What follows belongs to an exercise in optimizing a design on an open flow for a short achievable clock period and few clock cycles; a production flow would make more cautious choices.
RTL that was checked went through simulation tests only; none was proved equivalent to the original.
The series may have gaps, and a smaller design here may also do less where the tests do not look.
Function not checked in runs 2 and 3: the RTL went through the layout flow alone.
The clock cells of runs 7 to 10 come from the design's own scripts or RTL, not from TritonCTS.
No driver is modelled on the clock port, so clock power and skew are understated where the tree is cut down; a real chip needs a root buffer or a tree.

Fig. 1: run 1, placed cells, one colour a class
Drawn at 3 px/um. Fill, decap, tap and diode cells in grey.
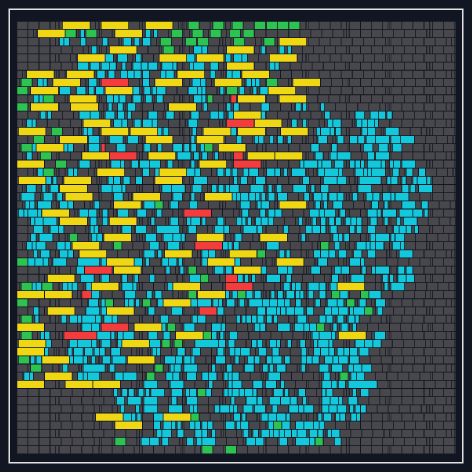
Fig. 2: run 1, routing congestion map
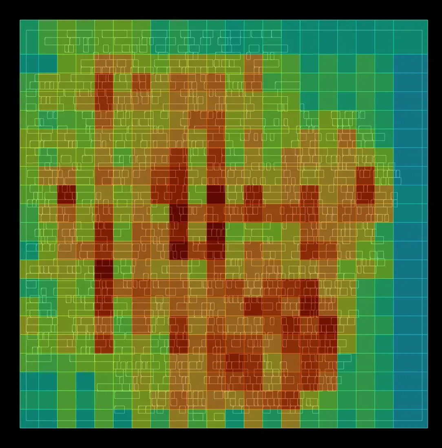
Fig. 3: run 1, placement view
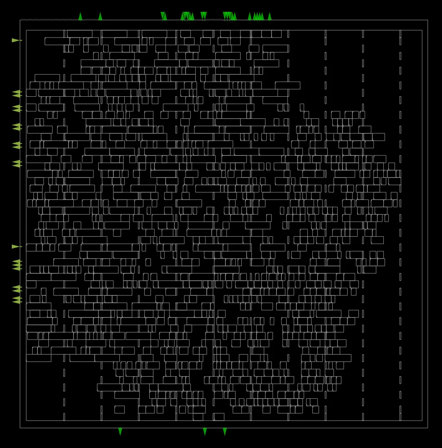
**flow/design.v**
```verilog
`timescale 1ns / 1ps
module register (
    input wire clk,
    input wire rst,
    input wire load,
    input wire inr,  
    input wire dcr,  
    input wire [7:0] data_in,
    output wire [7:0] out
);
    reg [7:0] store;
    always @(posedge clk or posedge rst) begin
        if (rst) begin
            store <= 8'b0;
        end else if (load) begin
            store <= data_in;
        end else if (inr) begin
            store <= store + 1;
        end else if (dcr) begin
            store <= store - 1;
        end
    end
    assign out = store;
endmodule
`timescale 1ns / 1ps
module program_counter (
    input wire clk,
    input wire rst,
    input wire inr,
    input wire load,
    input wire [15:0] data_in,
    output wire [15:0] out
);
    reg [15:0] pc;
    always @(posedge clk, posedge rst) begin
        if (rst) begin
            pc <= 16'b0;
        end else if (load) begin
            pc <= data_in;
        end else if (inr) begin
            pc <= pc + 1;
        end
    end
    assign out = pc;
endmodule
`timescale 1ns / 1ps
module alu (
    input wire [7:0] A,
    input wire [7:0] B,
    input wire cin,
    input wire [3:0] op,
    output wire [7:0] out,
    output wire cout
);
    reg [8:0] result;
    always @(*) begin
        case (op)
            4'b0000: result = A + B + cin;  
            4'b0001: result = A - B - cin;  
            4'b0010: result = {1'b0, A & B};  
            4'b0011: result = {1'b0, A | B};  
            4'b0100: result = {1'b0, A ^ B};  
            4'b0101: result = {1'b0, ~A};  
            4'b0110: result = A + 1;  
            4'b0111: result = A - 1;  
            4'b1000: result = {A[7], A[6:0], cin};  
            4'b1001: result = {A[0], cin, A[7:1]};  
            4'b1010: result = {1'b0, A};  
            4'b1011: result = {1'b0, B};  
            default: result = 9'b0;
        endcase
    end
    assign out  = result[7:0];
    assign cout = result[8];
endmodule
`timescale 1ns / 1ps
module flag_register(
    input wire clk,
    input wire rst,
    input wire load,
    input wire [7:0] data_in,
    input wire carry_in,
    output reg Z,
    output reg S,
    output reg CY
);
    always @(posedge clk or posedge rst) begin
        if (rst) begin
            Z <= 1'b0;
            S <= 1'b0;
            CY <= 1'b0;
        end else if (load) begin
            Z <= (data_in == 8'b0);
            S <= data_in[7];
            CY <= carry_in;
        end
    end
endmodule
`timescale 1ns / 1ps
module memory(
    input wire clk,
    input wire rst,
    input wire [15:0] data_in,    
    output wire [15:0] out,       
    input wire mar_load,          
    input wire mdr_load_bus,      
    input wire mdr_load_low,      
    input wire mdr_load_high,     
    input wire ram_write,         
    output wire [15:0] ram_addr,
    input wire [7:0] ram_rdata,
    output wire [7:0] ram_wdata,
    output wire ram_we
);
    reg [15:0] mar;
    reg [15:0] mdr;
    assign out = mdr;
    assign ram_addr  = mar;
    assign ram_wdata = mdr[7:0];
    assign ram_we    = ram_write;
    always @(posedge clk or posedge rst) begin
        if (rst) begin
            mar <= 16'b0;
            mdr <= 16'b0;
        end else begin
            if (mar_load)
                mar <= data_in;
            if (mdr_load_bus)
                mdr <= data_in;
            if (mdr_load_low)
                mdr[7:0] <= ram_rdata;
            if (mdr_load_high)
                mdr[15:8] <= ram_rdata;
        end
    end
endmodule
 module control_unit (
    input wire clk,
    input wire rst,
    input wire [7:0] opcode,
    input wire Z,
    input wire S,
    output wire [45:0] out
);
    localparam SIG_END        = 46;
    localparam SIG_HLT        = 45;
    localparam SIG_PC_EN      = 44;
    localparam SIG_MDR_EN     = 43;
    localparam SIG_A_EN       = 42;
    localparam SIG_B_EN       = 41;
    localparam SIG_C_EN       = 40;
    localparam SIG_TMP_EN     = 39;
    localparam SIG_ALU_EN     = 38;
    localparam SIG_SP_EN      = 37;
    localparam SIG_IO_EN      = 36;
    localparam SIG_PC_LOAD    = 35;
    localparam SIG_PC_INR     = 34;
    localparam SIG_IR_LOAD    = 33;
    localparam SIG_A_LOAD     = 32;
    localparam SIG_A_INR      = 31;
    localparam SIG_A_DCR      = 30;
    localparam SIG_B_LOAD     = 29;
    localparam SIG_B_INR      = 28;
    localparam SIG_B_DCR      = 27;
    localparam SIG_C_LOAD     = 26;
    localparam SIG_C_INR      = 25;
    localparam SIG_C_DCR      = 24;
    localparam SIG_TMP_LOAD   = 23;
    localparam SIG_TMP_INR    = 22;
    localparam SIG_TMP_DCR    = 21;
    localparam SIG_OUT_LOAD   = 20;
    localparam SIG_SP_LOAD    = 19;
    localparam SIG_SP_INR     = 18;
    localparam SIG_SP_DCR     = 17;
    localparam SIG_MAR_LOAD   = 16;
    localparam SIG_MDR_LOADB  = 15;
    localparam SIG_MDR_LOADL  = 14;
    localparam SIG_MDR_LOADH  = 13;
    localparam SIG_RAM_WRITE  = 12;
    localparam SIG_ALU_OP3    = 11;
    localparam SIG_ALU_OP2    = 10;
    localparam SIG_ALU_OP1    = 9;
    localparam SIG_ALU_OP0    = 8;
    localparam SIG_FLAG_LOAD  = 7;
    localparam SIG_IO_LOAD    = 6;
    localparam SIG_UNUSED5    = 5;
    localparam SIG_UNUSED4    = 4;
    localparam SIG_UNUSED3    = 3;
    localparam SIG_UNUSED2    = 2;
    localparam SIG_UNUSED1    = 1;
    localparam SIG_UNUSED0    = 0;
    reg [3:0] stage;
    reg [7:0] opcode_reg;
    reg [46:0] ctrl_word;
    reg [46:0] ctrl_rom [0:4095];
    initial $readmemb("ctrl_rom.mem", ctrl_rom);
    always @(negedge clk or posedge rst) begin
        if (rst)
            stage <= 0;
        else if (ctrl_word[SIG_HLT])
            stage <= stage;  
        else if (ctrl_word[SIG_END])
            stage <= 0;
        else
            stage <= stage + 1;
    end
    always @(*) begin
        ctrl_word = ctrl_rom[{opcode, stage}];
        if ((opcode == 8'hCA && stage == 4 && !Z) ||    
            (opcode == 8'hC2 && stage == 4 && Z)  ||    
            (opcode == 8'hFA && stage == 4 && !S))      
        begin
            ctrl_word = {1'b1, 46'b0};  
        end
    end
    assign out = ctrl_word[45:0];
endmodule
`timescale 1ns / 1ps
module cpu_top (
    input wire clk,
    input wire rst,
    output wire [15:0] mem_addr,
    input wire [7:0] mem_rdata,
    output wire [7:0] mem_wdata,
    output wire mem_we,
    output wire [7:0] out_value,
    output wire halted
);
    wire hlt;
    assign halted = hlt;
    reg [15:0] bus;
    always @(*) begin
        case (1'b1)
            pc_en:   bus = pc_out;
            mdr_en:  bus = mdr_out;
            a_en:    bus = {8'b0, a_out};
            b_en:    bus = {8'b0, b_out};
            c_en:    bus = {8'b0, c_out};
            tmp_en:  bus = {8'b0, tmp_out};
            alu_en:  bus = {8'b0, alu_out};
            default: bus = 16'b0;  
        endcase
    end
    wire pc_inr;
    wire pc_load;
    wire pc_en;
    wire [15:0] pc_out;
    program_counter pc (
        .clk(clk),
        .rst(rst),
        .inr(pc_inr),
        .load(pc_load),
        .data_in(bus),
        .out(pc_out)
    );
    wire ir_load;
    wire [7:0] ir_out;
    register ir (
        .clk(clk),
        .rst(rst),
        .load(ir_load),
        .inr(1'b0),
        .dcr(1'b0),
        .data_in(bus[7:0]),  
        .out(ir_out)
    );
    wire mar_load;
    wire mdr_load_bus;
    wire mdr_load_low;
    wire mdr_load_high;
    wire mdr_en;
    wire ram_write;
    wire [15:0] mdr_out;
    memory mem (
        .clk(clk),
        .rst(rst),
        .data_in(bus),
        .out(mdr_out),
        .mar_load(mar_load),
        .mdr_load_bus(mdr_load_bus),
        .mdr_load_low(mdr_load_low),
        .mdr_load_high(mdr_load_high),
        .ram_write(ram_write),
        .ram_addr(mem_addr),
        .ram_rdata(mem_rdata),
        .ram_wdata(mem_wdata),
        .ram_we(mem_we)
    );
    wire a_load;
    wire a_inr;
    wire a_dcr;
    wire a_en;
    wire [7:0] a_out;
    register a (
        .clk(clk),
        .rst(rst),
        .load(a_load),
        .inr(a_inr),
        .dcr(a_dcr),
        .data_in(bus[7:0]),
        .out(a_out)
    );
    wire tmp_load;
    wire tmp_inr;
    wire tmp_dcr;
    wire tmp_en;
    wire [7:0] tmp_out;
    register tmp (
        .clk(clk),
        .rst(rst),
        .load(tmp_load),
        .inr(tmp_inr),
        .dcr(tmp_dcr),
        .data_in(bus[7:0]),
        .out(tmp_out)
    );
    wire b_load;
    wire b_inr;
    wire b_dcr;
    wire b_en;
    wire [7:0] b_out;
    register b (
        .clk(clk),
        .rst(rst),
        .load(b_load),
        .inr(b_inr),
        .dcr(b_dcr),
        .data_in(bus[7:0]),
        .out(b_out)
    );
    wire c_load;
    wire c_inr;
    wire c_dcr;
    wire c_en;
    wire [7:0] c_out;
    register c (
        .clk(clk),
        .rst(rst),
        .load(c_load),
        .inr(c_inr),
        .dcr(c_dcr),
        .data_in(bus[7:0]),
        .out(c_out)
    );
    wire [3:0] alu_op;
    wire alu_en;
    wire [7:0] alu_out;
    wire alu_cout;
    alu alu (
        .A(a_out),
        .B(tmp_out),
        .cin(1'b0),
        .op(alu_op),
        .out(alu_out),
        .cout(alu_cout)
    );
    wire flag_load;
    wire Z;
    wire S;
    wire CY;
    flag_register flag (
        .clk(clk),
        .rst(rst),
        .load(flag_load),
        .data_in(alu_out),
        .carry_in(alu_cout),
        .Z(Z),
        .S(S),
        .CY(CY)
    );
    wire out_load;
    wire [7:0] out_out;
    register out (
        .clk(clk),
        .rst(rst),
        .load(out_load),
        .inr(1'b0),
        .dcr(1'b0),
        .data_in(bus[7:0]),
        .out(out_out)
    );
    wire [45:0] cu_out;
    control_unit cu(
        .clk(clk),
        .rst(rst),
        .opcode(ir_out),
        .Z(Z),
        .S(S),
        .out(cu_out)
    );
    assign hlt       = cu_out[45];
    assign pc_en     = cu_out[44];
    assign mdr_en    = cu_out[43];
    assign a_en      = cu_out[42];
    assign b_en      = cu_out[41];
    assign c_en      = cu_out[40];
    assign tmp_en    = cu_out[39];
    assign alu_en    = cu_out[38];
    assign sp_en     = cu_out[37];
    assign io_en     = cu_out[36];
    assign pc_load   = cu_out[35];
    assign pc_inr    = cu_out[34];
    assign ir_load   = cu_out[33];
    assign a_load    = cu_out[32];
    assign a_inr     = cu_out[31];
    assign a_dcr     = cu_out[30];
    assign b_load    = cu_out[29];
    assign b_inr     = cu_out[28];
    assign b_dcr     = cu_out[27];
    assign c_load    = cu_out[26];
    assign c_inr     = cu_out[25];
    assign c_dcr     = cu_out[24];
    assign tmp_load  = cu_out[23];
    assign tmp_inr   = cu_out[22];
    assign tmp_dcr   = cu_out[21];
    assign out_load  = cu_out[20];
    assign sp_load   = cu_out[19];
    assign sp_inr    = cu_out[18];
    assign sp_dcr    = cu_out[17];
    assign mar_load  = cu_out[16];
    assign mdr_load_bus = cu_out[15];
    assign mdr_load_low = cu_out[14];
    assign mdr_load_high = cu_out[13];
    assign ram_write = cu_out[12];
    assign alu_op    = cu_out[11:8];
    assign flag_load = cu_out[7];
    assign io_load   = cu_out[6];
    assign unused5   = cu_out[5];
    assign unused4   = cu_out[4];
    assign unused3   = cu_out[3];
    assign unused2   = cu_out[2];
    assign unused1   = cu_out[1];
    assign unused0   = cu_out[0];
    assign out_value = out_out;
endmodule
```
**flow/ctrl_rom.mem**
```
00100000000000000000000000000010000000000000000
00000000000000000000000000000000100000000000000
10010000000011000000000000000000000000000000000
10000000000000000000000000000000000000000000000
10000000000000000000000000000000000000000000000
10000000000000000000000000000000000000000000000
10000000000000000000000000000000000000000000000
10000000000000000000000000000000000000000000000
10000000000000000000000000000000000000000000000
10000000000000000000000000000000000000000000000
10000000000000000000000000000000000000000000000
10000000000000000000000000000000000000000000000
10000000000000000000000000000000000000000000000
10000000000000000000000000000000000000000000000
10000000000000000000000000000000000000000000000
10000000000000000000000000000000000000000000000
00000000000000000000000000000000000000000000000
00000000000000000000000000000000000000000000000
00000000000000000000000000000000000000000000000
00000000000000000000000000000000000000000000000
00000000000000000000000000000000000000000000000
00000000000000000000000000000000000000000000000
00000000000000000000000000000000000000000000000
00000000000000000000000000000000000000000000000
00000000000000000000000000000000000000000000000
00000000000000000000000000000000000000000000000
00000000000000000000000000000000000000000000000
00000000000000000000000000000000000000000000000
00000000000000000000000000000000000000000000000
00000000000000000000000000000000000000000000000
00000000000000000000000000000000000000000000000
00000000000000000000000000000000000000000000000
00000000000000000000000000000000000000000000000
00000000000000000000000000000000000000000000000
00000000000000000000000000000000000000000000000
00000000000000000000000000000000000000000000000
00000000000000000000000000000000000000000000000
00000000000000000000000000000000000000000000000
00000000000000000000000000000000000000000000000
00000000000000000000000000000000000000000000000
00000000000000000000000000000000000000000000000
00000000000000000000000000000000000000000000000
00000000000000000000000000000000000000000000000
00000000000000000000000000000000000000000000000
00000000000000000000000000000000000000000000000
00000000000000000000000000000000000000000000000
00000000000000000000000000000000000000000000000
00000000000000000000000000000000000000000000000
00000000000000000000000000000000000000000000000
00000000000000000000000000000000000000000000000
00000000000000000000000000000000000000000000000
00000000000000000000000000000000000000000000000
00000000000000000000000000000000000000000000000
00000000000000000000000000000000000000000000000
00000000000000000000000000000000000000000000000
00000000000000000000000000000000000000000000000
00000000000000000000000000000000000000000000000
00000000000000000000000000000000000000000000000
00000000000000000000000000000000000000000000000
00000000000000000000000000000000000000000000000
00000000000000000000000000000000000000000000000
00000000000000000000000000000000000000000000000
00000000000000000000000000000000000000000000000
00000000000000000000000000000000000000000000000
00100000000000000000000000000010000000000000000
00000000000000000000000000000000100000000000000
00010000000011000000000000000000000000000000000
00000000000000000010000000000000000000000000000
10000100000000000000000000100000000000000000000
10000000000000000000000000000000000000000000000
10000000000000000000000000000000000000000000000
10000000000000000000000000000000000000000000000
10000000000000000000000000000000000000000000000
10000000000000000000000000000000000000000000000
10000000000000000000000000000000000000000000000
10000000000000000000000000000000000000000000000
10000000000000000000000000000000000000000000000
10000000000000000000000000000000000000000000000
10000000000000000000000000000000000000000000000
10000000000000000000000000000000000000000000000
00100000000000000000000000000010000000000000000
00000000000000000000000000000000100000000000000
00010000000011000000000000000000000000000000000
10000000000000000001000000000000000000000000000
10000000000000000000000000000000000000000000000
10000000000000000000000000000000000000000000000
10000000000000000000000000000000000000000000000
10000000000000000000000000000000000000000000000
10000000000000000000000000000000000000000000000
10000000000000000000000000000000000000000000000
10000000000000000000000000000000000000000000000
10000000000000000000000000000000000000000000000
10000000000000000000000000000000000000000000000
10000000000000000000000000000000000000000000000
10000000000000000000000000000000000000000000000
10000000000000000000000000000000000000000000000
00100000000000000000000000000010000000000000000
00000000000000000000000000000000100000000000000
00010000000011000000000000000000000000000000000
00100000000000000000000000000010000000000000000
00000000000000000000000000000000100000000000000
10010000000010000100000000000000000000000000000
10000000000000000000000000000000000000000000000
10000000000000000000000000000000000000000000000
10000000000000000000000000000000000000000000000
10000000000000000000000000000000000000000000000
10000000000000000000000000000000000000000000000
10000000000000000000000000000000000000000000000
10000000000000000000000000000000000000000000000
10000000000000000000000000000000000000000000000
10000000000000000000000000000000000000000000000
10000000000000000000000000000000000000000000000
00000000000000000000000000000000000000000000000
00000000000000000000000000000000000000000000000
00000000000000000000000000000000000000000000000
00000000000000000000000000000000000000000000000
00000000000000000000000000000000000000000000000
00000000000000000000000000000000000000000000000
00000000000000000000000000000000000000000000000
00000000000000000000000000000000000000000000000
00000000000000000000000000000000000000000000000
00000000000000000000000000000000000000000000000
00000000000000000000000000000000000000000000000
00000000000000000000000000000000000000000000000
00000000000000000000000000000000000000000000000
00000000000000000000000000000000000000000000000
00000000000000000000000000000000000000000000000
00000000000000000000000000000000000000000000000
00000000000000000000000000000000000000000000000
00000000000000000000000000000000000000000000000
00000000000000000000000000000000000000000000000
00000000000000000000000000000000000000000000000
00000000000000000000000000000000000000000000000
00000000000000000000000000000000000000000000000
00000000000000000000000000000000000000000000000
00000000000000000000000000000000000000000000000
00000000000000000000000000000000000000000000000
00000000000000000000000000000000000000000000000
00000000000000000000000000000000000000000000000
00000000000000000000000000000000000000000000000
00000000000000000000000000000000000000000000000
00000000000000000000000000000000000000000000000
00000000000000000000000000000000000000000000000
00000000000000000000000000000000000000000000000
00000000000000000000000000000000000000000000000
00000000000000000000000000000000000000000000000
00000000000000000000000000000000000000000000000
00000000000000000000000000000000000000000000000
00000000000000000000000000000000000000000000000
00000000000000000000000000000000000000000000000
00000000000000000000000000000000000000000000000
00000000000000000000000000000000000000000000000
00000000000000000000000000000000000000000000000
00000000000000000000000000000000000000000000000
00000000000000000000000000000000000000000000000
00000000000000000000000000000000000000000000000
00000000000000000000000000000000000000000000000
00000000000000000000000000000000000000000000000
00000000000000000000000000000000000000000000000
00000000000000000000000000000000000000000000000
00000000000000000000000000000000000000000000000
00000000000000000000000000000000000000000000000
00000000000000000000000000000000000000000000000
00000000000000000000000000000000000000000000000
00000000000000000000000000000000000000000000000
00000000000000000000000000000000000000000000000
00000000000000000000000000000000000000000000000
00000000000000000000000000000000000000000000000
00000000000000000000000000000000000000000000000
00000000000000000000000000000000000000000000000
00000000000000000000000000000000000000000000000
00000000000000000000000000000000000000000000000
00000000000000000000000000000000000000000000000
00000000000000000000000000000000000000000000000
00000000000000000000000000000000000000000000000
00000000000000000000000000000000000000000000000
00000000000000000000000000000000000000000000000
00000000000000000000000000000000000000000000000
00000000000000000000000000000000000000000000000
00000000000000000000000000000000000000000000000
00000000000000000000000000000000000000000000000
00000000000000000000000000000000000000000000000
00000000000000000000000000000000000000000000000
00000000000000000000000000000000000000000000000
00000000000000000000000000000000000000000000000
00000000000000000000000000000000000000000000000
00000000000000000000000000000000000000000000000
00000000000000000000000000000000000000000000000
00000000000000000000000000000000000000000000000
00000000000000000000000000000000000000000000000
00000000000000000000000000000000000000000000000
00000000000000000000000000000000000000000000000
00100000000000000000000000000010000000000000000
00000000000000000000000000000000100000000000000
00010000000011000000000000000000000000000000000
10000000000000000000010000000000000000000000000
10000000000000000000000000000000000000000000000
10000000000000000000000000000000000000000000000
10000000000000000000000000000000000000000000000
10000000000000000000000000000000000000000000000
10000000000000000000000000000000000000000000000
10000000000000000000000000000000000000000000000
10000000000000000000000000000000000000000000000
10000000000000000000000000000000000000000000000
10000000000000000000000000000000000000000000000
10000000000000000000000000000000000000000000000
10000000000000000000000000000000000000000000000
10000000000000000000000000000000000000000000000
00100000000000000000000000000010000000000000000
00000000000000000000000000000000100000000000000
00010000000011000000000000000000000000000000000
10000000000000000000001000000000000000000000000
10000000000000000000000000000000000000000000000
10000000000000000000000000000000000000000000000
10000000000000000000000000000000000000000000000
10000000000000000000000000000000000000000000000
10000000000000000000000000000000000000000000000
10000000000000000000000000000000000000000000000
10000000000000000000000000000000000000000000000
10000000000000000000000000000000000000000000000
10000000000000000000000000000000000000000000000
10000000000000000000000000000000000000000000000
10000000000000000000000000000000000000000000000
10000000000000000000000000000000000000000000000
00100000000000000000000000000010000000000000000
00000000000000000000000000000000100000000000000
00010000000011000000000000000000000000000000000
00100000000000000000000000000010000000000000000
00000000000000000000000000000000100000000000000
10010000000010000000100000000000000000000000000
10000000000000000000000000000000000000000000000
10000000000000000000000000000000000000000000000
10000000000000000000000000000000000000000000000
10000000000000000000000000000000000000000000000
10000000000000000000000000000000000000000000000
10000000000000000000000000000000000000000000000
10000000000000000000000000000000000000000000000
10000000000000000000000000000000000000000000000
10000000000000000000000000000000000000000000000
10000000000000000000000000000000000000000000000
00000000000000000000000000000000000000000000000
00000000000000000000000000000000000000000000000
00000000000000000000000000000000000000000000000
00000000000000000000000000000000000000000000000
00000000000000000000000000000000000000000000000
00000000000000000000000000000000000000000000000
00000000000000000000000000000000000000000000000
00000000000000000000000000000000000000000000000
00000000000000000000000000000000000000000000000
00000000000000000000000000000000000000000000000
00000000000000000000000000000000000000000000000
00000000000000000000000000000000000000000000000
00000000000000000000000000000000000000000000000
00000000000000000000000000000000000000000000000
00000000000000000000000000000000000000000000000
00000000000000000000000000000000000000000000000
00000000000000000000000000000000000000000000000
00000000000000000000000000000000000000000000000
00000000000000000000000000000000000000000000000
00000000000000000000000000000000000000000000000
00000000000000000000000000000000000000000000000
00000000000000000000000000000000000000000000000
00000000000000000000000000000000000000000000000
00000000000000000000000000000000000000000000000
00000000000000000000000000000000000000000000000
00000000000000000000000000000000000000000000000
00000000000000000000000000000000000000000000000
00000000000000000000000000000000000000000000000
00000000000000000000000000000000000000000000000
00000000000000000000000000000000000000000000000
00000000000000000000000000000000000000000000000
00000000000000000000000000000000000000000000000
00000000000000000000000000000000000000000000000
00000000000000000000000000000000000000000000000
00000000000000000000000000000000000000000000000
00000000000000000000000000000000000000000000000
00000000000000000000000000000000000000000000000
00000000000000000000000000000000000000000000000
00000000000000000000000000000000000000000000000
00000000000000000000000000000000000000000000000
00000000000000000000000000000000000000000000000
00000000000000000000000000000000000000000000000
00000000000000000000000000000000000000000000000
00000000000000000000000000000000000000000000000
00000000000000000000000000000000000000000000000
00000000000000000000000000000000000000000000000
00000000000000000000000000000000000000000000000
00000000000000000000000000000000000000000000000
00000000000000000000000000000000000000000000000
00000000000000000000000000000000000000000000000
00000000000000000000000000000000000000000000000
00000000000000000000000000000000000000000000000
00000000000000000000000000000000000000000000000
00000000000000000000000000000000000000000000000
00000000000000000000000000000000000000000000000
00000000000000000000000000000000000000000000000
00000000000000000000000000000000000000000000000
00000000000000000000000000000000000000000000000
00000000000000000000000000000000000000000000000
00000000000000000000000000000000000000000000000
00000000000000000000000000000000000000000000000
00000000000000000000000000000000000000000000000
00000000000000000000000000000000000000000000000
00000000000000000000000000000000000000000000000
00000000000000000000000000000000000000000000000
00000000000000000000000000000000000000000000000
00000000000000000000000000000000000000000000000
00000000000000000000000000000000000000000000000
00000000000000000000000000000000000000000000000
00000000000000000000000000000000000000000000000
00000000000000000000000000000000000000000000000
00000000000000000000000000000000000000000000000
00000000000000000000000000000000000000000000000
00000000000000000000000000000000000000000000000
00000000000000000000000000000000000000000000000
00000000000000000000000000000000000000000000000
00000000000000000000000000000000000000000000000
00000000000000000000000000000000000000000000000
00000000000000000000000000000000000000000000000
00000000000000000000000000000000000000000000000
00000000000000000000000000000000000000000000000
00000000000000000000000000000000000000000000000
00000000000000000000000000000000000000000000000
00000000000000000000000000000000000000000000000
00000000000000000000000000000000000000000000000
00000000000000000000000000000000000000000000000
00000000000000000000000000000000000000000000000
00000000000000000000000000000000000000000000000
00000000000000000000000000000000000000000000000
00000000000000000000000000000000000000000000000
00000000000000000000000000000000000000000000000
00000000000000000000000000000000000000000000000
00000000000000000000000000000000000000000000000
00000000000000000000000000000000000000000000000
00000000000000000000000000000000000000000000000
00000000000000000000000000000000000000000000000
00000000000000000000000000000000000000000000000
00000000000000000000000000000000000000000000000
00000000000000000000000000000000000000000000000
00000000000000000000000000000000000000000000000
00000000000000000000000000000000000000000000000
00000000000000000000000000000000000000000000000
00000000000000000000000000000000000000000000000
00000000000000000000000000000000000000000000000
00000000000000000000000000000000000000000000000
00000000000000000000000000000000000000000000000
00000000000000000000000000000000000000000000000
00000000000000000000000000000000000000000000000
00000000000000000000000000000000000000000000000
00000000000000000000000000000000000000000000000
00000000000000000000000000000000000000000000000
00000000000000000000000000000000000000000000000
00000000000000000000000000000000000000000000000
00000000000000000000000000000000000000000000000
00000000000000000000000000000000000000000000000
00000000000000000000000000000000000000000000000
00000000000000000000000000000000000000000000000
00000000000000000000000000000000000000000000000
00000000000000000000000000000000000000000000000
00000000000000000000000000000000000000000000000
00000000000000000000000000000000000000000000000
00000000000000000000000000000000000000000000000
00000000000000000000000000000000000000000000000
00000000000000000000000000000000000000000000000
00000000000000000000000000000000000000000000000
00000000000000000000000000000000000000000000000
00000000000000000000000000000000000000000000000
00000000000000000000000000000000000000000000000
00100000000000000000000000000010000000000000000
00000000000000000000000000000000100000000000000
00010000000011000000000000000000000000000000000
10000000100000100000000000000000000100000000000
10000000000000000000000000000000000000000000000
10000000000000000000000000000000000000000000000
10000000000000000000000000000000000000000000000
10000000000000000000000000000000000000000000000
10000000000000000000000000000000000000000000000
10000000000000000000000000000000000000000000000
10000000000000000000000000000000000000000000000
10000000000000000000000000000000000000000000000
10000000000000000000000000000000000000000000000
10000000000000000000000000000000000000000000000
10000000000000000000000000000000000000000000000
10000000000000000000000000000000000000000000000
00000000000000000000000000000000000000000000000
00000000000000000000000000000000000000000000000
00000000000000000000000000000000000000000000000
00000000000000000000000000000000000000000000000
00000000000000000000000000000000000000000000000
00000000000000000000000000000000000000000000000
00000000000000000000000000000000000000000000000
00000000000000000000000000000000000000000000000
00000000000000000000000000000000000000000000000
00000000000000000000000000000000000000000000000
00000000000000000000000000000000000000000000000
00000000000000000000000000000000000000000000000
00000000000000000000000000000000000000000000000
00000000000000000000000000000000000000000000000
00000000000000000000000000000000000000000000000
00000000000000000000000000000000000000000000000
00000000000000000000000000000000000000000000000
00000000000000000000000000000000000000000000000
00000000000000000000000000000000000000000000000
00000000000000000000000000000000000000000000000
00000000000000000000000000000000000000000000000
00000000000000000000000000000000000000000000000
00000000000000000000000000000000000000000000000
00000000000000000000000000000000000000000000000
00000000000000000000000000000000000000000000000
00000000000000000000000000000000000000000000000
00000000000000000000000000000000000000000000000
00000000000000000000000000000000000000000000000
00000000000000000000000000000000000000000000000
00000000000000000000000000000000000000000000000
00000000000000000000000000000000000000000000000
00000000000000000000000000000000000000000000000
00000000000000000000000000000000000000000000000
00000000000000000000000000000000000000000000000
00000000000000000000000000000000000000000000000
00000000000000000000000000000000000000000000000
00000000000000000000000000000000000000000000000
00000000000000000000000000000000000000000000000
00000000000000000000000000000000000000000000000
00000000000000000000000000000000000000000000000
00000000000000000000000000000000000000000000000
00000000000000000000000000000000000000000000000
00000000000000000000000000000000000000000000000
00000000000000000000000000000000000000000000000
00000000000000000000000000000000000000000000000
00000000000000000000000000000000000000000000000
00000000000000000000000000000000000000000000000
00000000000000000000000000000000000000000000000
00000000000000000000000000000000000000000000000
00000000000000000000000000000000000000000000000
00000000000000000000000000000000000000000000000
00000000000000000000000000000000000000000000000
00000000000000000000000000000000000000000000000
00000000000000000000000000000000000000000000000
00000000000000000000000000000000000000000000000
00000000000000000000000000000000000000000000000
00000000000000000000000000000000000000000000000
00000000000000000000000000000000000000000000000
00000000000000000000000000000000000000000000000
00000000000000000000000000000000000000000000000
00000000000000000000000000000000000000000000000
00000000000000000000000000000000000000000000000
00000000000000000000000000000000000000000000000
00000000000000000000000000000000000000000000000
00000000000000000000000000000000000000000000000
00000000000000000000000000000000000000000000000
00000000000000000000000000000000000000000000000
00000000000000000000000000000000000000000000000
00000000000000000000000000000000000000000000000
00000000000000000000000000000000000000000000000
00000000000000000000000000000000000000000000000
00000000000000000000000000000000000000000000000
00000000000000000000000000000000000000000000000
00000000000000000000000000000000000000000000000
00000000000000000000000000000000000000000000000
00000000000000000000000000000000000000000000000
00000000000000000000000000000000000000000000000
00000000000000000000000000000000000000000000000
00000000000000000000000000000000000000000000000
00000000000000000000000000000000000000000000000
00000000000000000000000000000000000000000000000
00000000000000000000000000000000000000000000000
00000000000000000000000000000000000000000000000
00000000000000000000000000000000000000000000000
00000000000000000000000000000000000000000000000
00000000000000000000000000000000000000000000000
00000000000000000000000000000000000000000000000
00000000000000000000000000000000000000000000000
00000000000000000000000000000000000000000000000
00000000000000000000000000000000000000000000000
00000000000000000000000000000000000000000000000
00000000000000000000000000000000000000000000000
00000000000000000000000000000000000000000000000
00000000000000000000000000000000000000000000000
00000000000000000000000000000000000000000000000
00000000000000000000000000000000000000000000000
00000000000000000000000000000000000000000000000
00000000000000000000000000000000000000000000000
00000000000000000000000000000000000000000000000
00000000000000000000000000000000000000000000000
00000000000000000000000000000000000000000000000
00000000000000000000000000000000000000000000000
00000000000000000000000000000000000000000000000
00000000000000000000000000000000000000000000000
00000000000000000000000000000000000000000000000
00000000000000000000000000000000000000000000000
00000000000000000000000000000000000000000000000
00000000000000000000000000000000000000000000000
00000000000000000000000000000000000000000000000
00000000000000000000000000000000000000000000000
00000000000000000000000000000000000000000000000
00000000000000000000000000000000000000000000000
00100000000000000000000000000010000000000000000
00000000000000000000000000000000100000000000000
00010000000011000000000000000000000000000000000
10000000100000100000000000000000000100100000000
10000000000000000000000000000000000000000000000
10000000000000000000000000000000000000000000000
10000000000000000000000000000000000000000000000
10000000000000000000000000000000000000000000000
10000000000000000000000000000000000000000000000
10000000000000000000000000000000000000000000000
10000000000000000000000000000000000000000000000
10000000000000000000000000000000000000000000000
10000000000000000000000000000000000000000000000
10000000000000000000000000000000000000000000000
10000000000000000000000000000000000000000000000
10000000000000000000000000000000000000000000000
00000000000000000000000000000000000000000000000
00000000000000000000000000000000000000000000000
00000000000000000000000000000000000000000000000
00000000000000000000000000000000000000000000000
00000000000000000000000000000000000000000000000
00000000000000000000000000000000000000000000000
00000000000000000000000000000000000000000000000
00000000000000000000000000000000000000000000000
00000000000000000000000000000000000000000000000
00000000000000000000000000000000000000000000000
00000000000000000000000000000000000000000000000
00000000000000000000000000000000000000000000000
00000000000000000000000000000000000000000000000
00000000000000000000000000000000000000000000000
00000000000000000000000000000000000000000000000
00000000000000000000000000000000000000000000000
00000000000000000000000000000000000000000000000
00000000000000000000000000000000000000000000000
00000000000000000000000000000000000000000000000
00000000000000000000000000000000000000000000000
00000000000000000000000000000000000000000000000
00000000000000000000000000000000000000000000000
00000000000000000000000000000000000000000000000
00000000000000000000000000000000000000000000000
00000000000000000000000000000000000000000000000
00000000000000000000000000000000000000000000000
00000000000000000000000000000000000000000000000
00000000000000000000000000000000000000000000000
00000000000000000000000000000000000000000000000
00000000000000000000000000000000000000000000000
00000000000000000000000000000000000000000000000
00000000000000000000000000000000000000000000000
00000000000000000000000000000000000000000000000
00000000000000000000000000000000000000000000000
00000000000000000000000000000000000000000000000
00000000000000000000000000000000000000000000000
00000000000000000000000000000000000000000000000
00000000000000000000000000000000000000000000000
00000000000000000000000000000000000000000000000
00000000000000000000000000000000000000000000000
00000000000000000000000000000000000000000000000
00000000000000000000000000000000000000000000000
00000000000000000000000000000000000000000000000
00000000000000000000000000000000000000000000000
00000000000000000000000000000000000000000000000
00000000000000000000000000000000000000000000000
00000000000000000000000000000000000000000000000
00000000000000000000000000000000000000000000000
00000000000000000000000000000000000000000000000
00000000000000000000000000000000000000000000000
00000000000000000000000000000000000000000000000
00000000000000000000000000000000000000000000000
00000000000000000000000000000000000000000000000
00000000000000000000000000000000000000000000000
00000000000000000000000000000000000000000000000
00000000000000000000000000000000000000000000000
00000000000000000000000000000000000000000000000
00000000000000000000000000000000000000000000000
00000000000000000000000000000000000000000000000
00000000000000000000000000000000000000000000000
00000000000000000000000000000000000000000000000
00000000000000000000000000000000000000000000000
00000000000000000000000000000000000000000000000
00000000000000000000000000000000000000000000000
00000000000000000000000000000000000000000000000
00000000000000000000000000000000000000000000000
00000000000000000000000000000000000000000000000
00000000000000000000000000000000000000000000000
00000000000000000000000000000000000000000000000
00000000000000000000000000000000000000000000000
00000000000000000000000000000000000000000000000
00000000000000000000000000000000000000000000000
00000000000000000000000000000000000000000000000
00000000000000000000000000000000000000000000000
00000000000000000000000000000000000000000000000
00000000000000000000000000000000000000000000000
00000000000000000000000000000000000000000000000
00000000000000000000000000000000000000000000000
00000000000000000000000000000000000000000000000
00000000000000000000000000000000000000000000000
00000000000000000000000000000000000000000000000
00000000000000000000000000000000000000000000000
00000000000000000000000000000000000000000000000
00000000000000000000000000000000000000000000000
00000000000000000000000000000000000000000000000
00000000000000000000000000000000000000000000000
00000000000000000000000000000000000000000000000
00000000000000000000000000000000000000000000000
00000000000000000000000000000000000000000000000
00000000000000000000000000000000000000000000000
00000000000000000000000000000000000000000000000
00000000000000000000000000000000000000000000000
00000000000000000000000000000000000000000000000
00000000000000000000000000000000000000000000000
00000000000000000000000000000000000000000000000
00000000000000000000000000000000000000000000000
00000000000000000000000000000000000000000000000
00000000000000000000000000000000000000000000000
00000000000000000000000000000000000000000000000
00000000000000000000000000000000000000000000000
00000000000000000000000000000000000000000000000
00000000000000000000000000000000000000000000000
00000000000000000000000000000000000000000000000
00000000000000000000000000000000000000000000000
00000000000000000000000000000000000000000000000
00000000000000000000000000000000000000000000000
00000000000000000000000000000000000000000000000
00000000000000000000000000000000000000000000000
00000000000000000000000000000000000000000000000
00000000000000000000000000000000000000000000000
00000000000000000000000000000000000000000000000
00000000000000000000000000000000000000000000000
00000000000000000000000000000000000000000000000
00000000000000000000000000000000000000000000000
00000000000000000000000000000000000000000000000
00000000000000000000000000000000000000000000000
00000000000000000000000000000000000000000000000
00000000000000000000000000000000000000000000000
00000000000000000000000000000000000000000000000
00000000000000000000000000000000000000000000000
00000000000000000000000000000000000000000000000
00000000000000000000000000000000000000000000000
00000000000000000000000000000000000000000000000
00000000000000000000000000000000000000000000000
00000000000000000000000000000000000000000000000
00000000000000000000000000000000000000000000000
00000000000000000000000000000000000000000000000
00000000000000000000000000000000000000000000000
00000000000000000000000000000000000000000000000
00000000000000000000000000000000000000000000000
00000000000000000000000000000000000000000000000
00000000000000000000000000000000000000000000000
00000000000000000000000000000000000000000000000
00000000000000000000000000000000000000000000000
00000000000000000000000000000000000000000000000
00000000000000000000000000000000000000000000000
00000000000000000000000000000000000000000000000
00000000000000000000000000000000000000000000000
00000000000000000000000000000000000000000000000
00000000000000000000000000000000000000000000000
00000000000000000000000000000000000000000000000
00000000000000000000000000000000000000000000000
00000000000000000000000000000000000000000000000
00000000000000000000000000000000000000000000000
00000000000000000000000000000000000000000000000
00000000000000000000000000000000000000000000000
00000000000000000000000000000000000000000000000
00000000000000000000000000000000000000000000000
00000000000000000000000000000000000000000000000
00000000000000000000000000000000000000000000000
00000000000000000000000000000000000000000000000
00000000000000000000000000000000000000000000000
00000000000000000000000000000000000000000000000
00000000000000000000000000000000000000000000000
00000000000000000000000000000000000000000000000
00000000000000000000000000000000000000000000000
00000000000000000000000000000000000000000000000
00000000000000000000000000000000000000000000000
00000000000000000000000000000000000000000000000
00000000000000000000000000000000000000000000000
00000000000000000000000000000000000000000000000
00000000000000000000000000000000000000000000000
00000000000000000000000000000000000000000000000
00000000000000000000000000000000000000000000000
00000000000000000000000000000000000000000000000
00000000000000000000000000000000000000000000000
00000000000000000000000000000000000000000000000
00000000000000000000000000000000000000000000000
00000000000000000000000000000000000000000000000
00000000000000000000000000000000000000000000000
00000000000000000000000000000000000000000000000
00000000000000000000000000000000000000000000000
00000000000000000000000000000000000000000000000
00000000000000000000000000000000000000000000000
00000000000000000000000000000000000000000000000
00000000000000000000000000000000000000000000000
00000000000000000000000000000000000000000000000
00000000000000000000000000000000000000000000000
00000000000000000000000000000000000000000000000
00000000000000000000000000000000000000000000000
00000000000000000000000000000000000000000000000
00000000000000000000000000000000000000000000000
00000000000000000000000000000000000000000000000
00000000000000000000000000000000000000000000000
00000000000000000000000000000000000000000000000
00000000000000000000000000000000000000000000000
00000000000000000000000000000000000000000000000
00000000000000000000000000000000000000000000000
00000000000000000000000000000000000000000000000
00000000000000000000000000000000000000000000000
00000000000000000000000000000000000000000000000
00000000000000000000000000000000000000000000000
00000000000000000000000000000000000000000000000
00000000000000000000000000000000000000000000000
00000000000000000000000000000000000000000000000
00000000000000000000000000000000000000000000000
00000000000000000000000000000000000000000000000
00000000000000000000000000000000000000000000000
00000000000000000000000000000000000000000000000
00000000000000000000000000000000000000000000000
00000000000000000000000000000000000000000000000
00000000000000000000000000000000000000000000000
00000000000000000000000000000000000000000000000
00000000000000000000000000000000000000000000000
00000000000000000000000000000000000000000000000
00000000000000000000000000000000000000000000000
00000000000000000000000000000000000000000000000
00000000000000000000000000000000000000000000000
00000000000000000000000000000000000000000000000
00000000000000000000000000000000000000000000000
00000000000000000000000000000000000000000000000
00000000000000000000000000000000000000000000000
00000000000000000000000000000000000000000000000
00000000000000000000000000000000000000000000000
00000000000000000000000000000000000000000000000
00000000000000000000000000000000000000000000000
00000000000000000000000000000000000000000000000
00000000000000000000000000000000000000000000000
00000000000000000000000000000000000000000000000
00000000000000000000000000000000000000000000000
00000000000000000000000000000000000000000000000
00000000000000000000000000000000000000000000000
00000000000000000000000000000000000000000000000
00000000000000000000000000000000000000000000000
00000000000000000000000000000000000000000000000
00000000000000000000000000000000000000000000000
00000000000000000000000000000000000000000000000
00000000000000000000000000000000000000000000000
00000000000000000000000000000000000000000000000
00000000000000000000000000000000000000000000000
00000000000000000000000000000000000000000000000
00000000000000000000000000000000000000000000000
00000000000000000000000000000000000000000000000
00000000000000000000000000000000000000000000000
00000000000000000000000000000000000000000000000
00000000000000000000000000000000000000000000000
00000000000000000000000000000000000000000000000
00000000000000000000000000000000000000000000000
00000000000000000000000000000000000000000000000
00000000000000000000000000000000000000000000000
00100000000000000000000000000010000000000000000
00000000000000000000000000000000100000000000000
00010000000011000000000000000000000000000000000
10000000100000100000000000000000000010100000000
10000000000000000000000000000000000000000000000
10000000000000000000000000000000000000000000000
10000000000000000000000000000000000000000000000
10000000000000000000000000000000000000000000000
10000000000000000000000000000000000000000000000
10000000000000000000000000000000000000000000000
10000000000000000000000000000000000000000000000
10000000000000000000000000000000000000000000000
10000000000000000000000000000000000000000000000
10000000000000000000000000000000000000000000000
10000000000000000000000000000000000000000000000
10000000000000000000000000000000000000000000000
00000000000000000000000000000000000000000000000
00000000000000000000000000000000000000000000000
00000000000000000000000000000000000000000000000
00000000000000000000000000000000000000000000000
00000000000000000000000000000000000000000000000
00000000000000000000000000000000000000000000000
00000000000000000000000000000000000000000000000
00000000000000000000000000000000000000000000000
00000000000000000000000000000000000000000000000
00000000000000000000000000000000000000000000000
00000000000000000000000000000000000000000000000
00000000000000000000000000000000000000000000000
00000000000000000000000000000000000000000000000
00000000000000000000000000000000000000000000000
00000000000000000000000000000000000000000000000
00000000000000000000000000000000000000000000000
00000000000000000000000000000000000000000000000
00000000000000000000000000000000000000000000000
00000000000000000000000000000000000000000000000
00000000000000000000000000000000000000000000000
00000000000000000000000000000000000000000000000
00000000000000000000000000000000000000000000000
00000000000000000000000000000000000000000000000
00000000000000000000000000000000000000000000000
00000000000000000000000000000000000000000000000
00000000000000000000000000000000000000000000000
00000000000000000000000000000000000000000000000
00000000000000000000000000000000000000000000000
00000000000000000000000000000000000000000000000
00000000000000000000000000000000000000000000000
00000000000000000000000000000000000000000000000
00000000000000000000000000000000000000000000000
00100000000000000000000000000010000000000000000
00000000000000000000000000000000100000000000000
00010000000011000000000000000000000000000000000
00100000000000000000000000000010000000000000000
00000000000000000000000000000000010000000000000
00000000000010000000000000000000000000000000000
00100000000000000000000000000010000000000000000
00000000000000000000000000000000100000000000000
00000000000010000000000000000000000000000000000
00010000000000000000000000000010000000000000000
00001000000000000000000000000001000000000000000
10000000000000000000000000000000001000000000000
10000000000000000000000000000000000000000000000
10000000000000000000000000000000000000000000000
10000000000000000000000000000000000000000000000
10000000000000000000000000000000000000000000000
00000000000000000000000000000000000000000000000
00000000000000000000000000000000000000000000000
00000000000000000000000000000000000000000000000
00000000000000000000000000000000000000000000000
00000000000000000000000000000000000000000000000
00000000000000000000000000000000000000000000000
00000000000000000000000000000000000000000000000
00000000000000000000000000000000000000000000000
00000000000000000000000000000000000000000000000
00000000000000000000000000000000000000000000000
00000000000000000000000000000000000000000000000
00000000000000000000000000000000000000000000000
00000000000000000000000000000000000000000000000
00000000000000000000000000000000000000000000000
00000000000000000000000000000000000000000000000
00000000000000000000000000000000000000000000000
00000000000000000000000000000000000000000000000
00000000000000000000000000000000000000000000000
00000000000000000000000000000000000000000000000
00000000000000000000000000000000000000000000000
00000000000000000000000000000000000000000000000
00000000000000000000000000000000000000000000000
00000000000000000000000000000000000000000000000
00000000000000000000000000000000000000000000000
00000000000000000000000000000000000000000000000
00000000000000000000000000000000000000000000000
00000000000000000000000000000000000000000000000
00000000000000000000000000000000000000000000000
00000000000000000000000000000000000000000000000
00000000000000000000000000000000000000000000000
00000000000000000000000000000000000000000000000
00000000000000000000000000000000000000000000000
00000000000000000000000000000000000000000000000
00000000000000000000000000000000000000000000000
00000000000000000000000000000000000000000000000
00000000000000000000000000000000000000000000000
00000000000000000000000000000000000000000000000
00000000000000000000000000000000000000000000000
00000000000000000000000000000000000000000000000
00000000000000000000000000000000000000000000000
00000000000000000000000000000000000000000000000
00000000000000000000000000000000000000000000000
00000000000000000000000000000000000000000000000
00000000000000000000000000000000000000000000000
00000000000000000000000000000000000000000000000
00000000000000000000000000000000000000000000000
00000000000000000000000000000000000000000000000
00000000000000000000000000000000000000000000000
00000000000000000000000000000000000000000000000
00000000000000000000000000000000000000000000000
00000000000000000000000000000000000000000000000
00000000000000000000000000000000000000000000000
00000000000000000000000000000000000000000000000
00000000000000000000000000000000000000000000000
00000000000000000000000000000000000000000000000
00000000000000000000000000000000000000000000000
00000000000000000000000000000000000000000000000
00000000000000000000000000000000000000000000000
00000000000000000000000000000000000000000000000
00000000000000000000000000000000000000000000000
00000000000000000000000000000000000000000000000
00000000000000000000000000000000000000000000000
00000000000000000000000000000000000000000000000
00000000000000000000000000000000000000000000000
00000000000000000000000000000000000000000000000
00000000000000000000000000000000000000000000000
00000000000000000000000000000000000000000000000
00000000000000000000000000000000000000000000000
00000000000000000000000000000000000000000000000
00000000000000000000000000000000000000000000000
00000000000000000000000000000000000000000000000
00000000000000000000000000000000000000000000000
00000000000000000000000000000000000000000000000
00000000000000000000000000000000000000000000000
00000000000000000000000000000000000000000000000
00000000000000000000000000000000000000000000000
00000000000000000000000000000000000000000000000
00000000000000000000000000000000000000000000000
00000000000000000000000000000000000000000000000
00000000000000000000000000000000000000000000000
00000000000000000000000000000000000000000000000
00000000000000000000000000000000000000000000000
00000000000000000000000000000000000000000000000
00000000000000000000000000000000000000000000000
00000000000000000000000000000000000000000000000
00000000000000000000000000000000000000000000000
00000000000000000000000000000000000000000000000
00000000000000000000000000000000000000000000000
00000000000000000000000000000000000000000000000
00000000000000000000000000000000000000000000000
00000000000000000000000000000000000000000000000
00000000000000000000000000000000000000000000000
00000000000000000000000000000000000000000000000
00000000000000000000000000000000000000000000000
00000000000000000000000000000000000000000000000
00000000000000000000000000000000000000000000000
00000000000000000000000000000000000000000000000
00000000000000000000000000000000000000000000000
00000000000000000000000000000000000000000000000
00000000000000000000000000000000000000000000000
00000000000000000000000000000000000000000000000
00000000000000000000000000000000000000000000000
00000000000000000000000000000000000000000000000
00000000000000000000000000000000000000000000000
00000000000000000000000000000000000000000000000
00000000000000000000000000000000000000000000000
00000000000000000000000000000000000000000000000
00000000000000000000000000000000000000000000000
00000000000000000000000000000000000000000000000
00000000000000000000000000000000000000000000000
00000000000000000000000000000000000000000000000
00000000000000000000000000000000000000000000000
00100000000000000000000000000010000000000000000
00000000000000000000000000000000100000000000000
00010000000011000000000000000000000000000000000
00100000000000000000000000000010000000000000000
00000000000000000000000000000000010000000000000
00000000000010000000000000000000000000000000000
00100000000000000000000000000010000000000000000
00000000000000000000000000000000100000000000000
00000000000010000000000000000000000000000000000
00010000000000000000000000000010000000000000000
00000000000000000000000000000000110000000000000
10010000000000100000000000000000000000000000000
10000000000000000000000000000000000000000000000
10000000000000000000000000000000000000000000000
10000000000000000000000000000000000000000000000
10000000000000000000000000000000000000000000000
00000000000000000000000000000000000000000000000
00000000000000000000000000000000000000000000000
00000000000000000000000000000000000000000000000
00000000000000000000000000000000000000000000000
00000000000000000000000000000000000000000000000
00000000000000000000000000000000000000000000000
00000000000000000000000000000000000000000000000
00000000000000000000000000000000000000000000000
00000000000000000000000000000000000000000000000
00000000000000000000000000000000000000000000000
00000000000000000000000000000000000000000000000
00000000000000000000000000000000000000000000000
00000000000000000000000000000000000000000000000
00000000000000000000000000000000000000000000000
00000000000000000000000000000000000000000000000
00000000000000000000000000000000000000000000000
00100000000000000000000000000010000000000000000
00000000000000000000000000000000100000000000000
00010000000011000000000000000000000000000000000
10000000000000010000000000000000000000000000000
10000000000000000000000000000000000000000000000
10000000000000000000000000000000000000000000000
10000000000000000000000000000000000000000000000
10000000000000000000000000000000000000000000000
10000000000000000000000000000000000000000000000
10000000000000000000000000000000000000000000000
10000000000000000000000000000000000000000000000
10000000000000000000000000000000000000000000000
10000000000000000000000000000000000000000000000
10000000000000000000000000000000000000000000000
10000000000000000000000000000000000000000000000
10000000000000000000000000000000000000000000000
00100000000000000000000000000010000000000000000
00000000000000000000000000000000100000000000000
00010000000011000000000000000000000000000000000
10000000000000001000000000000000000000000000000
10000000000000000000000000000000000000000000000
10000000000000000000000000000000000000000000000
10000000000000000000000000000000000000000000000
10000000000000000000000000000000000000000000000
10000000000000000000000000000000000000000000000
10000000000000000000000000000000000000000000000
10000000000000000000000000000000000000000000000
10000000000000000000000000000000000000000000000
10000000000000000000000000000000000000000000000
10000000000000000000000000000000000000000000000
10000000000000000000000000000000000000000000000
10000000000000000000000000000000000000000000000
00100000000000000000000000000010000000000000000
00000000000000000000000000000000100000000000000
00010000000011000000000000000000000000000000000
00100000000000000000000000000010000000000000000
00000000000000000000000000000000100000000000000
10010000000010100000000000000000000000000000000
10000000000000000000000000000000000000000000000
10000000000000000000000000000000000000000000000
10000000000000000000000000000000000000000000000
10000000000000000000000000000000000000000000000
10000000000000000000000000000000000000000000000
10000000000000000000000000000000000000000000000
10000000000000000000000000000000000000000000000
10000000000000000000000000000000000000000000000
10000000000000000000000000000000000000000000000
10000000000000000000000000000000000000000000000
00000000000000000000000000000000000000000000000
00000000000000000000000000000000000000000000000
00000000000000000000000000000000000000000000000
00000000000000000000000000000000000000000000000
00000000000000000000000000000000000000000000000
00000000000000000000000000000000000000000000000
00000000000000000000000000000000000000000000000
00000000000000000000000000000000000000000000000
00000000000000000000000000000000000000000000000
00000000000000000000000000000000000000000000000
00000000000000000000000000000000000000000000000
00000000000000000000000000000000000000000000000
00000000000000000000000000000000000000000000000
00000000000000000000000000000000000000000000000
00000000000000000000000000000000000000000000000
00000000000000000000000000000000000000000000000
00000000000000000000000000000000000000000000000
00000000000000000000000000000000000000000000000
00000000000000000000000000000000000000000000000
00000000000000000000000000000000000000000000000
00000000000000000000000000000000000000000000000
00000000000000000000000000000000000000000000000
00000000000000000000000000000000000000000000000
00000000000000000000000000000000000000000000000
00000000000000000000000000000000000000000000000
00000000000000000000000000000000000000000000000
00000000000000000000000000000000000000000000000
00000000000000000000000000000000000000000000000
00000000000000000000000000000000000000000000000
00000000000000000000000000000000000000000000000
00000000000000000000000000000000000000000000000
00000000000000000000000000000000000000000000000
00100000000000000000000000000010000000000000000
00000000000000000000000000000000100000000000000
00010000000011000000000000000000000000000000000
10000010000000000100000000000000000000000000000
10000000000000000000000000000000000000000000000
10000000000000000000000000000000000000000000000
10000000000000000000000000000000000000000000000
10000000000000000000000000000000000000000000000
10000000000000000000000000000000000000000000000
10000000000000000000000000000000000000000000000
10000000000000000000000000000000000000000000000
10000000000000000000000000000000000000000000000
10000000000000000000000000000000000000000000000
10000000000000000000000000000000000000000000000
10000000000000000000000000000000000000000000000
10000000000000000000000000000000000000000000000
00000000000000000000000000000000000000000000000
00000000000000000000000000000000000000000000000
00000000000000000000000000000000000000000000000
00000000000000000000000000000000000000000000000
00000000000000000000000000000000000000000000000
00000000000000000000000000000000000000000000000
00000000000000000000000000000000000000000000000
00000000000000000000000000000000000000000000000
00000000000000000000000000000000000000000000000
00000000000000000000000000000000000000000000000
00000000000000000000000000000000000000000000000
00000000000000000000000000000000000000000000000
00000000000000000000000000000000000000000000000
00000000000000000000000000000000000000000000000
00000000000000000000000000000000000000000000000
00000000000000000000000000000000000000000000000
00000000000000000000000000000000000000000000000
00000000000000000000000000000000000000000000000
00000000000000000000000000000000000000000000000
00000000000000000000000000000000000000000000000
00000000000000000000000000000000000000000000000
00000000000000000000000000000000000000000000000
00000000000000000000000000000000000000000000000
00000000000000000000000000000000000000000000000
00000000000000000000000000000000000000000000000
00000000000000000000000000000000000000000000000
00000000000000000000000000000000000000000000000
00000000000000000000000000000000000000000000000
00000000000000000000000000000000000000000000000
00000000000000000000000000000000000000000000000
00000000000000000000000000000000000000000000000
00000000000000000000000000000000000000000000000
00000000000000000000000000000000000000000000000
00000000000000000000000000000000000000000000000
00000000000000000000000000000000000000000000000
00000000000000000000000000000000000000000000000
00000000000000000000000000000000000000000000000
00000000000000000000000000000000000000000000000
00000000000000000000000000000000000000000000000
00000000000000000000000000000000000000000000000
00000000000000000000000000000000000000000000000
00000000000000000000000000000000000000000000000
00000000000000000000000000000000000000000000000
00000000000000000000000000000000000000000000000
00000000000000000000000000000000000000000000000
00000000000000000000000000000000000000000000000
00000000000000000000000000000000000000000000000
00000000000000000000000000000000000000000000000
00000000000000000000000000000000000000000000000
00000000000000000000000000000000000000000000000
00000000000000000000000000000000000000000000000
00000000000000000000000000000000000000000000000
00000000000000000000000000000000000000000000000
00000000000000000000000000000000000000000000000
00000000000000000000000000000000000000000000000
00000000000000000000000000000000000000000000000
00000000000000000000000000000000000000000000000
00000000000000000000000000000000000000000000000
00000000000000000000000000000000000000000000000
00000000000000000000000000000000000000000000000
00000000000000000000000000000000000000000000000
00000000000000000000000000000000000000000000000
00000000000000000000000000000000000000000000000
00000000000000000000000000000000000000000000000
00000000000000000000000000000000000000000000000
00000000000000000000000000000000000000000000000
00000000000000000000000000000000000000000000000
00000000000000000000000000000000000000000000000
00000000000000000000000000000000000000000000000
00000000000000000000000000000000000000000000000
00000000000000000000000000000000000000000000000
00000000000000000000000000000000000000000000000
00000000000000000000000000000000000000000000000
00000000000000000000000000000000000000000000000
00000000000000000000000000000000000000000000000
00000000000000000000000000000000000000000000000
00000000000000000000000000000000000000000000000
00000000000000000000000000000000000000000000000
00000000000000000000000000000000000000000000000
00000000000000000000000000000000000000000000000
00100000000000000000000000000010000000000000000
00000000000000000000000000000000100000000000000
00010000000011000000000000000000000000000000000
10001000000000000100000000000000000000000000000
10000000000000000000000000000000000000000000000
10000000000000000000000000000000000000000000000
10000000000000000000000000000000000000000000000
10000000000000000000000000000000000000000000000
10000000000000000000000000000000000000000000000
10000000000000000000000000000000000000000000000
10000000000000000000000000000000000000000000000
10000000000000000000000000000000000000000000000
10000000000000000000000000000000000000000000000
10000000000000000000000000000000000000000000000
10000000000000000000000000000000000000000000000
10000000000000000000000000000000000000000000000
00100000000000000000000000000010000000000000000
00000000000000000000000000000000100000000000000
00010000000011000000000000000000000000000000000
10000100000000000000100000000000000000000000000
10000000000000000000000000000000000000000000000
10000000000000000000000000000000000000000000000
10000000000000000000000000000000000000000000000
10000000000000000000000000000000000000000000000
10000000000000000000000000000000000000000000000
10000000000000000000000000000000000000000000000
10000000000000000000000000000000000000000000000
10000000000000000000000000000000000000000000000
10000000000000000000000000000000000000000000000
10000000000000000000000000000000000000000000000
10000000000000000000000000000000000000000000000
10000000000000000000000000000000000000000000000
00000000000000000000000000000000000000000000000
00000000000000000000000000000000000000000000000
00000000000000000000000000000000000000000000000
00000000000000000000000000000000000000000000000
00000000000000000000000000000000000000000000000
00000000000000000000000000000000000000000000000
00000000000000000000000000000000000000000000000
00000000000000000000000000000000000000000000000
00000000000000000000000000000000000000000000000
00000000000000000000000000000000000000000000000
00000000000000000000000000000000000000000000000
00000000000000000000000000000000000000000000000
00000000000000000000000000000000000000000000000
00000000000000000000000000000000000000000000000
00000000000000000000000000000000000000000000000
00000000000000000000000000000000000000000000000
00000000000000000000000000000000000000000000000
00000000000000000000000000000000000000000000000
00000000000000000000000000000000000000000000000
00000000000000000000000000000000000000000000000
00000000000000000000000000000000000000000000000
00000000000000000000000000000000000000000000000
00000000000000000000000000000000000000000000000
00000000000000000000000000000000000000000000000
00000000000000000000000000000000000000000000000
00000000000000000000000000000000000000000000000
00000000000000000000000000000000000000000000000
00000000000000000000000000000000000000000000000
00000000000000000000000000000000000000000000000
00000000000000000000000000000000000000000000000
00000000000000000000000000000000000000000000000
00000000000000000000000000000000000000000000000
00000000000000000000000000000000000000000000000
00000000000000000000000000000000000000000000000
00000000000000000000000000000000000000000000000
00000000000000000000000000000000000000000000000
00000000000000000000000000000000000000000000000
00000000000000000000000000000000000000000000000
00000000000000000000000000000000000000000000000
00000000000000000000000000000000000000000000000
00000000000000000000000000000000000000000000000
00000000000000000000000000000000000000000000000
00000000000000000000000000000000000000000000000
00000000000000000000000000000000000000000000000
00000000000000000000000000000000000000000000000
00000000000000000000000000000000000000000000000
00000000000000000000000000000000000000000000000
00000000000000000000000000000000000000000000000
00000000000000000000000000000000000000000000000
00000000000000000000000000000000000000000000000
00000000000000000000000000000000000000000000000
00000000000000000000000000000000000000000000000
00000000000000000000000000000000000000000000000
00000000000000000000000000000000000000000000000
00000000000000000000000000000000000000000000000
00000000000000000000000000000000000000000000000
00000000000000000000000000000000000000000000000
00000000000000000000000000000000000000000000000
00000000000000000000000000000000000000000000000
00000000000000000000000000000000000000000000000
00000000000000000000000000000000000000000000000
00000000000000000000000000000000000000000000000
00000000000000000000000000000000000000000000000
00000000000000000000000000000000000000000000000
00000000000000000000000000000000000000000000000
00000000000000000000000000000000000000000000000
00000000000000000000000000000000000000000000000
00000000000000000000000000000000000000000000000
00000000000000000000000000000000000000000000000
00000000000000000000000000000000000000000000000
00000000000000000000000000000000000000000000000
00000000000000000000000000000000000000000000000
00000000000000000000000000000000000000000000000
00000000000000000000000000000000000000000000000
00000000000000000000000000000000000000000000000
00000000000000000000000000000000000000000000000
00000000000000000000000000000000000000000000000
00000000000000000000000000000000000000000000000
00000000000000000000000000000000000000000000000
00000000000000000000000000000000000000000000000
00000000000000000000000000000000000000000000000
00000000000000000000000000000000000000000000000
00000000000000000000000000000000000000000000000
00000000000000000000000000000000000000000000000
00000000000000000000000000000000000000000000000
00000000000000000000000000000000000000000000000
00000000000000000000000000000000000000000000000
00000000000000000000000000000000000000000000000
00000000000000000000000000000000000000000000000
00000000000000000000000000000000000000000000000
00000000000000000000000000000000000000000000000
00000000000000000000000000000000000000000000000
00000000000000000000000000000000000000000000000
00000000000000000000000000000000000000000000000
00000000000000000000000000000000000000000000000
00000000000000000000000000000000000000000000000
00100000000000000000000000000010000000000000000
00000000000000000000000000000000100000000000000
00010000000011000000000000000000000000000000000
10001000000000000000100000000000000000000000000
10000000000000000000000000000000000000000000000
10000000000000000000000000000000000000000000000
10000000000000000000000000000000000000000000000
10000000000000000000000000000000000000000000000
10000000000000000000000000000000000000000000000
10000000000000000000000000000000000000000000000
10000000000000000000000000000000000000000000000
10000000000000000000000000000000000000000000000
10000000000000000000000000000000000000000000000
10000000000000000000000000000000000000000000000
10000000000000000000000000000000000000000000000
10000000000000000000000000000000000000000000000
00000000000000000000000000000000000000000000000
00000000000000000000000000000000000000000000000
00000000000000000000000000000000000000000000000
00000000000000000000000000000000000000000000000
00000000000000000000000000000000000000000000000
00000000000000000000000000000000000000000000000
00000000000000000000000000000000000000000000000
00000000000000000000000000000000000000000000000
00000000000000000000000000000000000000000000000
00000000000000000000000000000000000000000000000
00000000000000000000000000000000000000000000000
00000000000000000000000000000000000000000000000
00000000000000000000000000000000000000000000000
00000000000000000000000000000000000000000000000
00000000000000000000000000000000000000000000000
00000000000000000000000000000000000000000000000
00000000000000000000000000000000000000000000000
00000000000000000000000000000000000000000000000
00000000000000000000000000000000000000000000000
00000000000000000000000000000000000000000000000
00000000000000000000000000000000000000000000000
00000000000000000000000000000000000000000000000
00000000000000000000000000000000000000000000000
00000000000000000000000000000000000000000000000
00000000000000000000000000000000000000000000000
00000000000000000000000000000000000000000000000
00000000000000000000000000000000000000000000000
00000000000000000000000000000000000000000000000
00000000000000000000000000000000000000000000000
00000000000000000000000000000000000000000000000
00000000000000000000000000000000000000000000000
00000000000000000000000000000000000000000000000
00000000000000000000000000000000000000000000000
00000000000000000000000000000000000000000000000
00000000000000000000000000000000000000000000000
00000000000000000000000000000000000000000000000
00000000000000000000000000000000000000000000000
00000000000000000000000000000000000000000000000
00000000000000000000000000000000000000000000000
00000000000000000000000000000000000000000000000
00000000000000000000000000000000000000000000000
00000000000000000000000000000000000000000000000
00000000000000000000000000000000000000000000000
00000000000000000000000000000000000000000000000
00000000000000000000000000000000000000000000000
00000000000000000000000000000000000000000000000
00000000000000000000000000000000000000000000000
00000000000000000000000000000000000000000000000
00000000000000000000000000000000000000000000000
00000000000000000000000000000000000000000000000
00000000000000000000000000000000000000000000000
00000000000000000000000000000000000000000000000
00000000000000000000000000000000000000000000000
00000000000000000000000000000000000000000000000
00000000000000000000000000000000000000000000000
00000000000000000000000000000000000000000000000
00000000000000000000000000000000000000000000000
00000000000000000000000000000000000000000000000
00000000000000000000000000000000000000000000000
00000000000000000000000000000000000000000000000
00000000000000000000000000000000000000000000000
00000000000000000000000000000000000000000000000
00000000000000000000000000000000000000000000000
00000000000000000000000000000000000000000000000
00000000000000000000000000000000000000000000000
00000000000000000000000000000000000000000000000
00000000000000000000000000000000000000000000000
00000000000000000000000000000000000000000000000
00000000000000000000000000000000000000000000000
00000000000000000000000000000000000000000000000
00000000000000000000000000000000000000000000000
00000000000000000000000000000000000000000000000
00000000000000000000000000000000000000000000000
00000000000000000000000000000000000000000000000
00000000000000000000000000000000000000000000000
00000000000000000000000000000000000000000000000
00000000000000000000000000000000000000000000000
00000000000000000000000000000000000000000000000
00000000000000000000000000000000000000000000000
00000000000000000000000000000000000000000000000
00000000000000000000000000000000000000000000000
00000000000000000000000000000000000000000000000
00000000000000000000000000000000000000000000000
00000000000000000000000000000000000000000000000
00000000000000000000000000000000000000000000000
00000000000000000000000000000000000000000000000
00000000000000000000000000000000000000000000000
00000000000000000000000000000000000000000000000
00000000000000000000000000000000000000000000000
00000000000000000000000000000000000000000000000
00000000000000000000000000000000000000000000000
00000000000000000000000000000000000000000000000
00000000000000000000000000000000000000000000000
00000000000000000000000000000000000000000000000
00000000000000000000000000000000000000000000000
00000000000000000000000000000000000000000000000
00000000000000000000000000000000000000000000000
00000000000000000000000000000000000000000000000
00000000000000000000000000000000000000000000000
00000000000000000000000000000000000000000000000
00000000000000000000000000000000000000000000000
00000000000000000000000000000000000000000000000
00000000000000000000000000000000000000000000000
00000000000000000000000000000000000000000000000
00000000000000000000000000000000000000000000000
00000000000000000000000000000000000000000000000
00000000000000000000000000000000000000000000000
00000000000000000000000000000000000000000000000
00000000000000000000000000000000000000000000000
00000000000000000000000000000000000000000000000
00000000000000000000000000000000000000000000000
00000000000000000000000000000000000000000000000
00000000000000000000000000000000000000000000000
00000000000000000000000000000000000000000000000
00000000000000000000000000000000000000000000000
00000000000000000000000000000000000000000000000
00000000000000000000000000000000000000000000000
00000000000000000000000000000000000000000000000
00000000000000000000000000000000000000000000000
00000000000000000000000000000000000000000000000
00000000000000000000000000000000000000000000000
00000000000000000000000000000000000000000000000
00000000000000000000000000000000000000000000000
00000000000000000000000000000000000000000000000
00000000000000000000000000000000000000000000000
00000000000000000000000000000000000000000000000
00000000000000000000000000000000000000000000000
00000000000000000000000000000000000000000000000
00000000000000000000000000000000000000000000000
00000000000000000000000000000000000000000000000
00000000000000000000000000000000000000000000000
00000000000000000000000000000000000000000000000
00000000000000000000000000000000000000000000000
00000000000000000000000000000000000000000000000
00000000000000000000000000000000000000000000000
00000000000000000000000000000000000000000000000
00000000000000000000000000000000000000000000000
00000000000000000000000000000000000000000000000
00000000000000000000000000000000000000000000000
00000000000000000000000000000000000000000000000
00000000000000000000000000000000000000000000000
00000000000000000000000000000000000000000000000
00000000000000000000000000000000000000000000000
00000000000000000000000000000000000000000000000
00000000000000000000000000000000000000000000000
00000000000000000000000000000000000000000000000
00000000000000000000000000000000000000000000000
00000000000000000000000000000000000000000000000
00000000000000000000000000000000000000000000000
00000000000000000000000000000000000000000000000
00000000000000000000000000000000000000000000000
00000000000000000000000000000000000000000000000
00000000000000000000000000000000000000000000000
00000000000000000000000000000000000000000000000
00000000000000000000000000000000000000000000000
00000000000000000000000000000000000000000000000
00000000000000000000000000000000000000000000000
00000000000000000000000000000000000000000000000
00000000000000000000000000000000000000000000000
00000000000000000000000000000000000000000000000
00000000000000000000000000000000000000000000000
00000000000000000000000000000000000000000000000
00000000000000000000000000000000000000000000000
00000000000000000000000000000000000000000000000
00000000000000000000000000000000000000000000000
00000000000000000000000000000000000000000000000
00000000000000000000000000000000000000000000000
00000000000000000000000000000000000000000000000
00000000000000000000000000000000000000000000000
00000000000000000000000000000000000000000000000
00000000000000000000000000000000000000000000000
00000000000000000000000000000000000000000000000
00000000000000000000000000000000000000000000000
00000000000000000000000000000000000000000000000
00000000000000000000000000000000000000000000000
00000000000000000000000000000000000000000000000
00000000000000000000000000000000000000000000000
00000000000000000000000000000000000000000000000
00000000000000000000000000000000000000000000000
00000000000000000000000000000000000000000000000
00000000000000000000000000000000000000000000000
00000000000000000000000000000000000000000000000
00000000000000000000000000000000000000000000000
00000000000000000000000000000000000000000000000
00000000000000000000000000000000000000000000000
00000000000000000000000000000000000000000000000
00000000000000000000000000000000000000000000000
00000000000000000000000000000000000000000000000
00000000000000000000000000000000000000000000000
00000000000000000000000000000000000000000000000
00000000000000000000000000000000000000000000000
00000000000000000000000000000000000000000000000
00000000000000000000000000000000000000000000000
00000000000000000000000000000000000000000000000
00000000000000000000000000000000000000000000000
00000000000000000000000000000000000000000000000
00000000000000000000000000000000000000000000000
00000000000000000000000000000000000000000000000
00000000000000000000000000000000000000000000000
00000000000000000000000000000000000000000000000
00000000000000000000000000000000000000000000000
00000000000000000000000000000000000000000000000
00000000000000000000000000000000000000000000000
00000000000000000000000000000000000000000000000
00000000000000000000000000000000000000000000000
00000000000000000000000000000000000000000000000
00000000000000000000000000000000000000000000000
00000000000000000000000000000000000000000000000
00000000000000000000000000000000000000000000000
00000000000000000000000000000000000000000000000
00000000000000000000000000000000000000000000000
00000000000000000000000000000000000000000000000
00000000000000000000000000000000000000000000000
00000000000000000000000000000000000000000000000
00000000000000000000000000000000000000000000000
00000000000000000000000000000000000000000000000
00000000000000000000000000000000000000000000000
00000000000000000000000000000000000000000000000
00000000000000000000000000000000000000000000000
00000000000000000000000000000000000000000000000
00000000000000000000000000000000000000000000000
00000000000000000000000000000000000000000000000
00000000000000000000000000000000000000000000000
00000000000000000000000000000000000000000000000
00000000000000000000000000000000000000000000000
00000000000000000000000000000000000000000000000
00000000000000000000000000000000000000000000000
00000000000000000000000000000000000000000000000
00000000000000000000000000000000000000000000000
00000000000000000000000000000000000000000000000
00000000000000000000000000000000000000000000000
00000000000000000000000000000000000000000000000
00000000000000000000000000000000000000000000000
00000000000000000000000000000000000000000000000
00000000000000000000000000000000000000000000000
00000000000000000000000000000000000000000000000
00000000000000000000000000000000000000000000000
00000000000000000000000000000000000000000000000
00000000000000000000000000000000000000000000000
00000000000000000000000000000000000000000000000
00000000000000000000000000000000000000000000000
00000000000000000000000000000000000000000000000
00000000000000000000000000000000000000000000000
00000000000000000000000000000000000000000000000
00000000000000000000000000000000000000000000000
00000000000000000000000000000000000000000000000
00000000000000000000000000000000000000000000000
00000000000000000000000000000000000000000000000
00000000000000000000000000000000000000000000000
00000000000000000000000000000000000000000000000
00000000000000000000000000000000000000000000000
00000000000000000000000000000000000000000000000
00000000000000000000000000000000000000000000000
00000000000000000000000000000000000000000000000
00000000000000000000000000000000000000000000000
00000000000000000000000000000000000000000000000
00000000000000000000000000000000000000000000000
00000000000000000000000000000000000000000000000
00000000000000000000000000000000000000000000000
00000000000000000000000000000000000000000000000
00000000000000000000000000000000000000000000000
00000000000000000000000000000000000000000000000
00000000000000000000000000000000000000000000000
00000000000000000000000000000000000000000000000
00000000000000000000000000000000000000000000000
00000000000000000000000000000000000000000000000
00000000000000000000000000000000000000000000000
00000000000000000000000000000000000000000000000
00000000000000000000000000000000000000000000000
00000000000000000000000000000000000000000000000
00000000000000000000000000000000000000000000000
00000000000000000000000000000000000000000000000
00000000000000000000000000000000000000000000000
00000000000000000000000000000000000000000000000
00000000000000000000000000000000000000000000000
00000000000000000000000000000000000000000000000
00000000000000000000000000000000000000000000000
00000000000000000000000000000000000000000000000
00000000000000000000000000000000000000000000000
00000000000000000000000000000000000000000000000
00000000000000000000000000000000000000000000000
00000000000000000000000000000000000000000000000
00000000000000000000000000000000000000000000000
00000000000000000000000000000000000000000000000
00000000000000000000000000000000000000000000000
00000000000000000000000000000000000000000000000
00000000000000000000000000000000000000000000000
00000000000000000000000000000000000000000000000
00000000000000000000000000000000000000000000000
00000000000000000000000000000000000000000000000
00000000000000000000000000000000000000000000000
00000000000000000000000000000000000000000000000
00000000000000000000000000000000000000000000000
00000000000000000000000000000000000000000000000
00000000000000000000000000000000000000000000000
00000000000000000000000000000000000000000000000
00000000000000000000000000000000000000000000000
00000000000000000000000000000000000000000000000
00000000000000000000000000000000000000000000000
00000000000000000000000000000000000000000000000
00000000000000000000000000000000000000000000000
00000000000000000000000000000000000000000000000
00000000000000000000000000000000000000000000000
00000000000000000000000000000000000000000000000
00000000000000000000000000000000000000000000000
00000000000000000000000000000000000000000000000
00000000000000000000000000000000000000000000000
00000000000000000000000000000000000000000000000
00000000000000000000000000000000000000000000000
00000000000000000000000000000000000000000000000
00000000000000000000000000000000000000000000000
00000000000000000000000000000000000000000000000
00000000000000000000000000000000000000000000000
00000000000000000000000000000000000000000000000
00000000000000000000000000000000000000000000000
00000000000000000000000000000000000000000000000
00000000000000000000000000000000000000000000000
00000000000000000000000000000000000000000000000
00000000000000000000000000000000000000000000000
00000000000000000000000000000000000000000000000
00000000000000000000000000000000000000000000000
00000000000000000000000000000000000000000000000
00000000000000000000000000000000000000000000000
00000000000000000000000000000000000000000000000
00000000000000000000000000000000000000000000000
00000000000000000000000000000000000000000000000
00000000000000000000000000000000000000000000000
00000000000000000000000000000000000000000000000
00000000000000000000000000000000000000000000000
00000000000000000000000000000000000000000000000
00000000000000000000000000000000000000000000000
00000000000000000000000000000000000000000000000
00000000000000000000000000000000000000000000000
00000000000000000000000000000000000000000000000
00000000000000000000000000000000000000000000000
00000000000000000000000000000000000000000000000
00000000000000000000000000000000000000000000000
00000000000000000000000000000000000000000000000
00000000000000000000000000000000000000000000000
00000000000000000000000000000000000000000000000
00000000000000000000000000000000000000000000000
00000000000000000000000000000000000000000000000
00000000000000000000000000000000000000000000000
00000000000000000000000000000000000000000000000
00000000000000000000000000000000000000000000000
00000000000000000000000000000000000000000000000
00000000000000000000000000000000000000000000000
00000000000000000000000000000000000000000000000
00000000000000000000000000000000000000000000000
00000000000000000000000000000000000000000000000
00000000000000000000000000000000000000000000000
00000000000000000000000000000000000000000000000
00000000000000000000000000000000000000000000000
00000000000000000000000000000000000000000000000
00000000000000000000000000000000000000000000000
00000000000000000000000000000000000000000000000
00000000000000000000000000000000000000000000000
00000000000000000000000000000000000000000000000
00000000000000000000000000000000000000000000000
00000000000000000000000000000000000000000000000
00000000000000000000000000000000000000000000000
00000000000000000000000000000000000000000000000
00000000000000000000000000000000000000000000000
00000000000000000000000000000000000000000000000
00000000000000000000000000000000000000000000000
00000000000000000000000000000000000000000000000
00000000000000000000000000000000000000000000000
00000000000000000000000000000000000000000000000
00000000000000000000000000000000000000000000000
00000000000000000000000000000000000000000000000
00000000000000000000000000000000000000000000000
00000000000000000000000000000000000000000000000
00000000000000000000000000000000000000000000000
00000000000000000000000000000000000000000000000
00000000000000000000000000000000000000000000000
00000000000000000000000000000000000000000000000
00000000000000000000000000000000000000000000000
00000000000000000000000000000000000000000000000
00000000000000000000000000000000000000000000000
00000000000000000000000000000000000000000000000
00000000000000000000000000000000000000000000000
00000000000000000000000000000000000000000000000
00000000000000000000000000000000000000000000000
00000000000000000000000000000000000000000000000
00000000000000000000000000000000000000000000000
00000000000000000000000000000000000000000000000
00000000000000000000000000000000000000000000000
00000000000000000000000000000000000000000000000
00000000000000000000000000000000000000000000000
00000000000000000000000000000000000000000000000
00000000000000000000000000000000000000000000000
00000000000000000000000000000000000000000000000
00000000000000000000000000000000000000000000000
00000000000000000000000000000000000000000000000
00000000000000000000000000000000000000000000000
00000000000000000000000000000000000000000000000
00000000000000000000000000000000000000000000000
00000000000000000000000000000000000000000000000
00000000000000000000000000000000000000000000000
00000000000000000000000000000000000000000000000
00000000000000000000000000000000000000000000000
00000000000000000000000000000000000000000000000
00000000000000000000000000000000000000000000000
00000000000000000000000000000000000000000000000
00000000000000000000000000000000000000000000000
00000000000000000000000000000000000000000000000
00000000000000000000000000000000000000000000000
00000000000000000000000000000000000000000000000
00000000000000000000000000000000000000000000000
00000000000000000000000000000000000000000000000
00000000000000000000000000000000000000000000000
00000000000000000000000000000000000000000000000
00000000000000000000000000000000000000000000000
00000000000000000000000000000000000000000000000
00000000000000000000000000000000000000000000000
00000000000000000000000000000000000000000000000
00000000000000000000000000000000000000000000000
00000000000000000000000000000000000000000000000
00000000000000000000000000000000000000000000000
00000000000000000000000000000000000000000000000
00000000000000000000000000000000000000000000000
00000000000000000000000000000000000000000000000
00000000000000000000000000000000000000000000000
00000000000000000000000000000000000000000000000
00000000000000000000000000000000000000000000000
00000000000000000000000000000000000000000000000
00000000000000000000000000000000000000000000000
00000000000000000000000000000000000000000000000
00000000000000000000000000000000000000000000000
00000000000000000000000000000000000000000000000
00000000000000000000000000000000000000000000000
00000000000000000000000000000000000000000000000
00000000000000000000000000000000000000000000000
00000000000000000000000000000000000000000000000
00000000000000000000000000000000000000000000000
00000000000000000000000000000000000000000000000
00000000000000000000000000000000000000000000000
00000000000000000000000000000000000000000000000
00000000000000000000000000000000000000000000000
00000000000000000000000000000000000000000000000
00000000000000000000000000000000000000000000000
00000000000000000000000000000000000000000000000
00000000000000000000000000000000000000000000000
00000000000000000000000000000000000000000000000
00000000000000000000000000000000000000000000000
00000000000000000000000000000000000000000000000
00000000000000000000000000000000000000000000000
00000000000000000000000000000000000000000000000
00000000000000000000000000000000000000000000000
00000000000000000000000000000000000000000000000
00000000000000000000000000000000000000000000000
00000000000000000000000000000000000000000000000
00000000000000000000000000000000000000000000000
00000000000000000000000000000000000000000000000
00000000000000000000000000000000000000000000000
00000000000000000000000000000000000000000000000
00000000000000000000000000000000000000000000000
00000000000000000000000000000000000000000000000
00000000000000000000000000000000000000000000000
00000000000000000000000000000000000000000000000
00000000000000000000000000000000000000000000000
00000000000000000000000000000000000000000000000
00000000000000000000000000000000000000000000000
00000000000000000000000000000000000000000000000
00000000000000000000000000000000000000000000000
00000000000000000000000000000000000000000000000
00000000000000000000000000000000000000000000000
00000000000000000000000000000000000000000000000
00000000000000000000000000000000000000000000000
00000000000000000000000000000000000000000000000
00000000000000000000000000000000000000000000000
00000000000000000000000000000000000000000000000
00000000000000000000000000000000000000000000000
00000000000000000000000000000000000000000000000
00000000000000000000000000000000000000000000000
00000000000000000000000000000000000000000000000
00000000000000000000000000000000000000000000000
00000000000000000000000000000000000000000000000
00000000000000000000000000000000000000000000000
00000000000000000000000000000000000000000000000
00000000000000000000000000000000000000000000000
00000000000000000000000000000000000000000000000
00000000000000000000000000000000000000000000000
00000000000000000000000000000000000000000000000
00000000000000000000000000000000000000000000000
00000000000000000000000000000000000000000000000
00000000000000000000000000000000000000000000000
00000000000000000000000000000000000000000000000
00000000000000000000000000000000000000000000000
00000000000000000000000000000000000000000000000
00000000000000000000000000000000000000000000000
00000000000000000000000000000000000000000000000
00000000000000000000000000000000000000000000000
00000000000000000000000000000000000000000000000
00000000000000000000000000000000000000000000000
00000000000000000000000000000000000000000000000
00000000000000000000000000000000000000000000000
00000000000000000000000000000000000000000000000
00000000000000000000000000000000000000000000000
00000000000000000000000000000000000000000000000
00000000000000000000000000000000000000000000000
00000000000000000000000000000000000000000000000
00000000000000000000000000000000000000000000000
00000000000000000000000000000000000000000000000
00000000000000000000000000000000000000000000000
00000000000000000000000000000000000000000000000
00000000000000000000000000000000000000000000000
00000000000000000000000000000000000000000000000
00000000000000000000000000000000000000000000000
00000000000000000000000000000000000000000000000
00000000000000000000000000000000000000000000000
00000000000000000000000000000000000000000000000
00000000000000000000000000000000000000000000000
00000000000000000000000000000000000000000000000
00000000000000000000000000000000000000000000000
00000000000000000000000000000000000000000000000
00000000000000000000000000000000000000000000000
00000000000000000000000000000000000000000000000
00000000000000000000000000000000000000000000000
00000000000000000000000000000000000000000000000
00000000000000000000000000000000000000000000000
00000000000000000000000000000000000000000000000
00000000000000000000000000000000000000000000000
00000000000000000000000000000000000000000000000
00000000000000000000000000000000000000000000000
00000000000000000000000000000000000000000000000
00000000000000000000000000000000000000000000000
00000000000000000000000000000000000000000000000
00000000000000000000000000000000000000000000000
00000000000000000000000000000000000000000000000
00000000000000000000000000000000000000000000000
00000000000000000000000000000000000000000000000
00000000000000000000000000000000000000000000000
00000000000000000000000000000000000000000000000
00000000000000000000000000000000000000000000000
00000000000000000000000000000000000000000000000
00000000000000000000000000000000000000000000000
00000000000000000000000000000000000000000000000
00000000000000000000000000000000000000000000000
00000000000000000000000000000000000000000000000
00000000000000000000000000000000000000000000000
00000000000000000000000000000000000000000000000
00000000000000000000000000000000000000000000000
00000000000000000000000000000000000000000000000
00000000000000000000000000000000000000000000000
00000000000000000000000000000000000000000000000
00000000000000000000000000000000000000000000000
00000000000000000000000000000000000000000000000
00000000000000000000000000000000000000000000000
00000000000000000000000000000000000000000000000
00000000000000000000000000000000000000000000000
00000000000000000000000000000000000000000000000
00000000000000000000000000000000000000000000000
00000000000000000000000000000000000000000000000
00000000000000000000000000000000000000000000000
00000000000000000000000000000000000000000000000
00000000000000000000000000000000000000000000000
00000000000000000000000000000000000000000000000
00000000000000000000000000000000000000000000000
00000000000000000000000000000000000000000000000
00000000000000000000000000000000000000000000000
00000000000000000000000000000000000000000000000
00000000000000000000000000000000000000000000000
00000000000000000000000000000000000000000000000
00000000000000000000000000000000000000000000000
00000000000000000000000000000000000000000000000
00000000000000000000000000000000000000000000000
00000000000000000000000000000000000000000000000
00000000000000000000000000000000000000000000000
00000000000000000000000000000000000000000000000
00000000000000000000000000000000000000000000000
00000000000000000000000000000000000000000000000
00000000000000000000000000000000000000000000000
00000000000000000000000000000000000000000000000
00000000000000000000000000000000000000000000000
00000000000000000000000000000000000000000000000
00000000000000000000000000000000000000000000000
00000000000000000000000000000000000000000000000
00000000000000000000000000000000000000000000000
00000000000000000000000000000000000000000000000
00000000000000000000000000000000000000000000000
00000000000000000000000000000000000000000000000
00000000000000000000000000000000000000000000000
00000000000000000000000000000000000000000000000
00000000000000000000000000000000000000000000000
00000000000000000000000000000000000000000000000
00000000000000000000000000000000000000000000000
00000000000000000000000000000000000000000000000
00000000000000000000000000000000000000000000000
00000000000000000000000000000000000000000000000
00000000000000000000000000000000000000000000000
00000000000000000000000000000000000000000000000
00000000000000000000000000000000000000000000000
00000000000000000000000000000000000000000000000
00000000000000000000000000000000000000000000000
00000000000000000000000000000000000000000000000
00000000000000000000000000000000000000000000000
00000000000000000000000000000000000000000000000
00000000000000000000000000000000000000000000000
00000000000000000000000000000000000000000000000
00000000000000000000000000000000000000000000000
00000000000000000000000000000000000000000000000
00000000000000000000000000000000000000000000000
00000000000000000000000000000000000000000000000
00000000000000000000000000000000000000000000000
00000000000000000000000000000000000000000000000
00000000000000000000000000000000000000000000000
00000000000000000000000000000000000000000000000
00100000000000000000000000000010000000000000000
00000000000000000000000000000000100000000000000
00010000000011000000000000000000000000000000000
11000000000000000000000000000000000000000000000
10000000000000000000000000000000000000000000000
10000000000000000000000000000000000000000000000
10000000000000000000000000000000000000000000000
10000000000000000000000000000000000000000000000
10000000000000000000000000000000000000000000000
10000000000000000000000000000000000000000000000
10000000000000000000000000000000000000000000000
10000000000000000000000000000000000000000000000
10000000000000000000000000000000000000000000000
10000000000000000000000000000000000000000000000
10000000000000000000000000000000000000000000000
10000000000000000000000000000000000000000000000
00000000000000000000000000000000000000000000000
00000000000000000000000000000000000000000000000
00000000000000000000000000000000000000000000000
00000000000000000000000000000000000000000000000
00000000000000000000000000000000000000000000000
00000000000000000000000000000000000000000000000
00000000000000000000000000000000000000000000000
00000000000000000000000000000000000000000000000
00000000000000000000000000000000000000000000000
00000000000000000000000000000000000000000000000
00000000000000000000000000000000000000000000000
00000000000000000000000000000000000000000000000
00000000000000000000000000000000000000000000000
00000000000000000000000000000000000000000000000
00000000000000000000000000000000000000000000000
00000000000000000000000000000000000000000000000
00100000000000000000000000000010000000000000000
00000000000000000000000000000000100000000000000
00010000000011000000000000000000000000000000000
10000100000000100000000000000000000000000000000
10000000000000000000000000000000000000000000000
10000000000000000000000000000000000000000000000
10000000000000000000000000000000000000000000000
10000000000000000000000000000000000000000000000
10000000000000000000000000000000000000000000000
10000000000000000000000000000000000000000000000
10000000000000000000000000000000000000000000000
10000000000000000000000000000000000000000000000
10000000000000000000000000000000000000000000000
10000000000000000000000000000000000000000000000
10000000000000000000000000000000000000000000000
10000000000000000000000000000000000000000000000
00100000000000000000000000000010000000000000000
00000000000000000000000000000000100000000000000
00010000000011000000000000000000000000000000000
10000010000000100000000000000000000000000000000
10000000000000000000000000000000000000000000000
10000000000000000000000000000000000000000000000
10000000000000000000000000000000000000000000000
10000000000000000000000000000000000000000000000
10000000000000000000000000000000000000000000000
10000000000000000000000000000000000000000000000
10000000000000000000000000000000000000000000000
10000000000000000000000000000000000000000000000
10000000000000000000000000000000000000000000000
10000000000000000000000000000000000000000000000
10000000000000000000000000000000000000000000000
10000000000000000000000000000000000000000000000
00000000000000000000000000000000000000000000000
00000000000000000000000000000000000000000000000
00000000000000000000000000000000000000000000000
00000000000000000000000000000000000000000000000
00000000000000000000000000000000000000000000000
00000000000000000000000000000000000000000000000
00000000000000000000000000000000000000000000000
00000000000000000000000000000000000000000000000
00000000000000000000000000000000000000000000000
00000000000000000000000000000000000000000000000
00000000000000000000000000000000000000000000000
00000000000000000000000000000000000000000000000
00000000000000000000000000000000000000000000000
00000000000000000000000000000000000000000000000
00000000000000000000000000000000000000000000000
00000000000000000000000000000000000000000000000
00000000000000000000000000000000000000000000000
00000000000000000000000000000000000000000000000
00000000000000000000000000000000000000000000000
00000000000000000000000000000000000000000000000
00000000000000000000000000000000000000000000000
00000000000000000000000000000000000000000000000
00000000000000000000000000000000000000000000000
00000000000000000000000000000000000000000000000
00000000000000000000000000000000000000000000000
00000000000000000000000000000000000000000000000
00000000000000000000000000000000000000000000000
00000000000000000000000000000000000000000000000
00000000000000000000000000000000000000000000000
00000000000000000000000000000000000000000000000
00000000000000000000000000000000000000000000000
00000000000000000000000000000000000000000000000
00000000000000000000000000000000000000000000000
00000000000000000000000000000000000000000000000
00000000000000000000000000000000000000000000000
00000000000000000000000000000000000000000000000
00000000000000000000000000000000000000000000000
00000000000000000000000000000000000000000000000
00000000000000000000000000000000000000000000000
00000000000000000000000000000000000000000000000
00000000000000000000000000000000000000000000000
00000000000000000000000000000000000000000000000
00000000000000000000000000000000000000000000000
00000000000000000000000000000000000000000000000
00000000000000000000000000000000000000000000000
00000000000000000000000000000000000000000000000
00000000000000000000000000000000000000000000000
00000000000000000000000000000000000000000000000
00000000000000000000000000000000000000000000000
00000000000000000000000000000000000000000000000
00000000000000000000000000000000000000000000000
00000000000000000000000000000000000000000000000
00000000000000000000000000000000000000000000000
00000000000000000000000000000000000000000000000
00000000000000000000000000000000000000000000000
00000000000000000000000000000000000000000000000
00000000000000000000000000000000000000000000000
00000000000000000000000000000000000000000000000
00000000000000000000000000000000000000000000000
00000000000000000000000000000000000000000000000
00000000000000000000000000000000000000000000000
00000000000000000000000000000000000000000000000
00000000000000000000000000000000000000000000000
00000000000000000000000000000000000000000000000
00000000000000000000000000000000000000000000000
00000000000000000000000000000000000000000000000
00000000000000000000000000000000000000000000000
00000000000000000000000000000000000000000000000
00000000000000000000000000000000000000000000000
00000000000000000000000000000000000000000000000
00000000000000000000000000000000000000000000000
00000000000000000000000000000000000000000000000
00000000000000000000000000000000000000000000000
00000000000000000000000000000000000000000000000
00000000000000000000000000000000000000000000000
00000000000000000000000000000000000000000000000
00000000000000000000000000000000000000000000000
00000000000000000000000000000000000000000000000
00000000000000000000000000000000000000000000000
00000000000000000000000000000000000000000000000
00000000000000000000000000000000000000000000000
00000000000000000000000000000000000000000000000
00000000000000000000000000000000000000000000000
00000000000000000000000000000000000000000000000
00000000000000000000000000000000000000000000000
00000000000000000000000000000000000000000000000
00000000000000000000000000000000000000000000000
00000000000000000000000000000000000000000000000
00000000000000000000000000000000000000000000000
00000000000000000000000000000000000000000000000
00000000000000000000000000000000000000000000000
00000000000000000000000000000000000000000000000
00000000000000000000000000000000000000000000000
00000000000000000000000000000000000000000000000
00000000000000000000000000000000000000000000000
00000000000000000000000000000000000000000000000
00100000000000000000000000000010000000000000000
00000000000000000000000000000000100000000000000
00010000000011000000000000000000000000000000000
00000100000000000000000100000000000000000000000
10000000100000100000000000000000000000010000000
10000000000000000000000000000000000000000000000
10000000000000000000000000000000000000000000000
10000000000000000000000000000000000000000000000
10000000000000000000000000000000000000000000000
10000000000000000000000000000000000000000000000
10000000000000000000000000000000000000000000000
10000000000000000000000000000000000000000000000
10000000000000000000000000000000000000000000000
10000000000000000000000000000000000000000000000
10000000000000000000000000000000000000000000000
10000000000000000000000000000000000000000000000
00100000000000000000000000000010000000000000000
00000000000000000000000000000000100000000000000
00010000000011000000000000000000000000000000000
00000010000000000000000100000000000000000000000
10000000100000100000000000000000000000010000000
10000000000000000000000000000000000000000000000
10000000000000000000000000000000000000000000000
10000000000000000000000000000000000000000000000
10000000000000000000000000000000000000000000000
10000000000000000000000000000000000000000000000
10000000000000000000000000000000000000000000000
10000000000000000000000000000000000000000000000
10000000000000000000000000000000000000000000000
10000000000000000000000000000000000000000000000
10000000000000000000000000000000000000000000000
10000000000000000000000000000000000000000000000
00000000000000000000000000000000000000000000000
00000000000000000000000000000000000000000000000
00000000000000000000000000000000000000000000000
00000000000000000000000000000000000000000000000
00000000000000000000000000000000000000000000000
00000000000000000000000000000000000000000000000
00000000000000000000000000000000000000000000000
00000000000000000000000000000000000000000000000
00000000000000000000000000000000000000000000000
00000000000000000000000000000000000000000000000
00000000000000000000000000000000000000000000000
00000000000000000000000000000000000000000000000
00000000000000000000000000000000000000000000000
00000000000000000000000000000000000000000000000
00000000000000000000000000000000000000000000000
00000000000000000000000000000000000000000000000
00000000000000000000000000000000000000000000000
00000000000000000000000000000000000000000000000
00000000000000000000000000000000000000000000000
00000000000000000000000000000000000000000000000
00000000000000000000000000000000000000000000000
00000000000000000000000000000000000000000000000
00000000000000000000000000000000000000000000000
00000000000000000000000000000000000000000000000
00000000000000000000000000000000000000000000000
00000000000000000000000000000000000000000000000
00000000000000000000000000000000000000000000000
00000000000000000000000000000000000000000000000
00000000000000000000000000000000000000000000000
00000000000000000000000000000000000000000000000
00000000000000000000000000000000000000000000000
00000000000000000000000000000000000000000000000
00000000000000000000000000000000000000000000000
00000000000000000000000000000000000000000000000
00000000000000000000000000000000000000000000000
00000000000000000000000000000000000000000000000
00000000000000000000000000000000000000000000000
00000000000000000000000000000000000000000000000
00000000000000000000000000000000000000000000000
00000000000000000000000000000000000000000000000
00000000000000000000000000000000000000000000000
00000000000000000000000000000000000000000000000
00000000000000000000000000000000000000000000000
00000000000000000000000000000000000000000000000
00000000000000000000000000000000000000000000000
00000000000000000000000000000000000000000000000
00000000000000000000000000000000000000000000000
00000000000000000000000000000000000000000000000
00000000000000000000000000000000000000000000000
00000000000000000000000000000000000000000000000
00000000000000000000000000000000000000000000000
00000000000000000000000000000000000000000000000
00000000000000000000000000000000000000000000000
00000000000000000000000000000000000000000000000
00000000000000000000000000000000000000000000000
00000000000000000000000000000000000000000000000
00000000000000000000000000000000000000000000000
00000000000000000000000000000000000000000000000
00000000000000000000000000000000000000000000000
00000000000000000000000000000000000000000000000
00000000000000000000000000000000000000000000000
00000000000000000000000000000000000000000000000
00000000000000000000000000000000000000000000000
00000000000000000000000000000000000000000000000
00000000000000000000000000000000000000000000000
00000000000000000000000000000000000000000000000
00000000000000000000000000000000000000000000000
00000000000000000000000000000000000000000000000
00000000000000000000000000000000000000000000000
00000000000000000000000000000000000000000000000
00000000000000000000000000000000000000000000000
00000000000000000000000000000000000000000000000
00000000000000000000000000000000000000000000000
00000000000000000000000000000000000000000000000
00000000000000000000000000000000000000000000000
00000000000000000000000000000000000000000000000
00000000000000000000000000000000000000000000000
00000000000000000000000000000000000000000000000
00000000000000000000000000000000000000000000000
00000000000000000000000000000000000000000000000
00000000000000000000000000000000000000000000000
00000000000000000000000000000000000000000000000
00000000000000000000000000000000000000000000000
00000000000000000000000000000000000000000000000
00000000000000000000000000000000000000000000000
00000000000000000000000000000000000000000000000
00000000000000000000000000000000000000000000000
00000000000000000000000000000000000000000000000
00000000000000000000000000000000000000000000000
00000000000000000000000000000000000000000000000
00000000000000000000000000000000000000000000000
00000000000000000000000000000000000000000000000
00000000000000000000000000000000000000000000000
00000000000000000000000000000000000000000000000
00000000000000000000000000000000000000000000000
00000000000000000000000000000000000000000000000
00000000000000000000000000000000000000000000000
00000000000000000000000000000000000000000000000
00000000000000000000000000000000000000000000000
00000000000000000000000000000000000000000000000
00000000000000000000000000000000000000000000000
00000000000000000000000000000000000000000000000
00000000000000000000000000000000000000000000000
00000000000000000000000000000000000000000000000
00000000000000000000000000000000000000000000000
00000000000000000000000000000000000000000000000
00000000000000000000000000000000000000000000000
00000000000000000000000000000000000000000000000
00000000000000000000000000000000000000000000000
00000000000000000000000000000000000000000000000
00000000000000000000000000000000000000000000000
00000000000000000000000000000000000000000000000
00000000000000000000000000000000000000000000000
00000000000000000000000000000000000000000000000
00000000000000000000000000000000000000000000000
00000000000000000000000000000000000000000000000
00000000000000000000000000000000000000000000000
00000000000000000000000000000000000000000000000
00000000000000000000000000000000000000000000000
00000000000000000000000000000000000000000000000
00000000000000000000000000000000000000000000000
00000000000000000000000000000000000000000000000
00000000000000000000000000000000000000000000000
00000000000000000000000000000000000000000000000
00000000000000000000000000000000000000000000000
00000000000000000000000000000000000000000000000
00000000000000000000000000000000000000000000000
00000000000000000000000000000000000000000000000
00000000000000000000000000000000000000000000000
00000000000000000000000000000000000000000000000
00000000000000000000000000000000000000000000000
00000000000000000000000000000000000000000000000
00000000000000000000000000000000000000000000000
00000000000000000000000000000000000000000000000
00000000000000000000000000000000000000000000000
00000000000000000000000000000000000000000000000
00000000000000000000000000000000000000000000000
00000000000000000000000000000000000000000000000
00000000000000000000000000000000000000000000000
00000000000000000000000000000000000000000000000
00000000000000000000000000000000000000000000000
00000000000000000000000000000000000000000000000
00000000000000000000000000000000000000000000000
00000000000000000000000000000000000000000000000
00000000000000000000000000000000000000000000000
00000000000000000000000000000000000000000000000
00000000000000000000000000000000000000000000000
00000000000000000000000000000000000000000000000
00000000000000000000000000000000000000000000000
00000000000000000000000000000000000000000000000
00000000000000000000000000000000000000000000000
00000000000000000000000000000000000000000000000
00000000000000000000000000000000000000000000000
00000000000000000000000000000000000000000000000
00000000000000000000000000000000000000000000000
00000000000000000000000000000000000000000000000
00000000000000000000000000000000000000000000000
00000000000000000000000000000000000000000000000
00000000000000000000000000000000000000000000000
00000000000000000000000000000000000000000000000
00000000000000000000000000000000000000000000000
00000000000000000000000000000000000000000000000
00000000000000000000000000000000000000000000000
00000000000000000000000000000000000000000000000
00000000000000000000000000000000000000000000000
00000000000000000000000000000000000000000000000
00000000000000000000000000000000000000000000000
00000000000000000000000000000000000000000000000
00000000000000000000000000000000000000000000000
00000000000000000000000000000000000000000000000
00000000000000000000000000000000000000000000000
00000000000000000000000000000000000000000000000
00000000000000000000000000000000000000000000000
00000000000000000000000000000000000000000000000
00000000000000000000000000000000000000000000000
00000000000000000000000000000000000000000000000
00000000000000000000000000000000000000000000000
00000000000000000000000000000000000000000000000
00000000000000000000000000000000000000000000000
00000000000000000000000000000000000000000000000
00000000000000000000000000000000000000000000000
00000000000000000000000000000000000000000000000
00000000000000000000000000000000000000000000000
00000000000000000000000000000000000000000000000
00000000000000000000000000000000000000000000000
00000000000000000000000000000000000000000000000
00000000000000000000000000000000000000000000000
00000000000000000000000000000000000000000000000
00000000000000000000000000000000000000000000000
00000000000000000000000000000000000000000000000
00000000000000000000000000000000000000000000000
00000000000000000000000000000000000000000000000
00000000000000000000000000000000000000000000000
00000000000000000000000000000000000000000000000
00000000000000000000000000000000000000000000000
00000000000000000000000000000000000000000000000
00000000000000000000000000000000000000000000000
00000000000000000000000000000000000000000000000
00000000000000000000000000000000000000000000000
00000000000000000000000000000000000000000000000
00000000000000000000000000000000000000000000000
00000000000000000000000000000000000000000000000
00000000000000000000000000000000000000000000000
00000000000000000000000000000000000000000000000
00000000000000000000000000000000000000000000000
00000000000000000000000000000000000000000000000
00000000000000000000000000000000000000000000000
00000000000000000000000000000000000000000000000
00000000000000000000000000000000000000000000000
00000000000000000000000000000000000000000000000
00000000000000000000000000000000000000000000000
00000000000000000000000000000000000000000000000
00000000000000000000000000000000000000000000000
00000000000000000000000000000000000000000000000
00000000000000000000000000000000000000000000000
00000000000000000000000000000000000000000000000
00000000000000000000000000000000000000000000000
00000000000000000000000000000000000000000000000
00000000000000000000000000000000000000000000000
00000000000000000000000000000000000000000000000
00000000000000000000000000000000000000000000000
00000000000000000000000000000000000000000000000
00000000000000000000000000000000000000000000000
00000000000000000000000000000000000000000000000
00100000000000000000000000000010000000000000000
00000000000000000000000000000000100000000000000
00010000000011000000000000000000000000000000000
00000100000000000000000100000000000000000000000
10000000100000100000000000000000000000110000000
10000000000000000000000000000000000000000000000
10000000000000000000000000000000000000000000000
10000000000000000000000000000000000000000000000
10000000000000000000000000000000000000000000000
10000000000000000000000000000000000000000000000
10000000000000000000000000000000000000000000000
10000000000000000000000000000000000000000000000
10000000000000000000000000000000000000000000000
10000000000000000000000000000000000000000000000
10000000000000000000000000000000000000000000000
10000000000000000000000000000000000000000000000
00100000000000000000000000000010000000000000000
00000000000000000000000000000000100000000000000
00010000000011000000000000000000000000000000000
00000010000000000000000100000000000000000000000
10000000100000100000000000000000000000110000000
10000000000000000000000000000000000000000000000
10000000000000000000000000000000000000000000000
10000000000000000000000000000000000000000000000
10000000000000000000000000000000000000000000000
10000000000000000000000000000000000000000000000
10000000000000000000000000000000000000000000000
10000000000000000000000000000000000000000000000
10000000000000000000000000000000000000000000000
10000000000000000000000000000000000000000000000
10000000000000000000000000000000000000000000000
10000000000000000000000000000000000000000000000
00000000000000000000000000000000000000000000000
00000000000000000000000000000000000000000000000
00000000000000000000000000000000000000000000000
00000000000000000000000000000000000000000000000
00000000000000000000000000000000000000000000000
00000000000000000000000000000000000000000000000
00000000000000000000000000000000000000000000000
00000000000000000000000000000000000000000000000
00000000000000000000000000000000000000000000000
00000000000000000000000000000000000000000000000
00000000000000000000000000000000000000000000000
00000000000000000000000000000000000000000000000
00000000000000000000000000000000000000000000000
00000000000000000000000000000000000000000000000
00000000000000000000000000000000000000000000000
00000000000000000000000000000000000000000000000
00000000000000000000000000000000000000000000000
00000000000000000000000000000000000000000000000
00000000000000000000000000000000000000000000000
00000000000000000000000000000000000000000000000
00000000000000000000000000000000000000000000000
00000000000000000000000000000000000000000000000
00000000000000000000000000000000000000000000000
00000000000000000000000000000000000000000000000
00000000000000000000000000000000000000000000000
00000000000000000000000000000000000000000000000
00000000000000000000000000000000000000000000000
00000000000000000000000000000000000000000000000
00000000000000000000000000000000000000000000000
00000000000000000000000000000000000000000000000
00000000000000000000000000000000000000000000000
00000000000000000000000000000000000000000000000
00000000000000000000000000000000000000000000000
00000000000000000000000000000000000000000000000
00000000000000000000000000000000000000000000000
00000000000000000000000000000000000000000000000
00000000000000000000000000000000000000000000000
00000000000000000000000000000000000000000000000
00000000000000000000000000000000000000000000000
00000000000000000000000000000000000000000000000
00000000000000000000000000000000000000000000000
00000000000000000000000000000000000000000000000
00000000000000000000000000000000000000000000000
00000000000000000000000000000000000000000000000
00000000000000000000000000000000000000000000000
00000000000000000000000000000000000000000000000
00000000000000000000000000000000000000000000000
00000000000000000000000000000000000000000000000
00000000000000000000000000000000000000000000000
00000000000000000000000000000000000000000000000
00000000000000000000000000000000000000000000000
00000000000000000000000000000000000000000000000
00000000000000000000000000000000000000000000000
00000000000000000000000000000000000000000000000
00000000000000000000000000000000000000000000000
00000000000000000000000000000000000000000000000
00000000000000000000000000000000000000000000000
00000000000000000000000000000000000000000000000
00000000000000000000000000000000000000000000000
00000000000000000000000000000000000000000000000
00000000000000000000000000000000000000000000000
00000000000000000000000000000000000000000000000
00000000000000000000000000000000000000000000000
00000000000000000000000000000000000000000000000
00000000000000000000000000000000000000000000000
00000000000000000000000000000000000000000000000
00000000000000000000000000000000000000000000000
00000000000000000000000000000000000000000000000
00000000000000000000000000000000000000000000000
00000000000000000000000000000000000000000000000
00000000000000000000000000000000000000000000000
00000000000000000000000000000000000000000000000
00000000000000000000000000000000000000000000000
00000000000000000000000000000000000000000000000
00000000000000000000000000000000000000000000000
00000000000000000000000000000000000000000000000
00000000000000000000000000000000000000000000000
00000000000000000000000000000000000000000000000
00000000000000000000000000000000000000000000000
00000000000000000000000000000000000000000000000
00000000000000000000000000000000000000000000000
00000000000000000000000000000000000000000000000
00000000000000000000000000000000000000000000000
00000000000000000000000000000000000000000000000
00000000000000000000000000000000000000000000000
00000000000000000000000000000000000000000000000
00000000000000000000000000000000000000000000000
00000000000000000000000000000000000000000000000
00000000000000000000000000000000000000000000000
00000000000000000000000000000000000000000000000
00000000000000000000000000000000000000000000000
00000000000000000000000000000000000000000000000
00000000000000000000000000000000000000000000000
00000000000000000000000000000000000000000000000
00000000000000000000000000000000000000000000000
00000000000000000000000000000000000000000000000
00000000000000000000000000000000000000000000000
00000000000000000000000000000000000000000000000
00000000000000000000000000000000000000000000000
00000000000000000000000000000000000000000000000
00000000000000000000000000000000000000000000000
00000000000000000000000000000000000000000000000
00000000000000000000000000000000000000000000000
00000000000000000000000000000000000000000000000
00000000000000000000000000000000000000000000000
00000000000000000000000000000000000000000000000
00000000000000000000000000000000000000000000000
00000000000000000000000000000000000000000000000
00000000000000000000000000000000000000000000000
00000000000000000000000000000000000000000000000
00000000000000000000000000000000000000000000000
00000000000000000000000000000000000000000000000
00000000000000000000000000000000000000000000000
00000000000000000000000000000000000000000000000
00000000000000000000000000000000000000000000000
00000000000000000000000000000000000000000000000
00000000000000000000000000000000000000000000000
00000000000000000000000000000000000000000000000
00000000000000000000000000000000000000000000000
00000000000000000000000000000000000000000000000
00000000000000000000000000000000000000000000000
00000000000000000000000000000000000000000000000
00000000000000000000000000000000000000000000000
00000000000000000000000000000000000000000000000
00000000000000000000000000000000000000000000000
00000000000000000000000000000000000000000000000
00000000000000000000000000000000000000000000000
00000000000000000000000000000000000000000000000
00000000000000000000000000000000000000000000000
00000000000000000000000000000000000000000000000
00000000000000000000000000000000000000000000000
00000000000000000000000000000000000000000000000
00000000000000000000000000000000000000000000000
00000000000000000000000000000000000000000000000
00000000000000000000000000000000000000000000000
00000000000000000000000000000000000000000000000
00000000000000000000000000000000000000000000000
00000000000000000000000000000000000000000000000
00000000000000000000000000000000000000000000000
00000000000000000000000000000000000000000000000
00000000000000000000000000000000000000000000000
00000000000000000000000000000000000000000000000
00000000000000000000000000000000000000000000000
00000000000000000000000000000000000000000000000
00000000000000000000000000000000000000000000000
00000000000000000000000000000000000000000000000
00000000000000000000000000000000000000000000000
00000000000000000000000000000000000000000000000
00000000000000000000000000000000000000000000000
00000000000000000000000000000000000000000000000
00000000000000000000000000000000000000000000000
00000000000000000000000000000000000000000000000
00000000000000000000000000000000000000000000000
00000000000000000000000000000000000000000000000
00000000000000000000000000000000000000000000000
00000000000000000000000000000000000000000000000
00000000000000000000000000000000000000000000000
00000000000000000000000000000000000000000000000
00000000000000000000000000000000000000000000000
00000000000000000000000000000000000000000000000
00000000000000000000000000000000000000000000000
00000000000000000000000000000000000000000000000
00000000000000000000000000000000000000000000000
00000000000000000000000000000000000000000000000
00000000000000000000000000000000000000000000000
00000000000000000000000000000000000000000000000
00000000000000000000000000000000000000000000000
00000000000000000000000000000000000000000000000
00000000000000000000000000000000000000000000000
00000000000000000000000000000000000000000000000
00000000000000000000000000000000000000000000000
00000000000000000000000000000000000000000000000
00000000000000000000000000000000000000000000000
00000000000000000000000000000000000000000000000
00000000000000000000000000000000000000000000000
00000000000000000000000000000000000000000000000
00000000000000000000000000000000000000000000000
00000000000000000000000000000000000000000000000
00000000000000000000000000000000000000000000000
00000000000000000000000000000000000000000000000
00000000000000000000000000000000000000000000000
00000000000000000000000000000000000000000000000
00000000000000000000000000000000000000000000000
00000000000000000000000000000000000000000000000
00000000000000000000000000000000000000000000000
00000000000000000000000000000000000000000000000
00000000000000000000000000000000000000000000000
00000000000000000000000000000000000000000000000
00000000000000000000000000000000000000000000000
00000000000000000000000000000000000000000000000
00000000000000000000000000000000000000000000000
00000000000000000000000000000000000000000000000
00000000000000000000000000000000000000000000000
00000000000000000000000000000000000000000000000
00000000000000000000000000000000000000000000000
00000000000000000000000000000000000000000000000
00000000000000000000000000000000000000000000000
00000000000000000000000000000000000000000000000
00000000000000000000000000000000000000000000000
00000000000000000000000000000000000000000000000
00000000000000000000000000000000000000000000000
00000000000000000000000000000000000000000000000
00000000000000000000000000000000000000000000000
00000000000000000000000000000000000000000000000
00000000000000000000000000000000000000000000000
00000000000000000000000000000000000000000000000
00000000000000000000000000000000000000000000000
00000000000000000000000000000000000000000000000
00000000000000000000000000000000000000000000000
00000000000000000000000000000000000000000000000
00000000000000000000000000000000000000000000000
00000000000000000000000000000000000000000000000
00000000000000000000000000000000000000000000000
00000000000000000000000000000000000000000000000
00000000000000000000000000000000000000000000000
00000000000000000000000000000000000000000000000
00000000000000000000000000000000000000000000000
00000000000000000000000000000000000000000000000
00000000000000000000000000000000000000000000000
00000000000000000000000000000000000000000000000
00000000000000000000000000000000000000000000000
00000000000000000000000000000000000000000000000
00000000000000000000000000000000000000000000000
00000000000000000000000000000000000000000000000
00100000000000000000000000000010000000000000000
00000000000000000000000000000000100000000000000
00010000000011000000000000000000000000000000000
00000100000000000000000100000000000000000000000
10000000100000100000000000000000000001010000000
10000000000000000000000000000000000000000000000
10000000000000000000000000000000000000000000000
10000000000000000000000000000000000000000000000
10000000000000000000000000000000000000000000000
10000000000000000000000000000000000000000000000
10000000000000000000000000000000000000000000000
10000000000000000000000000000000000000000000000
10000000000000000000000000000000000000000000000
10000000000000000000000000000000000000000000000
10000000000000000000000000000000000000000000000
10000000000000000000000000000000000000000000000
00100000000000000000000000000010000000000000000
00000000000000000000000000000000100000000000000
00010000000011000000000000000000000000000000000
00000010000000000000000100000000000000000000000
10000000100000100000000000000000000001010000000
10000000000000000000000000000000000000000000000
10000000000000000000000000000000000000000000000
10000000000000000000000000000000000000000000000
10000000000000000000000000000000000000000000000
10000000000000000000000000000000000000000000000
10000000000000000000000000000000000000000000000
10000000000000000000000000000000000000000000000
10000000000000000000000000000000000000000000000
10000000000000000000000000000000000000000000000
10000000000000000000000000000000000000000000000
10000000000000000000000000000000000000000000000
00000000000000000000000000000000000000000000000
00000000000000000000000000000000000000000000000
00000000000000000000000000000000000000000000000
00000000000000000000000000000000000000000000000
00000000000000000000000000000000000000000000000
00000000000000000000000000000000000000000000000
00000000000000000000000000000000000000000000000
00000000000000000000000000000000000000000000000
00000000000000000000000000000000000000000000000
00000000000000000000000000000000000000000000000
00000000000000000000000000000000000000000000000
00000000000000000000000000000000000000000000000
00000000000000000000000000000000000000000000000
00000000000000000000000000000000000000000000000
00000000000000000000000000000000000000000000000
00000000000000000000000000000000000000000000000
00000000000000000000000000000000000000000000000
00000000000000000000000000000000000000000000000
00000000000000000000000000000000000000000000000
00000000000000000000000000000000000000000000000
00000000000000000000000000000000000000000000000
00000000000000000000000000000000000000000000000
00000000000000000000000000000000000000000000000
00000000000000000000000000000000000000000000000
00000000000000000000000000000000000000000000000
00000000000000000000000000000000000000000000000
00000000000000000000000000000000000000000000000
00000000000000000000000000000000000000000000000
00000000000000000000000000000000000000000000000
00000000000000000000000000000000000000000000000
00000000000000000000000000000000000000000000000
00000000000000000000000000000000000000000000000
00000000000000000000000000000000000000000000000
00000000000000000000000000000000000000000000000
00000000000000000000000000000000000000000000000
00000000000000000000000000000000000000000000000
00000000000000000000000000000000000000000000000
00000000000000000000000000000000000000000000000
00000000000000000000000000000000000000000000000
00000000000000000000000000000000000000000000000
00000000000000000000000000000000000000000000000
00000000000000000000000000000000000000000000000
00000000000000000000000000000000000000000000000
00000000000000000000000000000000000000000000000
00000000000000000000000000000000000000000000000
00000000000000000000000000000000000000000000000
00000000000000000000000000000000000000000000000
00000000000000000000000000000000000000000000000
00000000000000000000000000000000000000000000000
00000000000000000000000000000000000000000000000
00000000000000000000000000000000000000000000000
00000000000000000000000000000000000000000000000
00000000000000000000000000000000000000000000000
00000000000000000000000000000000000000000000000
00000000000000000000000000000000000000000000000
00000000000000000000000000000000000000000000000
00000000000000000000000000000000000000000000000
00000000000000000000000000000000000000000000000
00000000000000000000000000000000000000000000000
00000000000000000000000000000000000000000000000
00000000000000000000000000000000000000000000000
00000000000000000000000000000000000000000000000
00000000000000000000000000000000000000000000000
00000000000000000000000000000000000000000000000
00000000000000000000000000000000000000000000000
00000000000000000000000000000000000000000000000
00000000000000000000000000000000000000000000000
00000000000000000000000000000000000000000000000
00000000000000000000000000000000000000000000000
00000000000000000000000000000000000000000000000
00000000000000000000000000000000000000000000000
00000000000000000000000000000000000000000000000
00000000000000000000000000000000000000000000000
00000000000000000000000000000000000000000000000
00000000000000000000000000000000000000000000000
00000000000000000000000000000000000000000000000
00000000000000000000000000000000000000000000000
00000000000000000000000000000000000000000000000
00000000000000000000000000000000000000000000000
00000000000000000000000000000000000000000000000
00000000000000000000000000000000000000000000000
00000000000000000000000000000000000000000000000
00000000000000000000000000000000000000000000000
00000000000000000000000000000000000000000000000
00000000000000000000000000000000000000000000000
00000000000000000000000000000000000000000000000
00000000000000000000000000000000000000000000000
00000000000000000000000000000000000000000000000
00000000000000000000000000000000000000000000000
00000000000000000000000000000000000000000000000
00000000000000000000000000000000000000000000000
00000000000000000000000000000000000000000000000
00000000000000000000000000000000000000000000000
00000000000000000000000000000000000000000000000
00000000000000000000000000000000000000000000000
00000000000000000000000000000000000000000000000
00100000000000000000000000000010000000000000000
00000000000000000000000000000000100000000000000
00010000000011000000000000000000000000000000000
00000100000000000000000100000000000000000000000
10000000100000100000000000000000000010010000000
10000000000000000000000000000000000000000000000
10000000000000000000000000000000000000000000000
10000000000000000000000000000000000000000000000
10000000000000000000000000000000000000000000000
10000000000000000000000000000000000000000000000
10000000000000000000000000000000000000000000000
10000000000000000000000000000000000000000000000
10000000000000000000000000000000000000000000000
10000000000000000000000000000000000000000000000
10000000000000000000000000000000000000000000000
10000000000000000000000000000000000000000000000
00100000000000000000000000000010000000000000000
00000000000000000000000000000000100000000000000
00010000000011000000000000000000000000000000000
00000010000000000000000100000000000000000000000
10000000100000100000000000000000000010010000000
10000000000000000000000000000000000000000000000
10000000000000000000000000000000000000000000000
10000000000000000000000000000000000000000000000
10000000000000000000000000000000000000000000000
10000000000000000000000000000000000000000000000
10000000000000000000000000000000000000000000000
10000000000000000000000000000000000000000000000
10000000000000000000000000000000000000000000000
10000000000000000000000000000000000000000000000
10000000000000000000000000000000000000000000000
10000000000000000000000000000000000000000000000
00000000000000000000000000000000000000000000000
00000000000000000000000000000000000000000000000
00000000000000000000000000000000000000000000000
00000000000000000000000000000000000000000000000
00000000000000000000000000000000000000000000000
00000000000000000000000000000000000000000000000
00000000000000000000000000000000000000000000000
00000000000000000000000000000000000000000000000
00000000000000000000000000000000000000000000000
00000000000000000000000000000000000000000000000
00000000000000000000000000000000000000000000000
00000000000000000000000000000000000000000000000
00000000000000000000000000000000000000000000000
00000000000000000000000000000000000000000000000
00000000000000000000000000000000000000000000000
00000000000000000000000000000000000000000000000
00000000000000000000000000000000000000000000000
00000000000000000000000000000000000000000000000
00000000000000000000000000000000000000000000000
00000000000000000000000000000000000000000000000
00000000000000000000000000000000000000000000000
00000000000000000000000000000000000000000000000
00000000000000000000000000000000000000000000000
00000000000000000000000000000000000000000000000
00000000000000000000000000000000000000000000000
00000000000000000000000000000000000000000000000
00000000000000000000000000000000000000000000000
00000000000000000000000000000000000000000000000
00000000000000000000000000000000000000000000000
00000000000000000000000000000000000000000000000
00000000000000000000000000000000000000000000000
00000000000000000000000000000000000000000000000
00000000000000000000000000000000000000000000000
00000000000000000000000000000000000000000000000
00000000000000000000000000000000000000000000000
00000000000000000000000000000000000000000000000
00000000000000000000000000000000000000000000000
00000000000000000000000000000000000000000000000
00000000000000000000000000000000000000000000000
00000000000000000000000000000000000000000000000
00000000000000000000000000000000000000000000000
00000000000000000000000000000000000000000000000
00000000000000000000000000000000000000000000000
00000000000000000000000000000000000000000000000
00000000000000000000000000000000000000000000000
00000000000000000000000000000000000000000000000
00000000000000000000000000000000000000000000000
00000000000000000000000000000000000000000000000
00000000000000000000000000000000000000000000000
00000000000000000000000000000000000000000000000
00000000000000000000000000000000000000000000000
00000000000000000000000000000000000000000000000
00000000000000000000000000000000000000000000000
00000000000000000000000000000000000000000000000
00000000000000000000000000000000000000000000000
00000000000000000000000000000000000000000000000
00000000000000000000000000000000000000000000000
00000000000000000000000000000000000000000000000
00000000000000000000000000000000000000000000000
00000000000000000000000000000000000000000000000
00000000000000000000000000000000000000000000000
00000000000000000000000000000000000000000000000
00000000000000000000000000000000000000000000000
00000000000000000000000000000000000000000000000
00000000000000000000000000000000000000000000000
00000000000000000000000000000000000000000000000
00000000000000000000000000000000000000000000000
00000000000000000000000000000000000000000000000
00000000000000000000000000000000000000000000000
00000000000000000000000000000000000000000000000
00000000000000000000000000000000000000000000000
00000000000000000000000000000000000000000000000
00000000000000000000000000000000000000000000000
00000000000000000000000000000000000000000000000
00000000000000000000000000000000000000000000000
00000000000000000000000000000000000000000000000
00000000000000000000000000000000000000000000000
00000000000000000000000000000000000000000000000
00000000000000000000000000000000000000000000000
00000000000000000000000000000000000000000000000
00000000000000000000000000000000000000000000000
00000000000000000000000000000000000000000000000
00000000000000000000000000000000000000000000000
00000000000000000000000000000000000000000000000
00000000000000000000000000000000000000000000000
00000000000000000000000000000000000000000000000
00000000000000000000000000000000000000000000000
00000000000000000000000000000000000000000000000
00000000000000000000000000000000000000000000000
00000000000000000000000000000000000000000000000
00000000000000000000000000000000000000000000000
00000000000000000000000000000000000000000000000
00000000000000000000000000000000000000000000000
00000000000000000000000000000000000000000000000
00000000000000000000000000000000000000000000000
00000000000000000000000000000000000000000000000
00100000000000000000000000000010000000000000000
00000000000000000000000000000000100000000000000
00010000000011000000000000000000000000000000000
00000100000000000000000100000000000000000000000
10000000100000100000000000000000000001110000000
10000000000000000000000000000000000000000000000
10000000000000000000000000000000000000000000000
10000000000000000000000000000000000000000000000
10000000000000000000000000000000000000000000000
10000000000000000000000000000000000000000000000
10000000000000000000000000000000000000000000000
10000000000000000000000000000000000000000000000
10000000000000000000000000000000000000000000000
10000000000000000000000000000000000000000000000
10000000000000000000000000000000000000000000000
10000000000000000000000000000000000000000000000
00100000000000000000000000000010000000000000000
00000000000000000000000000000000100000000000000
00010000000011000000000000000000000000000000000
00000010000000000000000100000000000000000000000
10000000100000100000000000000000000001110000000
10000000000000000000000000000000000000000000000
10000000000000000000000000000000000000000000000
10000000000000000000000000000000000000000000000
10000000000000000000000000000000000000000000000
10000000000000000000000000000000000000000000000
10000000000000000000000000000000000000000000000
10000000000000000000000000000000000000000000000
10000000000000000000000000000000000000000000000
10000000000000000000000000000000000000000000000
10000000000000000000000000000000000000000000000
10000000000000000000000000000000000000000000000
00000000000000000000000000000000000000000000000
00000000000000000000000000000000000000000000000
00000000000000000000000000000000000000000000000
00000000000000000000000000000000000000000000000
00000000000000000000000000000000000000000000000
00000000000000000000000000000000000000000000000
00000000000000000000000000000000000000000000000
00000000000000000000000000000000000000000000000
00000000000000000000000000000000000000000000000
00000000000000000000000000000000000000000000000
00000000000000000000000000000000000000000000000
00000000000000000000000000000000000000000000000
00000000000000000000000000000000000000000000000
00000000000000000000000000000000000000000000000
00000000000000000000000000000000000000000000000
00000000000000000000000000000000000000000000000
00000000000000000000000000000000000000000000000
00000000000000000000000000000000000000000000000
00000000000000000000000000000000000000000000000
00000000000000000000000000000000000000000000000
00000000000000000000000000000000000000000000000
00000000000000000000000000000000000000000000000
00000000000000000000000000000000000000000000000
00000000000000000000000000000000000000000000000
00000000000000000000000000000000000000000000000
00000000000000000000000000000000000000000000000
00000000000000000000000000000000000000000000000
00000000000000000000000000000000000000000000000
00000000000000000000000000000000000000000000000
00000000000000000000000000000000000000000000000
00000000000000000000000000000000000000000000000
00000000000000000000000000000000000000000000000
00000000000000000000000000000000000000000000000
00000000000000000000000000000000000000000000000
00000000000000000000000000000000000000000000000
00000000000000000000000000000000000000000000000
00000000000000000000000000000000000000000000000
00000000000000000000000000000000000000000000000
00000000000000000000000000000000000000000000000
00000000000000000000000000000000000000000000000
00000000000000000000000000000000000000000000000
00000000000000000000000000000000000000000000000
00000000000000000000000000000000000000000000000
00000000000000000000000000000000000000000000000
00000000000000000000000000000000000000000000000
00000000000000000000000000000000000000000000000
00000000000000000000000000000000000000000000000
00000000000000000000000000000000000000000000000
00000000000000000000000000000000000000000000000
00000000000000000000000000000000000000000000000
00000000000000000000000000000000000000000000000
00000000000000000000000000000000000000000000000
00000000000000000000000000000000000000000000000
00000000000000000000000000000000000000000000000
00000000000000000000000000000000000000000000000
00000000000000000000000000000000000000000000000
00000000000000000000000000000000000000000000000
00000000000000000000000000000000000000000000000
00000000000000000000000000000000000000000000000
00000000000000000000000000000000000000000000000
00000000000000000000000000000000000000000000000
00000000000000000000000000000000000000000000000
00000000000000000000000000000000000000000000000
00000000000000000000000000000000000000000000000
00000000000000000000000000000000000000000000000
00000000000000000000000000000000000000000000000
00000000000000000000000000000000000000000000000
00000000000000000000000000000000000000000000000
00000000000000000000000000000000000000000000000
00000000000000000000000000000000000000000000000
00000000000000000000000000000000000000000000000
00000000000000000000000000000000000000000000000
00000000000000000000000000000000000000000000000
00000000000000000000000000000000000000000000000
00000000000000000000000000000000000000000000000
00000000000000000000000000000000000000000000000
00000000000000000000000000000000000000000000000
00000000000000000000000000000000000000000000000
00000000000000000000000000000000000000000000000
00000000000000000000000000000000000000000000000
00000000000000000000000000000000000000000000000
00000000000000000000000000000000000000000000000
00000000000000000000000000000000000000000000000
00000000000000000000000000000000000000000000000
00000000000000000000000000000000000000000000000
00000000000000000000000000000000000000000000000
00000000000000000000000000000000000000000000000
00000000000000000000000000000000000000000000000
00000000000000000000000000000000000000000000000
00000000000000000000000000000000000000000000000
00000000000000000000000000000000000000000000000
00000000000000000000000000000000000000000000000
00000000000000000000000000000000000000000000000
00000000000000000000000000000000000000000000000
00000000000000000000000000000000000000000000000
00000000000000000000000000000000000000000000000
00000000000000000000000000000000000000000000000
00000000000000000000000000000000000000000000000
00000000000000000000000000000000000000000000000
00000000000000000000000000000000000000000000000
00000000000000000000000000000000000000000000000
00000000000000000000000000000000000000000000000
00000000000000000000000000000000000000000000000
00000000000000000000000000000000000000000000000
00000000000000000000000000000000000000000000000
00000000000000000000000000000000000000000000000
00000000000000000000000000000000000000000000000
00000000000000000000000000000000000000000000000
00000000000000000000000000000000000000000000000
00000000000000000000000000000000000000000000000
00000000000000000000000000000000000000000000000
00000000000000000000000000000000000000000000000
00000000000000000000000000000000000000000000000
00000000000000000000000000000000000000000000000
00000000000000000000000000000000000000000000000
00000000000000000000000000000000000000000000000
00000000000000000000000000000000000000000000000
00000000000000000000000000000000000000000000000
00000000000000000000000000000000000000000000000
00000000000000000000000000000000000000000000000
00000000000000000000000000000000000000000000000
00000000000000000000000000000000000000000000000
00000000000000000000000000000000000000000000000
00000000000000000000000000000000000000000000000
00000000000000000000000000000000000000000000000
00000000000000000000000000000000000000000000000
00000000000000000000000000000000000000000000000
00000000000000000000000000000000000000000000000
00000000000000000000000000000000000000000000000
00000000000000000000000000000000000000000000000
00000000000000000000000000000000000000000000000
00000000000000000000000000000000000000000000000
00000000000000000000000000000000000000000000000
00000000000000000000000000000000000000000000000
00000000000000000000000000000000000000000000000
00000000000000000000000000000000000000000000000
00000000000000000000000000000000000000000000000
00000000000000000000000000000000000000000000000
00000000000000000000000000000000000000000000000
00000000000000000000000000000000000000000000000
00000000000000000000000000000000000000000000000
00000000000000000000000000000000000000000000000
00000000000000000000000000000000000000000000000
00000000000000000000000000000000000000000000000
00000000000000000000000000000000000000000000000
00000000000000000000000000000000000000000000000
00000000000000000000000000000000000000000000000
00000000000000000000000000000000000000000000000
00000000000000000000000000000000000000000000000
00000000000000000000000000000000000000000000000
00000000000000000000000000000000000000000000000
00000000000000000000000000000000000000000000000
00000000000000000000000000000000000000000000000
00000000000000000000000000000000000000000000000
00000000000000000000000000000000000000000000000
00000000000000000000000000000000000000000000000
00000000000000000000000000000000000000000000000
00000000000000000000000000000000000000000000000
00000000000000000000000000000000000000000000000
00000000000000000000000000000000000000000000000
00000000000000000000000000000000000000000000000
00000000000000000000000000000000000000000000000
00000000000000000000000000000000000000000000000
00000000000000000000000000000000000000000000000
00000000000000000000000000000000000000000000000
00000000000000000000000000000000000000000000000
00000000000000000000000000000000000000000000000
00000000000000000000000000000000000000000000000
00000000000000000000000000000000000000000000000
00000000000000000000000000000000000000000000000
00000000000000000000000000000000000000000000000
00000000000000000000000000000000000000000000000
00000000000000000000000000000000000000000000000
00000000000000000000000000000000000000000000000
00000000000000000000000000000000000000000000000
00000000000000000000000000000000000000000000000
00000000000000000000000000000000000000000000000
00000000000000000000000000000000000000000000000
00000000000000000000000000000000000000000000000
00000000000000000000000000000000000000000000000
00000000000000000000000000000000000000000000000
00000000000000000000000000000000000000000000000
00000000000000000000000000000000000000000000000
00000000000000000000000000000000000000000000000
00000000000000000000000000000000000000000000000
00000000000000000000000000000000000000000000000
00000000000000000000000000000000000000000000000
00000000000000000000000000000000000000000000000
00000000000000000000000000000000000000000000000
00000000000000000000000000000000000000000000000
00000000000000000000000000000000000000000000000
00000000000000000000000000000000000000000000000
00000000000000000000000000000000000000000000000
00000000000000000000000000000000000000000000000
00000000000000000000000000000000000000000000000
00000000000000000000000000000000000000000000000
00000000000000000000000000000000000000000000000
00000000000000000000000000000000000000000000000
00000000000000000000000000000000000000000000000
00000000000000000000000000000000000000000000000
00000000000000000000000000000000000000000000000
00000000000000000000000000000000000000000000000
00000000000000000000000000000000000000000000000
00000000000000000000000000000000000000000000000
00000000000000000000000000000000000000000000000
00000000000000000000000000000000000000000000000
00000000000000000000000000000000000000000000000
00000000000000000000000000000000000000000000000
00000000000000000000000000000000000000000000000
00000000000000000000000000000000000000000000000
00000000000000000000000000000000000000000000000
00000000000000000000000000000000000000000000000
00000000000000000000000000000000000000000000000
00000000000000000000000000000000000000000000000
00000000000000000000000000000000000000000000000
00000000000000000000000000000000000000000000000
00000000000000000000000000000000000000000000000
00000000000000000000000000000000000000000000000
00000000000000000000000000000000000000000000000
00000000000000000000000000000000000000000000000
00000000000000000000000000000000000000000000000
00000000000000000000000000000000000000000000000
00000000000000000000000000000000000000000000000
00000000000000000000000000000000000000000000000
00000000000000000000000000000000000000000000000
00000000000000000000000000000000000000000000000
00000000000000000000000000000000000000000000000
00000000000000000000000000000000000000000000000
00000000000000000000000000000000000000000000000
00000000000000000000000000000000000000000000000
00000000000000000000000000000000000000000000000
00000000000000000000000000000000000000000000000
00000000000000000000000000000000000000000000000
00000000000000000000000000000000000000000000000
00000000000000000000000000000000000000000000000
00000000000000000000000000000000000000000000000
00000000000000000000000000000000000000000000000
00000000000000000000000000000000000000000000000
00000000000000000000000000000000000000000000000
00000000000000000000000000000000000000000000000
00000000000000000000000000000000000000000000000
00000000000000000000000000000000000000000000000
00000000000000000000000000000000000000000000000
00000000000000000000000000000000000000000000000
00000000000000000000000000000000000000000000000
00000000000000000000000000000000000000000000000
00000000000000000000000000000000000000000000000
00000000000000000000000000000000000000000000000
00000000000000000000000000000000000000000000000
00000000000000000000000000000000000000000000000
00000000000000000000000000000000000000000000000
00000000000000000000000000000000000000000000000
00000000000000000000000000000000000000000000000
00000000000000000000000000000000000000000000000
00000000000000000000000000000000000000000000000
00000000000000000000000000000000000000000000000
00100000000000000000000000000010000000000000000
00000000000000000000000000000000100000000000000
00010000000011000000000000000000000000000000000
10000000000000000000000000000000000000000000000
10000000000000000000000000000000000000000000000
10000000000000000000000000000000000000000000000
10000000000000000000000000000000000000000000000
10000000000000000000000000000000000000000000000
10000000000000000000000000000000000000000000000
10000000000000000000000000000000000000000000000
10000000000000000000000000000000000000000000000
10000000000000000000000000000000000000000000000
10000000000000000000000000000000000000000000000
10000000000000000000000000000000000000000000000
10000000000000000000000000000000000000000000000
10000000000000000000000000000000000000000000000
00100000000000000000000000000010000000000000000
00000000000000000000000000000000100000000000000
00010000000011000000000000000000000000000000000
00100000000000000000000000000010000000000000000
00000000000000000000000000000000010000000000000
00010000000010000000000000000000000000000000000
00000000000000000000000000000010000000000000000
00000000000000000000000000000000100000000000000
10010000000100000000000000000000000000000000000
10000000000000000000000000000000000000000000000
10000000000000000000000000000000000000000000000
10000000000000000000000000000000000000000000000
10000000000000000000000000000000000000000000000
10000000000000000000000000000000000000000000000
10000000000000000000000000000000000000000000000
10000000000000000000000000000000000000000000000
00000000000000000000000000000000000000000000000
00000000000000000000000000000000000000000000000
00000000000000000000000000000000000000000000000
00000000000000000000000000000000000000000000000
00000000000000000000000000000000000000000000000
00000000000000000000000000000000000000000000000
00000000000000000000000000000000000000000000000
00000000000000000000000000000000000000000000000
00000000000000000000000000000000000000000000000
00000000000000000000000000000000000000000000000
00000000000000000000000000000000000000000000000
00000000000000000000000000000000000000000000000
00000000000000000000000000000000000000000000000
00000000000000000000000000000000000000000000000
00000000000000000000000000000000000000000000000
00000000000000000000000000000000000000000000000
00000000000000000000000000000000000000000000000
00000000000000000000000000000000000000000000000
00000000000000000000000000000000000000000000000
00000000000000000000000000000000000000000000000
00000000000000000000000000000000000000000000000
00000000000000000000000000000000000000000000000
00000000000000000000000000000000000000000000000
00000000000000000000000000000000000000000000000
00000000000000000000000000000000000000000000000
00000000000000000000000000000000000000000000000
00000000000000000000000000000000000000000000000
00000000000000000000000000000000000000000000000
00000000000000000000000000000000000000000000000
00000000000000000000000000000000000000000000000
00000000000000000000000000000000000000000000000
00000000000000000000000000000000000000000000000
00000000000000000000000000000000000000000000000
00000000000000000000000000000000000000000000000
00000000000000000000000000000000000000000000000
00000000000000000000000000000000000000000000000
00000000000000000000000000000000000000000000000
00000000000000000000000000000000000000000000000
00000000000000000000000000000000000000000000000
00000000000000000000000000000000000000000000000
00000000000000000000000000000000000000000000000
00000000000000000000000000000000000000000000000
00000000000000000000000000000000000000000000000
00000000000000000000000000000000000000000000000
00000000000000000000000000000000000000000000000
00000000000000000000000000000000000000000000000
00000000000000000000000000000000000000000000000
00000000000000000000000000000000000000000000000
00000000000000000000000000000000000000000000000
00000000000000000000000000000000000000000000000
00000000000000000000000000000000000000000000000
00000000000000000000000000000000000000000000000
00000000000000000000000000000000000000000000000
00000000000000000000000000000000000000000000000
00000000000000000000000000000000000000000000000
00000000000000000000000000000000000000000000000
00000000000000000000000000000000000000000000000
00000000000000000000000000000000000000000000000
00000000000000000000000000000000000000000000000
00000000000000000000000000000000000000000000000
00000000000000000000000000000000000000000000000
00000000000000000000000000000000000000000000000
00000000000000000000000000000000000000000000000
00000000000000000000000000000000000000000000000
00000000000000000000000000000000000000000000000
00000000000000000000000000000000000000000000000
00000000000000000000000000000000000000000000000
00000000000000000000000000000000000000000000000
00000000000000000000000000000000000000000000000
00000000000000000000000000000000000000000000000
00000000000000000000000000000000000000000000000
00000000000000000000000000000000000000000000000
00000000000000000000000000000000000000000000000
00000000000000000000000000000000000000000000000
00000000000000000000000000000000000000000000000
00000000000000000000000000000000000000000000000
00000000000000000000000000000000000000000000000
00000000000000000000000000000000000000000000000
00000000000000000000000000000000000000000000000
00000000000000000000000000000000000000000000000
00100000000000000000000000000010000000000000000
00000000000000000000000000000000100000000000000
00010000000011000000000000000000000000000000000
10000000000000000000000000000000000000000000000
10000000000000000000000000000000000000000000000
10000000000000000000000000000000000000000000000
10000000000000000000000000000000000000000000000
10000000000000000000000000000000000000000000000
10000000000000000000000000000000000000000000000
10000000000000000000000000000000000000000000000
10000000000000000000000000000000000000000000000
10000000000000000000000000000000000000000000000
10000000000000000000000000000000000000000000000
10000000000000000000000000000000000000000000000
10000000000000000000000000000000000000000000000
10000000000000000000000000000000000000000000000
00100000000000000000000000000010000000000000000
00000000000000000000000000000000100000000000000
00010000000011000000000000000000000000000000000
10000000000000000000000000000000000000000000000
10000000000000000000000000000000000000000000000
10000000000000000000000000000000000000000000000
10000000000000000000000000000000000000000000000
10000000000000000000000000000000000000000000000
10000000000000000000000000000000000000000000000
10000000000000000000000000000000000000000000000
10000000000000000000000000000000000000000000000
10000000000000000000000000000000000000000000000
10000000000000000000000000000000000000000000000
10000000000000000000000000000000000000000000000
10000000000000000000000000000000000000000000000
10000000000000000000000000000000000000000000000
00000000000000000000000000000000000000000000000
00000000000000000000000000000000000000000000000
00000000000000000000000000000000000000000000000
00000000000000000000000000000000000000000000000
00000000000000000000000000000000000000000000000
00000000000000000000000000000000000000000000000
00000000000000000000000000000000000000000000000
00000000000000000000000000000000000000000000000
00000000000000000000000000000000000000000000000
00000000000000000000000000000000000000000000000
00000000000000000000000000000000000000000000000
00000000000000000000000000000000000000000000000
00000000000000000000000000000000000000000000000
00000000000000000000000000000000000000000000000
00000000000000000000000000000000000000000000000
00000000000000000000000000000000000000000000000
00000000000000000000000000000000000000000000000
00000000000000000000000000000000000000000000000
00000000000000000000000000000000000000000000000
00000000000000000000000000000000000000000000000
00000000000000000000000000000000000000000000000
00000000000000000000000000000000000000000000000
00000000000000000000000000000000000000000000000
00000000000000000000000000000000000000000000000
00000000000000000000000000000000000000000000000
00000000000000000000000000000000000000000000000
00000000000000000000000000000000000000000000000
00000000000000000000000000000000000000000000000
00000000000000000000000000000000000000000000000
00000000000000000000000000000000000000000000000
00000000000000000000000000000000000000000000000
00000000000000000000000000000000000000000000000
00100000000000000000000000000010000000000000000
00000000000000000000000000000000100000000000000
00010000000011000000000000000000000000000000000
10000000000000000000000000000000000000000000000
10000000000000000000000000000000000000000000000
10000000000000000000000000000000000000000000000
10000000000000000000000000000000000000000000000
10000000000000000000000000000000000000000000000
10000000000000000000000000000000000000000000000
10000000000000000000000000000000000000000000000
10000000000000000000000000000000000000000000000
10000000000000000000000000000000000000000000000
10000000000000000000000000000000000000000000000
10000000000000000000000000000000000000000000000
10000000000000000000000000000000000000000000000
10000000000000000000000000000000000000000000000
00000000000000000000000000000000000000000000000
00000000000000000000000000000000000000000000000
00000000000000000000000000000000000000000000000
00000000000000000000000000000000000000000000000
00000000000000000000000000000000000000000000000
00000000000000000000000000000000000000000000000
00000000000000000000000000000000000000000000000
00000000000000000000000000000000000000000000000
00000000000000000000000000000000000000000000000
00000000000000000000000000000000000000000000000
00000000000000000000000000000000000000000000000
00000000000000000000000000000000000000000000000
00000000000000000000000000000000000000000000000
00000000000000000000000000000000000000000000000
00000000000000000000000000000000000000000000000
00000000000000000000000000000000000000000000000
00000000000000000000000000000000000000000000000
00000000000000000000000000000000000000000000000
00000000000000000000000000000000000000000000000
00000000000000000000000000000000000000000000000
00000000000000000000000000000000000000000000000
00000000000000000000000000000000000000000000000
00000000000000000000000000000000000000000000000
00000000000000000000000000000000000000000000000
00000000000000000000000000000000000000000000000
00000000000000000000000000000000000000000000000
00000000000000000000000000000000000000000000000
00000000000000000000000000000000000000000000000
00000000000000000000000000000000000000000000000
00000000000000000000000000000000000000000000000
00000000000000000000000000000000000000000000000
00000000000000000000000000000000000000000000000
00000000000000000000000000000000000000000000000
00000000000000000000000000000000000000000000000
00000000000000000000000000000000000000000000000
00000000000000000000000000000000000000000000000
00000000000000000000000000000000000000000000000
00000000000000000000000000000000000000000000000
00000000000000000000000000000000000000000000000
00000000000000000000000000000000000000000000000
00000000000000000000000000000000000000000000000
00000000000000000000000000000000000000000000000
00000000000000000000000000000000000000000000000
00000000000000000000000000000000000000000000000
00000000000000000000000000000000000000000000000
00000000000000000000000000000000000000000000000
00000000000000000000000000000000000000000000000
00000000000000000000000000000000000000000000000
00000000000000000000000000000000000000000000000
00000000000000000000000000000000000000000000000
00000000000000000000000000000000000000000000000
00000000000000000000000000000000000000000000000
00000000000000000000000000000000000000000000000
00000000000000000000000000000000000000000000000
00000000000000000000000000000000000000000000000
00000000000000000000000000000000000000000000000
00000000000000000000000000000000000000000000000
00000000000000000000000000000000000000000000000
00000000000000000000000000000000000000000000000
00000000000000000000000000000000000000000000000
00000000000000000000000000000000000000000000000
00000000000000000000000000000000000000000000000
00000000000000000000000000000000000000000000000
00000000000000000000000000000000000000000000000
00000000000000000000000000000000000000000000000
00000000000000000000000000000000000000000000000
00000000000000000000000000000000000000000000000
00000000000000000000000000000000000000000000000
00000000000000000000000000000000000000000000000
00000000000000000000000000000000000000000000000
00000000000000000000000000000000000000000000000
00000000000000000000000000000000000000000000000
00000000000000000000000000000000000000000000000
00000000000000000000000000000000000000000000000
00000000000000000000000000000000000000000000000
00000000000000000000000000000000000000000000000
00000000000000000000000000000000000000000000000
00000000000000000000000000000000000000000000000
00000000000000000000000000000000000000000000000
00000000000000000000000000000000000000000000000
00100000000000000000000000000010000000000000000
00000000000000000000000000000000100000000000000
00010000000011000000000000000000000000000000000
10000000000000000000000000000000000000000000000
10000000000000000000000000000000000000000000000
10000000000000000000000000000000000000000000000
10000000000000000000000000000000000000000000000
10000000000000000000000000000000000000000000000
10000000000000000000000000000000000000000000000
10000000000000000000000000000000000000000000000
10000000000000000000000000000000000000000000000
10000000000000000000000000000000000000000000000
10000000000000000000000000000000000000000000000
10000000000000000000000000000000000000000000000
10000000000000000000000000000000000000000000000
10000000000000000000000000000000000000000000000
00000000000000000000000000000000000000000000000
00000000000000000000000000000000000000000000000
00000000000000000000000000000000000000000000000
00000000000000000000000000000000000000000000000
00000000000000000000000000000000000000000000000
00000000000000000000000000000000000000000000000
00000000000000000000000000000000000000000000000
00000000000000000000000000000000000000000000000
00000000000000000000000000000000000000000000000
00000000000000000000000000000000000000000000000
00000000000000000000000000000000000000000000000
00000000000000000000000000000000000000000000000
00000000000000000000000000000000000000000000000
00000000000000000000000000000000000000000000000
00000000000000000000000000000000000000000000000
00000000000000000000000000000000000000000000000
00000000000000000000000000000000000000000000000
00000000000000000000000000000000000000000000000
00000000000000000000000000000000000000000000000
00000000000000000000000000000000000000000000000
00000000000000000000000000000000000000000000000
00000000000000000000000000000000000000000000000
00000000000000000000000000000000000000000000000
00000000000000000000000000000000000000000000000
00000000000000000000000000000000000000000000000
00000000000000000000000000000000000000000000000
00000000000000000000000000000000000000000000000
00000000000000000000000000000000000000000000000
00000000000000000000000000000000000000000000000
00000000000000000000000000000000000000000000000
00000000000000000000000000000000000000000000000
00000000000000000000000000000000000000000000000
00000000000000000000000000000000000000000000000
00000000000000000000000000000000000000000000000
00000000000000000000000000000000000000000000000
00000000000000000000000000000000000000000000000
00000000000000000000000000000000000000000000000
00000000000000000000000000000000000000000000000
00000000000000000000000000000000000000000000000
00000000000000000000000000000000000000000000000
00000000000000000000000000000000000000000000000
00000000000000000000000000000000000000000000000
00000000000000000000000000000000000000000000000
00000000000000000000000000000000000000000000000
00000000000000000000000000000000000000000000000
00000000000000000000000000000000000000000000000
00000000000000000000000000000000000000000000000
00000000000000000000000000000000000000000000000
00000000000000000000000000000000000000000000000
00000000000000000000000000000000000000000000000
00000000000000000000000000000000000000000000000
00000000000000000000000000000000000000000000000
00000000000000000000000000000000000000000000000
00000000000000000000000000000000000000000000000
00000000000000000000000000000000000000000000000
00000000000000000000000000000000000000000000000
00000000000000000000000000000000000000000000000
00000000000000000000000000000000000000000000000
00000000000000000000000000000000000000000000000
00000000000000000000000000000000000000000000000
00000000000000000000000000000000000000000000000
00000000000000000000000000000000000000000000000
00000000000000000000000000000000000000000000000
00000000000000000000000000000000000000000000000
00000000000000000000000000000000000000000000000
00000000000000000000000000000000000000000000000
00000000000000000000000000000000000000000000000
00000000000000000000000000000000000000000000000
00000000000000000000000000000000000000000000000
00000000000000000000000000000000000000000000000
00000000000000000000000000000000000000000000000
00000000000000000000000000000000000000000000000
00000000000000000000000000000000000000000000000
00000000000000000000000000000000000000000000000
00000000000000000000000000000000000000000000000
00000000000000000000000000000000000000000000000
00000000000000000000000000000000000000000000000
00000000000000000000000000000000000000000000000
00000000000000000000000000000000000000000000000
00000000000000000000000000000000000000000000000
00000000000000000000000000000000000000000000000
00000000000000000000000000000000000000000000000
00000000000000000000000000000000000000000000000
00000000000000000000000000000000000000000000000
00000000000000000000000000000000000000000000000
00000000000000000000000000000000000000000000000
00000000000000000000000000000000000000000000000
00000000000000000000000000000000000000000000000
00000000000000000000000000000000000000000000000
00000000000000000000000000000000000000000000000
00000000000000000000000000000000000000000000000
00000000000000000000000000000000000000000000000
00000000000000000000000000000000000000000000000
00000000000000000000000000000000000000000000000
00000000000000000000000000000000000000000000000
00000000000000000000000000000000000000000000000
00000000000000000000000000000000000000000000000
00000000000000000000000000000000000000000000000
00000000000000000000000000000000000000000000000
00000000000000000000000000000000000000000000000
00000000000000000000000000000000000000000000000
00000000000000000000000000000000000000000000000
00000000000000000000000000000000000000000000000
00000000000000000000000000000000000000000000000
00000000000000000000000000000000000000000000000
00000000000000000000000000000000000000000000000
00000000000000000000000000000000000000000000000
00000000000000000000000000000000000000000000000
00000000000000000000000000000000000000000000000
00000000000000000000000000000000000000000000000
00000000000000000000000000000000000000000000000
00000000000000000000000000000000000000000000000
00100000000000000000000000000010000000000000000
00000000000000000000000000000000100000000000000
00010000000011000000000000000000000000000000000
10000000000000000000000000000000000000000000000
10000000000000000000000000000000000000000000000
10000000000000000000000000000000000000000000000
10000000000000000000000000000000000000000000000
10000000000000000000000000000000000000000000000
10000000000000000000000000000000000000000000000
10000000000000000000000000000000000000000000000
10000000000000000000000000000000000000000000000
10000000000000000000000000000000000000000000000
10000000000000000000000000000000000000000000000
10000000000000000000000000000000000000000000000
10000000000000000000000000000000000000000000000
10000000000000000000000000000000000000000000000
00000000000000000000000000000000000000000000000
00000000000000000000000000000000000000000000000
00000000000000000000000000000000000000000000000
00000000000000000000000000000000000000000000000
00000000000000000000000000000000000000000000000
00000000000000000000000000000000000000000000000
00000000000000000000000000000000000000000000000
00000000000000000000000000000000000000000000000
00000000000000000000000000000000000000000000000
00000000000000000000000000000000000000000000000
00000000000000000000000000000000000000000000000
00000000000000000000000000000000000000000000000
00000000000000000000000000000000000000000000000
00000000000000000000000000000000000000000000000
00000000000000000000000000000000000000000000000
00000000000000000000000000000000000000000000000
00000000000000000000000000000000000000000000000
00000000000000000000000000000000000000000000000
00000000000000000000000000000000000000000000000
00000000000000000000000000000000000000000000000
00000000000000000000000000000000000000000000000
00000000000000000000000000000000000000000000000
00000000000000000000000000000000000000000000000
00000000000000000000000000000000000000000000000
00000000000000000000000000000000000000000000000
00000000000000000000000000000000000000000000000
00000000000000000000000000000000000000000000000
00000000000000000000000000000000000000000000000
00000000000000000000000000000000000000000000000
00000000000000000000000000000000000000000000000
00000000000000000000000000000000000000000000000
00000000000000000000000000000000000000000000000
00000000000000000000000000000000000000000000000
00000000000000000000000000000000000000000000000
00000000000000000000000000000000000000000000000
00000000000000000000000000000000000000000000000
00000000000000000000000000000000000000000000000
00000000000000000000000000000000000000000000000
00000000000000000000000000000000000000000000000
00000000000000000000000000000000000000000000000
00000000000000000000000000000000000000000000000
00000000000000000000000000000000000000000000000
00000000000000000000000000000000000000000000000
00000000000000000000000000000000000000000000000
00000000000000000000000000000000000000000000000
00000000000000000000000000000000000000000000000
00000000000000000000000000000000000000000000000
00000000000000000000000000000000000000000000000
00000000000000000000000000000000000000000000000
00000000000000000000000000000000000000000000000
00000000000000000000000000000000000000000000000
00000000000000000000000000000000000000000000000
00000000000000000000000000000000000000000000000
00000000000000000000000000000000000000000000000
00000000000000000000000000000000000000000000000
00000000000000000000000000000000000000000000000
00000000000000000000000000000000000000000000000
00000000000000000000000000000000000000000000000
00000000000000000000000000000000000000000000000
00000000000000000000000000000000000000000000000
00000000000000000000000000000000000000000000000
00000000000000000000000000000000000000000000000
00000000000000000000000000000000000000000000000
00000000000000000000000000000000000000000000000
00000000000000000000000000000000000000000000000
00000000000000000000000000000000000000000000000
00000000000000000000000000000000000000000000000
00000000000000000000000000000000000000000000000
00000000000000000000000000000000000000000000000
00000000000000000000000000000000000000000000000
00000000000000000000000000000000000000000000000
00000000000000000000000000000000000000000000000
00000000000000000000000000000000000000000000000
00000000000000000000000000000000000000000000000
00000000000000000000000000000000000000000000000
00000000000000000000000000000000000000000000000
00000000000000000000000000000000000000000000000
00000000000000000000000000000000000000000000000
00000000000000000000000000000000000000000000000
00000000000000000000000000000000000000000000000
00000000000000000000000000000000000000000000000
00000000000000000000000000000000000000000000000
00000000000000000000000000000000000000000000000
00000000000000000000000000000000000000000000000
00000000000000000000000000000000000000000000000
00000000000000000000000000000000000000000000000
00000000000000000000000000000000000000000000000
00000000000000000000000000000000000000000000000
00000000000000000000000000000000000000000000000
00000000000000000000000000000000000000000000000
00000000000000000000000000000000000000000000000
00000000000000000000000000000000000000000000000
00000000000000000000000000000000000000000000000
00000000000000000000000000000000000000000000000
00000000000000000000000000000000000000000000000
00000000000000000000000000000000000000000000000
00000000000000000000000000000000000000000000000
00000000000000000000000000000000000000000000000
00000000000000000000000000000000000000000000000
00000000000000000000000000000000000000000000000
00000000000000000000000000000000000000000000000
00000000000000000000000000000000000000000000000
00000000000000000000000000000000000000000000000
00000000000000000000000000000000000000000000000
00000000000000000000000000000000000000000000000
00000000000000000000000000000000000000000000000
00000000000000000000000000000000000000000000000
00000000000000000000000000000000000000000000000
00000000000000000000000000000000000000000000000
00000000000000000000000000000000000000000000000
00000000000000000000000000000000000000000000000
00000000000000000000000000000000000000000000000
00000000000000000000000000000000000000000000000
00000000000000000000000000000000000000000000000
00000000000000000000000000000000000000000000000
00000000000000000000000000000000000000000000000
00000000000000000000000000000000000000000000000
00000000000000000000000000000000000000000000000
00000000000000000000000000000000000000000000000
00000000000000000000000000000000000000000000000
00000000000000000000000000000000000000000000000
00000000000000000000000000000000000000000000000
00000000000000000000000000000000000000000000000
00000000000000000000000000000000000000000000000
00000000000000000000000000000000000000000000000
00000000000000000000000000000000000000000000000
00000000000000000000000000000000000000000000000
00000000000000000000000000000000000000000000000
00000000000000000000000000000000000000000000000
00000000000000000000000000000000000000000000000
00000000000000000000000000000000000000000000000
00000000000000000000000000000000000000000000000
00000000000000000000000000000000000000000000000
00000000000000000000000000000000000000000000000
00000000000000000000000000000000000000000000000
00000000000000000000000000000000000000000000000
00000000000000000000000000000000000000000000000
00000000000000000000000000000000000000000000000
00000000000000000000000000000000000000000000000
00000000000000000000000000000000000000000000000
00000000000000000000000000000000000000000000000
00000000000000000000000000000000000000000000000
00000000000000000000000000000000000000000000000
00000000000000000000000000000000000000000000000
00000000000000000000000000000000000000000000000
00000000000000000000000000000000000000000000000
00000000000000000000000000000000000000000000000
00000000000000000000000000000000000000000000000
00000000000000000000000000000000000000000000000
00000000000000000000000000000000000000000000000
00000000000000000000000000000000000000000000000
00000000000000000000000000000000000000000000000
00000000000000000000000000000000000000000000000
00000000000000000000000000000000000000000000000
00000000000000000000000000000000000000000000000
00000000000000000000000000000000000000000000000
00000000000000000000000000000000000000000000000
00000000000000000000000000000000000000000000000
00000000000000000000000000000000000000000000000
00000000000000000000000000000000000000000000000
00100000000000000000000000000010000000000000000
00000000000000000000000000000000100000000000000
00010000000011000000000000000000000000000000000
10000000000000000000000000000000000000000000000
10000000000000000000000000000000000000000000000
10000000000000000000000000000000000000000000000
10000000000000000000000000000000000000000000000
10000000000000000000000000000000000000000000000
10000000000000000000000000000000000000000000000
10000000000000000000000000000000000000000000000
10000000000000000000000000000000000000000000000
10000000000000000000000000000000000000000000000
10000000000000000000000000000000000000000000000
10000000000000000000000000000000000000000000000
10000000000000000000000000000000000000000000000
10000000000000000000000000000000000000000000000
00000000000000000000000000000000000000000000000
00000000000000000000000000000000000000000000000
00000000000000000000000000000000000000000000000
00000000000000000000000000000000000000000000000
00000000000000000000000000000000000000000000000
00000000000000000000000000000000000000000000000
00000000000000000000000000000000000000000000000
00000000000000000000000000000000000000000000000
00000000000000000000000000000000000000000000000
00000000000000000000000000000000000000000000000
00000000000000000000000000000000000000000000000
00000000000000000000000000000000000000000000000
00000000000000000000000000000000000000000000000
00000000000000000000000000000000000000000000000
00000000000000000000000000000000000000000000000
00000000000000000000000000000000000000000000000
00000000000000000000000000000000000000000000000
00000000000000000000000000000000000000000000000
00000000000000000000000000000000000000000000000
00000000000000000000000000000000000000000000000
00000000000000000000000000000000000000000000000
00000000000000000000000000000000000000000000000
00000000000000000000000000000000000000000000000
00000000000000000000000000000000000000000000000
00000000000000000000000000000000000000000000000
00000000000000000000000000000000000000000000000
00000000000000000000000000000000000000000000000
00000000000000000000000000000000000000000000000
00000000000000000000000000000000000000000000000
00000000000000000000000000000000000000000000000
00000000000000000000000000000000000000000000000
00000000000000000000000000000000000000000000000
00000000000000000000000000000000000000000000000
00000000000000000000000000000000000000000000000
00000000000000000000000000000000000000000000000
00000000000000000000000000000000000000000000000
00000000000000000000000000000000000000000000000
00000000000000000000000000000000000000000000000
00000000000000000000000000000000000000000000000
00000000000000000000000000000000000000000000000
00000000000000000000000000000000000000000000000
00000000000000000000000000000000000000000000000
00000000000000000000000000000000000000000000000
00000000000000000000000000000000000000000000000
00000000000000000000000000000000000000000000000
00000000000000000000000000000000000000000000000
00000000000000000000000000000000000000000000000
00000000000000000000000000000000000000000000000
00000000000000000000000000000000000000000000000
00000000000000000000000000000000000000000000000
00000000000000000000000000000000000000000000000
00000000000000000000000000000000000000000000000
00000000000000000000000000000000000000000000000
00000000000000000000000000000000000000000000000
00000000000000000000000000000000000000000000000
00000000000000000000000000000000000000000000000
00000000000000000000000000000000000000000000000
00000000000000000000000000000000000000000000000
00000000000000000000000000000000000000000000000
00000000000000000000000000000000000000000000000
00000000000000000000000000000000000000000000000
00000000000000000000000000000000000000000000000
00000000000000000000000000000000000000000000000
00000000000000000000000000000000000000000000000
00000000000000000000000000000000000000000000000
00000000000000000000000000000000000000000000000
00000000000000000000000000000000000000000000000
00000000000000000000000000000000000000000000000
00000000000000000000000000000000000000000000000
00000000000000000000000000000000000000000000000
00000000000000000000000000000000000000000000000
00000000000000000000000000000000000000000000000
00000000000000000000000000000000000000000000000
00000000000000000000000000000000000000000000000
00000000000000000000000000000000000000000000000
00000000000000000000000000000000000000000000000
00000000000000000000000000000000000000000000000
00000000000000000000000000000000000000000000000
00000000000000000000000000000000000000000000000
00000000000000000000000000000000000000000000000
00000000000000000000000000000000000000000000000
00000000000000000000000000000000000000000000000
00000000000000000000000000000000000000000000000
00000000000000000000000000000000000000000000000
00000000000000000000000000000000000000000000000
00000000000000000000000000000000000000000000000
00000000000000000000000000000000000000000000000
00000000000000000000000000000000000000000000000
00000000000000000000000000000000000000000000000
00000000000000000000000000000000000000000000000
00000000000000000000000000000000000000000000000
00000000000000000000000000000000000000000000000
00000000000000000000000000000000000000000000000
00000000000000000000000000000000000000000000000
00000000000000000000000000000000000000000000000
00000000000000000000000000000000000000000000000
00000000000000000000000000000000000000000000000
00000000000000000000000000000000000000000000000
00000000000000000000000000000000000000000000000
00000000000000000000000000000000000000000000000
00000000000000000000000000000000000000000000000
00000000000000000000000000000000000000000000000
00000000000000000000000000000000000000000000000
00000000000000000000000000000000000000000000000
00000000000000000000000000000000000000000000000
00000000000000000000000000000000000000000000000
00000000000000000000000000000000000000000000000
00000000000000000000000000000000000000000000000
00000000000000000000000000000000000000000000000
00000000000000000000000000000000000000000000000
00000000000000000000000000000000000000000000000
00000000000000000000000000000000000000000000000
00100000000000000000000000000010000000000000000
00000000000000000000000000000000100000000000000
00010000000011000000000000000000000000000000000
10000000000000000000000000000000000000000000000
10000000000000000000000000000000000000000000000
10000000000000000000000000000000000000000000000
10000000000000000000000000000000000000000000000
10000000000000000000000000000000000000000000000
10000000000000000000000000000000000000000000000
10000000000000000000000000000000000000000000000
10000000000000000000000000000000000000000000000
10000000000000000000000000000000000000000000000
10000000000000000000000000000000000000000000000
10000000000000000000000000000000000000000000000
10000000000000000000000000000000000000000000000
10000000000000000000000000000000000000000000000
00000000000000000000000000000000000000000000000
00000000000000000000000000000000000000000000000
00000000000000000000000000000000000000000000000
00000000000000000000000000000000000000000000000
00000000000000000000000000000000000000000000000
00000000000000000000000000000000000000000000000
00000000000000000000000000000000000000000000000
00000000000000000000000000000000000000000000000
00000000000000000000000000000000000000000000000
00000000000000000000000000000000000000000000000
00000000000000000000000000000000000000000000000
00000000000000000000000000000000000000000000000
00000000000000000000000000000000000000000000000
00000000000000000000000000000000000000000000000
00000000000000000000000000000000000000000000000
00000000000000000000000000000000000000000000000
00000000000000000000000000000000000000000000000
00000000000000000000000000000000000000000000000
00000000000000000000000000000000000000000000000
00000000000000000000000000000000000000000000000
00000000000000000000000000000000000000000000000
00000000000000000000000000000000000000000000000
00000000000000000000000000000000000000000000000
00000000000000000000000000000000000000000000000
00000000000000000000000000000000000000000000000
00000000000000000000000000000000000000000000000
00000000000000000000000000000000000000000000000
00000000000000000000000000000000000000000000000
00000000000000000000000000000000000000000000000
00000000000000000000000000000000000000000000000
00000000000000000000000000000000000000000000000
00000000000000000000000000000000000000000000000
00000000000000000000000000000000000000000000000
00000000000000000000000000000000000000000000000
00000000000000000000000000000000000000000000000
00000000000000000000000000000000000000000000000
00000000000000000000000000000000000000000000000
00000000000000000000000000000000000000000000000
00000000000000000000000000000000000000000000000
00000000000000000000000000000000000000000000000
00000000000000000000000000000000000000000000000
00000000000000000000000000000000000000000000000
00000000000000000000000000000000000000000000000
00000000000000000000000000000000000000000000000
00000000000000000000000000000000000000000000000
00000000000000000000000000000000000000000000000
00000000000000000000000000000000000000000000000
00000000000000000000000000000000000000000000000
00000000000000000000000000000000000000000000000
00000000000000000000000000000000000000000000000
00000000000000000000000000000000000000000000000
00000000000000000000000000000000000000000000000
00000000000000000000000000000000000000000000000
00000000000000000000000000000000000000000000000
00000000000000000000000000000000000000000000000
00000000000000000000000000000000000000000000000
00000000000000000000000000000000000000000000000
00000000000000000000000000000000000000000000000
00000000000000000000000000000000000000000000000
00000000000000000000000000000000000000000000000
00000000000000000000000000000000000000000000000
00000000000000000000000000000000000000000000000
00000000000000000000000000000000000000000000000
00000000000000000000000000000000000000000000000
00000000000000000000000000000000000000000000000
00000000000000000000000000000000000000000000000
00000000000000000000000000000000000000000000000
00000000000000000000000000000000000000000000000
00000000000000000000000000000000000000000000000
00000000000000000000000000000000000000000000000
00000000000000000000000000000000000000000000000
00000000000000000000000000000000000000000000000
00000000000000000000000000000000000000000000000
00000000000000000000000000000000000000000000000
00000000000000000000000000000000000000000000000
00000000000000000000000000000000000000000000000
00000000000000000000000000000000000000000000000
00000000000000000000000000000000000000000000000
00000000000000000000000000000000000000000000000
00000000000000000000000000000000000000000000000
00000000000000000000000000000000000000000000000
00000000000000000000000000000000000000000000000
00000000000000000000000000000000000000000000000
00000000000000000000000000000000000000000000000
00000000000000000000000000000000000000000000000
00000000000000000000000000000000000000000000000
00000000000000000000000000000000000000000000000
00000000000000000000000000000000000000000000000
00000000000000000000000000000000000000000000000
00000000000000000000000000000000000000000000000
00000000000000000000000000000000000000000000000
00000000000000000000000000000000000000000000000
00000000000000000000000000000000000000000000000
00000000000000000000000000000000000000000000000
00000000000000000000000000000000000000000000000
00000000000000000000000000000000000000000000000
00000000000000000000000000000000000000000000000
00000000000000000000000000000000000000000000000
00000000000000000000000000000000000000000000000
00000000000000000000000000000000000000000000000
00000000000000000000000000000000000000000000000
00000000000000000000000000000000000000000000000
00000000000000000000000000000000000000000000000
00000000000000000000000000000000000000000000000
00000000000000000000000000000000000000000000000
00000000000000000000000000000000000000000000000
00000000000000000000000000000000000000000000000
00000000000000000000000000000000000000000000000
00000000000000000000000000000000000000000000000
00000000000000000000000000000000000000000000000
00000000000000000000000000000000000000000000000
00000000000000000000000000000000000000000000000
00100000000000000000000000000010000000000000000
00000000000000000000000000000000100000000000000
00010000000011000000000000000000000000000000000
10000000000000000000000000000000000000000000000
10000000000000000000000000000000000000000000000
10000000000000000000000000000000000000000000000
10000000000000000000000000000000000000000000000
10000000000000000000000000000000000000000000000
10000000000000000000000000000000000000000000000
10000000000000000000000000000000000000000000000
10000000000000000000000000000000000000000000000
10000000000000000000000000000000000000000000000
10000000000000000000000000000000000000000000000
10000000000000000000000000000000000000000000000
10000000000000000000000000000000000000000000000
10000000000000000000000000000000000000000000000
00000000000000000000000000000000000000000000000
00000000000000000000000000000000000000000000000
00000000000000000000000000000000000000000000000
00000000000000000000000000000000000000000000000
00000000000000000000000000000000000000000000000
00000000000000000000000000000000000000000000000
00000000000000000000000000000000000000000000000
00000000000000000000000000000000000000000000000
00000000000000000000000000000000000000000000000
00000000000000000000000000000000000000000000000
00000000000000000000000000000000000000000000000
00000000000000000000000000000000000000000000000
00000000000000000000000000000000000000000000000
00000000000000000000000000000000000000000000000
00000000000000000000000000000000000000000000000
00000000000000000000000000000000000000000000000
00000000000000000000000000000000000000000000000
00000000000000000000000000000000000000000000000
00000000000000000000000000000000000000000000000
00000000000000000000000000000000000000000000000
00000000000000000000000000000000000000000000000
00000000000000000000000000000000000000000000000
00000000000000000000000000000000000000000000000
00000000000000000000000000000000000000000000000
00000000000000000000000000000000000000000000000
00000000000000000000000000000000000000000000000
00000000000000000000000000000000000000000000000
00000000000000000000000000000000000000000000000
00000000000000000000000000000000000000000000000
00000000000000000000000000000000000000000000000
00000000000000000000000000000000000000000000000
00000000000000000000000000000000000000000000000
00000000000000000000000000000000000000000000000
00000000000000000000000000000000000000000000000
00000000000000000000000000000000000000000000000
00000000000000000000000000000000000000000000000
00000000000000000000000000000000000000000000000
00000000000000000000000000000000000000000000000
00000000000000000000000000000000000000000000000
00000000000000000000000000000000000000000000000
00000000000000000000000000000000000000000000000
00000000000000000000000000000000000000000000000
00000000000000000000000000000000000000000000000
00000000000000000000000000000000000000000000000
00000000000000000000000000000000000000000000000
00000000000000000000000000000000000000000000000
00000000000000000000000000000000000000000000000
00000000000000000000000000000000000000000000000
00100000000000000000000000000010000000000000000
00000000000000000000000000000000100000000000000
00010000000011000000000000000000000000000000000
10000000000000000000000000000000000000000000000
10000000000000000000000000000000000000000000000
10000000000000000000000000000000000000000000000
10000000000000000000000000000000000000000000000
10000000000000000000000000000000000000000000000
10000000000000000000000000000000000000000000000
10000000000000000000000000000000000000000000000
10000000000000000000000000000000000000000000000
10000000000000000000000000000000000000000000000
10000000000000000000000000000000000000000000000
10000000000000000000000000000000000000000000000
10000000000000000000000000000000000000000000000
10000000000000000000000000000000000000000000000
00000000000000000000000000000000000000000000000
00000000000000000000000000000000000000000000000
00000000000000000000000000000000000000000000000
00000000000000000000000000000000000000000000000
00000000000000000000000000000000000000000000000
00000000000000000000000000000000000000000000000
00000000000000000000000000000000000000000000000
00000000000000000000000000000000000000000000000
00000000000000000000000000000000000000000000000
00000000000000000000000000000000000000000000000
00000000000000000000000000000000000000000000000
00000000000000000000000000000000000000000000000
00000000000000000000000000000000000000000000000
00000000000000000000000000000000000000000000000
00000000000000000000000000000000000000000000000
00000000000000000000000000000000000000000000000
00000000000000000000000000000000000000000000000
00000000000000000000000000000000000000000000000
00000000000000000000000000000000000000000000000
00000000000000000000000000000000000000000000000
00000000000000000000000000000000000000000000000
00000000000000000000000000000000000000000000000
00000000000000000000000000000000000000000000000
00000000000000000000000000000000000000000000000
00000000000000000000000000000000000000000000000
00000000000000000000000000000000000000000000000
00000000000000000000000000000000000000000000000
00000000000000000000000000000000000000000000000
00000000000000000000000000000000000000000000000
00000000000000000000000000000000000000000000000
00000000000000000000000000000000000000000000000
00000000000000000000000000000000000000000000000
00000000000000000000000000000000000000000000000
00000000000000000000000000000000000000000000000
00000000000000000000000000000000000000000000000
00000000000000000000000000000000000000000000000
00000000000000000000000000000000000000000000000
00000000000000000000000000000000000000000000000
00000000000000000000000000000000000000000000000
00000000000000000000000000000000000000000000000
00000000000000000000000000000000000000000000000
00000000000000000000000000000000000000000000000
00000000000000000000000000000000000000000000000
00000000000000000000000000000000000000000000000
00000000000000000000000000000000000000000000000
00000000000000000000000000000000000000000000000
00000000000000000000000000000000000000000000000
00000000000000000000000000000000000000000000000
00000000000000000000000000000000000000000000000
00000000000000000000000000000000000000000000000
00000000000000000000000000000000000000000000000
00000000000000000000000000000000000000000000000
00000000000000000000000000000000000000000000000
00000000000000000000000000000000000000000000000
00000000000000000000000000000000000000000000000
00000000000000000000000000000000000000000000000
00000000000000000000000000000000000000000000000
00000000000000000000000000000000000000000000000
00000000000000000000000000000000000000000000000
00000000000000000000000000000000000000000000000
00000000000000000000000000000000000000000000000
00000000000000000000000000000000000000000000000
00000000000000000000000000000000000000000000000
00000000000000000000000000000000000000000000000
00000000000000000000000000000000000000000000000
00000000000000000000000000000000000000000000000
00000000000000000000000000000000000000000000000
00000000000000000000000000000000000000000000000
00000000000000000000000000000000000000000000000
00000000000000000000000000000000000000000000000
00000000000000000000000000000000000000000000000
00000000000000000000000000000000000000000000000
00000000000000000000000000000000000000000000000
00000000000000000000000000000000000000000000000
00000000000000000000000000000000000000000000000
00000000000000000000000000000000000000000000000
00000000000000000000000000000000000000000000000
00000000000000000000000000000000000000000000000
00000000000000000000000000000000000000000000000
00000000000000000000000000000000000000000000000
```
**flow/run.sh**
```bash
#!/bin/bash
# synth_recipe.tcl (not shown) runs the flow's synth.tcl, then flattens the netlist and writes it again
# the make line also repeats each setting of config.mk as NAME=value (left out here)
make -C /OpenROAD-flow-scripts/flow DESIGN_CONFIG=/design/flow/config.mk WORK_HOME=/design/flow/orfs CLKGATE_MAP_FILE= SYNTH_SCRIPT=/design/flow/synth_recipe.tcl finish
```
**flow/config.mk**
```make
export PLATFORM = sky130hd
export DESIGN_NAME = cpu_top
export DESIGN_NICKNAME = cpu_top
export VERILOG_FILES = /design/flow/design.v
export SDC_FILE = /design/flow/constraint.sdc
export NUM_CORES = 4
export LEC_CHECK = 0
export CAP_MARGIN = 20
export CORE_MARGIN = 2
export CORE_UTILIZATION = 40
export SLEW_MARGIN = 20
export SYNTH_MEMORY_MAX_BITS = 262144
```
**flow/constraint.sdc**
```tcl
create_clock -name core_clock -period 11.0 [get_ports {clk}]
set_input_delay 2.2000 -clock core_clock [delete_from_list [all_inputs] [get_ports {clk}]]
set_output_delay 2.2000 -clock core_clock [all_outputs]
set_load 0.01 [all_outputs]
```
==> impl_metrics.toml, run 1 <==
[status]
outcome = "timing/DRC/antenna clean"

[finish]
final_common_cell = "dfrtp_1"
area_delta_synth_final_pct = 11.19
clk_share = 0.03231
seqCellArea_um2 = 2552
num_antenna_cells = 0
multi_input_area_share = 0.5786
layout_common_cells = "dfrtp_1, nand2_1, a21oi_1"
fin_cells = 1340
fin_nets = 1119
buf_share = 0.06750
comb.multi_input.count = 828
inv_count = 47
drive_gt1_frac = 0.07042
multi_input_area_um2 = 5534
n_clock_buffer = 10
design_area_um2 = 9564
buffers = 72
largestClassByArea = "multi-input gates"

[die]
ios = 44
die_h_um = 150.6
start_util = 0.4079
dieArea_um2 = 22690
num_rows = 53

[synthesis]
synth_area_leader_cell = "dfrtp_1"
syn_nets = 1114
synth.area.mux_share = 0.03069
synth-seq-cells = 102
synth.yosys.seq_area_share = 0.2967
synth-simple-area-share = 0.2281
ys.flop_type = "dfrtp_1"
synth_top_family_by_area = "compound AO/OA/AOI/OAI gates"
async_flop_share = 1.000
yosysWarnings = 19
synth_area_leaders = "dfrtp_1, ha_1, a21oi_1, o21ai_0, nand2_1"
syn-cell-area_um2 = 8602
synthDistinctLibCells = 81
synth_xor_area_frac = 0.03462
netlist_instances = 1055
synth_compound_area_frac = 0.2733
synth_top_area_frac = 0.2851
synthAdderAreaFrac = 0.07389
syn_area_per_cell_um2 = 8.154

[route]
firstDrtPassIters = 8
drcViolationCount = 0
routed_via_density = 6.351
wl_um = 29230
routed-wl-met3_um = 2689
top_layer = "met4"
drt-initial-drc-count = 906
vias = 8510
route.met2.wl_um = 12520
met1Wirelength_um = 13150
antenna_left = 0

[global_routing]
use_met1 = 0.3804
antenna_found_initial = 0
grt_usage = 0.2618
grt_pass1_vias = 8012
grt_pass1_wl_um = 46190
grt_use_met2 = 0.3866
overflow = 0
grt_max_degree = 68

[clocking]
clk_path_buf_depth = 2
numClockSinks = 102
clkTransAtPathRegs_ps = 80
htree_levels = 3
clockRootBuffer = "clkbuf_16"
cts_made_buffers = 9
cts_resized = 0
post_cts_buffers = 0
clk_latency_ps = 360
cts_tree = "done"

[worst_setup_path]
required_ps = 11210
r2r-end = "a.store[3]"
r2r_cells = 18
critPathArrivalTime_ps = 10810
cp_max_fo = 12
crit_buf_inv = 2
crit_path_end_kind = "flip-flop"
r2r_start = "cu.stage[0]"
cp-start-kind = "flip-flop"
crit_chain = "inv_1 > ha_1 > nand2b_1 > or2_2 > o211a_1 > o21ai_0 > nor2_1 > a21o_1 > inv_1 > ha_1 > nor2b_1 > o21a_1 > or3_1 > a31oi_1 > o21ai_0 > a211oi_1 > o21a_1 > o221ai_1"
critical-path-top-delay-family = "compound AO/OA/AOI/OAI gates"
worst-r2r-setup-slack_ps = 400
crit_type = "reg2reg"

[sta]
hold_slack_ps = 481.3
setup_tns_ps = 0
timing_hold_violations_final = 0
relSlewSlack = 0.3323
setup_viol = 0
fin_ws_ps = 401.3
tightest_slew_ps = 994.1
drv_slew = 0
rsz0062_at_grt = "false"
fin_skew_ps = 11.04

[worst_hold_path]
holdPathEnd = "mem.mar[10]"
worstHoldPathCells = 2
hold_class = "reg2reg"
hp-start = "mem.mar[10]"

[flow_run]
maxCapViolCount = 0

[place]
place_ws_ps = 565.1
portBuffers = 43
place_hpwl_um = 21090
gp_congestion = 1.003
dpl_cell_area_um2 = 9250
Testbench counts for the RTL of run 1, summed over its fixed seeds: cycles 150,794.
Back to the opening pictures, Fig. 1:
[remaining logic cells] cyan | cells: 875
[clock drivers and dummy loads] red | cells: 16
[remaining buffers and delay cells] green | cells: 72
[registers] yellow | cells: 102

Back to the opening pictures, Fig. 2:
Final Util: 0.4535
wire per inst: 21.82 um
busiest grt layer: met2

Back to the opening pictures, Fig. 3:
tap cell count: 275
num sequential: 102
Fill cells: 2126
Seq area share: 0.2669

run 1: how the worst max path moves through the flow:
stage	startpoint	to	slack (ps)	depth (start not counted)
after floorplan	rst	cu.stage[0]	750	1
after detailed placement	cu.stage[0]	a.store[3]	570	18
after global placement	cu.stage[0]	a.store[3]	600	19
final	cu.stage[0]	a.store[3]	400	18
after CTS	cu.stage[0]	a.store[3]	540	18
after global routing	cu.stage[1]	a.store[3]	150	18
run 1: flip-flops by register name, summed over array words and instances, names as in the netlist:
name and count:
mem.mar 16, ir.store 8, pc.pc 16, b.store 8
tmp.store 8, flag.S 1, flag.Z 1, mem.mdr 16
out.store 8, cu.stage 4, a.store 8, c.store 8
run 1: cells in the mapped netlist (all sizes together) (6+ instances only):
cell type,count
nor2b,22
xnor2,20
a211oi,13
o22ai,9
and2,9
ha,46
o2111ai,9
a32oi,6
nor3b,13
clkbuf,41
and3,15
o31ai,9
nor3,22
nand3,28
a22oi,32
inv,47
a31oi,12
or2,8
dfrtp,98
or3,8
or4,8
mux2i,23
nand3b,8
nand4,23
nor4,12
nand2b,8
a21o,12
o21ai,89
a21oi,83
o21a,6
o221ai,10
buf,37
o211ai,13
nand2,82
xor2,14
nor2,77
Fig. 4: run 1, metal 3
Drawn at 2 px/um. Cells faint in the background.
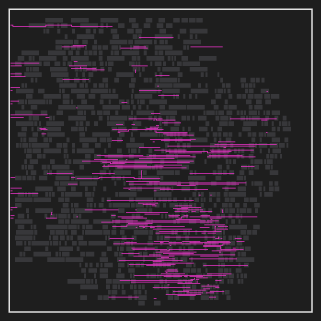

--- run 2 (changed files replaced; the others as in run 1) ---
removed: flow/ctrl_rom.mem
removed: flow/run.sh
==> flow/design.v <==
`timescale 1ns / 1ps
module cpu_top (
    input wire clk,
    input wire rst,
    output wire [15:0] mem_addr,
    input wire [7:0] mem_rdata,
    output wire [7:0] mem_wdata,
    output wire mem_we,
    output wire [7:0] out_value,
    output wire halted
);
    reg [15:0] ma;        
    reg [15:0] ret;       
    reg [7:0]  ir;
    reg [7:0]  hi;
    reg [7:0]  m0;
    reg [7:0]  a, b, c, outr;
    reg        we;
    reg        hlt, hlt_p;
    reg        first;
    reg        st_op, st_aft, st_lo, st_data;
    reg sel_c;                                    
    reg a_add, a_and, a_xor, a_or, a_mov, a_cma, a_shl, a_shr;
    reg y_x, y_inv, y_cin;                        
    reg b_inc, b_dec, b_fa, b_fc;
    reg c_inc, c_dec, c_fa, c_fb;
    assign mem_addr  = ma;
    assign mem_wdata = a;
    assign mem_we    = we;
    assign out_value = outr;
    assign halted    = hlt;
    wire [7:0] d = mem_rdata;
    wire ir_mvi_a = ir == 8'h3E;
    wire ir_mvi_b = ir == 8'h06;
    wire ir_mvi_c = ir == 8'h0E;
    wire ir_lda   = ir == 8'h3A;
    wire ir_sta   = ir == 8'h32;
    wire ir_jmp   = ir == 8'hC3;
    wire ir_multi = ir_mvi_a | ir_mvi_b | ir_mvi_c | ir_lda | ir_sta | ir_jmp;
    wire run     = ~hlt_p;
    wire byte_op = st_op | (st_aft & ~ir_multi);    
    wire dec1    = st_aft & ~ir_multi;              
    wire opnd1   = st_aft & ir_multi;               
    wire [7:0] x   = sel_c ? c : b;
    wire [7:0] y   = (x & {8{y_x}}) ^ {8{y_inv}};
    wire [7:0] sum = a + y + {7'b0, y_cin};
    wire [7:0] a_n = ({8{a_add}} & sum)
                   | ({8{a_and}} & (a & x))
                   | ({8{a_xor}} & (a ^ x))
                   | ({8{a_or}}  & (a | x))
                   | ({8{a_mov}} & x)
                   | ({8{a_cma}} & ~a)
                   | ({8{a_shl}} & {a[6:0], 1'b0})
                   | ({8{a_shr}} & {1'b0, a[7:1]});
    wire a_w = a_add | a_and | a_xor | a_or | a_mov | a_cma | a_shl | a_shr;
    wire [7:0] b_id = b + (b_inc ? 8'h01 : 8'hFF);
    wire [7:0] c_id = c + (c_inc ? 8'h01 : 8'hFF);
    wire [7:0] b_n = (b_inc | b_dec) ? b_id : (b_fa ? a : c);
    wire [7:0] c_n = (c_inc | c_dec) ? c_id : (c_fa ? a : b);
    wire b_w = b_inc | b_dec | b_fa | b_fc;
    wire c_w = c_inc | c_dec | c_fa | c_fb;
    wire [15:0] ma_inc = ma + 16'd1;
    always @(posedge clk or posedge rst) begin
        if (rst) begin
            a <= 8'h00; b <= 8'h00; c <= 8'h00; outr <= 8'h00;
            {sel_c, a_add, a_and, a_xor, a_or, a_mov, a_cma, a_shl, a_shr} <= 9'b0;
            {y_x, y_inv, y_cin} <= 3'b0;
            {b_inc, b_dec, b_fa, b_fc, c_inc, c_dec, c_fa, c_fb} <= 8'b0;
        end else begin
            if (run && ((opnd1 && ir_mvi_a) || (st_data && ir_lda))) a <= d;
            else if (a_w) a <= a_n;
            if (run && opnd1 && ir_mvi_b) b <= d;
            else if (b_w) b <= b_n;
            if (run && opnd1 && ir_mvi_c) c <= d;
            else if (c_w) c <= c_n;
            if (b_inc) outr <= b_id;
            sel_c <= ir[0] | (ir == 8'h48);
            a_add <= run && dec1 && (ir == 8'h80 || ir == 8'h81 || ir == 8'h90 || ir == 8'h91 ||
                                     ir == 8'h3C || ir == 8'h3D);
            y_x   <= ir[7];
            y_inv <= (ir[7] & ir[4]) | (ir == 8'h3D);
            y_cin <= (ir[7] & ir[4]) | (ir == 8'h3C);
            a_and <= run && dec1 && (ir == 8'hA0 || ir == 8'hA1);
            a_xor <= run && dec1 && (ir == 8'hA8 || ir == 8'hA9);
            a_or  <= run && dec1 && (ir == 8'hB0 || ir == 8'hB1);
            a_mov <= run && dec1 && (ir == 8'h78 || ir == 8'h79);
            a_cma <= run && dec1 && (ir == 8'h2F);
            a_shl <= run && dec1 && (ir == 8'h17);
            a_shr <= run && dec1 && (ir == 8'h1F);
            b_inc <= run && dec1 && (ir == 8'h04);
            b_dec <= run && dec1 && (ir == 8'h05);
            b_fa  <= run && dec1 && (ir == 8'h47);
            b_fc  <= run && dec1 && (ir == 8'h41);
            c_inc <= run && dec1 && (ir == 8'h0C);
            c_dec <= run && dec1 && (ir == 8'h0D);
            c_fa  <= run && dec1 && (ir == 8'h4F);
            c_fb  <= run && dec1 && (ir == 8'h48);
        end
    end
    always @(posedge clk or posedge rst) begin
        if (rst) begin
            ma <= 16'h0000; ret <= 16'h0000;
            ir <= 8'h00; hi <= 8'h00; m0 <= 8'h00;
            we <= 1'b0; hlt <= 1'b0; hlt_p <= 1'b0; first <= 1'b1;
            st_op <= 1'b1; st_aft <= 1'b0; st_lo <= 1'b0; st_data <= 1'b0;
        end else begin
            hlt <= hlt_p;
            if (run) begin
                first <= 1'b0;
                if (first) m0 <= d;
                if (byte_op) begin
                    ir <= d;
                    hlt_p <= d == 8'h76;
                end
                if (opnd1) hi <= d;
                we <= st_lo & ir_sta;
                if (st_lo) ret <= ma_inc;
                if (opnd1 && ir_jmp) ma <= {d, m0};
                else if (st_lo) ma <= {hi, d};
                else if (st_data) ma <= ret;
                else ma <= ma_inc;
                st_op   <= (opnd1 & ~(ir_lda | ir_sta)) | st_data;
                st_aft  <= byte_op;
                st_lo   <= opnd1 & (ir_lda | ir_sta);
                st_data <= st_lo;
            end
        end
    end
endmodule
==> flow/flow/run.sh <==
#!/bin/bash
set -euo pipefail
MARGIN=$(cat flow/margin.txt)
bash standard.sh synth > synth.log 2>&1
bash standard.sh SETUP_SLACK_MARGIN=$MARGIN finish > layout.log 2>&1
==> flow/flow/margin.txt <==
8.0
==> flow/standard.sh <==
#!/bin/bash
# synth_recipe.tcl (not shown) runs the flow's synth.tcl, then flattens the netlist and writes it again
# the make line also repeats each setting of config.mk as NAME=value (left out here)
make -C /OpenROAD-flow-scripts/flow DESIGN_CONFIG=/design/flow/config.mk WORK_HOME=/design/flow/orfs CLKGATE_MAP_FILE= SYNTH_SCRIPT=/design/flow/synth_recipe.tcl "${@:-finish}"
==> flow/config.mk <==
export PLATFORM = sky130hd
export DESIGN_NAME = cpu_top
export DESIGN_NICKNAME = cpu_top
export VERILOG_FILES = /design/flow/design.v
export SDC_FILE = /design/flow/constraint.sdc
export NUM_CORES = 4
export LEC_CHECK = 0
export ABC_CLOCK_PERIOD_IN_PS = 3000
export CAP_MARGIN = 20
export CORE_MARGIN = 2
export CORE_UTILIZATION = 40
export SLEW_MARGIN = 20
export SYNTH_MEMORY_MAX_BITS = 262144
Fig. 5: run 2, metal 3
Drawn at 3 px/um. Cells faint in the background.
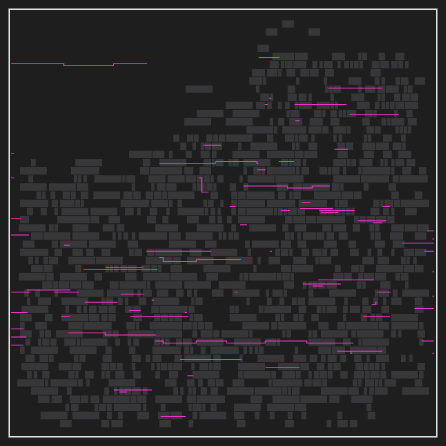
main direction: horizontal
longest straight run: 24.4 um
share of all routed wire: 3.3%
wire length on this layer: 680 um
nets with wire on the layer: 54

==> run 2 against run 1 <==
Still clean on timing, DRC and antenna. Wire length fell by 28%. Global-route usage decreased by 4.5 points. Count of clock-buffer cells in the layout rose by 13. Via count shrank 24%. Sequential share of layout area is 5.7 points higher. Sequential cell count up 14. Highest routed layer unchanged.
==> impl_metrics.toml, run 2 <==
[die]
die_h_um = 142.0
dieArea_um2 = 20160
num_rows = 50
start_util = 0.4071
ios = 44

[clocking]
clockRootBuffer = "clkbuf_16"
numClockSinks = 116
clk_latency_ps = 420
clkTransAtPathRegs_ps = 50
htree_levels = 4
clk_path_buf_depth = 2
cts_tree = "done"
cts_made_buffers = 17
hold_buffers = 0

[synthesis]
syn-cell-area_um2 = 7615
synthAdderAreaFrac = 0.06802
synth-seq-cells = 116
synth.yosys.seq_area_share = 0.3815
synth.area.mux_share = 0.09218
yosysWarnings = 1
synth_xor_area_frac = 0.03796
synth_area_leaders = "dfrtp_1, ha_1, mux2_2, nand2_1, mux2i_1"
async_flop_share = 1.000
netlist_instances = 829
synthDistinctLibCells = 78
synth_compound_area_frac = 0.1880
syn_nets = 878
synth_area_leader_cell = "dfrtp_1"
synth_top_area_frac = 0.3746
ys.flop_type = "dfrtp_1"
synthTopCellsByCount = "dfrtp_1, nand2_1, o21ai_0"
syn_area_per_cell_um2 = 9.186
synth_edf_count = 0
post-synth-top-count-cell = "dfrtp_1"
synth-simple-area-share = 0.1857

[status]
outcome = "timing/DRC/antenna clean"

[route]
top_layer = "met4"
firstDrtPassIters = 6
wl_um = 20940
met1Wirelength_um = 9495
route.met2.wl_um = 10390
drt-wirelength-per-cell_um = 18.55
routed_via_density = 5.707
drt-initial-drc-count = 383
routed-wl-met3_um = 680
drcViolationCount = 0
vias = 6443
antenna_left = 0

[worst_setup_path]
r2r_start = "b[0]"
crit_type = "reg2out"
crit_buf_inv = 1
r2r_cells = 11
endpoint = "mem_addr[0]"
critical-path-top-delay-family = "flip-flops"
worst-r2r-setup-slack_ps = 8190
cp_max_fo = 2
crit_chain = "buf_6"
crit_path_end_kind = "output port"
r2r-end = "a[6]"
crit_start = "ma[0]"
critPathArrivalTime_ps = 990
required_ps = 8800
worstSetupPathDepth = 1
cp-start-kind = "flip-flop"

[sta]
relSlewSlack = 0.2785
timing_hold_violations_final = 0
hold_slack_ps = 472.1
setup_tns_ps = 0
rsz0062_at_grt = "true"
tightest_slew_ps = 1078
setup_viol = 0
fin_ws_ps = 7814
drv_slew = 0
fin_skew_ps = 9.032

[global_routing]
overflow = 0
grt_use_met2 = 0.3610
busiest_layer = "met2"
grt_max_degree = 63
grt_usage = 0.2164
grt_pass1_vias = 6314
grt_pass1_wl_um = 34040
antenna_found_initial = 0

[flow_run]
maxCapViolCount = 0

[worst_hold_path]
hold_class = "reg2reg"

[place]
gp_congestion = 0.8239
place_hpwl_um = 13910
place_ws_ps = 6837
dp.cells = 1060
dpl_cell_area_um2 = 8173

[finish]
reg_top3 = "ma: 16 flops, ret: 16 flops"
final_common_cell = "nand2_1"
layout_common_cells = "nand2_1, dfrtp_1, o21ai_0"
design_area_um2 = 9051
fin_cells = 1129
fin_nets = 931
utilization = 0.4839
drive_gt1_frac = 0.2123
fillers = 1788
area_delta_synth_final_pct = 18.86
Fig. 6: run 2, wires at chosen ports, followed through buffers
Drawn at 3 px/um.
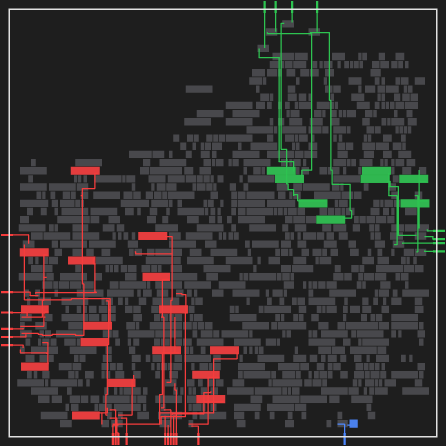
[`mem_addr`] red | direction: output | edge: 10 bottom, 6 left | end cells: 16 | buffers: 16 | wire: 749 um
[`rst`] blue | direction: input | edge: bottom | end cells: 1 | buffers: 1 | wire: 6.80 um
[`mem_wdata`] green | direction: output | edge: 4 top, 4 right | end cells: 8 | buffers: 8 | wire: 423 um

run 2: area by class of cell:
cell class	instances	area, um^2	share of cell area
inverter	39	150.1	0.01659
tap	234	292.8	0.03235
clock buffer	23	467.9	0.05170
sequential	116	2929	0.3236
timing repair buffer	85	691.9	0.07644
clock inverter	9	151.4	0.01673
multi-input combinational	623	4368	0.4826
run 2: timing repair:
item / in CTS / in global routing
setup buffers: 27 / 10
gates resized for setup: 182 / 13
endpoints found under the setup margin: 122 / 102
run 2: cells by family after synthesis:
family / Yosys count
compound gates: 205
fa+ha+maj: 39
buf+inv: 90
simple gates: 281
xor+xnor: 33
flops: 116
mux: 65
run 2: worst min-delay path by stage:
stage	start	endpoint	slack [ps]	cells past startpoint
after floorplan	ret[0]	ret[0]	440	2
after global placement	ret[7]	ret[7]	460	2
after detailed placement	ret[10]	ret[10]	470	2
after CTS	ret[0]	ret[0]	480	2
after global routing	ret[0]	ret[0]	500	2
final	ret[0]	ret[0]	470	2
Fig. 7: run 2, routing congestion map
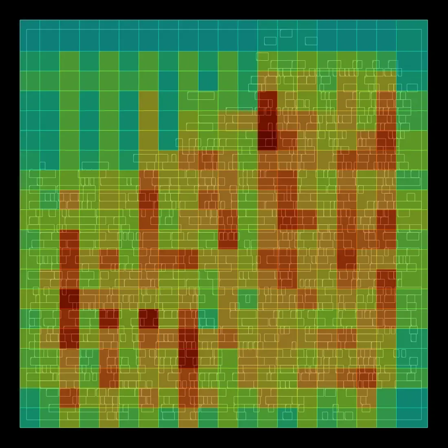

==> run 3, diff against run 2 <==
==> flow/run.sh (new file) <==
#!/bin/bash
# synth_recipe.tcl (not shown) runs the flow's synth.tcl, then flattens the netlist and writes it again
# the make line also repeats each setting of config.mk as NAME=value (left out here)
make -C /OpenROAD-flow-scripts/flow DESIGN_CONFIG=/design/flow/config.mk WORK_HOME=/design/flow/orfs CLKGATE_MAP_FILE= SYNTH_SCRIPT=/design/flow/synth_recipe.tcl finish
--- a/flow/config.mk
+++ b/flow/config.mk
@@ -9,5 +9,6 @@
 export CAP_MARGIN = 20
 export CORE_MARGIN = 2
 export CORE_UTILIZATION = 40
+export SETUP_SLACK_MARGIN = 5
 export SLEW_MARGIN = 20
 export SYNTH_MEMORY_MAX_BITS = 262144
removed: flow/flow/run.sh
removed: flow/flow/margin.txt
removed: flow/standard.sh
Fig. 8: run 3, routing congestion map
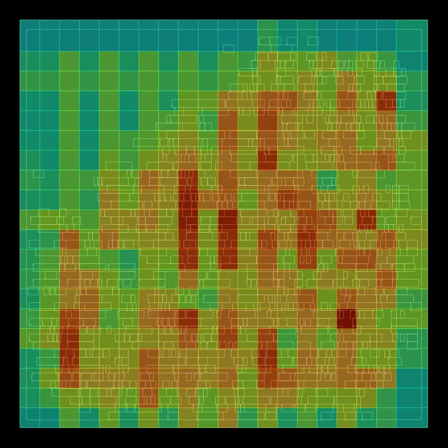
M1 GR Usage: 0.2926
M3 GR Usage: 0.03634
wire per inst: 18.70 um
gr usage total: 0.2112

Fig. 9: run 3, placed cells, one colour a class
Drawn at 3 px/um. Fill, decap, tap and diode cells in grey.
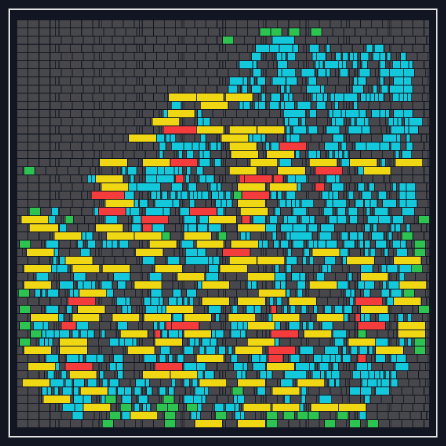
[registers] yellow | cells: 116
[remaining buffers and delay cells] green | cells: 48
[clock drivers and dummy loads] red | cells: 32
[remaining logic cells] cyan | cells: 662

==> run 3 against run 2 <==
Via count is 2.9% lower. Final area down 3.3%. Clock skew shrank 0.67 ps. Synthesized cell count did not move. Non-clock buffer count is 37 lower. Synthesized area did not move. Critical path depth unchanged. Worst setup slack worse by 620 ps. Fmax decreased by 16%. Critical path type unchanged.
==> impl_metrics.toml, run 3 <==
[finish]
reg_top3 = "ma: 16 flops, ret: 16 flops"
utilization = 0.4681
fin_nets = 894
drive_gt1_frac = 0.1142
layout_common_cells = "dfrtp_1, nand2_1, o21ai_0"
multi_input_area_um2 = 4354
design_area_um2 = 8756
fin_cells = 1092
area_delta_synth_final_pct = 14.99
fillers = 1819
seqCellArea_um2 = 2905
final_common_cell = "dfrtp_1"
num_antenna_cells = 0

[worst_setup_path]
crit_buf_inv = 1
cp_max_fo = 10
crit_path_end_kind = "output port"
crit_type = "reg2out"
required_ps = 8800
critPathArrivalTime_ps = 1610
crit_chain = "clkdlybuf4s50_1"
critical-path-top-delay-family = "buffers and inverters"
cp-start-kind = "flip-flop"

[synthesis]
synthTopCellsByCount = "dfrtp_1, nand2_1, o21ai_0"
synth_xor_area_frac = 0.03796
synth.area.mux_share = 0.09218
post-synth-top-count-cell = "dfrtp_1"
synth_compound_area_frac = 0.1880
synthDistinctLibCells = 78
ys.flop_type = "dfrtp_1"
yosysWarnings = 1
synth_area_leaders = "dfrtp_1, ha_1, mux2_2, nand2_1, mux2i_1"
async_flop_share = 1.000
synth-seq-cells = 116
syn_area_per_cell_um2 = 9.186
synth_edf_count = 0
synth.yosys.seq_area_share = 0.3815
synth_top_area_frac = 0.3746
syn-cell-area_um2 = 7615
synthAdderAreaFrac = 0.06802
syn_nets = 878
synth_area_leader_cell = "dfrtp_1"
synth-simple-area-share = 0.1857
netlist_instances = 829

[clocking]
clk_path_buf_depth = 2
hold_buffers = 0
post_cts_buffers = 0
cts_made_buffers = 17
cts_tree = "done"
clk_latency_ps = 420
cts_resized = 0
numClockSinks = 116
clkTransAtPathRegs_ps = 50
htree_levels = 4
clockRootBuffer = "clkbuf_16"

[die]
die_h_um = 142.0
num_rows = 50
start_util = 0.4071
dieArea_um2 = 20160
die_x_um = 142.0
ios = 44

[global_routing]
grt_pass1_wl_um = 33200
antenna_found_initial = 0
overflow = 0
grt_max_degree = 67
grt_pass1_vias = 6029

[route]
antenna_left = 0
wl_um = 20420
drt-initial-drc-count = 587
drcViolationCount = 0
routed_via_density = 5.728
vias = 6255
firstDrtPassIters = 5

[sta]
rsz0062_at_grt = "false"
timing_hold_violations_final = 0
fin_skew_ps = 8.362
fin_ws_ps = 7190
tightest_slew_ps = 1043
drv_slew = 0
hold_slack_ps = 479.0
setup_viol = 0
fmax_ghz = 0.2625
relSlewSlack = 0.3021
setup_tns_ps = 0

[place]
place_hpwl_um = 14060
portBuffers = 43
gp_congestion = 0.8815
place_ws_ps = 6935
dpl_cell_area_um2 = 8169
dp.cells = 1060

[flow_run]
maxCapViolCount = 0

[worst_hold_path]
hold_class = "reg2reg"

[status]
outcome = "timing/DRC/antenna clean"
## run 3: cell counts after synthesis
Identical to the previous run, type by type.
## run 3: layer usage
| layer | up-vias | part of all wire | GRT usage |
|---|---|---|---|
| met5 | - | 0 | 0 |
| met4 | 0 | 0.013 | 0.05474 |
| met3 | 16 | 0.040 | 0.03634 |
| met2 | 128 | 0.48 | 0.3447 |
| met1 | 3065 | 0.46 | 0.2926 |
| li1 | 3046 | - | - |
## run 3: final cells by class
type / count / area share
multi-input combinational: 623 / 0.4973
sequential: 116 / 0.3318
timing repair buffer: 48 / 0.05344
clock buffer: 19 / 0.05173
tap: 234 / 0.03344
inverter: 39 / 0.01700
clock inverter: 13 / 0.01529
## run 3: worst paths after layout
path                          from            to  slack, ps  cells after the start
max in group asynchronous      rst         a_shr       7480                      3
min in group asynchronous      rst       outr[3]       2240                      2
hold / removal             ret[15]       ret[15]        480                      2
setup / recovery              a[1]  mem_wdata[1]       7190                      1
setup reg to reg             sel_c          a[6]       7800                     11
hold reg to reg            ret[15]       ret[15]        480                      2
Fig. 10: run 3, metal 3
Drawn at 3 px/um. Cells faint in the background.
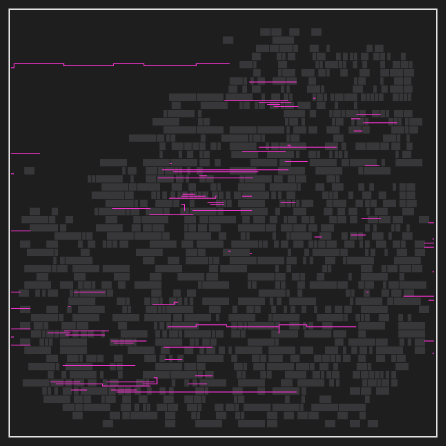

==> run 4, diff against run 3 <==
==> flow/design.v (replaced) <==
`timescale 1ns / 1ps
module cpu_top (
    input wire clk,
    input wire rst,
    output wire [15:0] mem_addr,
    input wire [7:0] mem_rdata,
    output wire [7:0] mem_wdata,
    output wire mem_we,
    output wire [7:0] out_value,
    output wire halted
);
    reg [15:0] ma;        
    reg [15:0] ret;       
    reg [7:0]  ir;
    reg [7:0]  hi;
    reg [7:0]  m0;
    reg [7:0]  a, b, c, outr;
    reg        we;
    reg        hlt;
    reg        first;
    reg        st_op, st_aft, st_lo, st_data;
    assign mem_addr  = ma;
    assign mem_wdata = a;
    assign mem_we    = we;
    assign out_value = outr;
    assign halted    = hlt;
    wire [7:0] d = mem_rdata;
    wire ir_mvi_a = ir == 8'h3E;
    wire ir_mvi_b = ir == 8'h06;
    wire ir_mvi_c = ir == 8'h0E;
    wire ir_lda   = ir == 8'h3A;
    wire ir_sta   = ir == 8'h32;
    wire ir_jmp   = ir == 8'hC3;
    wire ir_multi = ir_mvi_a | ir_mvi_b | ir_mvi_c | ir_lda | ir_sta | ir_jmp;
    wire byte_op = st_op | (st_aft & ~ir_multi);    
    wire exec1   = st_aft & ~ir_multi;              
    wire opnd1   = st_aft & ir_multi;               
    reg [7:0] a_n, b_n, c_n;
    reg a_w, b_w, c_w, o_w;
    always @(*) begin
        a_n = 8'h00; b_n = 8'h00; c_n = 8'h00;
        a_w = 1'b0;  b_w = 1'b0;  c_w = 1'b0; o_w = 1'b0;
        case (ir)
            8'h78: begin a_w = 1'b1; a_n = b; end
            8'h79: begin a_w = 1'b1; a_n = c; end
            8'h47: begin b_w = 1'b1; b_n = a; end
            8'h4F: begin c_w = 1'b1; c_n = a; end
            8'h41: begin b_w = 1'b1; b_n = c; end
            8'h48: begin c_w = 1'b1; c_n = b; end
            8'h3C: begin a_w = 1'b1; a_n = a + 8'd1; end
            8'h3D: begin a_w = 1'b1; a_n = a - 8'd1; end
            8'h04: begin b_w = 1'b1; b_n = b + 8'd1; o_w = 1'b1; end
            8'h05: begin b_w = 1'b1; b_n = b - 8'd1; end
            8'h0C: begin c_w = 1'b1; c_n = c + 8'd1; end
            8'h0D: begin c_w = 1'b1; c_n = c - 8'd1; end
            8'h80: begin a_w = 1'b1; a_n = a + b; end
            8'h81: begin a_w = 1'b1; a_n = a + c; end
            8'h90: begin a_w = 1'b1; a_n = a - b; end
            8'h91: begin a_w = 1'b1; a_n = a - c; end
            8'hA0: begin a_w = 1'b1; a_n = a & b; end
            8'hA1: begin a_w = 1'b1; a_n = a & c; end
            8'hA8: begin a_w = 1'b1; a_n = a ^ b; end
            8'hA9: begin a_w = 1'b1; a_n = a ^ c; end
            8'hB0: begin a_w = 1'b1; a_n = a | b; end
            8'hB1: begin a_w = 1'b1; a_n = a | c; end
            8'h2F: begin a_w = 1'b1; a_n = ~a; end
            8'h17: begin a_w = 1'b1; a_n = {a[6:0], 1'b0}; end
            8'h1F: begin a_w = 1'b1; a_n = {1'b0, a[7:1]}; end
            default: ;
        endcase
    end
    wire [15:0] ma_inc = ma + 16'd1;
    always @(posedge clk or posedge rst) begin
        if (rst) begin
            ma <= 16'h0000; ret <= 16'h0000;
            ir <= 8'h00; hi <= 8'h00; m0 <= 8'h00;
            a <= 8'h00; b <= 8'h00; c <= 8'h00; outr <= 8'h00;
            we <= 1'b0; hlt <= 1'b0; first <= 1'b1;
            st_op <= 1'b1; st_aft <= 1'b0; st_lo <= 1'b0; st_data <= 1'b0;
        end else if (!hlt) begin
            first <= 1'b0;
            if (first) m0 <= d;
            if (exec1 && a_w) a <= a_n;
            else if ((opnd1 && ir_mvi_a) || (st_data && ir_lda)) a <= d;
            if (exec1 && b_w) b <= b_n;
            else if (opnd1 && ir_mvi_b) b <= d;
            if (exec1 && c_w) c <= c_n;
            else if (opnd1 && ir_mvi_c) c <= d;
            if (exec1 && o_w) outr <= b_n;
            if (byte_op) begin
                ir <= d;
                hlt <= d == 8'h76;
            end
            if (opnd1) hi <= d;
            we <= st_lo & ir_sta;
            if (st_lo) ret <= ma_inc;
            if (opnd1 && ir_jmp) ma <= {d, m0};
            else if (st_lo) ma <= {hi, d};
            else if (st_data) ma <= ret;
            else ma <= ma_inc;
            st_op   <= (opnd1 & ~(ir_lda | ir_sta)) | st_data;
            st_aft  <= byte_op;
            st_lo   <= opnd1 & (ir_lda | ir_sta);
            st_data <= st_lo;
        end
    end
endmodule
==> flow/config.mk (replaced) <==
export PLATFORM = sky130hd
export DESIGN_NAME = cpu_top
export DESIGN_NICKNAME = cpu_top
export VERILOG_FILES = /design/flow/design.v
export SDC_FILE = /design/flow/constraint.sdc
export NUM_CORES = 4
export LEC_CHECK = 0
export CAP_MARGIN = 20
export CORE_MARGIN = 2
export CORE_UTILIZATION = 40
export SLEW_MARGIN = 20
export SYNTH_MEMORY_MAX_BITS = 262144
Fig. 11: run 4, metal 3
Drawn at 3 px/um. Cells faint in the background.
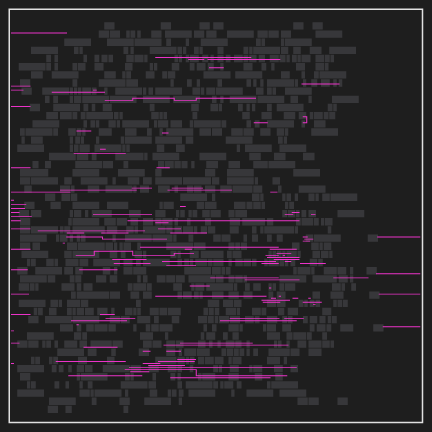
nets with wire on the layer: 86
share of all routed wire: 6.8%

Fig. 12: run 4, wires at chosen ports, followed through buffers
Drawn at 3 px/um.
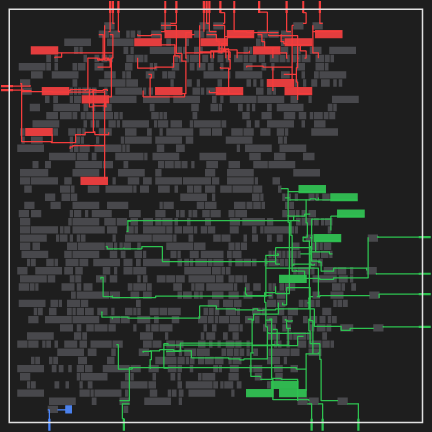
[`rst`] blue | direction: input | edge: bottom | end cells: 1 | buffers: 1 | wire: 6.80 um
[`mem_wdata`] green | direction: output | edge: 4 bottom, 4 right | end cells: 8 | buffers: 8 | wire: 1280 um
[`mem_addr`] red | direction: output | edge: 14 top, 2 left | end cells: 16 | buffers: 16 | wire: 785 um

==> run 4 against run 3 <==
Synthesized cell count is 1.7% lower. Final area down 10%. Wire length down 2.1%. First-iteration DRC count is 1.2% higher. Fmax shrank 8.2%. Die area fell by 6.6%. Global-route usage increased by 1.0 points. Utilization shrank 1.5 points. Synthesized area fell by 6.8%. Sequential cell count decreased by 21. Critical path type is now reg2reg. Critical endpoint is now a[7].
==> impl_metrics.toml, run 4 <==
[finish]
buf_share = 0.05776
num_antenna_cells = 0
sh_seq_area = 0.3035
seq_cells = 95
multi_input_area_share = 0.5492
layout_common_cells = "dfrtp_1, nand2_1, nor2_1"
multi_input_area_um2 = 4307
area_delta_synth_final_pct = 10.45
design_area_um2 = 7841
fin_nets = 845
clk_share = 0.04085
n_clock_buffer = 11
seqCellArea_um2 = 2380
drive_gt1_frac = 0.08856
buffers = 46
reg_top3 = "ma: 16 flops, ret: 16 flops"
final_common_cell = "dfrtp_1"
largestClassByArea = "multi-input gates"
fin_cells = 1038
comb.multi_input.count = 631
inv_count = 26
fillers = 1712

[place]
place_ws_ps = 6881
gp_congestion = 0.9406
dp.cells = 1023
portBuffers = 43
place_hpwl_um = 13660
dpl_cell_area_um2 = 7521

[flow_run]
maxCapViolCount = 0

[worst_hold_path]
hp-start = "ret[4]"
hold_class = "reg2reg"
worstHoldPathCells = 2
holdPathEnd = "ret[4]"

[sta]
relSlewSlack = 0.3705
fin_ws_ps = 6850
rsz0062_at_grt = "false"
setup_viol = 0
drv_slew = 0
setup_tns_ps = 0
fmax_ghz = 0.2410
fin_skew_ps = 14.40
timing_hold_violations_final = 0
tightest_slew_ps = 937.0

[synthesis]
syn_area_per_cell_um2 = 8.711
netlist_instances = 815
synth_area_leaders = "dfrtp_1, o21ai_0, nand2_1, mux2_2, xnor2_1"
synth_compound_area_frac = 0.2450
yosysWarnings = 1
syn_nets = 851
ys.flop_type = "dfrtp_1"
synth_xor_area_frac = 0.05992
syn-cell-area_um2 = 7099
synth.yosys.seq_area_share = 0.3352
synthAdderAreaFrac = 0.04900
synthTopCellsByCount = "dfrtp_1, nand2_1, nor2_1"
synth.area.mux_share = 0.06574
async_flop_share = 1.000
synth-simple-area-share = 0.1866
synth-seq-cells = 95
synth_top_area_frac = 0.3278
synth_area_leader_cell = "dfrtp_1"
post-synth-top-count-cell = "dfrtp_1"
synth_edf_count = 0
synthDistinctLibCells = 73

[route]
drt-initial-drc-count = 594
routed_via_density = 5.934
firstDrtPassIters = 5
vias = 6160
antenna_left = 0
drt-wirelength-per-cell_um = 19.26
wl_um = 19990
drcViolationCount = 0

[worst_setup_path]
crit_start = "ir[0]"
r2r_cells = 12
r2r-end = "a[7]"
crit_chain = "nor4b_1 > nand2_1 > o21ai_0 > inv_1 > ha_1 > nor2b_1 > o21ai_0 > a21oi_1 > o41ai_1 > xnor3_1 > nand2_1 > a22oi_2"
cp_max_fo = 20
worst-r2r-setup-slack_ps = 6850
cp-start-kind = "flip-flop"
critPathArrivalTime_ps = 4390
crit_path_end_kind = "flip-flop"
worstSetupPathDepth = 12
endpoint = "a[7]"
r2r_start = "ir[0]"
required_ps = 11240
critical-path-top-delay-family = "simple AND/OR/NAND/NOR gates"
crit_type = "reg2reg"
crit_buf_inv = 1

[clocking]
post_cts_buffers = 0
cts_made_buffers = 9
clk_latency_ps = 360
clockRootBuffer = "clkbuf_16"
clkTransAtPathRegs_ps = 80
numClockSinks = 95
cts_tree = "done"
htree_levels = 3
hold_buffers = 0
cts_resized = 0

[die]
die_x_um = 137.2
num_rows = 48
dieArea_um2 = 18830
die_h_um = 137.2
start_util = 0.4104
ios = 44

[global_routing]
overflow = 0
grt_pass1_wl_um = 32420
grt_pass1_vias = 5893
antenna_found_initial = 0
grt_max_degree = 53

[status]
outcome = "timing/DRC/antenna clean"
Testbench counts for the RTL of run 4, summed over its fixed seeds: cycles 42,268.
## run 4: cell types whose count changed after synthesis, sizes merged, moves of 10 or more
cell,previous run,this run
nand2b,15,5
buf,12,26
a21o,9,21
dfrtp,114,93
a21oi,31,46
ha,35,23
nor2,48,81
nand2,105,90
inv,38,26
xnor2,21,36
mux2i,27,14
o21ai,55,76
## run 4: per-stage QoR
step           utilization  hold slack, ps
5_1_grt             0.4533           503.9
3_3_place_gp        0.4347           462.8
6_report            0.4533           481.8
2_1_floorplan            -           443.8
3_5_place_dp        0.4348           471.3
4_1_cts             0.4533           489.2
## run 4: routing by layer
layer,track usage,share of wire
met2,0.3297,0.43
met4,0.06472,0.018
met1,0.3275,0.48
met3,0.04047,0.068
met5,0,0
Fig. 13: run 4, routing congestion map
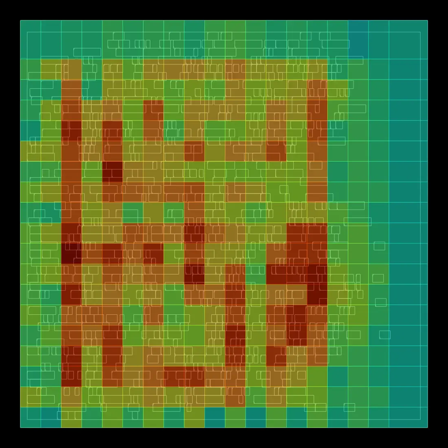

==> run 5: a larger rewrite; changed files in full <==
removed: flow/run.sh
==> flow/design.v <==
`timescale 1ns / 1ps
module cpu_top (
    input wire clk,
    input wire rst,
    output wire [15:0] mem_addr,
    input wire [7:0] mem_rdata,
    output wire [7:0] mem_wdata,
    output wire mem_we,
    output wire [7:0] out_value,
    output wire halted
);
    reg [15:0] ma;        
    reg [15:0] ret;       
    reg [7:0]  dr;        
    reg [7:0]  m0;
    reg [7:0]  a, b, c;
    reg [7:0]  outr;
    reg        we;
    reg        hlt, hlt_p;
    reg        first;
    reg        st_boot, st_op, st_aft, st_lo, st_data;
    reg        k_lda, k_sta;              
    reg        w_a, w_b, w_c;             
    reg sel_c;                                    
    reg a_add, a_and, a_xor, a_or, a_mov, a_cma, a_shl, a_shr;
    reg y_x, y_inv, y_cin;                        
    reg b_inc, b_dec, b_fa, b_fc;
    reg c_inc, c_dec, c_fa, c_fb;
    assign mem_addr  = ma;
    assign mem_wdata = a;
    assign mem_we    = we;
    assign out_value = outr;
    assign halted    = hlt;
    wire [7:0] d = mem_rdata;
    wire dr_mvi_a = dr == 8'h3E;
    wire dr_mvi_b = dr == 8'h06;
    wire dr_mvi_c = dr == 8'h0E;
    wire dr_lda   = dr == 8'h3A;
    wire dr_sta   = dr == 8'h32;
    wire dr_jmp   = dr == 8'hC3;
    wire dr_multi = dr_mvi_a | dr_mvi_b | dr_mvi_c | dr_lda | dr_sta | dr_jmp;
    wire run     = ~hlt_p & ~hlt;
    wire byte_op = st_op | (st_aft & ~dr_multi);    
    wire dec1    = st_aft & ~dr_multi;              
    wire opnd1   = st_aft & dr_multi;               
    wire is_hlt  = run & byte_op & (d == 8'h76);
    wire [7:0] x   = sel_c ? c : b;
    wire [7:0] y   = (x & {8{y_x}}) ^ {8{y_inv}};
    wire [7:0] sum = a + y + {7'b0, y_cin};
    wire [7:0] a_n = ({8{a_add}} & sum)
                   | ({8{a_and}} & (a & x))
                   | ({8{a_xor}} & (a ^ x))
                   | ({8{a_or}}  & (a | x))
                   | ({8{a_mov}} & x)
                   | ({8{a_cma}} & ~a)
                   | ({8{a_shl}} & {a[6:0], 1'b0})
                   | ({8{a_shr}} & {1'b0, a[7:1]});
    wire a_w = a_add | a_and | a_xor | a_or | a_mov | a_cma | a_shl | a_shr;
    wire [7:0] b_id = b + (b_inc ? 8'h01 : 8'hFF);
    wire [7:0] c_id = c + (c_inc ? 8'h01 : 8'hFF);
    wire [7:0] b_n = (b_inc | b_dec) ? b_id : (b_fa ? a : c);
    wire [7:0] c_n = (c_inc | c_dec) ? c_id : (c_fa ? a : b);
    wire b_w = b_inc | b_dec | b_fa | b_fc;
    wire c_w = c_inc | c_dec | c_fa | c_fb;
    wire [15:0] ma_inc = ma + 16'd1;
    always @(posedge clk) begin
        if (st_boot) begin
            a <= 8'h00; b <= 8'h00; c <= 8'h00;
        end else begin
            if (w_a) a <= dr;
            else if (a_w) a <= a_n;
            if (w_b) b <= dr;
            else if (b_w) b <= b_n;
            if (w_c) c <= dr;
            else if (c_w) c <= c_n;
        end
        if (st_boot) ma <= 16'h0000;
        else if (run) begin
            if (opnd1 && dr_jmp) ma <= {d, m0};
            else if (st_lo) ma <= {dr, d};
            else if (st_data) ma <= ret;
            else ma <= ma_inc;
        end
        if (run && st_lo) ret <= ma_inc;
        if (run) dr <= d;
        if (first) m0 <= d;
    end
    always @(posedge clk or posedge rst) begin
        if (rst) begin
            outr <= 8'h00;
            {sel_c, a_add, a_and, a_xor, a_or, a_mov, a_cma, a_shl, a_shr} <= 9'b0;
            {y_x, y_inv, y_cin} <= 3'b0;
            {b_inc, b_dec, b_fa, b_fc, c_inc, c_dec, c_fa, c_fb} <= 8'b0;
            we <= 1'b0; hlt <= 1'b0; hlt_p <= 1'b0; first <= 1'b0;
            st_boot <= 1'b1; st_op <= 1'b0; st_aft <= 1'b0; st_lo <= 1'b0; st_data <= 1'b0;
            k_lda <= 1'b0; k_sta <= 1'b0;
            w_a <= 1'b0; w_b <= 1'b0; w_c <= 1'b0;
        end else begin
            if (b_inc) outr <= b_id;
            sel_c <= dr[0] | (dr == 8'h48);
            a_add <= run && dec1 && (dr == 8'h80 || dr == 8'h81 || dr == 8'h90 || dr == 8'h91 ||
                                     dr == 8'h3C || dr == 8'h3D);
            y_x   <= dr[7];
            y_inv <= (dr[7] & dr[4]) | (dr == 8'h3D);
            y_cin <= (dr[7] & dr[4]) | (dr == 8'h3C);
            a_and <= run && dec1 && (dr == 8'hA0 || dr == 8'hA1);
            a_xor <= run && dec1 && (dr == 8'hA8 || dr == 8'hA9);
            a_or  <= run && dec1 && (dr == 8'hB0 || dr == 8'hB1);
            a_mov <= run && dec1 && (dr == 8'h78 || dr == 8'h79);
            a_cma <= run && dec1 && (dr == 8'h2F);
            a_shl <= run && dec1 && (dr == 8'h17);
            a_shr <= run && dec1 && (dr == 8'h1F);
            b_inc <= run && dec1 && (dr == 8'h04);
            b_dec <= run && dec1 && (dr == 8'h05);
            b_fa  <= run && dec1 && (dr == 8'h47);
            b_fc  <= run && dec1 && (dr == 8'h41);
            c_inc <= run && dec1 && (dr == 8'h0C);
            c_dec <= run && dec1 && (dr == 8'h0D);
            c_fa  <= run && dec1 && (dr == 8'h4F);
            c_fb  <= run && dec1 && (dr == 8'h48);
            first <= st_boot;
            hlt_p <= is_hlt;
            hlt   <= hlt | hlt_p | (is_hlt & ~(st_aft & dr == 8'h04));
            if (run) begin
                we <= st_lo & k_sta;
                if (opnd1) begin
                    k_lda <= dr_lda;
                    k_sta <= dr_sta;
                end
                w_a <= (opnd1 & dr_mvi_a) | (st_data & k_lda);
                w_b <= opnd1 & dr_mvi_b;
                w_c <= opnd1 & dr_mvi_c;
                st_boot <= 1'b0;
                st_op   <= st_boot | (opnd1 & ~(dr_lda | dr_sta)) | st_data;
                st_aft  <= byte_op;
                st_lo   <= opnd1 & (dr_lda | dr_sta);
                st_data <= st_lo;
            end else begin
                we <= 1'b0;
                w_a <= 1'b0; w_b <= 1'b0; w_c <= 1'b0;
            end
        end
    end
endmodule
==> flow/flow/run.sh <==
#!/bin/bash
set -euo pipefail
MARGIN=$(cat flow/margin.txt)
bash standard.sh synth > synth.log 2>&1
bash standard.sh SETUP_SLACK_MARGIN=$MARGIN finish > layout.log 2>&1
==> flow/flow/margin.txt <==
8.4
==> flow/standard.sh <==
#!/bin/bash
# synth_recipe.tcl (not shown) runs the flow's synth.tcl, then flattens the netlist and writes it again
# the make line also repeats each setting of config.mk as NAME=value (left out here)
make -C /OpenROAD-flow-scripts/flow DESIGN_CONFIG=/design/flow/config.mk WORK_HOME=/design/flow/orfs CLKGATE_MAP_FILE= SYNTH_SCRIPT=/design/flow/synth_recipe.tcl "${@:-finish}"
==> flow/config.mk <==
export PLATFORM = sky130hd
export DESIGN_NAME = cpu_top
export DESIGN_NICKNAME = cpu_top
export VERILOG_FILES = /design/flow/design.v
export SDC_FILE = /design/flow/constraint.sdc
export NUM_CORES = 4
export LEC_CHECK = 0
export ABC_CLOCK_PERIOD_IN_PS = 2500
export CAP_MARGIN = 20
export CORE_MARGIN = 2
export CORE_UTILIZATION = 40
export SLEW_MARGIN = 20
export SYNTH_MEMORY_MAX_BITS = 262144
Fig. 14: run 5, routing congestion map
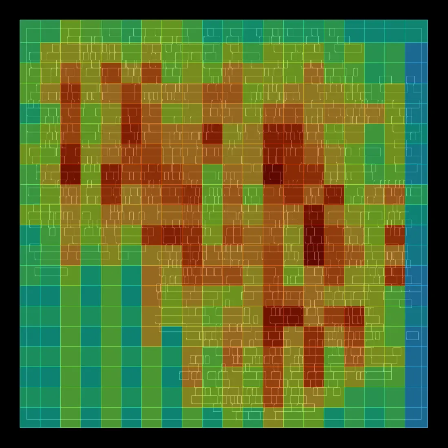
wire per inst: 20.20 um
grt met2 use: 0.3700
M3 GR Usage: 0.04282
Final Util: 0.4989

Fig. 15: run 5, gate families picked out
Drawn at 3 px/um.
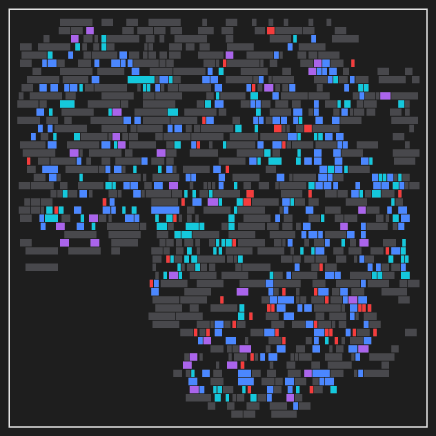
[aoi and oai cells] blue | cells: 193 | most used: a21oi_1 | where: widely spread
[nor cells] cyan | cells: 122 | most used: nor2_1
[non-inverting ao/oa cells] purple | cells: 33 | most used: a21o_1 | where: widely spread
[inv cells] red | cells: 49 | most used: inv_1

==> run 5 against run 4 <==
Worst setup slack improved by 990 ps. Final cell count grew 6.4%. Wire length up 12%.
==> impl_metrics.toml, run 5 <==
[finish]
area_delta_synth_final_pct = 22.90
layout_common_cells = "nand2_1, nor2_1, buf_4"
final_common_cell = "nand2_1"
reg_top3 = "ma: 16 flops, ret: 16 flops"
fin_nets = 911

[global_routing]
grt_pass1_wl_um = 35830
use_met1 = 0.3180
grt_pass1_vias = 6484
antenna_found_initial = 0
grt_usage = 0.2351
grt_max_degree = 29
overflow = 0

[route]
drcViolationCount = 0
wl_um = 22300
route.met2.wl_um = 10320
routed_via_density = 6.027
drt-initial-drc-count = 579
top_layer = "met4"
met1Wirelength_um = 9673
antenna_left = 0
firstDrtPassIters = 7
vias = 6654
routed-wl-met3_um = 1535

[worst_setup_path]
critPathArrivalTime_ps = 960
crit_path_end_kind = "output port"
critical-path-top-delay-family = "flip-flops"
cp-start-kind = "flip-flop"
crit_chain = "buf_2"
crit_buf_inv = 1
required_ps = 8800
crit_type = "reg2out"

[synthesis]
async_flop_share = 0.3684
synthTopCellsByCount = "nand2_1, nor2_1, clkbuf_1"
syn-cell-area_um2 = 7267
synthAdderAreaFrac = 0.07128
synth_compound_area_frac = 0.2169
synth_top_area_frac = 0.1412
synth_area_leader_cell = "dfrtp_1"
synthDistinctLibCells = 82
synth_xor_area_frac = 0.03375
netlist_instances = 806
synth_edf_count = 32
synth-seq-cells = 114
synth_area_leaders = "dfrtp_1, edfxtp_1, dfxtp_1, ha_1, nand2_1"
post-synth-top-count-cell = "nand2_1"
ys.flop_type = "dfrtp_1"
syn_area_per_cell_um2 = 9.016
yosysWarnings = 1
synth-simple-area-share = 0.1884
synth.yosys.seq_area_share = 0.3872

[clocking]
clk_latency_ps = 430
cts_resized = 241
clockRootBuffer = "clkbuf_16"
post_cts_buffers = 32
htree_levels = 4
cts_tree = "done"
numClockSinks = 114
cts_made_buffers = 17
hold_buffers = 0
clk_path_buf_depth = 2
clkTransAtPathRegs_ps = 60

[sta]
tightest_slew_ps = 960.3
period_share = 0.2875
fmax_ghz = 0.3162
hold_slack_ps = 471.7
timing_hold_violations_final = 0
fin_skew_ps = 12.12
drv_slew = 0
setup_tns_ps = 0
setup_viol = 0
rsz0062_at_grt = "true"

[die]
start_util = 0.4059
ios = 44
num_rows = 49
die_h_um = 138.8
dieArea_um2 = 19260

[place]
portBuffers = 43
gp_congestion = 0.8809
place_ws_ps = 7413

[worst_hold_path]
hold_class = "reg2reg"

[status]
outcome = "timing/DRC/antenna clean"

[flow_run]
maxCapViolCount = 0
Testbench counts for the RTL of run 5, summed over its fixed seeds: cycles 42,401.
## run 5: changes by cell type in the layout (fill, tap and decap cells not counted), moves of 25 or more
cell and delta:
clkdlybuf4s50_1 -42, buf_4 +39, edfxtp_1 +32, o21ai_0 -39, buf_6 +25, nand2_1 -27
dfrtp_1 -55
## run 5: metrics by stage
stage / cells / cell area (um^2)
floorplan: 806 / 7321
global placement: 1027 / 7845
detailed placement: 1027 / 7845
CTS: 1093 / 8782
global route: 1104 / 8931
finish: 1104 / 8931
## run 5: area by class of cell
class,instances,area [um^2]
fillers,1689,8971
multi-input cells,594,4204
flip-flops and latches,114,2902
repair buffers,86,763.2
clock buffers,17,425.4
well taps,229,286.5
inverters,45,172.7
clock inverters,15,147.6
repair inverters,4,30.03
## run 5: final timing paths
kind,from,endpoint,slack (ps),depth (start not counted)
max in group asynchronous,rst,st_boot,8250,2
min in group asynchronous,rst,b_fc,2400,2
setup / recovery,hlt,halted,7840,1
hold / removal,m0[3],ma[3],470,2
setup reg to reg,sel_c,a[4],8390,12
hold reg to reg,m0[3],ma[3],470,2
==> run 6, diff against run 5 <==
--- a/flow/config.mk
+++ b/flow/config.mk
@@ -9,5 +9,7 @@
 export CAP_MARGIN = 20
 export CORE_MARGIN = 2
 export CORE_UTILIZATION = 40
+export CTS_CLUSTER_DIAMETER = 100
+export CTS_CLUSTER_SIZE = 40
 export SLEW_MARGIN = 20
 export SYNTH_MEMORY_MAX_BITS = 262144
Fig. 16: run 6, placement view
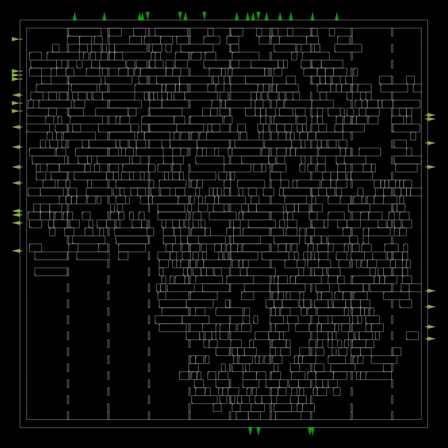
Core Box Area: 17900 um^2
tap cell count: 229

Fig. 17: run 6, wires at chosen ports, followed through buffers
Drawn at 3 px/um.
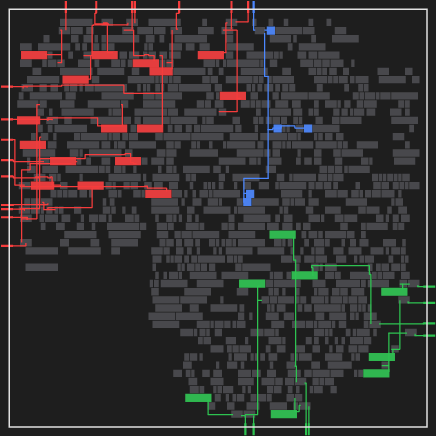
[`rst`] blue | direction: input | edge: top | end cells: 5 | buffers: 1 | wire: 88.3 um
[`mem_wdata`] green | direction: output | edge: 4 right, 4 bottom | end cells: 8 | buffers: 8 | wire: 268 um
[`mem_addr`] red | direction: output | edge: 9 left, 7 top | end cells: 16 | buffers: 16 | wire: 651 um

==> run 6 against run 5 <==
Synthesized cell count did not move. Die area unchanged. Sequential cell count unchanged. Final cell count is the same. Wire length is the same. Register-to-register slack is essentially flat. Fmax is the same. Synthesized area unchanged. Largest cell class unchanged.
==> impl_metrics.toml, run 6 <==
[status]
outcome = "timing/DRC/antenna clean"

[clocking]
numClockSinks = 114
clockRootBuffer = "clkbuf_16"
cts_tree = "done"
htree_levels = 4
cts_resized = 241
clk_latency_ps = 430
clkTransAtPathRegs_ps = 60
hold_buffers = 0
post_cts_buffers = 32
clk_path_buf_depth = 2
cts_made_buffers = 17

[finish]
comb.multi_input.count = 594
drive_gt1_frac = 0.2377
sh_seq_area = 0.3249
buf_share = 0.08546
buffers = 86
largestClassByArea = "multi-input gates"
fin_nets = 911
area_delta_synth_final_pct = 22.90
fillers = 1689
clk_share = 0.06416
num_antenna_cells = 0
inv_count = 49
fin_cells = 1104
final_common_cell = "nand2_1"
layout_common_cells = "nand2_1, nor2_1, buf_4"
multi_input_area_share = 0.4707
n_clock_buffer = 17
seqCellArea_um2 = 2902
multi_input_area_um2 = 4204
reg_top3 = "ma: 16 flops, ret: 16 flops"
seq_cells = 114

[synthesis]
ys.flop_type = "dfrtp_1"
syn-cell-area_um2 = 7267
synthTopCellsByCount = "nand2_1, nor2_1, clkbuf_1"
synth_area_leaders = "dfrtp_1, edfxtp_1, dfxtp_1, ha_1, nand2_1"
syn_nets = 855
synth-seq-cells = 114
async_flop_share = 0.3684
synth_area_leader_cell = "dfrtp_1"
yosysWarnings = 1
synth.yosys.seq_area_share = 0.3872
syn_area_per_cell_um2 = 9.016
post-synth-top-count-cell = "nand2_1"
synth_top_area_frac = 0.1412
netlist_instances = 806
synth_edf_count = 32
synthDistinctLibCells = 82

[worst_setup_path]
r2r_cells = 12
r2r-end = "a[4]"
cp_max_fo = 2
endpoint = "halted"
r2r_start = "sel_c"
worstSetupPathDepth = 1
required_ps = 8800
crit_path_end_kind = "output port"
slowest_stage = "dfrtp_1"
crit_buf_inv = 1
crit_start = "hlt"
crit_chain = "buf_2"
worst-r2r-setup-slack_ps = 8390
cp-start-kind = "flip-flop"
critical-path-top-delay-family = "flip-flops"
crit_type = "reg2out"
slowest_delay_ps = 390
critPathArrivalTime_ps = 960

[worst_hold_path]
hold_class = "reg2reg"
worstHoldPathCells = 2
holdPathEnd = "ma[3]"
hp-start = "m0[3]"

[route]
drt-initial-drc-count = 579
vias = 6654
drcViolationCount = 0
routed_via_density = 6.027
drt-wirelength-per-cell_um = 20.20
firstDrtPassIters = 7
antenna_left = 0
wl_um = 22300

[sta]
fmax_ghz = 0.3162
rsz0062_at_grt = "true"
hold_slack_ps = 471.7
period_share = 0.2875
timing_hold_violations_final = 0
relSlewSlack = 0.3574
drv_slew = 0
fin_skew_ps = 12.12
tightest_slew_ps = 960.3
fin_crit_ps = 3162
setup_viol = 0
setup_tns_ps = 0

[place]
gp_congestion = 0.8809
place_hpwl_um = 14520
portBuffers = 43
dp.cells = 1027

[die]
ios = 44
die_h_um = 138.8
num_rows = 49
die_x_um = 138.8
start_util = 0.4059
dieArea_um2 = 19260

[flow_run]
maxCapViolCount = 0

[global_routing]
grt_usage = 0.2351
overflow = 0
grt_max_degree = 29
antenna_found_initial = 0
grt_pass1_vias = 6484
grt_pass1_wl_um = 35830
run 6: cell counts in the layout (fill, tap and decap cells not counted):
Identical to the previous run, type by type.
run 6: stage by stage:
step / instance area (um^2) / setup WS, ps / util
final: 8931 / 7838 / 0.4989
after CTS: 8782 / 7812 / 0.4906
after detailed placement: 7845 / 7413 / 0.4382
after global placement: 7845 / 7443 / 0.4382
after floorplan: 7321 / 8158 / -
after global routing: 8931 / 7804 / 0.4989
run 6: logic make-up (layout without fill, tap and decap cells):
kind of cell,count (synthesis),in the layout,synth area share
AOI/OAI and AO/OA,226,226,0.2169
xor gates and xnor gates,28,28,0.03375
DFF,114,114,0.3872
and+or+nand+nor,266,266,0.1884
muxes,35,35,0.05096
buffers and inverters,98,167,0.05148
adders and majority gates,39,39,0.07128
run 6: metal layers:
metal | global-route usage | vias to the layer above | part of all wire
met5 | 0 | - | 0
met4 | 0.1031 | 0 | 0.035
met3 | 0.04282 | 55 | 0.069
met2 | 0.3700 | 293 | 0.46
met1 | 0.3180 | 3196 | 0.43
li1 | - | 3110 | -
Fig. 18: run 6, metal 3
Drawn at 3 px/um. Cells faint in the background.
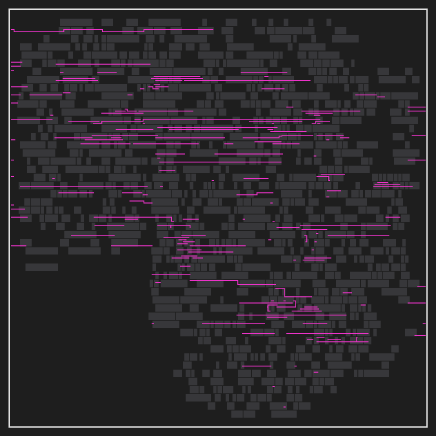

==> run 7, diff against run 6 <==
==> flow/flow/run.sh (replaced) <==
#!/bin/bash
set -euo pipefail
source flow/settings.sh
bash standard.sh synth > synth.log 2>&1
bash standard.sh SETUP_SLACK_MARGIN=$MARGIN place > place.log 2>&1
bash standard.sh SETUP_SLACK_MARGIN=$MARGIN CLK_NBUF=$CLK_NBUF CLK_BUFCELL=$CLK_BUFCELL \
  RUN_SCRIPT=$PWD/flow/cts.tcl RUN_LOG_NAME_STEM=4_1_cts run > cts.log 2>&1
bash standard.sh SETUP_SLACK_MARGIN=$MARGIN do-4_cts do-route > route.log 2>&1
bash standard.sh SETUP_SLACK_MARGIN=$MARGIN finish > finish.log 2>&1
==> flow/flow/cts.tcl (new file) <==
# Clock tree of one level: the clock port drives NBUF clock buffers, each
# placed at the middle of a balanced group of the registers it clocks. Then
# the usual post-CTS legalisation and timing repair, as ORFS's cts.tcl does.
utl::set_metrics_stage "cts__{}"
source $::env(SCRIPTS_DIR)/load.tcl
erase_non_stage_variables cts
load_design 3_place.odb 3_place.sdc

set nbuf $::env(CLK_NBUF)
set bufcell $::env(CLK_BUFCELL)
set block [ord::get_db_block]
set clknet [$block findNet clk]

# clock sinks with their locations
set sinks {}
foreach it [$clknet getITerms] {
  set inst [$it getInst]
  set bb [$inst getBBox]
  set x [expr {([$bb xMin] + [$bb xMax]) / 2}]
  set y [expr {([$bb yMin] + [$bb yMax]) / 2}]
  lappend sinks [list $x $y [$inst getName] [[$it getMTerm] getName]]
}
puts "clock sinks: [llength $sinks]"

# split into nbuf groups of equal size: by x into columns, then by y
proc split_groups {items n axis} {
  if {$n <= 1} { return [list $items] }
  set s [lsort -integer -index $axis $items]
  set n1 [expr {$n / 2}]
  set k [expr {([llength $s] * $n1 + $n / 2) / $n}]
  set na [expr {1 - $axis}]
  return [concat [split_groups [lrange $s 0 [expr {$k - 1}]] $n1 $na] \
                 [split_groups [lrange $s $k end] [expr {$n - $n1}] $na]]
}
set groups [split_groups $sinks $nbuf 0]

set i 0
foreach g $groups {
  set sx 0; set sy 0
  foreach s $g { incr sx [lindex $s 0]; incr sy [lindex $s 1] }
  set cx [expr {$sx / [llength $g]}]
  set cy [expr {$sy / [llength $g]}]
  set bname "clkbuf_one_$i"
  set nname "clknet_one_$i"
  set master [[ord::get_db] findMaster $bufcell]
  set inst [odb::dbInst_create $block $master $bname]
  set net [odb::dbNet_create $block $nname]
  $net setSigType CLOCK
  [$inst findITerm A] connect $clknet
  [$inst findITerm X] connect $net
  foreach s $g {
    set it [[$block findInst [lindex $s 2]] findITerm [lindex $s 3]]
    $it disconnect
    $it connect $net
  }
  $inst setLocation $cx $cy
  $inst setPlacementStatus PLACED
  puts "group $i: [llength $g] sinks, buffer at $cx $cy"
  incr i
}
$clknet setSigType CLOCK

set_propagated_clock [all_clocks]
log_cmd estimate_parasitics -placement

set_placement_padding -global \
  -left $::env(CELL_PAD_IN_SITES_DETAIL_PLACEMENT) \
  -right $::env(CELL_PAD_IN_SITES_DETAIL_PLACEMENT)
detailed_placement
log_cmd estimate_parasitics -placement
report_clock_latency
set_dont_use $::env(DONT_USE_CELLS)

repair_timing_helper
detailed_placement
check_placement -verbose
report_clock_latency
report_worst_slack -max
report_worst_slack -min

report_metrics 4 "cts final"
orfs_write_db $::env(RESULTS_DIR)/4_1_cts.odb
orfs_write_sdc $::env(RESULTS_DIR)/4_cts.sdc
==> flow/flow/settings.sh (new file) <==
MARGIN=8.4
CLK_NBUF=4
CLK_BUFCELL=sky130_fd_sc_hd__clkbuf_16
--- a/flow/config.mk
+++ b/flow/config.mk
@@ -9,7 +9,5 @@
 export CAP_MARGIN = 20
 export CORE_MARGIN = 2
 export CORE_UTILIZATION = 40
-export CTS_CLUSTER_DIAMETER = 100
-export CTS_CLUSTER_SIZE = 40
 export SLEW_MARGIN = 20
 export SYNTH_MEMORY_MAX_BITS = 262144
removed: flow/flow/margin.txt
Fig. 19: run 7, metal 3
Drawn at 3 px/um. Cells faint in the background.
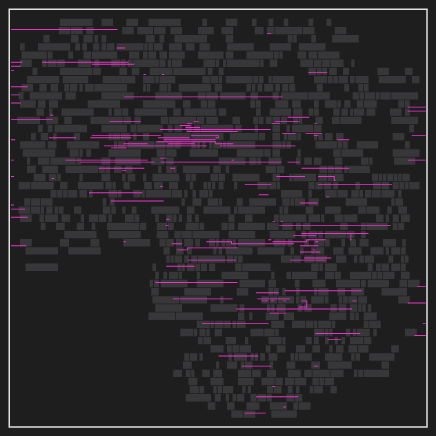
wire length on this layer: 1170 um
share of all routed wire: 5.3%
nets with wire on the layer: 85
longest straight run: 52.4 um

==> run 7 against run 6 <==
Sequential share of layout area grew 1.7 points. Synthesized cell count did not move. Die area did not move. Worst setup slack improved by 240 ps. Critical path depth did not move. Fmax grew 8.2%. Hold slack improved by 12 ps. Register-to-register slack got worse by 40 ps. Utilization is 2.5 points lower.
==> impl_metrics.toml, run 7 <==
[status]
outcome = "timing/DRC/antenna clean"

[sta]
timing_hold_violations_final = 0
tightest_slew_ps = 920.1
rsz0062_at_grt = "true"
fin_crit_ps = 2924
drv_slew = 0
fin_ws_ps = 8076
relSlewSlack = 0.3843
fmax_ghz = 0.3420

[place]
place_hpwl_um = 14520
dp.cells = 1027
place_ws_ps = 7413
gp_congestion = 0.8809

[synthesis]
synth-seq-cells = 114
synthTopCellsByCount = "nand2_1, nor2_1, clkbuf_1"
ys.flop_type = "dfrtp_1"
synth_xor_area_frac = 0.03375
syn-cell-area_um2 = 7267
syn_area_per_cell_um2 = 9.016
yosysWarnings = 1
netlist_instances = 806
synth_compound_area_frac = 0.2169
synth-simple-area-share = 0.1884
async_flop_share = 0.3684
post-synth-top-count-cell = "nand2_1"
synth.area.mux_share = 0.05096
synth_area_leader_cell = "dfrtp_1"
synth_area_leaders = "dfrtp_1, edfxtp_1, dfxtp_1, ha_1, nand2_1"
synth_top_area_frac = 0.1412
synth_edf_count = 32

[worst_setup_path]
cp_max_fo = 2
crit_buf_inv = 1
worstSetupPathDepth = 1
r2r_start = "sel_c"
required_ps = 8800
endpoint = "halted"
crit_type = "reg2out"
crit_path_end_kind = "output port"
crit_chain = "buf_2"
r2r-end = "a[4]"
worst-r2r-setup-slack_ps = 8350
slowest_stage = "dfrtp_1"
slowest_delay_ps = 410
critical-path-top-delay-family = "flip-flops"

[global_routing]
grt_pass1_vias = 6269
grt_usage = 0.2226
busiest_layer = "met2"
overflow = 0
gr-usage-met3 = 0.01727
use_met1 = 0.3217
grt_max_degree = 30

[finish]
fin_nets = 903
fin_cells = 1081
num_antenna_cells = 0
fillers = 1726
final_common_cell = "nand2_1"
reg_top3 = "ma: 16 flops, ret: 16 flops"
drive_gt1_frac = 0.2218
area_delta_synth_final_pct = 16.84
layout_common_cells = "nand2_1, nor2_1, buf_4"

[route]
antenna_left = 0
route.met2.wl_um = 10200
drt-initial-drc-count = 563
met1Wirelength_um = 9852
routed-wl-met3_um = 1170
drt-wirelength-per-cell_um = 20.35
firstDrtPassIters = 7
wl_um = 21990

[die]
die_x_um = 138.8
start_util = 0.4059
ios = 44
dieArea_um2 = 19260
num_rows = 49

[worst_hold_path]
worstHoldPathCells = 2
hold_class = "reg2reg"
hp-start = "m0[4]"

[clocking]
clk_latency_ps = 180
clkTransAtPathRegs_ps = 110

[flow_run]
maxCapViolCount = 0
Fig. 20: run 7, placed cells, one colour a class
Drawn at 3 px/um. Fill, decap, tap and diode cells in grey.
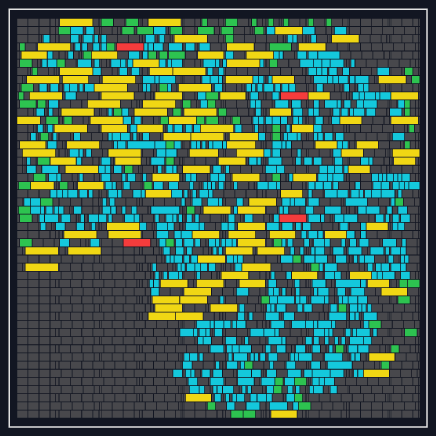
[clock-net drivers] red | cells: 4
[registers] yellow | cells: 114
[remaining logic cells] cyan | cells: 642
[remaining buffers and delay cells] green | cells: 92

## run 7: cell counts after synthesis
No cell type changed its count.
## run 7: cell families (layout without fill, tap and decap cells)
group,Yosys count,after routing
flops,114,114
xor+xnor,28,28
buf+inv,98,144
simple gates,266,266
compound gates,226,226
fa+ha+maj,39,39
mux,35,35
## run 7: repair_timing
| item | in CTS | in global routing |
|---|---|---|
| gates resized for setup | 259 | 9 |
| pin swaps | 13 | 6 |
| gates cloned | 3 | 0 |
| setup buffers | 40 | 7 |
| endpoints found under the setup margin | 133 | 61 |
| hold endpoints to repair | 0 | 0 |
## run 7: final cells by class
class / count / area, um^2 / area share
multi-input combinational: 594 / 4204 / 0.4951
sequential: 114 / 2902 / 0.3417
timing repair buffer: 92 / 803.3 / 0.09461
tap: 229 / 286.5 / 0.03375
inverter: 45 / 172.7 / 0.02034
buffer: 4 / 100.1 / 0.01179
timing repair inverter: 3 / 22.52 / 0.002653
## run 7: through the flow
stage	utilization	hold WS, ps	cell area [um^2]
finish	0.4743	483.4	8491
global route	0.4743	520.9	8491
detailed placement	0.4382	456.6	7845
global placement	0.4382	450.9	7845
floorplan	-	376.2	7321
Fig. 21: run 7, placement view
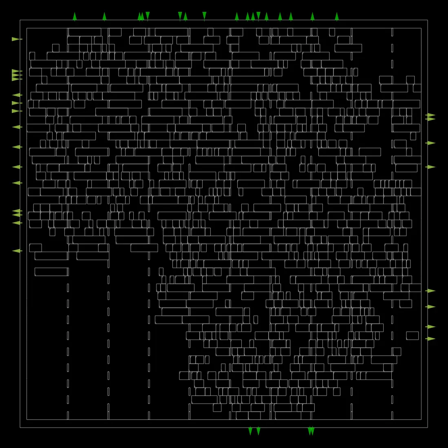

==> run 8, diff against run 7 <==
==> flow/flow/run.sh (replaced) <==
#!/bin/bash
set -euo pipefail
source flow/settings.sh
bash standard.sh synth > synth.log 2>&1
bash standard.sh SETUP_SLACK_MARGIN=$MARGIN place > place.log 2>&1
bash standard.sh SETUP_SLACK_MARGIN=$MARGIN CLK_NBUF=$CLK_NBUF CLK_BUFCELL=$CLK_BUFCELL CLK_INV1=${CLK_INV1:-} CLK_INV2=${CLK_INV2:-} \
  RUN_SCRIPT=$PWD/flow/cts.tcl RUN_LOG_NAME_STEM=4_1_cts run > cts.log 2>&1
bash standard.sh SETUP_SLACK_MARGIN=$MARGIN do-4_cts do-route > route.log 2>&1
bash standard.sh SETUP_SLACK_MARGIN=$MARGIN finish > finish.log 2>&1
--- a/flow/flow/cts.tcl
+++ b/flow/flow/cts.tcl
@@ -1,5 +1,6 @@
-# Clock tree of one level: the clock port drives NBUF clock buffers, each
-# placed at the middle of a balanced group of the registers it clocks. Then
+# Clock tree of one level: the clock port drives NBUF clock buffers (or
+# pairs of inverters), each placed at the middle of a balanced group of the
+# registers it clocks. Then
 # the usual post-CTS legalisation and timing repair, as ORFS's cts.tcl does.
 utl::set_metrics_stage "cts__{}"
 source $::env(SCRIPTS_DIR)/load.tcl
@@ -42,19 +43,35 @@
   set cy [expr {$sy / [llength $g]}]
   set bname "clkbuf_one_$i"
   set nname "clknet_one_$i"
-  set master [[ord::get_db] findMaster $bufcell]
-  set inst [odb::dbInst_create $block $master $bname]
   set net [odb::dbNet_create $block $nname]
   $net setSigType CLOCK
-  [$inst findITerm A] connect $clknet
-  [$inst findITerm X] connect $net
+  if {$bufcell eq "inv"} {
+    # two inverters in a row: a small one at the port's side, a big one
+    # driving the group
+    set i1 [odb::dbInst_create $block [[ord::get_db] findMaster $::env(CLK_INV1)] "clkinv_one_a$i"]
+    set i2 [odb::dbInst_create $block [[ord::get_db] findMaster $::env(CLK_INV2)] "clkinv_one_b$i"]
+    set mid [odb::dbNet_create $block "clknet_mid_$i"]
+    $mid setSigType CLOCK
+    [$i1 findITerm A] connect $clknet
+    [$i1 findITerm Y] connect $mid
+    [$i2 findITerm A] connect $mid
+    [$i2 findITerm Y] connect $net
+    set placed [list $i1 $i2]
+  } else {
+    set inst [odb::dbInst_create $block [[ord::get_db] findMaster $bufcell] $bname]
+    [$inst findITerm A] connect $clknet
+    [$inst findITerm X] connect $net
+    set placed [list $inst]
+  }
   foreach s $g {
     set it [[$block findInst [lindex $s 2]] findITerm [lindex $s 3]]
     $it disconnect
     $it connect $net
   }
-  $inst setLocation $cx $cy
-  $inst setPlacementStatus PLACED
+  foreach inst $placed {
+    $inst setLocation $cx $cy
+    $inst setPlacementStatus PLACED
+  }
   puts "group $i: [llength $g] sinks, buffer at $cx $cy"
   incr i
 }
==> flow/flow/settings.sh (replaced) <==
MARGIN=8.4
CLK_NBUF=4
CLK_BUFCELL=inv
CLK_INV1=sky130_fd_sc_hd__clkinv_8
CLK_INV2=sky130_fd_sc_hd__clkinv_16
Fig. 22: run 8, placement view
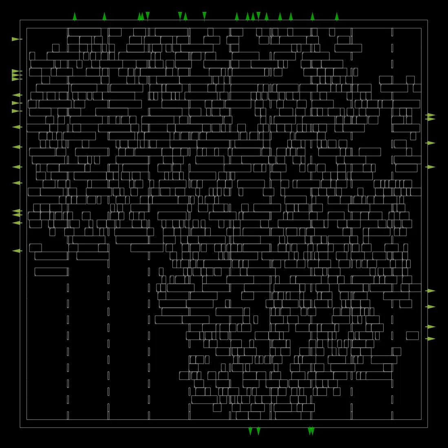
non-filler cells, final: 1081
Seq area share: 0.3384
num sequential: 114
Fill cells: 1736

==> run 8 against run 7 <==
Critical path depth stayed put. Critical endpoint is now mem_addr[5]. Register-to-register slack better by 40 ps. Largest cell class unchanged. Synthesized cell count stayed put. Highest routed layer unchanged. Fmax is 1.4% lower. Final area is 0.81% higher. First-iteration DRC count is 8.3% lower.
==> impl_metrics.toml, run 8 <==
[sta]
setup_tns_ps = 0
fin_skew_ps = 13.19
fmax_ghz = 0.3373
drv_slew = 0
relSlewSlack = 0.3592
hold_slack_ps = 471.4
rsz0062_at_grt = "true"
timing_hold_violations_final = 0
setup_viol = 0
period_share = 0.2695
fin_crit_ps = 2965
tightest_slew_ps = 957.7

[place]
portBuffers = 43
dpl_cell_area_um2 = 7845
gp_congestion = 0.8809
place_hpwl_um = 14520

[worst_setup_path]
slowest_delay_ps = 390
r2r_cells = 12
cp_max_fo = 6
critPathArrivalTime_ps = 760
cp-start-kind = "flip-flop"
crit_buf_inv = 1
crit_type = "reg2out"
crit_chain = "clkdlybuf4s15_2"
r2r_start = "sel_c"
required_ps = 8800
worst-r2r-setup-slack_ps = 8390
crit_path_end_kind = "output port"
slowest_stage = "dfxtp_2"
critical-path-top-delay-family = "flip-flops"
r2r-end = "a[4]"

[route]
wl_um = 21930
drcViolationCount = 0
routed_via_density = 6.044
antenna_left = 0
firstDrtPassIters = 7
vias = 6534
drt-wirelength-per-cell_um = 20.29
drt-initial-drc-count = 516

[synthesis]
syn_area_per_cell_um2 = 9.016
yosysWarnings = 1
synth_area_leaders = "dfrtp_1, edfxtp_1, dfxtp_1, ha_1, nand2_1"
synth_edf_count = 32
syn_nets = 855
synthDistinctLibCells = 82
synth.yosys.seq_area_share = 0.3872
post-synth-top-count-cell = "nand2_1"
synth_xor_area_frac = 0.03375
syn-cell-area_um2 = 7267
synth.area.mux_share = 0.05096
synth-seq-cells = 114
synth_compound_area_frac = 0.2169
netlist_instances = 806
synth_top_area_frac = 0.1412
synthTopCellsByCount = "nand2_1, nor2_1, clkbuf_1"
synthAdderAreaFrac = 0.07128
synth_top_family_by_area = "compound AO/OA/AOI/OAI gates"
synth-simple-area-share = 0.1884
async_flop_share = 0.3684
synth_area_leader_cell = "dfrtp_1"
ys.flop_type = "dfrtp_1"

[die]
die_x_um = 138.8
num_rows = 49
ios = 44
core_area_um2 = 17900
tap_cells = 229
start_util = 0.4059
die_h_um = 138.8
dieArea_um2 = 19260

[finish]
reg_top3 = "ma: 16 flops, ret: 16 flops"
multi_input_area_um2 = 4215
drive_gt1_frac = 0.2254
num_antenna_cells = 0
final_common_cell = "nand2_1"
largestClassByArea = "multi-input gates"
multi_input_area_share = 0.4925
fin_nets = 903
comb.multi_input.count = 594
layout_common_cells = "nand2_1, nor2_1, buf_4"
area_delta_synth_final_pct = 17.79
design_area_um2 = 8559
seqCellArea_um2 = 2897
inv_count = 57

[global_routing]
grt_usage = 0.2223
gr-usage-met3 = 0.01899
antenna_found_initial = 0
overflow = 0
grt_pass1_wl_um = 35150
grt_pass1_vias = 6288
grt_max_degree = 30
grt_use_met2 = 0.3586
use_met1 = 0.3212
busiest_layer = "met2"

[status]
outcome = "timing/DRC/antenna clean"

[clocking]
clkTransAtPathRegs_ps = 70
clk_latency_ps = 140

[worst_hold_path]
hold_class = "reg2reg"
holdPathEnd = "ma[3]"
worstHoldPathCells = 2
hp-start = "m0[3]"

[flow_run]
maxCapViolCount = 0
Fig. 23: run 8, placed cells, one colour a class
Drawn at 3 px/um. Fill, decap, tap and diode cells in grey.
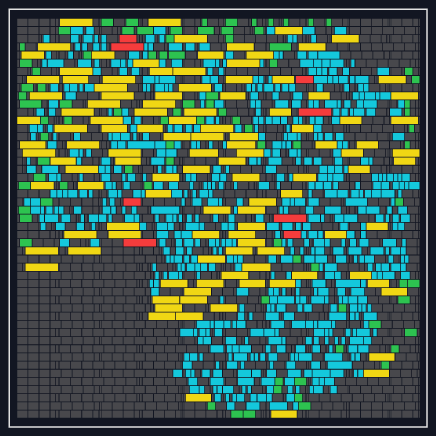
[remaining logic cells] cyan | cells: 643
[registers] yellow | cells: 114
[remaining buffers and delay cells] green | cells: 87
[clock-net drivers] red | cells: 8

run 8: cell counts after synthesis:
Identical to the previous run, type by type.
run 8: repair_timing:
item,CTS,global route
gates resized for setup,257,13
setup endpoints to repair,133,63
buffers inserted,35,7
pin swaps,16,10
gates cloned,3,1
hold buffers,0,0
run 8: layer usage:
metal,wire [um],up-vias,share of wire
li1,-,3065,-
met1,9718,3186,0.44
met2,10320,242,0.47
met3,1257,41,0.057
met4,633,0,0.029
met5,0,-,0
run 8: through the flow:
stage / worst slack [ps] / util / std cells
floorplan: 8158 / - / 806
global placement: 7443 / 0.4382 / 1027
detailed placement: 7413 / 0.4382 / 1027
global route: 7987 / 0.4781 / 1081
finish: 8035 / 0.4781 / 1081
run 8: worst max-delay path by stage:
stage | start | slack [ps] | to | depth (start not counted)
6_report | ma[5] | 8040 | mem_addr[5] | 1
5_1_grt | mem_rdata[0] | 7990 | hlt | 4
4_1_cts | mem_rdata[0] | 8040 | hlt | 4
3_5_place_dp | mem_rdata[7] | 7410 | hlt | 4
3_3_place_gp | mem_rdata[5] | 7440 | hlt | 4
2_1_floorplan | mem_rdata[7] | 8160 | hlt | 3
Fig. 24: run 8, gate families picked out
Drawn at 3 px/um.
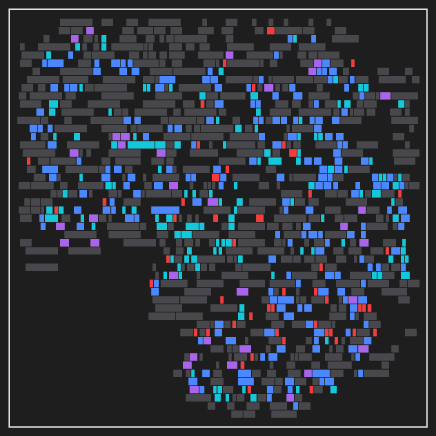

==> run 9, diff against run 8 <==
--- a/flow/design.v
+++ b/flow/design.v
@@ -10,13 +10,15 @@
     output wire halted
 );
     reg [15:0] ma;        
-    reg [15:0] ret;       
+    reg [15:0] pc;        
+    reg [7:0]  wd;        
     reg [7:0]  dr;        
     reg [7:0]  m0;
     reg [7:0]  a, b, c;
     reg [7:0]  outr;
     reg        we;
-    reg        hlt, hlt_p;
+    reg        hlt;        
+    reg        frz;        
     reg        first;
     reg        st_boot, st_op, st_aft, st_lo, st_data;
     reg        k_lda, k_sta;              
@@ -27,7 +29,7 @@
     reg b_inc, b_dec, b_fa, b_fc;
     reg c_inc, c_dec, c_fa, c_fb;
     assign mem_addr  = ma;
-    assign mem_wdata = a;
+    assign mem_wdata = wd;
     assign mem_we    = we;
     assign out_value = outr;
     assign halted    = hlt;
@@ -39,11 +41,11 @@
     wire dr_sta   = dr == 8'h32;
     wire dr_jmp   = dr == 8'hC3;
     wire dr_multi = dr_mvi_a | dr_mvi_b | dr_mvi_c | dr_lda | dr_sta | dr_jmp;
-    wire run     = ~hlt_p & ~hlt;
+    wire run     = ~frz;
     wire byte_op = st_op | (st_aft & ~dr_multi);    
     wire dec1    = st_aft & ~dr_multi;              
     wire opnd1   = st_aft & dr_multi;               
-    wire is_hlt  = run & byte_op & (d == 8'h76);
+    wire is_hlt  = st_aft & (dr == 8'h76);          
     wire [7:0] x   = sel_c ? c : b;
     wire [7:0] y   = (x & {8{y_x}}) ^ {8{y_inv}};
     wire [7:0] sum = a + y + {7'b0, y_cin};
@@ -62,7 +64,7 @@
     wire [7:0] c_n = (c_inc | c_dec) ? c_id : (c_fa ? a : b);
     wire b_w = b_inc | b_dec | b_fa | b_fc;
     wire c_w = c_inc | c_dec | c_fa | c_fb;
-    wire [15:0] ma_inc = ma + 16'd1;
+    wire [15:0] pc_inc = pc + 16'd1;
     always @(posedge clk) begin
         if (st_boot) begin
             a <= 8'h00; b <= 8'h00; c <= 8'h00;
@@ -78,10 +80,15 @@
         else if (run) begin
             if (opnd1 && dr_jmp) ma <= {d, m0};
             else if (st_lo) ma <= {dr, d};
-            else if (st_data) ma <= ret;
-            else ma <= ma_inc;
+            else if (st_data) ma <= pc;
+            else ma <= pc_inc;
         end
-        if (run && st_lo) ret <= ma_inc;
+        if (st_boot) pc <= 16'h0000;
+        else if (run) begin
+            if (opnd1 && dr_jmp) pc <= {d, m0};
+            else if (!st_data) pc <= pc_inc;
+        end
+        wd <= a;
         if (run) dr <= d;
         if (first) m0 <= d;
     end
@@ -91,7 +98,7 @@
             {sel_c, a_add, a_and, a_xor, a_or, a_mov, a_cma, a_shl, a_shr} <= 9'b0;
             {y_x, y_inv, y_cin} <= 3'b0;
             {b_inc, b_dec, b_fa, b_fc, c_inc, c_dec, c_fa, c_fb} <= 8'b0;
-            we <= 1'b0; hlt <= 1'b0; hlt_p <= 1'b0; first <= 1'b0;
+            we <= 1'b0; hlt <= 1'b0; frz <= 1'b0; first <= 1'b0;
             st_boot <= 1'b1; st_op <= 1'b0; st_aft <= 1'b0; st_lo <= 1'b0; st_data <= 1'b0;
             k_lda <= 1'b0; k_sta <= 1'b0;
             w_a <= 1'b0; w_b <= 1'b0; w_c <= 1'b0;
@@ -119,8 +126,8 @@
             c_fa  <= run && dec1 && (dr == 8'h4F);
             c_fb  <= run && dec1 && (dr == 8'h48);
             first <= st_boot;
-            hlt_p <= is_hlt;
-            hlt   <= hlt | hlt_p | (is_hlt & ~(st_aft & dr == 8'h04));
+            frz <= frz | is_hlt;
+            hlt <= hlt | is_hlt;
             if (run) begin
                 we <= st_lo & k_sta;
                 if (opnd1) begin
Fig. 25: run 9, gate families picked out
Drawn at 3 px/um.
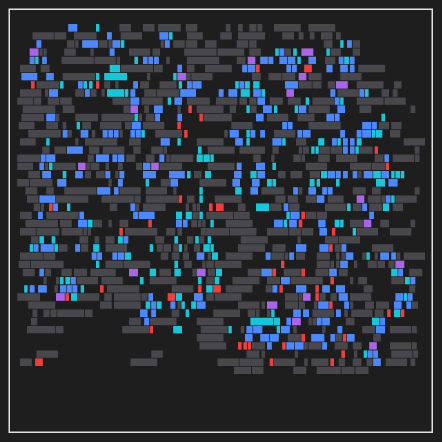
[non-inverting ao/oa cells] purple | cells: 20 | most used: a21o_1
[aoi and oai cells] blue | cells: 222 | most used: a21oi_1
[inv cells] red | cells: 46 | most used: inv_1
[nor cells] cyan | cells: 138 | most used: nor2_1

==> run 9 against run 8 <==
Still clean on timing, DRC and antenna. Register-to-register slack lost 170 ps. Global-route usage shrank 1.7 points. Synthesized area grew 2.6%. Utilization shrank 0.47 points. Sequential share of layout area shrank 0.77 points. Via count shrank 1.3%. Critical endpoint is now out_value[2].
==> impl_metrics.toml, run 9 <==
[synthesis]
synth_edf_count = 16
syn-cell-area_um2 = 7457
async_flop_share = 0.3443
post-synth-top-count-cell = "nand2_1"
ys.flop_type = "dfxtp_1"
synthAdderAreaFrac = 0.06946
synth_xor_area_frac = 0.04094
syn_nets = 913
synth_compound_area_frac = 0.2139
synth-simple-area-share = 0.1936
yosysWarnings = 1
synth_top_area_frac = 0.1718
synthTopCellsByCount = "nand2_1, nor2_1, a21oi_1"
synth.yosys.seq_area_share = 0.3773
synth-seq-cells = 122
synth.area.mux_share = 0.04849
synthDistinctLibCells = 73
syn_area_per_cell_um2 = 8.631
netlist_instances = 864
synth_area_leader_cell = "dfxtp_1"
synth_area_leaders = "dfxtp_1, dfrtp_1, edfxtp_1, ha_1, a21oi_1"
synth_top_family_by_area = "compound AO/OA/AOI/OAI gates"

[worst_setup_path]
crit_type = "reg2out"
slowest_delay_ps = 400
slowest_stage = "dfrtp_1"
crit_path_end_kind = "output port"
crit_buf_inv = 1
required_ps = 8800
cp-start-kind = "flip-flop"
cp_max_fo = 2
critPathArrivalTime_ps = 670
critical-path-top-delay-family = "flip-flops"
crit_chain = "buf_2"

[finish]
area_delta_synth_final_pct = 15.22
num_antenna_cells = 0
drive_gt1_frac = 0.1980
reg_top3 = "ma: 16 flops, pc: 16 flops"
fin_nets = 940
design_area_um2 = 8592
final_common_cell = "nor2_1"
utilization = 0.4735
fin_cells = 1118
layout_common_cells = "nor2_1, nand2_1, a21oi_1"

[global_routing]
grt_pass1_wl_um = 33340
grt_usage = 0.2057
overflow = 0
grt_pass1_vias = 6080
antenna_found_initial = 0
grt_max_degree = 61

[die]
ios = 44
core_area_um2 = 18150
num_rows = 49
start_util = 0.4109
dieArea_um2 = 19750
die_x_um = 140.5
die_h_um = 140.5

[sta]
tightest_slew_ps = 787.6
fin_skew_ps = 9.454
timing_hold_violations_final = 0
drv_slew = 0
hold_slack_ps = 471.1
fin_crit_ps = 2869
fin_ws_ps = 8131
setup_tns_ps = 0
rsz0062_at_grt = "true"
setup_viol = 0
period_share = 0.2608
relSlewSlack = 0.4706
fmax_ghz = 0.3486

[place]
place_ws_ps = 7588
gp_congestion = 0.8447
portBuffers = 43
dp.cells = 1082
place_hpwl_um = 13840
dpl_cell_area_um2 = 8025

[route]
drcViolationCount = 0
drt-wirelength-per-cell_um = 18.57
firstDrtPassIters = 7
drt-initial-drc-count = 640
wl_um = 20760
routed_via_density = 5.769
antenna_left = 0
vias = 6450

[clocking]
clk_latency_ps = 140
clkTransAtPathRegs_ps = 70
hold_buffers = 0

[status]
outcome = "timing/DRC/antenna clean"

[flow_run]
maxCapViolCount = 0

[worst_hold_path]
hold_class = "reg2reg"
Testbench counts for the RTL of run 9, summed over its fixed seeds: cycles 42,524.
Fig. 26: run 9, wires at chosen ports, followed through buffers
Drawn at 3 px/um.
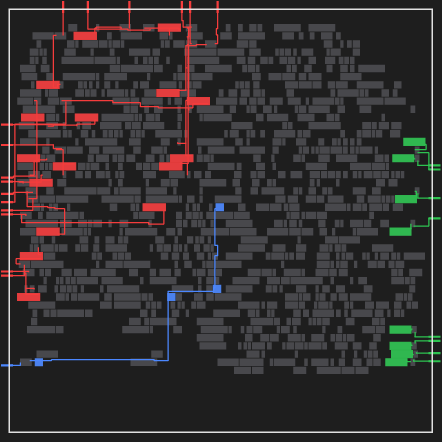
[`mem_wdata`] green | direction: output | edge: right | end cells: 8 | buffers: 8 | wire: 70.6 um
[`mem_addr`] red | direction: output | edge: 10 left, 6 top | end cells: 16 | buffers: 16 | wire: 639 um
[`rst`] blue | direction: input | edge: left | end cells: 4 | buffers: 1 | wire: 119 um

==> run 9: final cells by class <==
cell class	count	area, um^2
timing repair buffer	74	674.4
timing repair inverter	3	22.52
tap	229	286.5
multi-input combinational	639	4413
inverter	51	354.1
fill	1774	9555
sequential	122	2841
==> run 9: final timing paths <==
| path | from | depth (start not counted) | endpoint | slack [ps] |
|---|---|---|---|---|
| worst max-delay path | outr[2] | 1 | out_value[2] | 8130 |
| worst min-delay path | hlt | 1 | hlt | 470 |
| worst max register to register | sel_c | 12 | a[4] | 8220 |
| worst min register to register | hlt | 1 | hlt | 470 |
| max in group asynchronous | rst | 3 | st_boot | 8480 |
| min in group asynchronous | rst | 2 | b_fa | 2250 |
==> run 9: layer usage <==
metal | vias to the layer above | part of all wire | global-route usage
met5 | - | 0 | 0
li1 | 3152 | - | -
met3 | 22 | 0.039 | 0.009915
met2 | 177 | 0.47 | 0.3413
met4 | 0 | 0.017 | 0.04158
met1 | 3099 | 0.47 | 0.3007
==> run 9: what timing repair did <==
| action | 4_1_cts | 5_1_grt |
|---|---|---|
| resized for setup | 245 | 31 |
| setup endpoints to repair | 125 | 59 |
| cloned | 3 | 0 |
| buffers inserted | 11 | 14 |
| pin swaps | 18 | 17 |
Fig. 27: run 9, metal 3
Drawn at 3 px/um. Cells faint in the background.
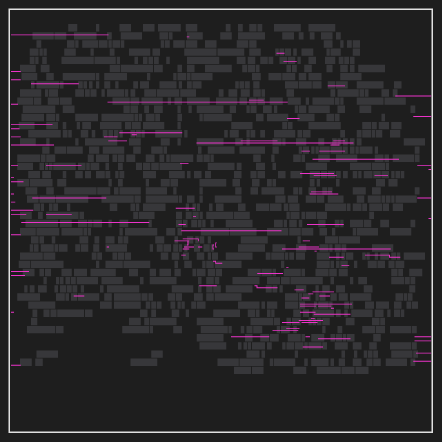

==> run 10, diff against run 9 <==
--- a/flow/design.v
+++ b/flow/design.v
@@ -45,7 +45,7 @@
     wire byte_op = st_op | (st_aft & ~dr_multi);    
     wire dec1    = st_aft & ~dr_multi;              
     wire opnd1   = st_aft & dr_multi;               
-    wire is_hlt  = st_aft & (dr == 8'h76);          
+    wire is_hlt  = run & byte_op & (d == 8'h76);    
     wire [7:0] x   = sel_c ? c : b;
     wire [7:0] y   = (x & {8{y_x}}) ^ {8{y_inv}};
     wire [7:0] sum = a + y + {7'b0, y_cin};
@@ -127,7 +127,7 @@
             c_fb  <= run && dec1 && (dr == 8'h48);
             first <= st_boot;
             frz <= frz | is_hlt;
-            hlt <= hlt | is_hlt;
+            hlt <= frz | (is_hlt & ~(st_aft & dr == 8'h04));
             if (run) begin
                 we <= st_lo & k_sta;
                 if (opnd1) begin
Fig. 28: run 10, metal 3
Drawn at 3 px/um. Cells faint in the background.
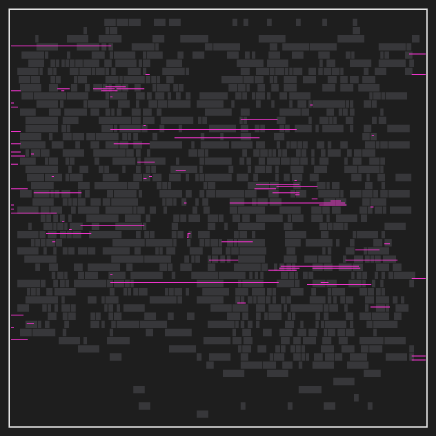
nets with wire on the layer: 54
wire length on this layer: 613 um

Fig. 29: run 10, gate families picked out
Drawn at 3 px/um.
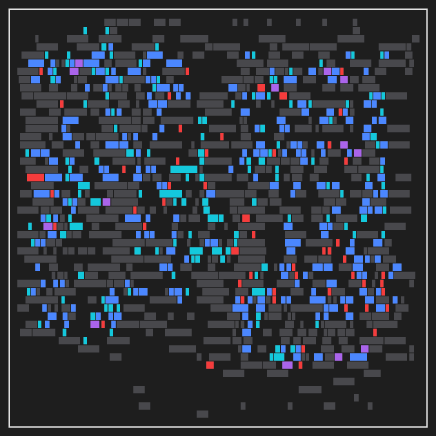
[nor cells] cyan | cells: 131 | most used: nor2_1
[aoi and oai cells] blue | cells: 222 | most used: a21oi_1
[inv cells] red | cells: 52 | most used: inv_1
[non-inverting ao/oa cells] purple | cells: 13 | most used: a21o_1 | where: widely spread

==> run 10 against run 9 <==
Sequential share of layout area is essentially flat. Final cell count shrank 1.3%. Critical path depth is the same. Worst setup slack lost 9.4 ps. Synthesized cell count shrank 1.9%. Register-to-register slack gained 50 ps. Sequential cell count is the same. Fmax shrank 0.33%. Hold slack gained 3.3 ps. Final area is essentially flat. Synthesized area shrank 2.6%. Critical path type unchanged. Critical endpoint is now halted. Largest cell class unchanged.
==> impl_metrics.toml, run 10 <==
[synthesis]
syn_nets = 897
async_flop_share = 0.3443
synth-seq-cells = 122
synthTopCellsByCount = "nor2_1, a21oi_1, nand2_1"
yosysWarnings = 1
ys.flop_type = "dfxtp_1"
synth.yosys.seq_area_share = 0.3872
netlist_instances = 848
post-synth-top-count-cell = "nor2_1"
syn_area_per_cell_um2 = 8.570
syn-cell-area_um2 = 7267
synth_area_leader_cell = "dfxtp_1"
synth_edf_count = 16
synthDistinctLibCells = 69
synth_top_area_frac = 0.1763
synth_area_leaders = "dfxtp_1, dfrtp_1, edfxtp_1, ha_1, a21oi_1"

[finish]
fin_nets = 926
drive_gt1_frac = 0.2274
design_area_um2 = 8586
seq_cells = 122
largestClassByArea = "multi-input gates"
sh_seq_area = 0.3311
seqCellArea_um2 = 2843
reg_top3 = "ma: 16 flops, pc: 16 flops"
multi_input_area_um2 = 4324
multi_input_area_share = 0.5036
fillers = 1785
inv_count = 60
area_delta_synth_final_pct = 18.15
num_antenna_cells = 0
final_common_cell = "nor2_1"
utilization = 0.4796
comb.multi_input.count = 619

[worst_setup_path]
slowest_delay_ps = 410
critPathArrivalTime_ps = 680
slowest_stage = "dfrtp_1"
required_ps = 8800
crit_buf_inv = 1
crit_path_end_kind = "output port"
crit_chain = "buf_6"
critical-path-top-delay-family = "flip-flops"
cp-start-kind = "flip-flop"
crit_type = "reg2out"

[route]
firstDrtPassIters = 5
wl_um = 19520
routed_via_density = 5.717
drt-wirelength-per-cell_um = 17.68
met1Wirelength_um = 8727
drcViolationCount = 0
route.met2.wl_um = 9762
vias = 6312
routed-wl-met3_um = 612
drt-initial-drc-count = 415

[die]
core_area_um2 = 17900
dieArea_um2 = 19260
ios = 44
start_util = 0.4059
die_h_um = 138.8
num_rows = 49
tap_cells = 229
die_x_um = 138.8

[flow_run]
maxCapViolCount = 0

[place]
place_ws_ps = 7476
dpl_cell_area_um2 = 7850
dp.cells = 1066
gp_congestion = 0.8480

[sta]
rsz0062_at_grt = "true"
relSlewSlack = 0.2838
fmax_ghz = 0.3475
fin_skew_ps = 16.60
setup_tns_ps = 0
fin_crit_ps = 2878
timing_hold_violations_final = 0
fin_ws_ps = 8122
period_share = 0.2616
setup_viol = 0
tightest_slew_ps = 1068
drv_slew = 0
hold_slack_ps = 474.4

[worst_hold_path]
hold_class = "reg2reg"

[clocking]
clkTransAtPathRegs_ps = 70
hold_buffers = 0
clk_latency_ps = 140

[global_routing]
grt_use_met2 = 0.3490
use_met1 = 0.2657
grt_pass1_wl_um = 31550
gr-usage-met3 = 0.01174
grt_usage = 0.1959
antenna_found_initial = 0
grt_max_degree = 62
grt_pass1_vias = 6019
busiest_layer = "met2"
overflow = 0

[status]
outcome = "timing/DRC/antenna clean"
Testbench counts for the RTL of run 10, summed over its fixed seeds: cycles 42,401.
run 10: cells by family (layout without fill, tap and decap cells):
logic type,Yosys count,count (layout),share of synthesized area
AO/OA/AOI/OAI,235,235,0.2040
XOR/XNOR,40,40,0.04821
adder cells (fa/ha/maj),39,39,0.07128
buffers and inverters,107,134,0.06095
flip-flops,122,122,0.3872
multiplexers,30,30,0.04373
AND/OR/NAND/NOR,275,275,0.1846
run 10: what timing repair did:
action / in CTS / in global routing
setup buffers: 16 / 11
resized for setup: 272 / 40
pin swaps: 28 / 28
setup endpoints to repair: 127 / 79
cloned: 3 / 0
run 10: path summary, 6_finish.rpt:
check | slack (ps) | cells past startpoint | start | endpoint
worst max-delay path | 8120 | 1 | hlt | halted
worst min register to register | 470 | 2 | ma[7] | ma[7]
worst max register to register | 8270 | 13 | sel_c | a[6]
max in group asynchronous | 8470 | 3 | rst | st_boot
min in group asynchronous | 2250 | 2 | rst | a_xor
worst min-delay path | 470 | 2 | ma[7] | ma[7]

==> notes/layouts.md <==
Pictures saved along the way, in no particular order.

Wires at chosen ports, followed through buffers.
Drawn at 3 px/um.
panel A
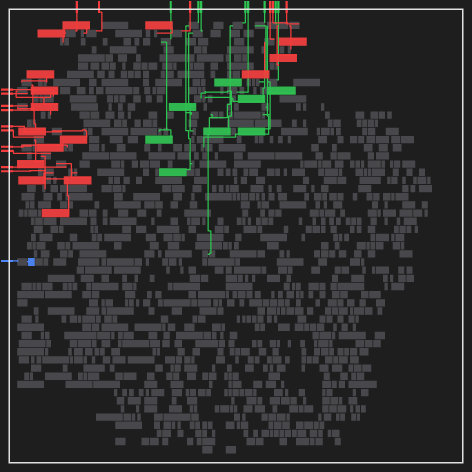
panel B
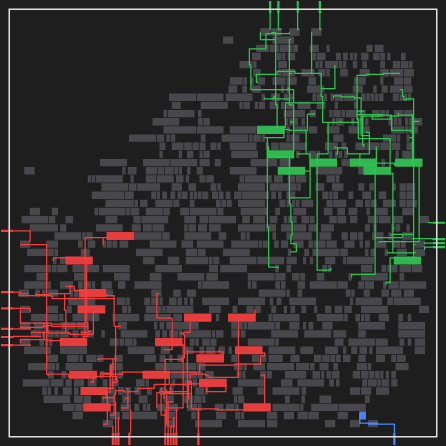
panel C
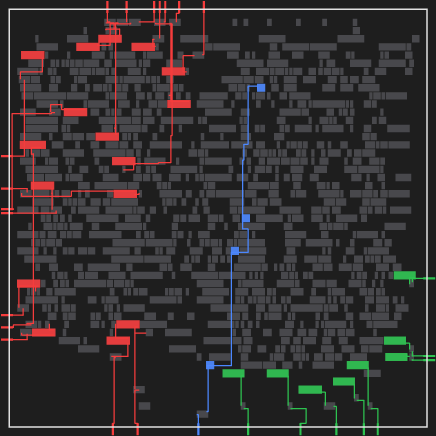
panel D
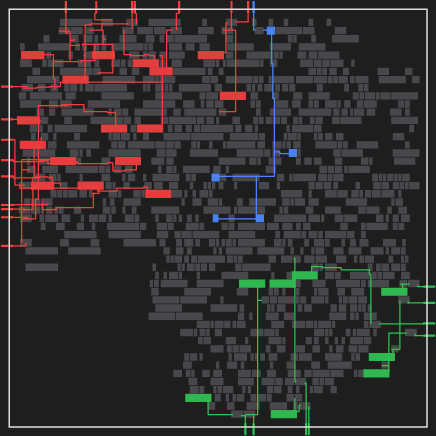
panel D: run 8
panel A: run 1
panel C: run 10
panel B: run 3
The one with the most cells is panel A.


## Gallery

Placed cells, one colour a class.
Drawn at 3 px/um. Fill, decap, tap and diode cells in grey.
picture 1
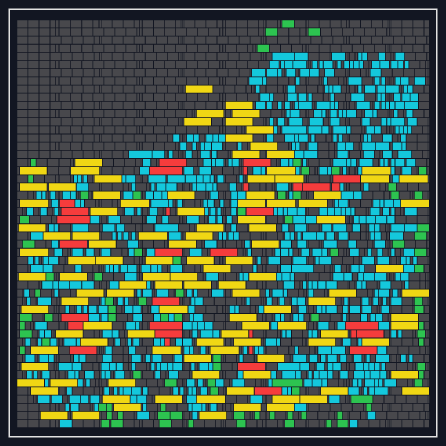
picture 2
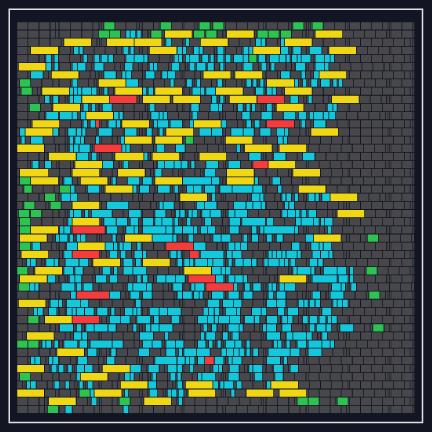
picture 3
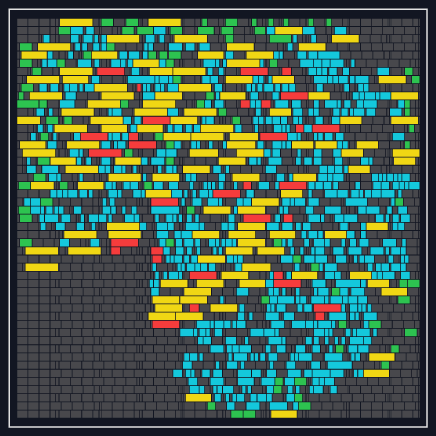
picture 4
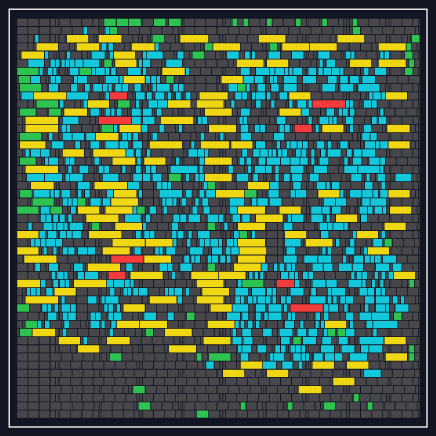
picture 5
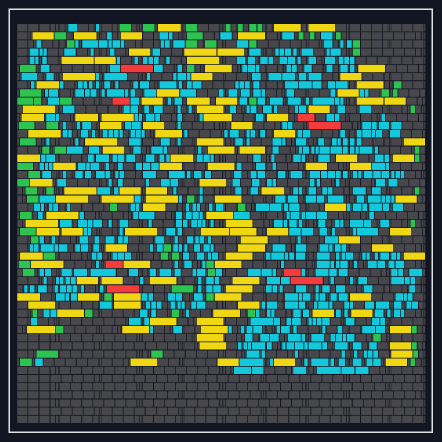
| picture | from |
|---|---|
| picture 2 | run 4 |
| picture 5 | run 9 |
| picture 3 | run 5 |
| picture 4 | run 10 |
| picture 1 | run 2 |
The one with the fewest sequential cells is picture 2.

Key to picture 1:
[clock drivers and dummy loads] red | cells: 32
[registers] yellow | cells: 116
[remaining buffers and delay cells] green | cells: 85
[remaining logic cells] cyan | cells: 662

static timing again, ports no longer ideal:
The flow's constraints put no driver on any port. The routed layouts listed below were extracted and timed again, unchanged, in two steps.
Step 1 assumes that a clkbuf_16 drives the clock port and a buf_2 every other input.
Step 2 moves the port delays by t, midway between the first and last clock arrival at a register: inputs arrive t later, outputs are due t later. That takes back most of the time a late clock gives input paths.
Slacks: ideal / step 1 / step 2; pairs: ideal / step 1.
run | shift t [ns] | setup WS [ns] | latest minus earliest clock arrival (ns) | worst data-port slew with drivers (ns)
run 2 | 0.458 | 7.814 / 7.771 / 7.623 | 0.010 / 0.010 | 0.03
run 3 | 0.456 | 7.190 / 7.146 / 7.045 | 0.008 / 0.009 | 0.03
run 4 | 0.395 | 6.850 / 6.850 / 6.850 | 0.015 / 0.015 | 0.03
run 5 | 0.465 | 7.838 / 7.795 / 7.811 | 0.012 / 0.012 | 0.06
run 6 | 0.465 | 7.838 / 7.795 / 7.811 | 0.012 / 0.012 | 0.06
run 7 | 0.257 | 8.076 / 7.991 / 7.903 | 0.020 / 0.020 | 0.06
run 8 | 0.272 | 8.035 / 7.892 / 7.877 | 0.017 / 0.016 | 0.06
run 9 | 0.278 | 8.131 / 7.985 / 8.082 | 0.010 / 0.010 | 0.06
run 10 | 0.278 | 8.122 / 7.975 / 8.038 | 0.016 / 0.017 | 0.06
After both steps setup and hold are still met in every run listed. For run 2, which loses most, drivers alone change the setup slack by -0.043 ns; drivers and shift together by -0.191 ns. Setup slack includes reset recovery checks.
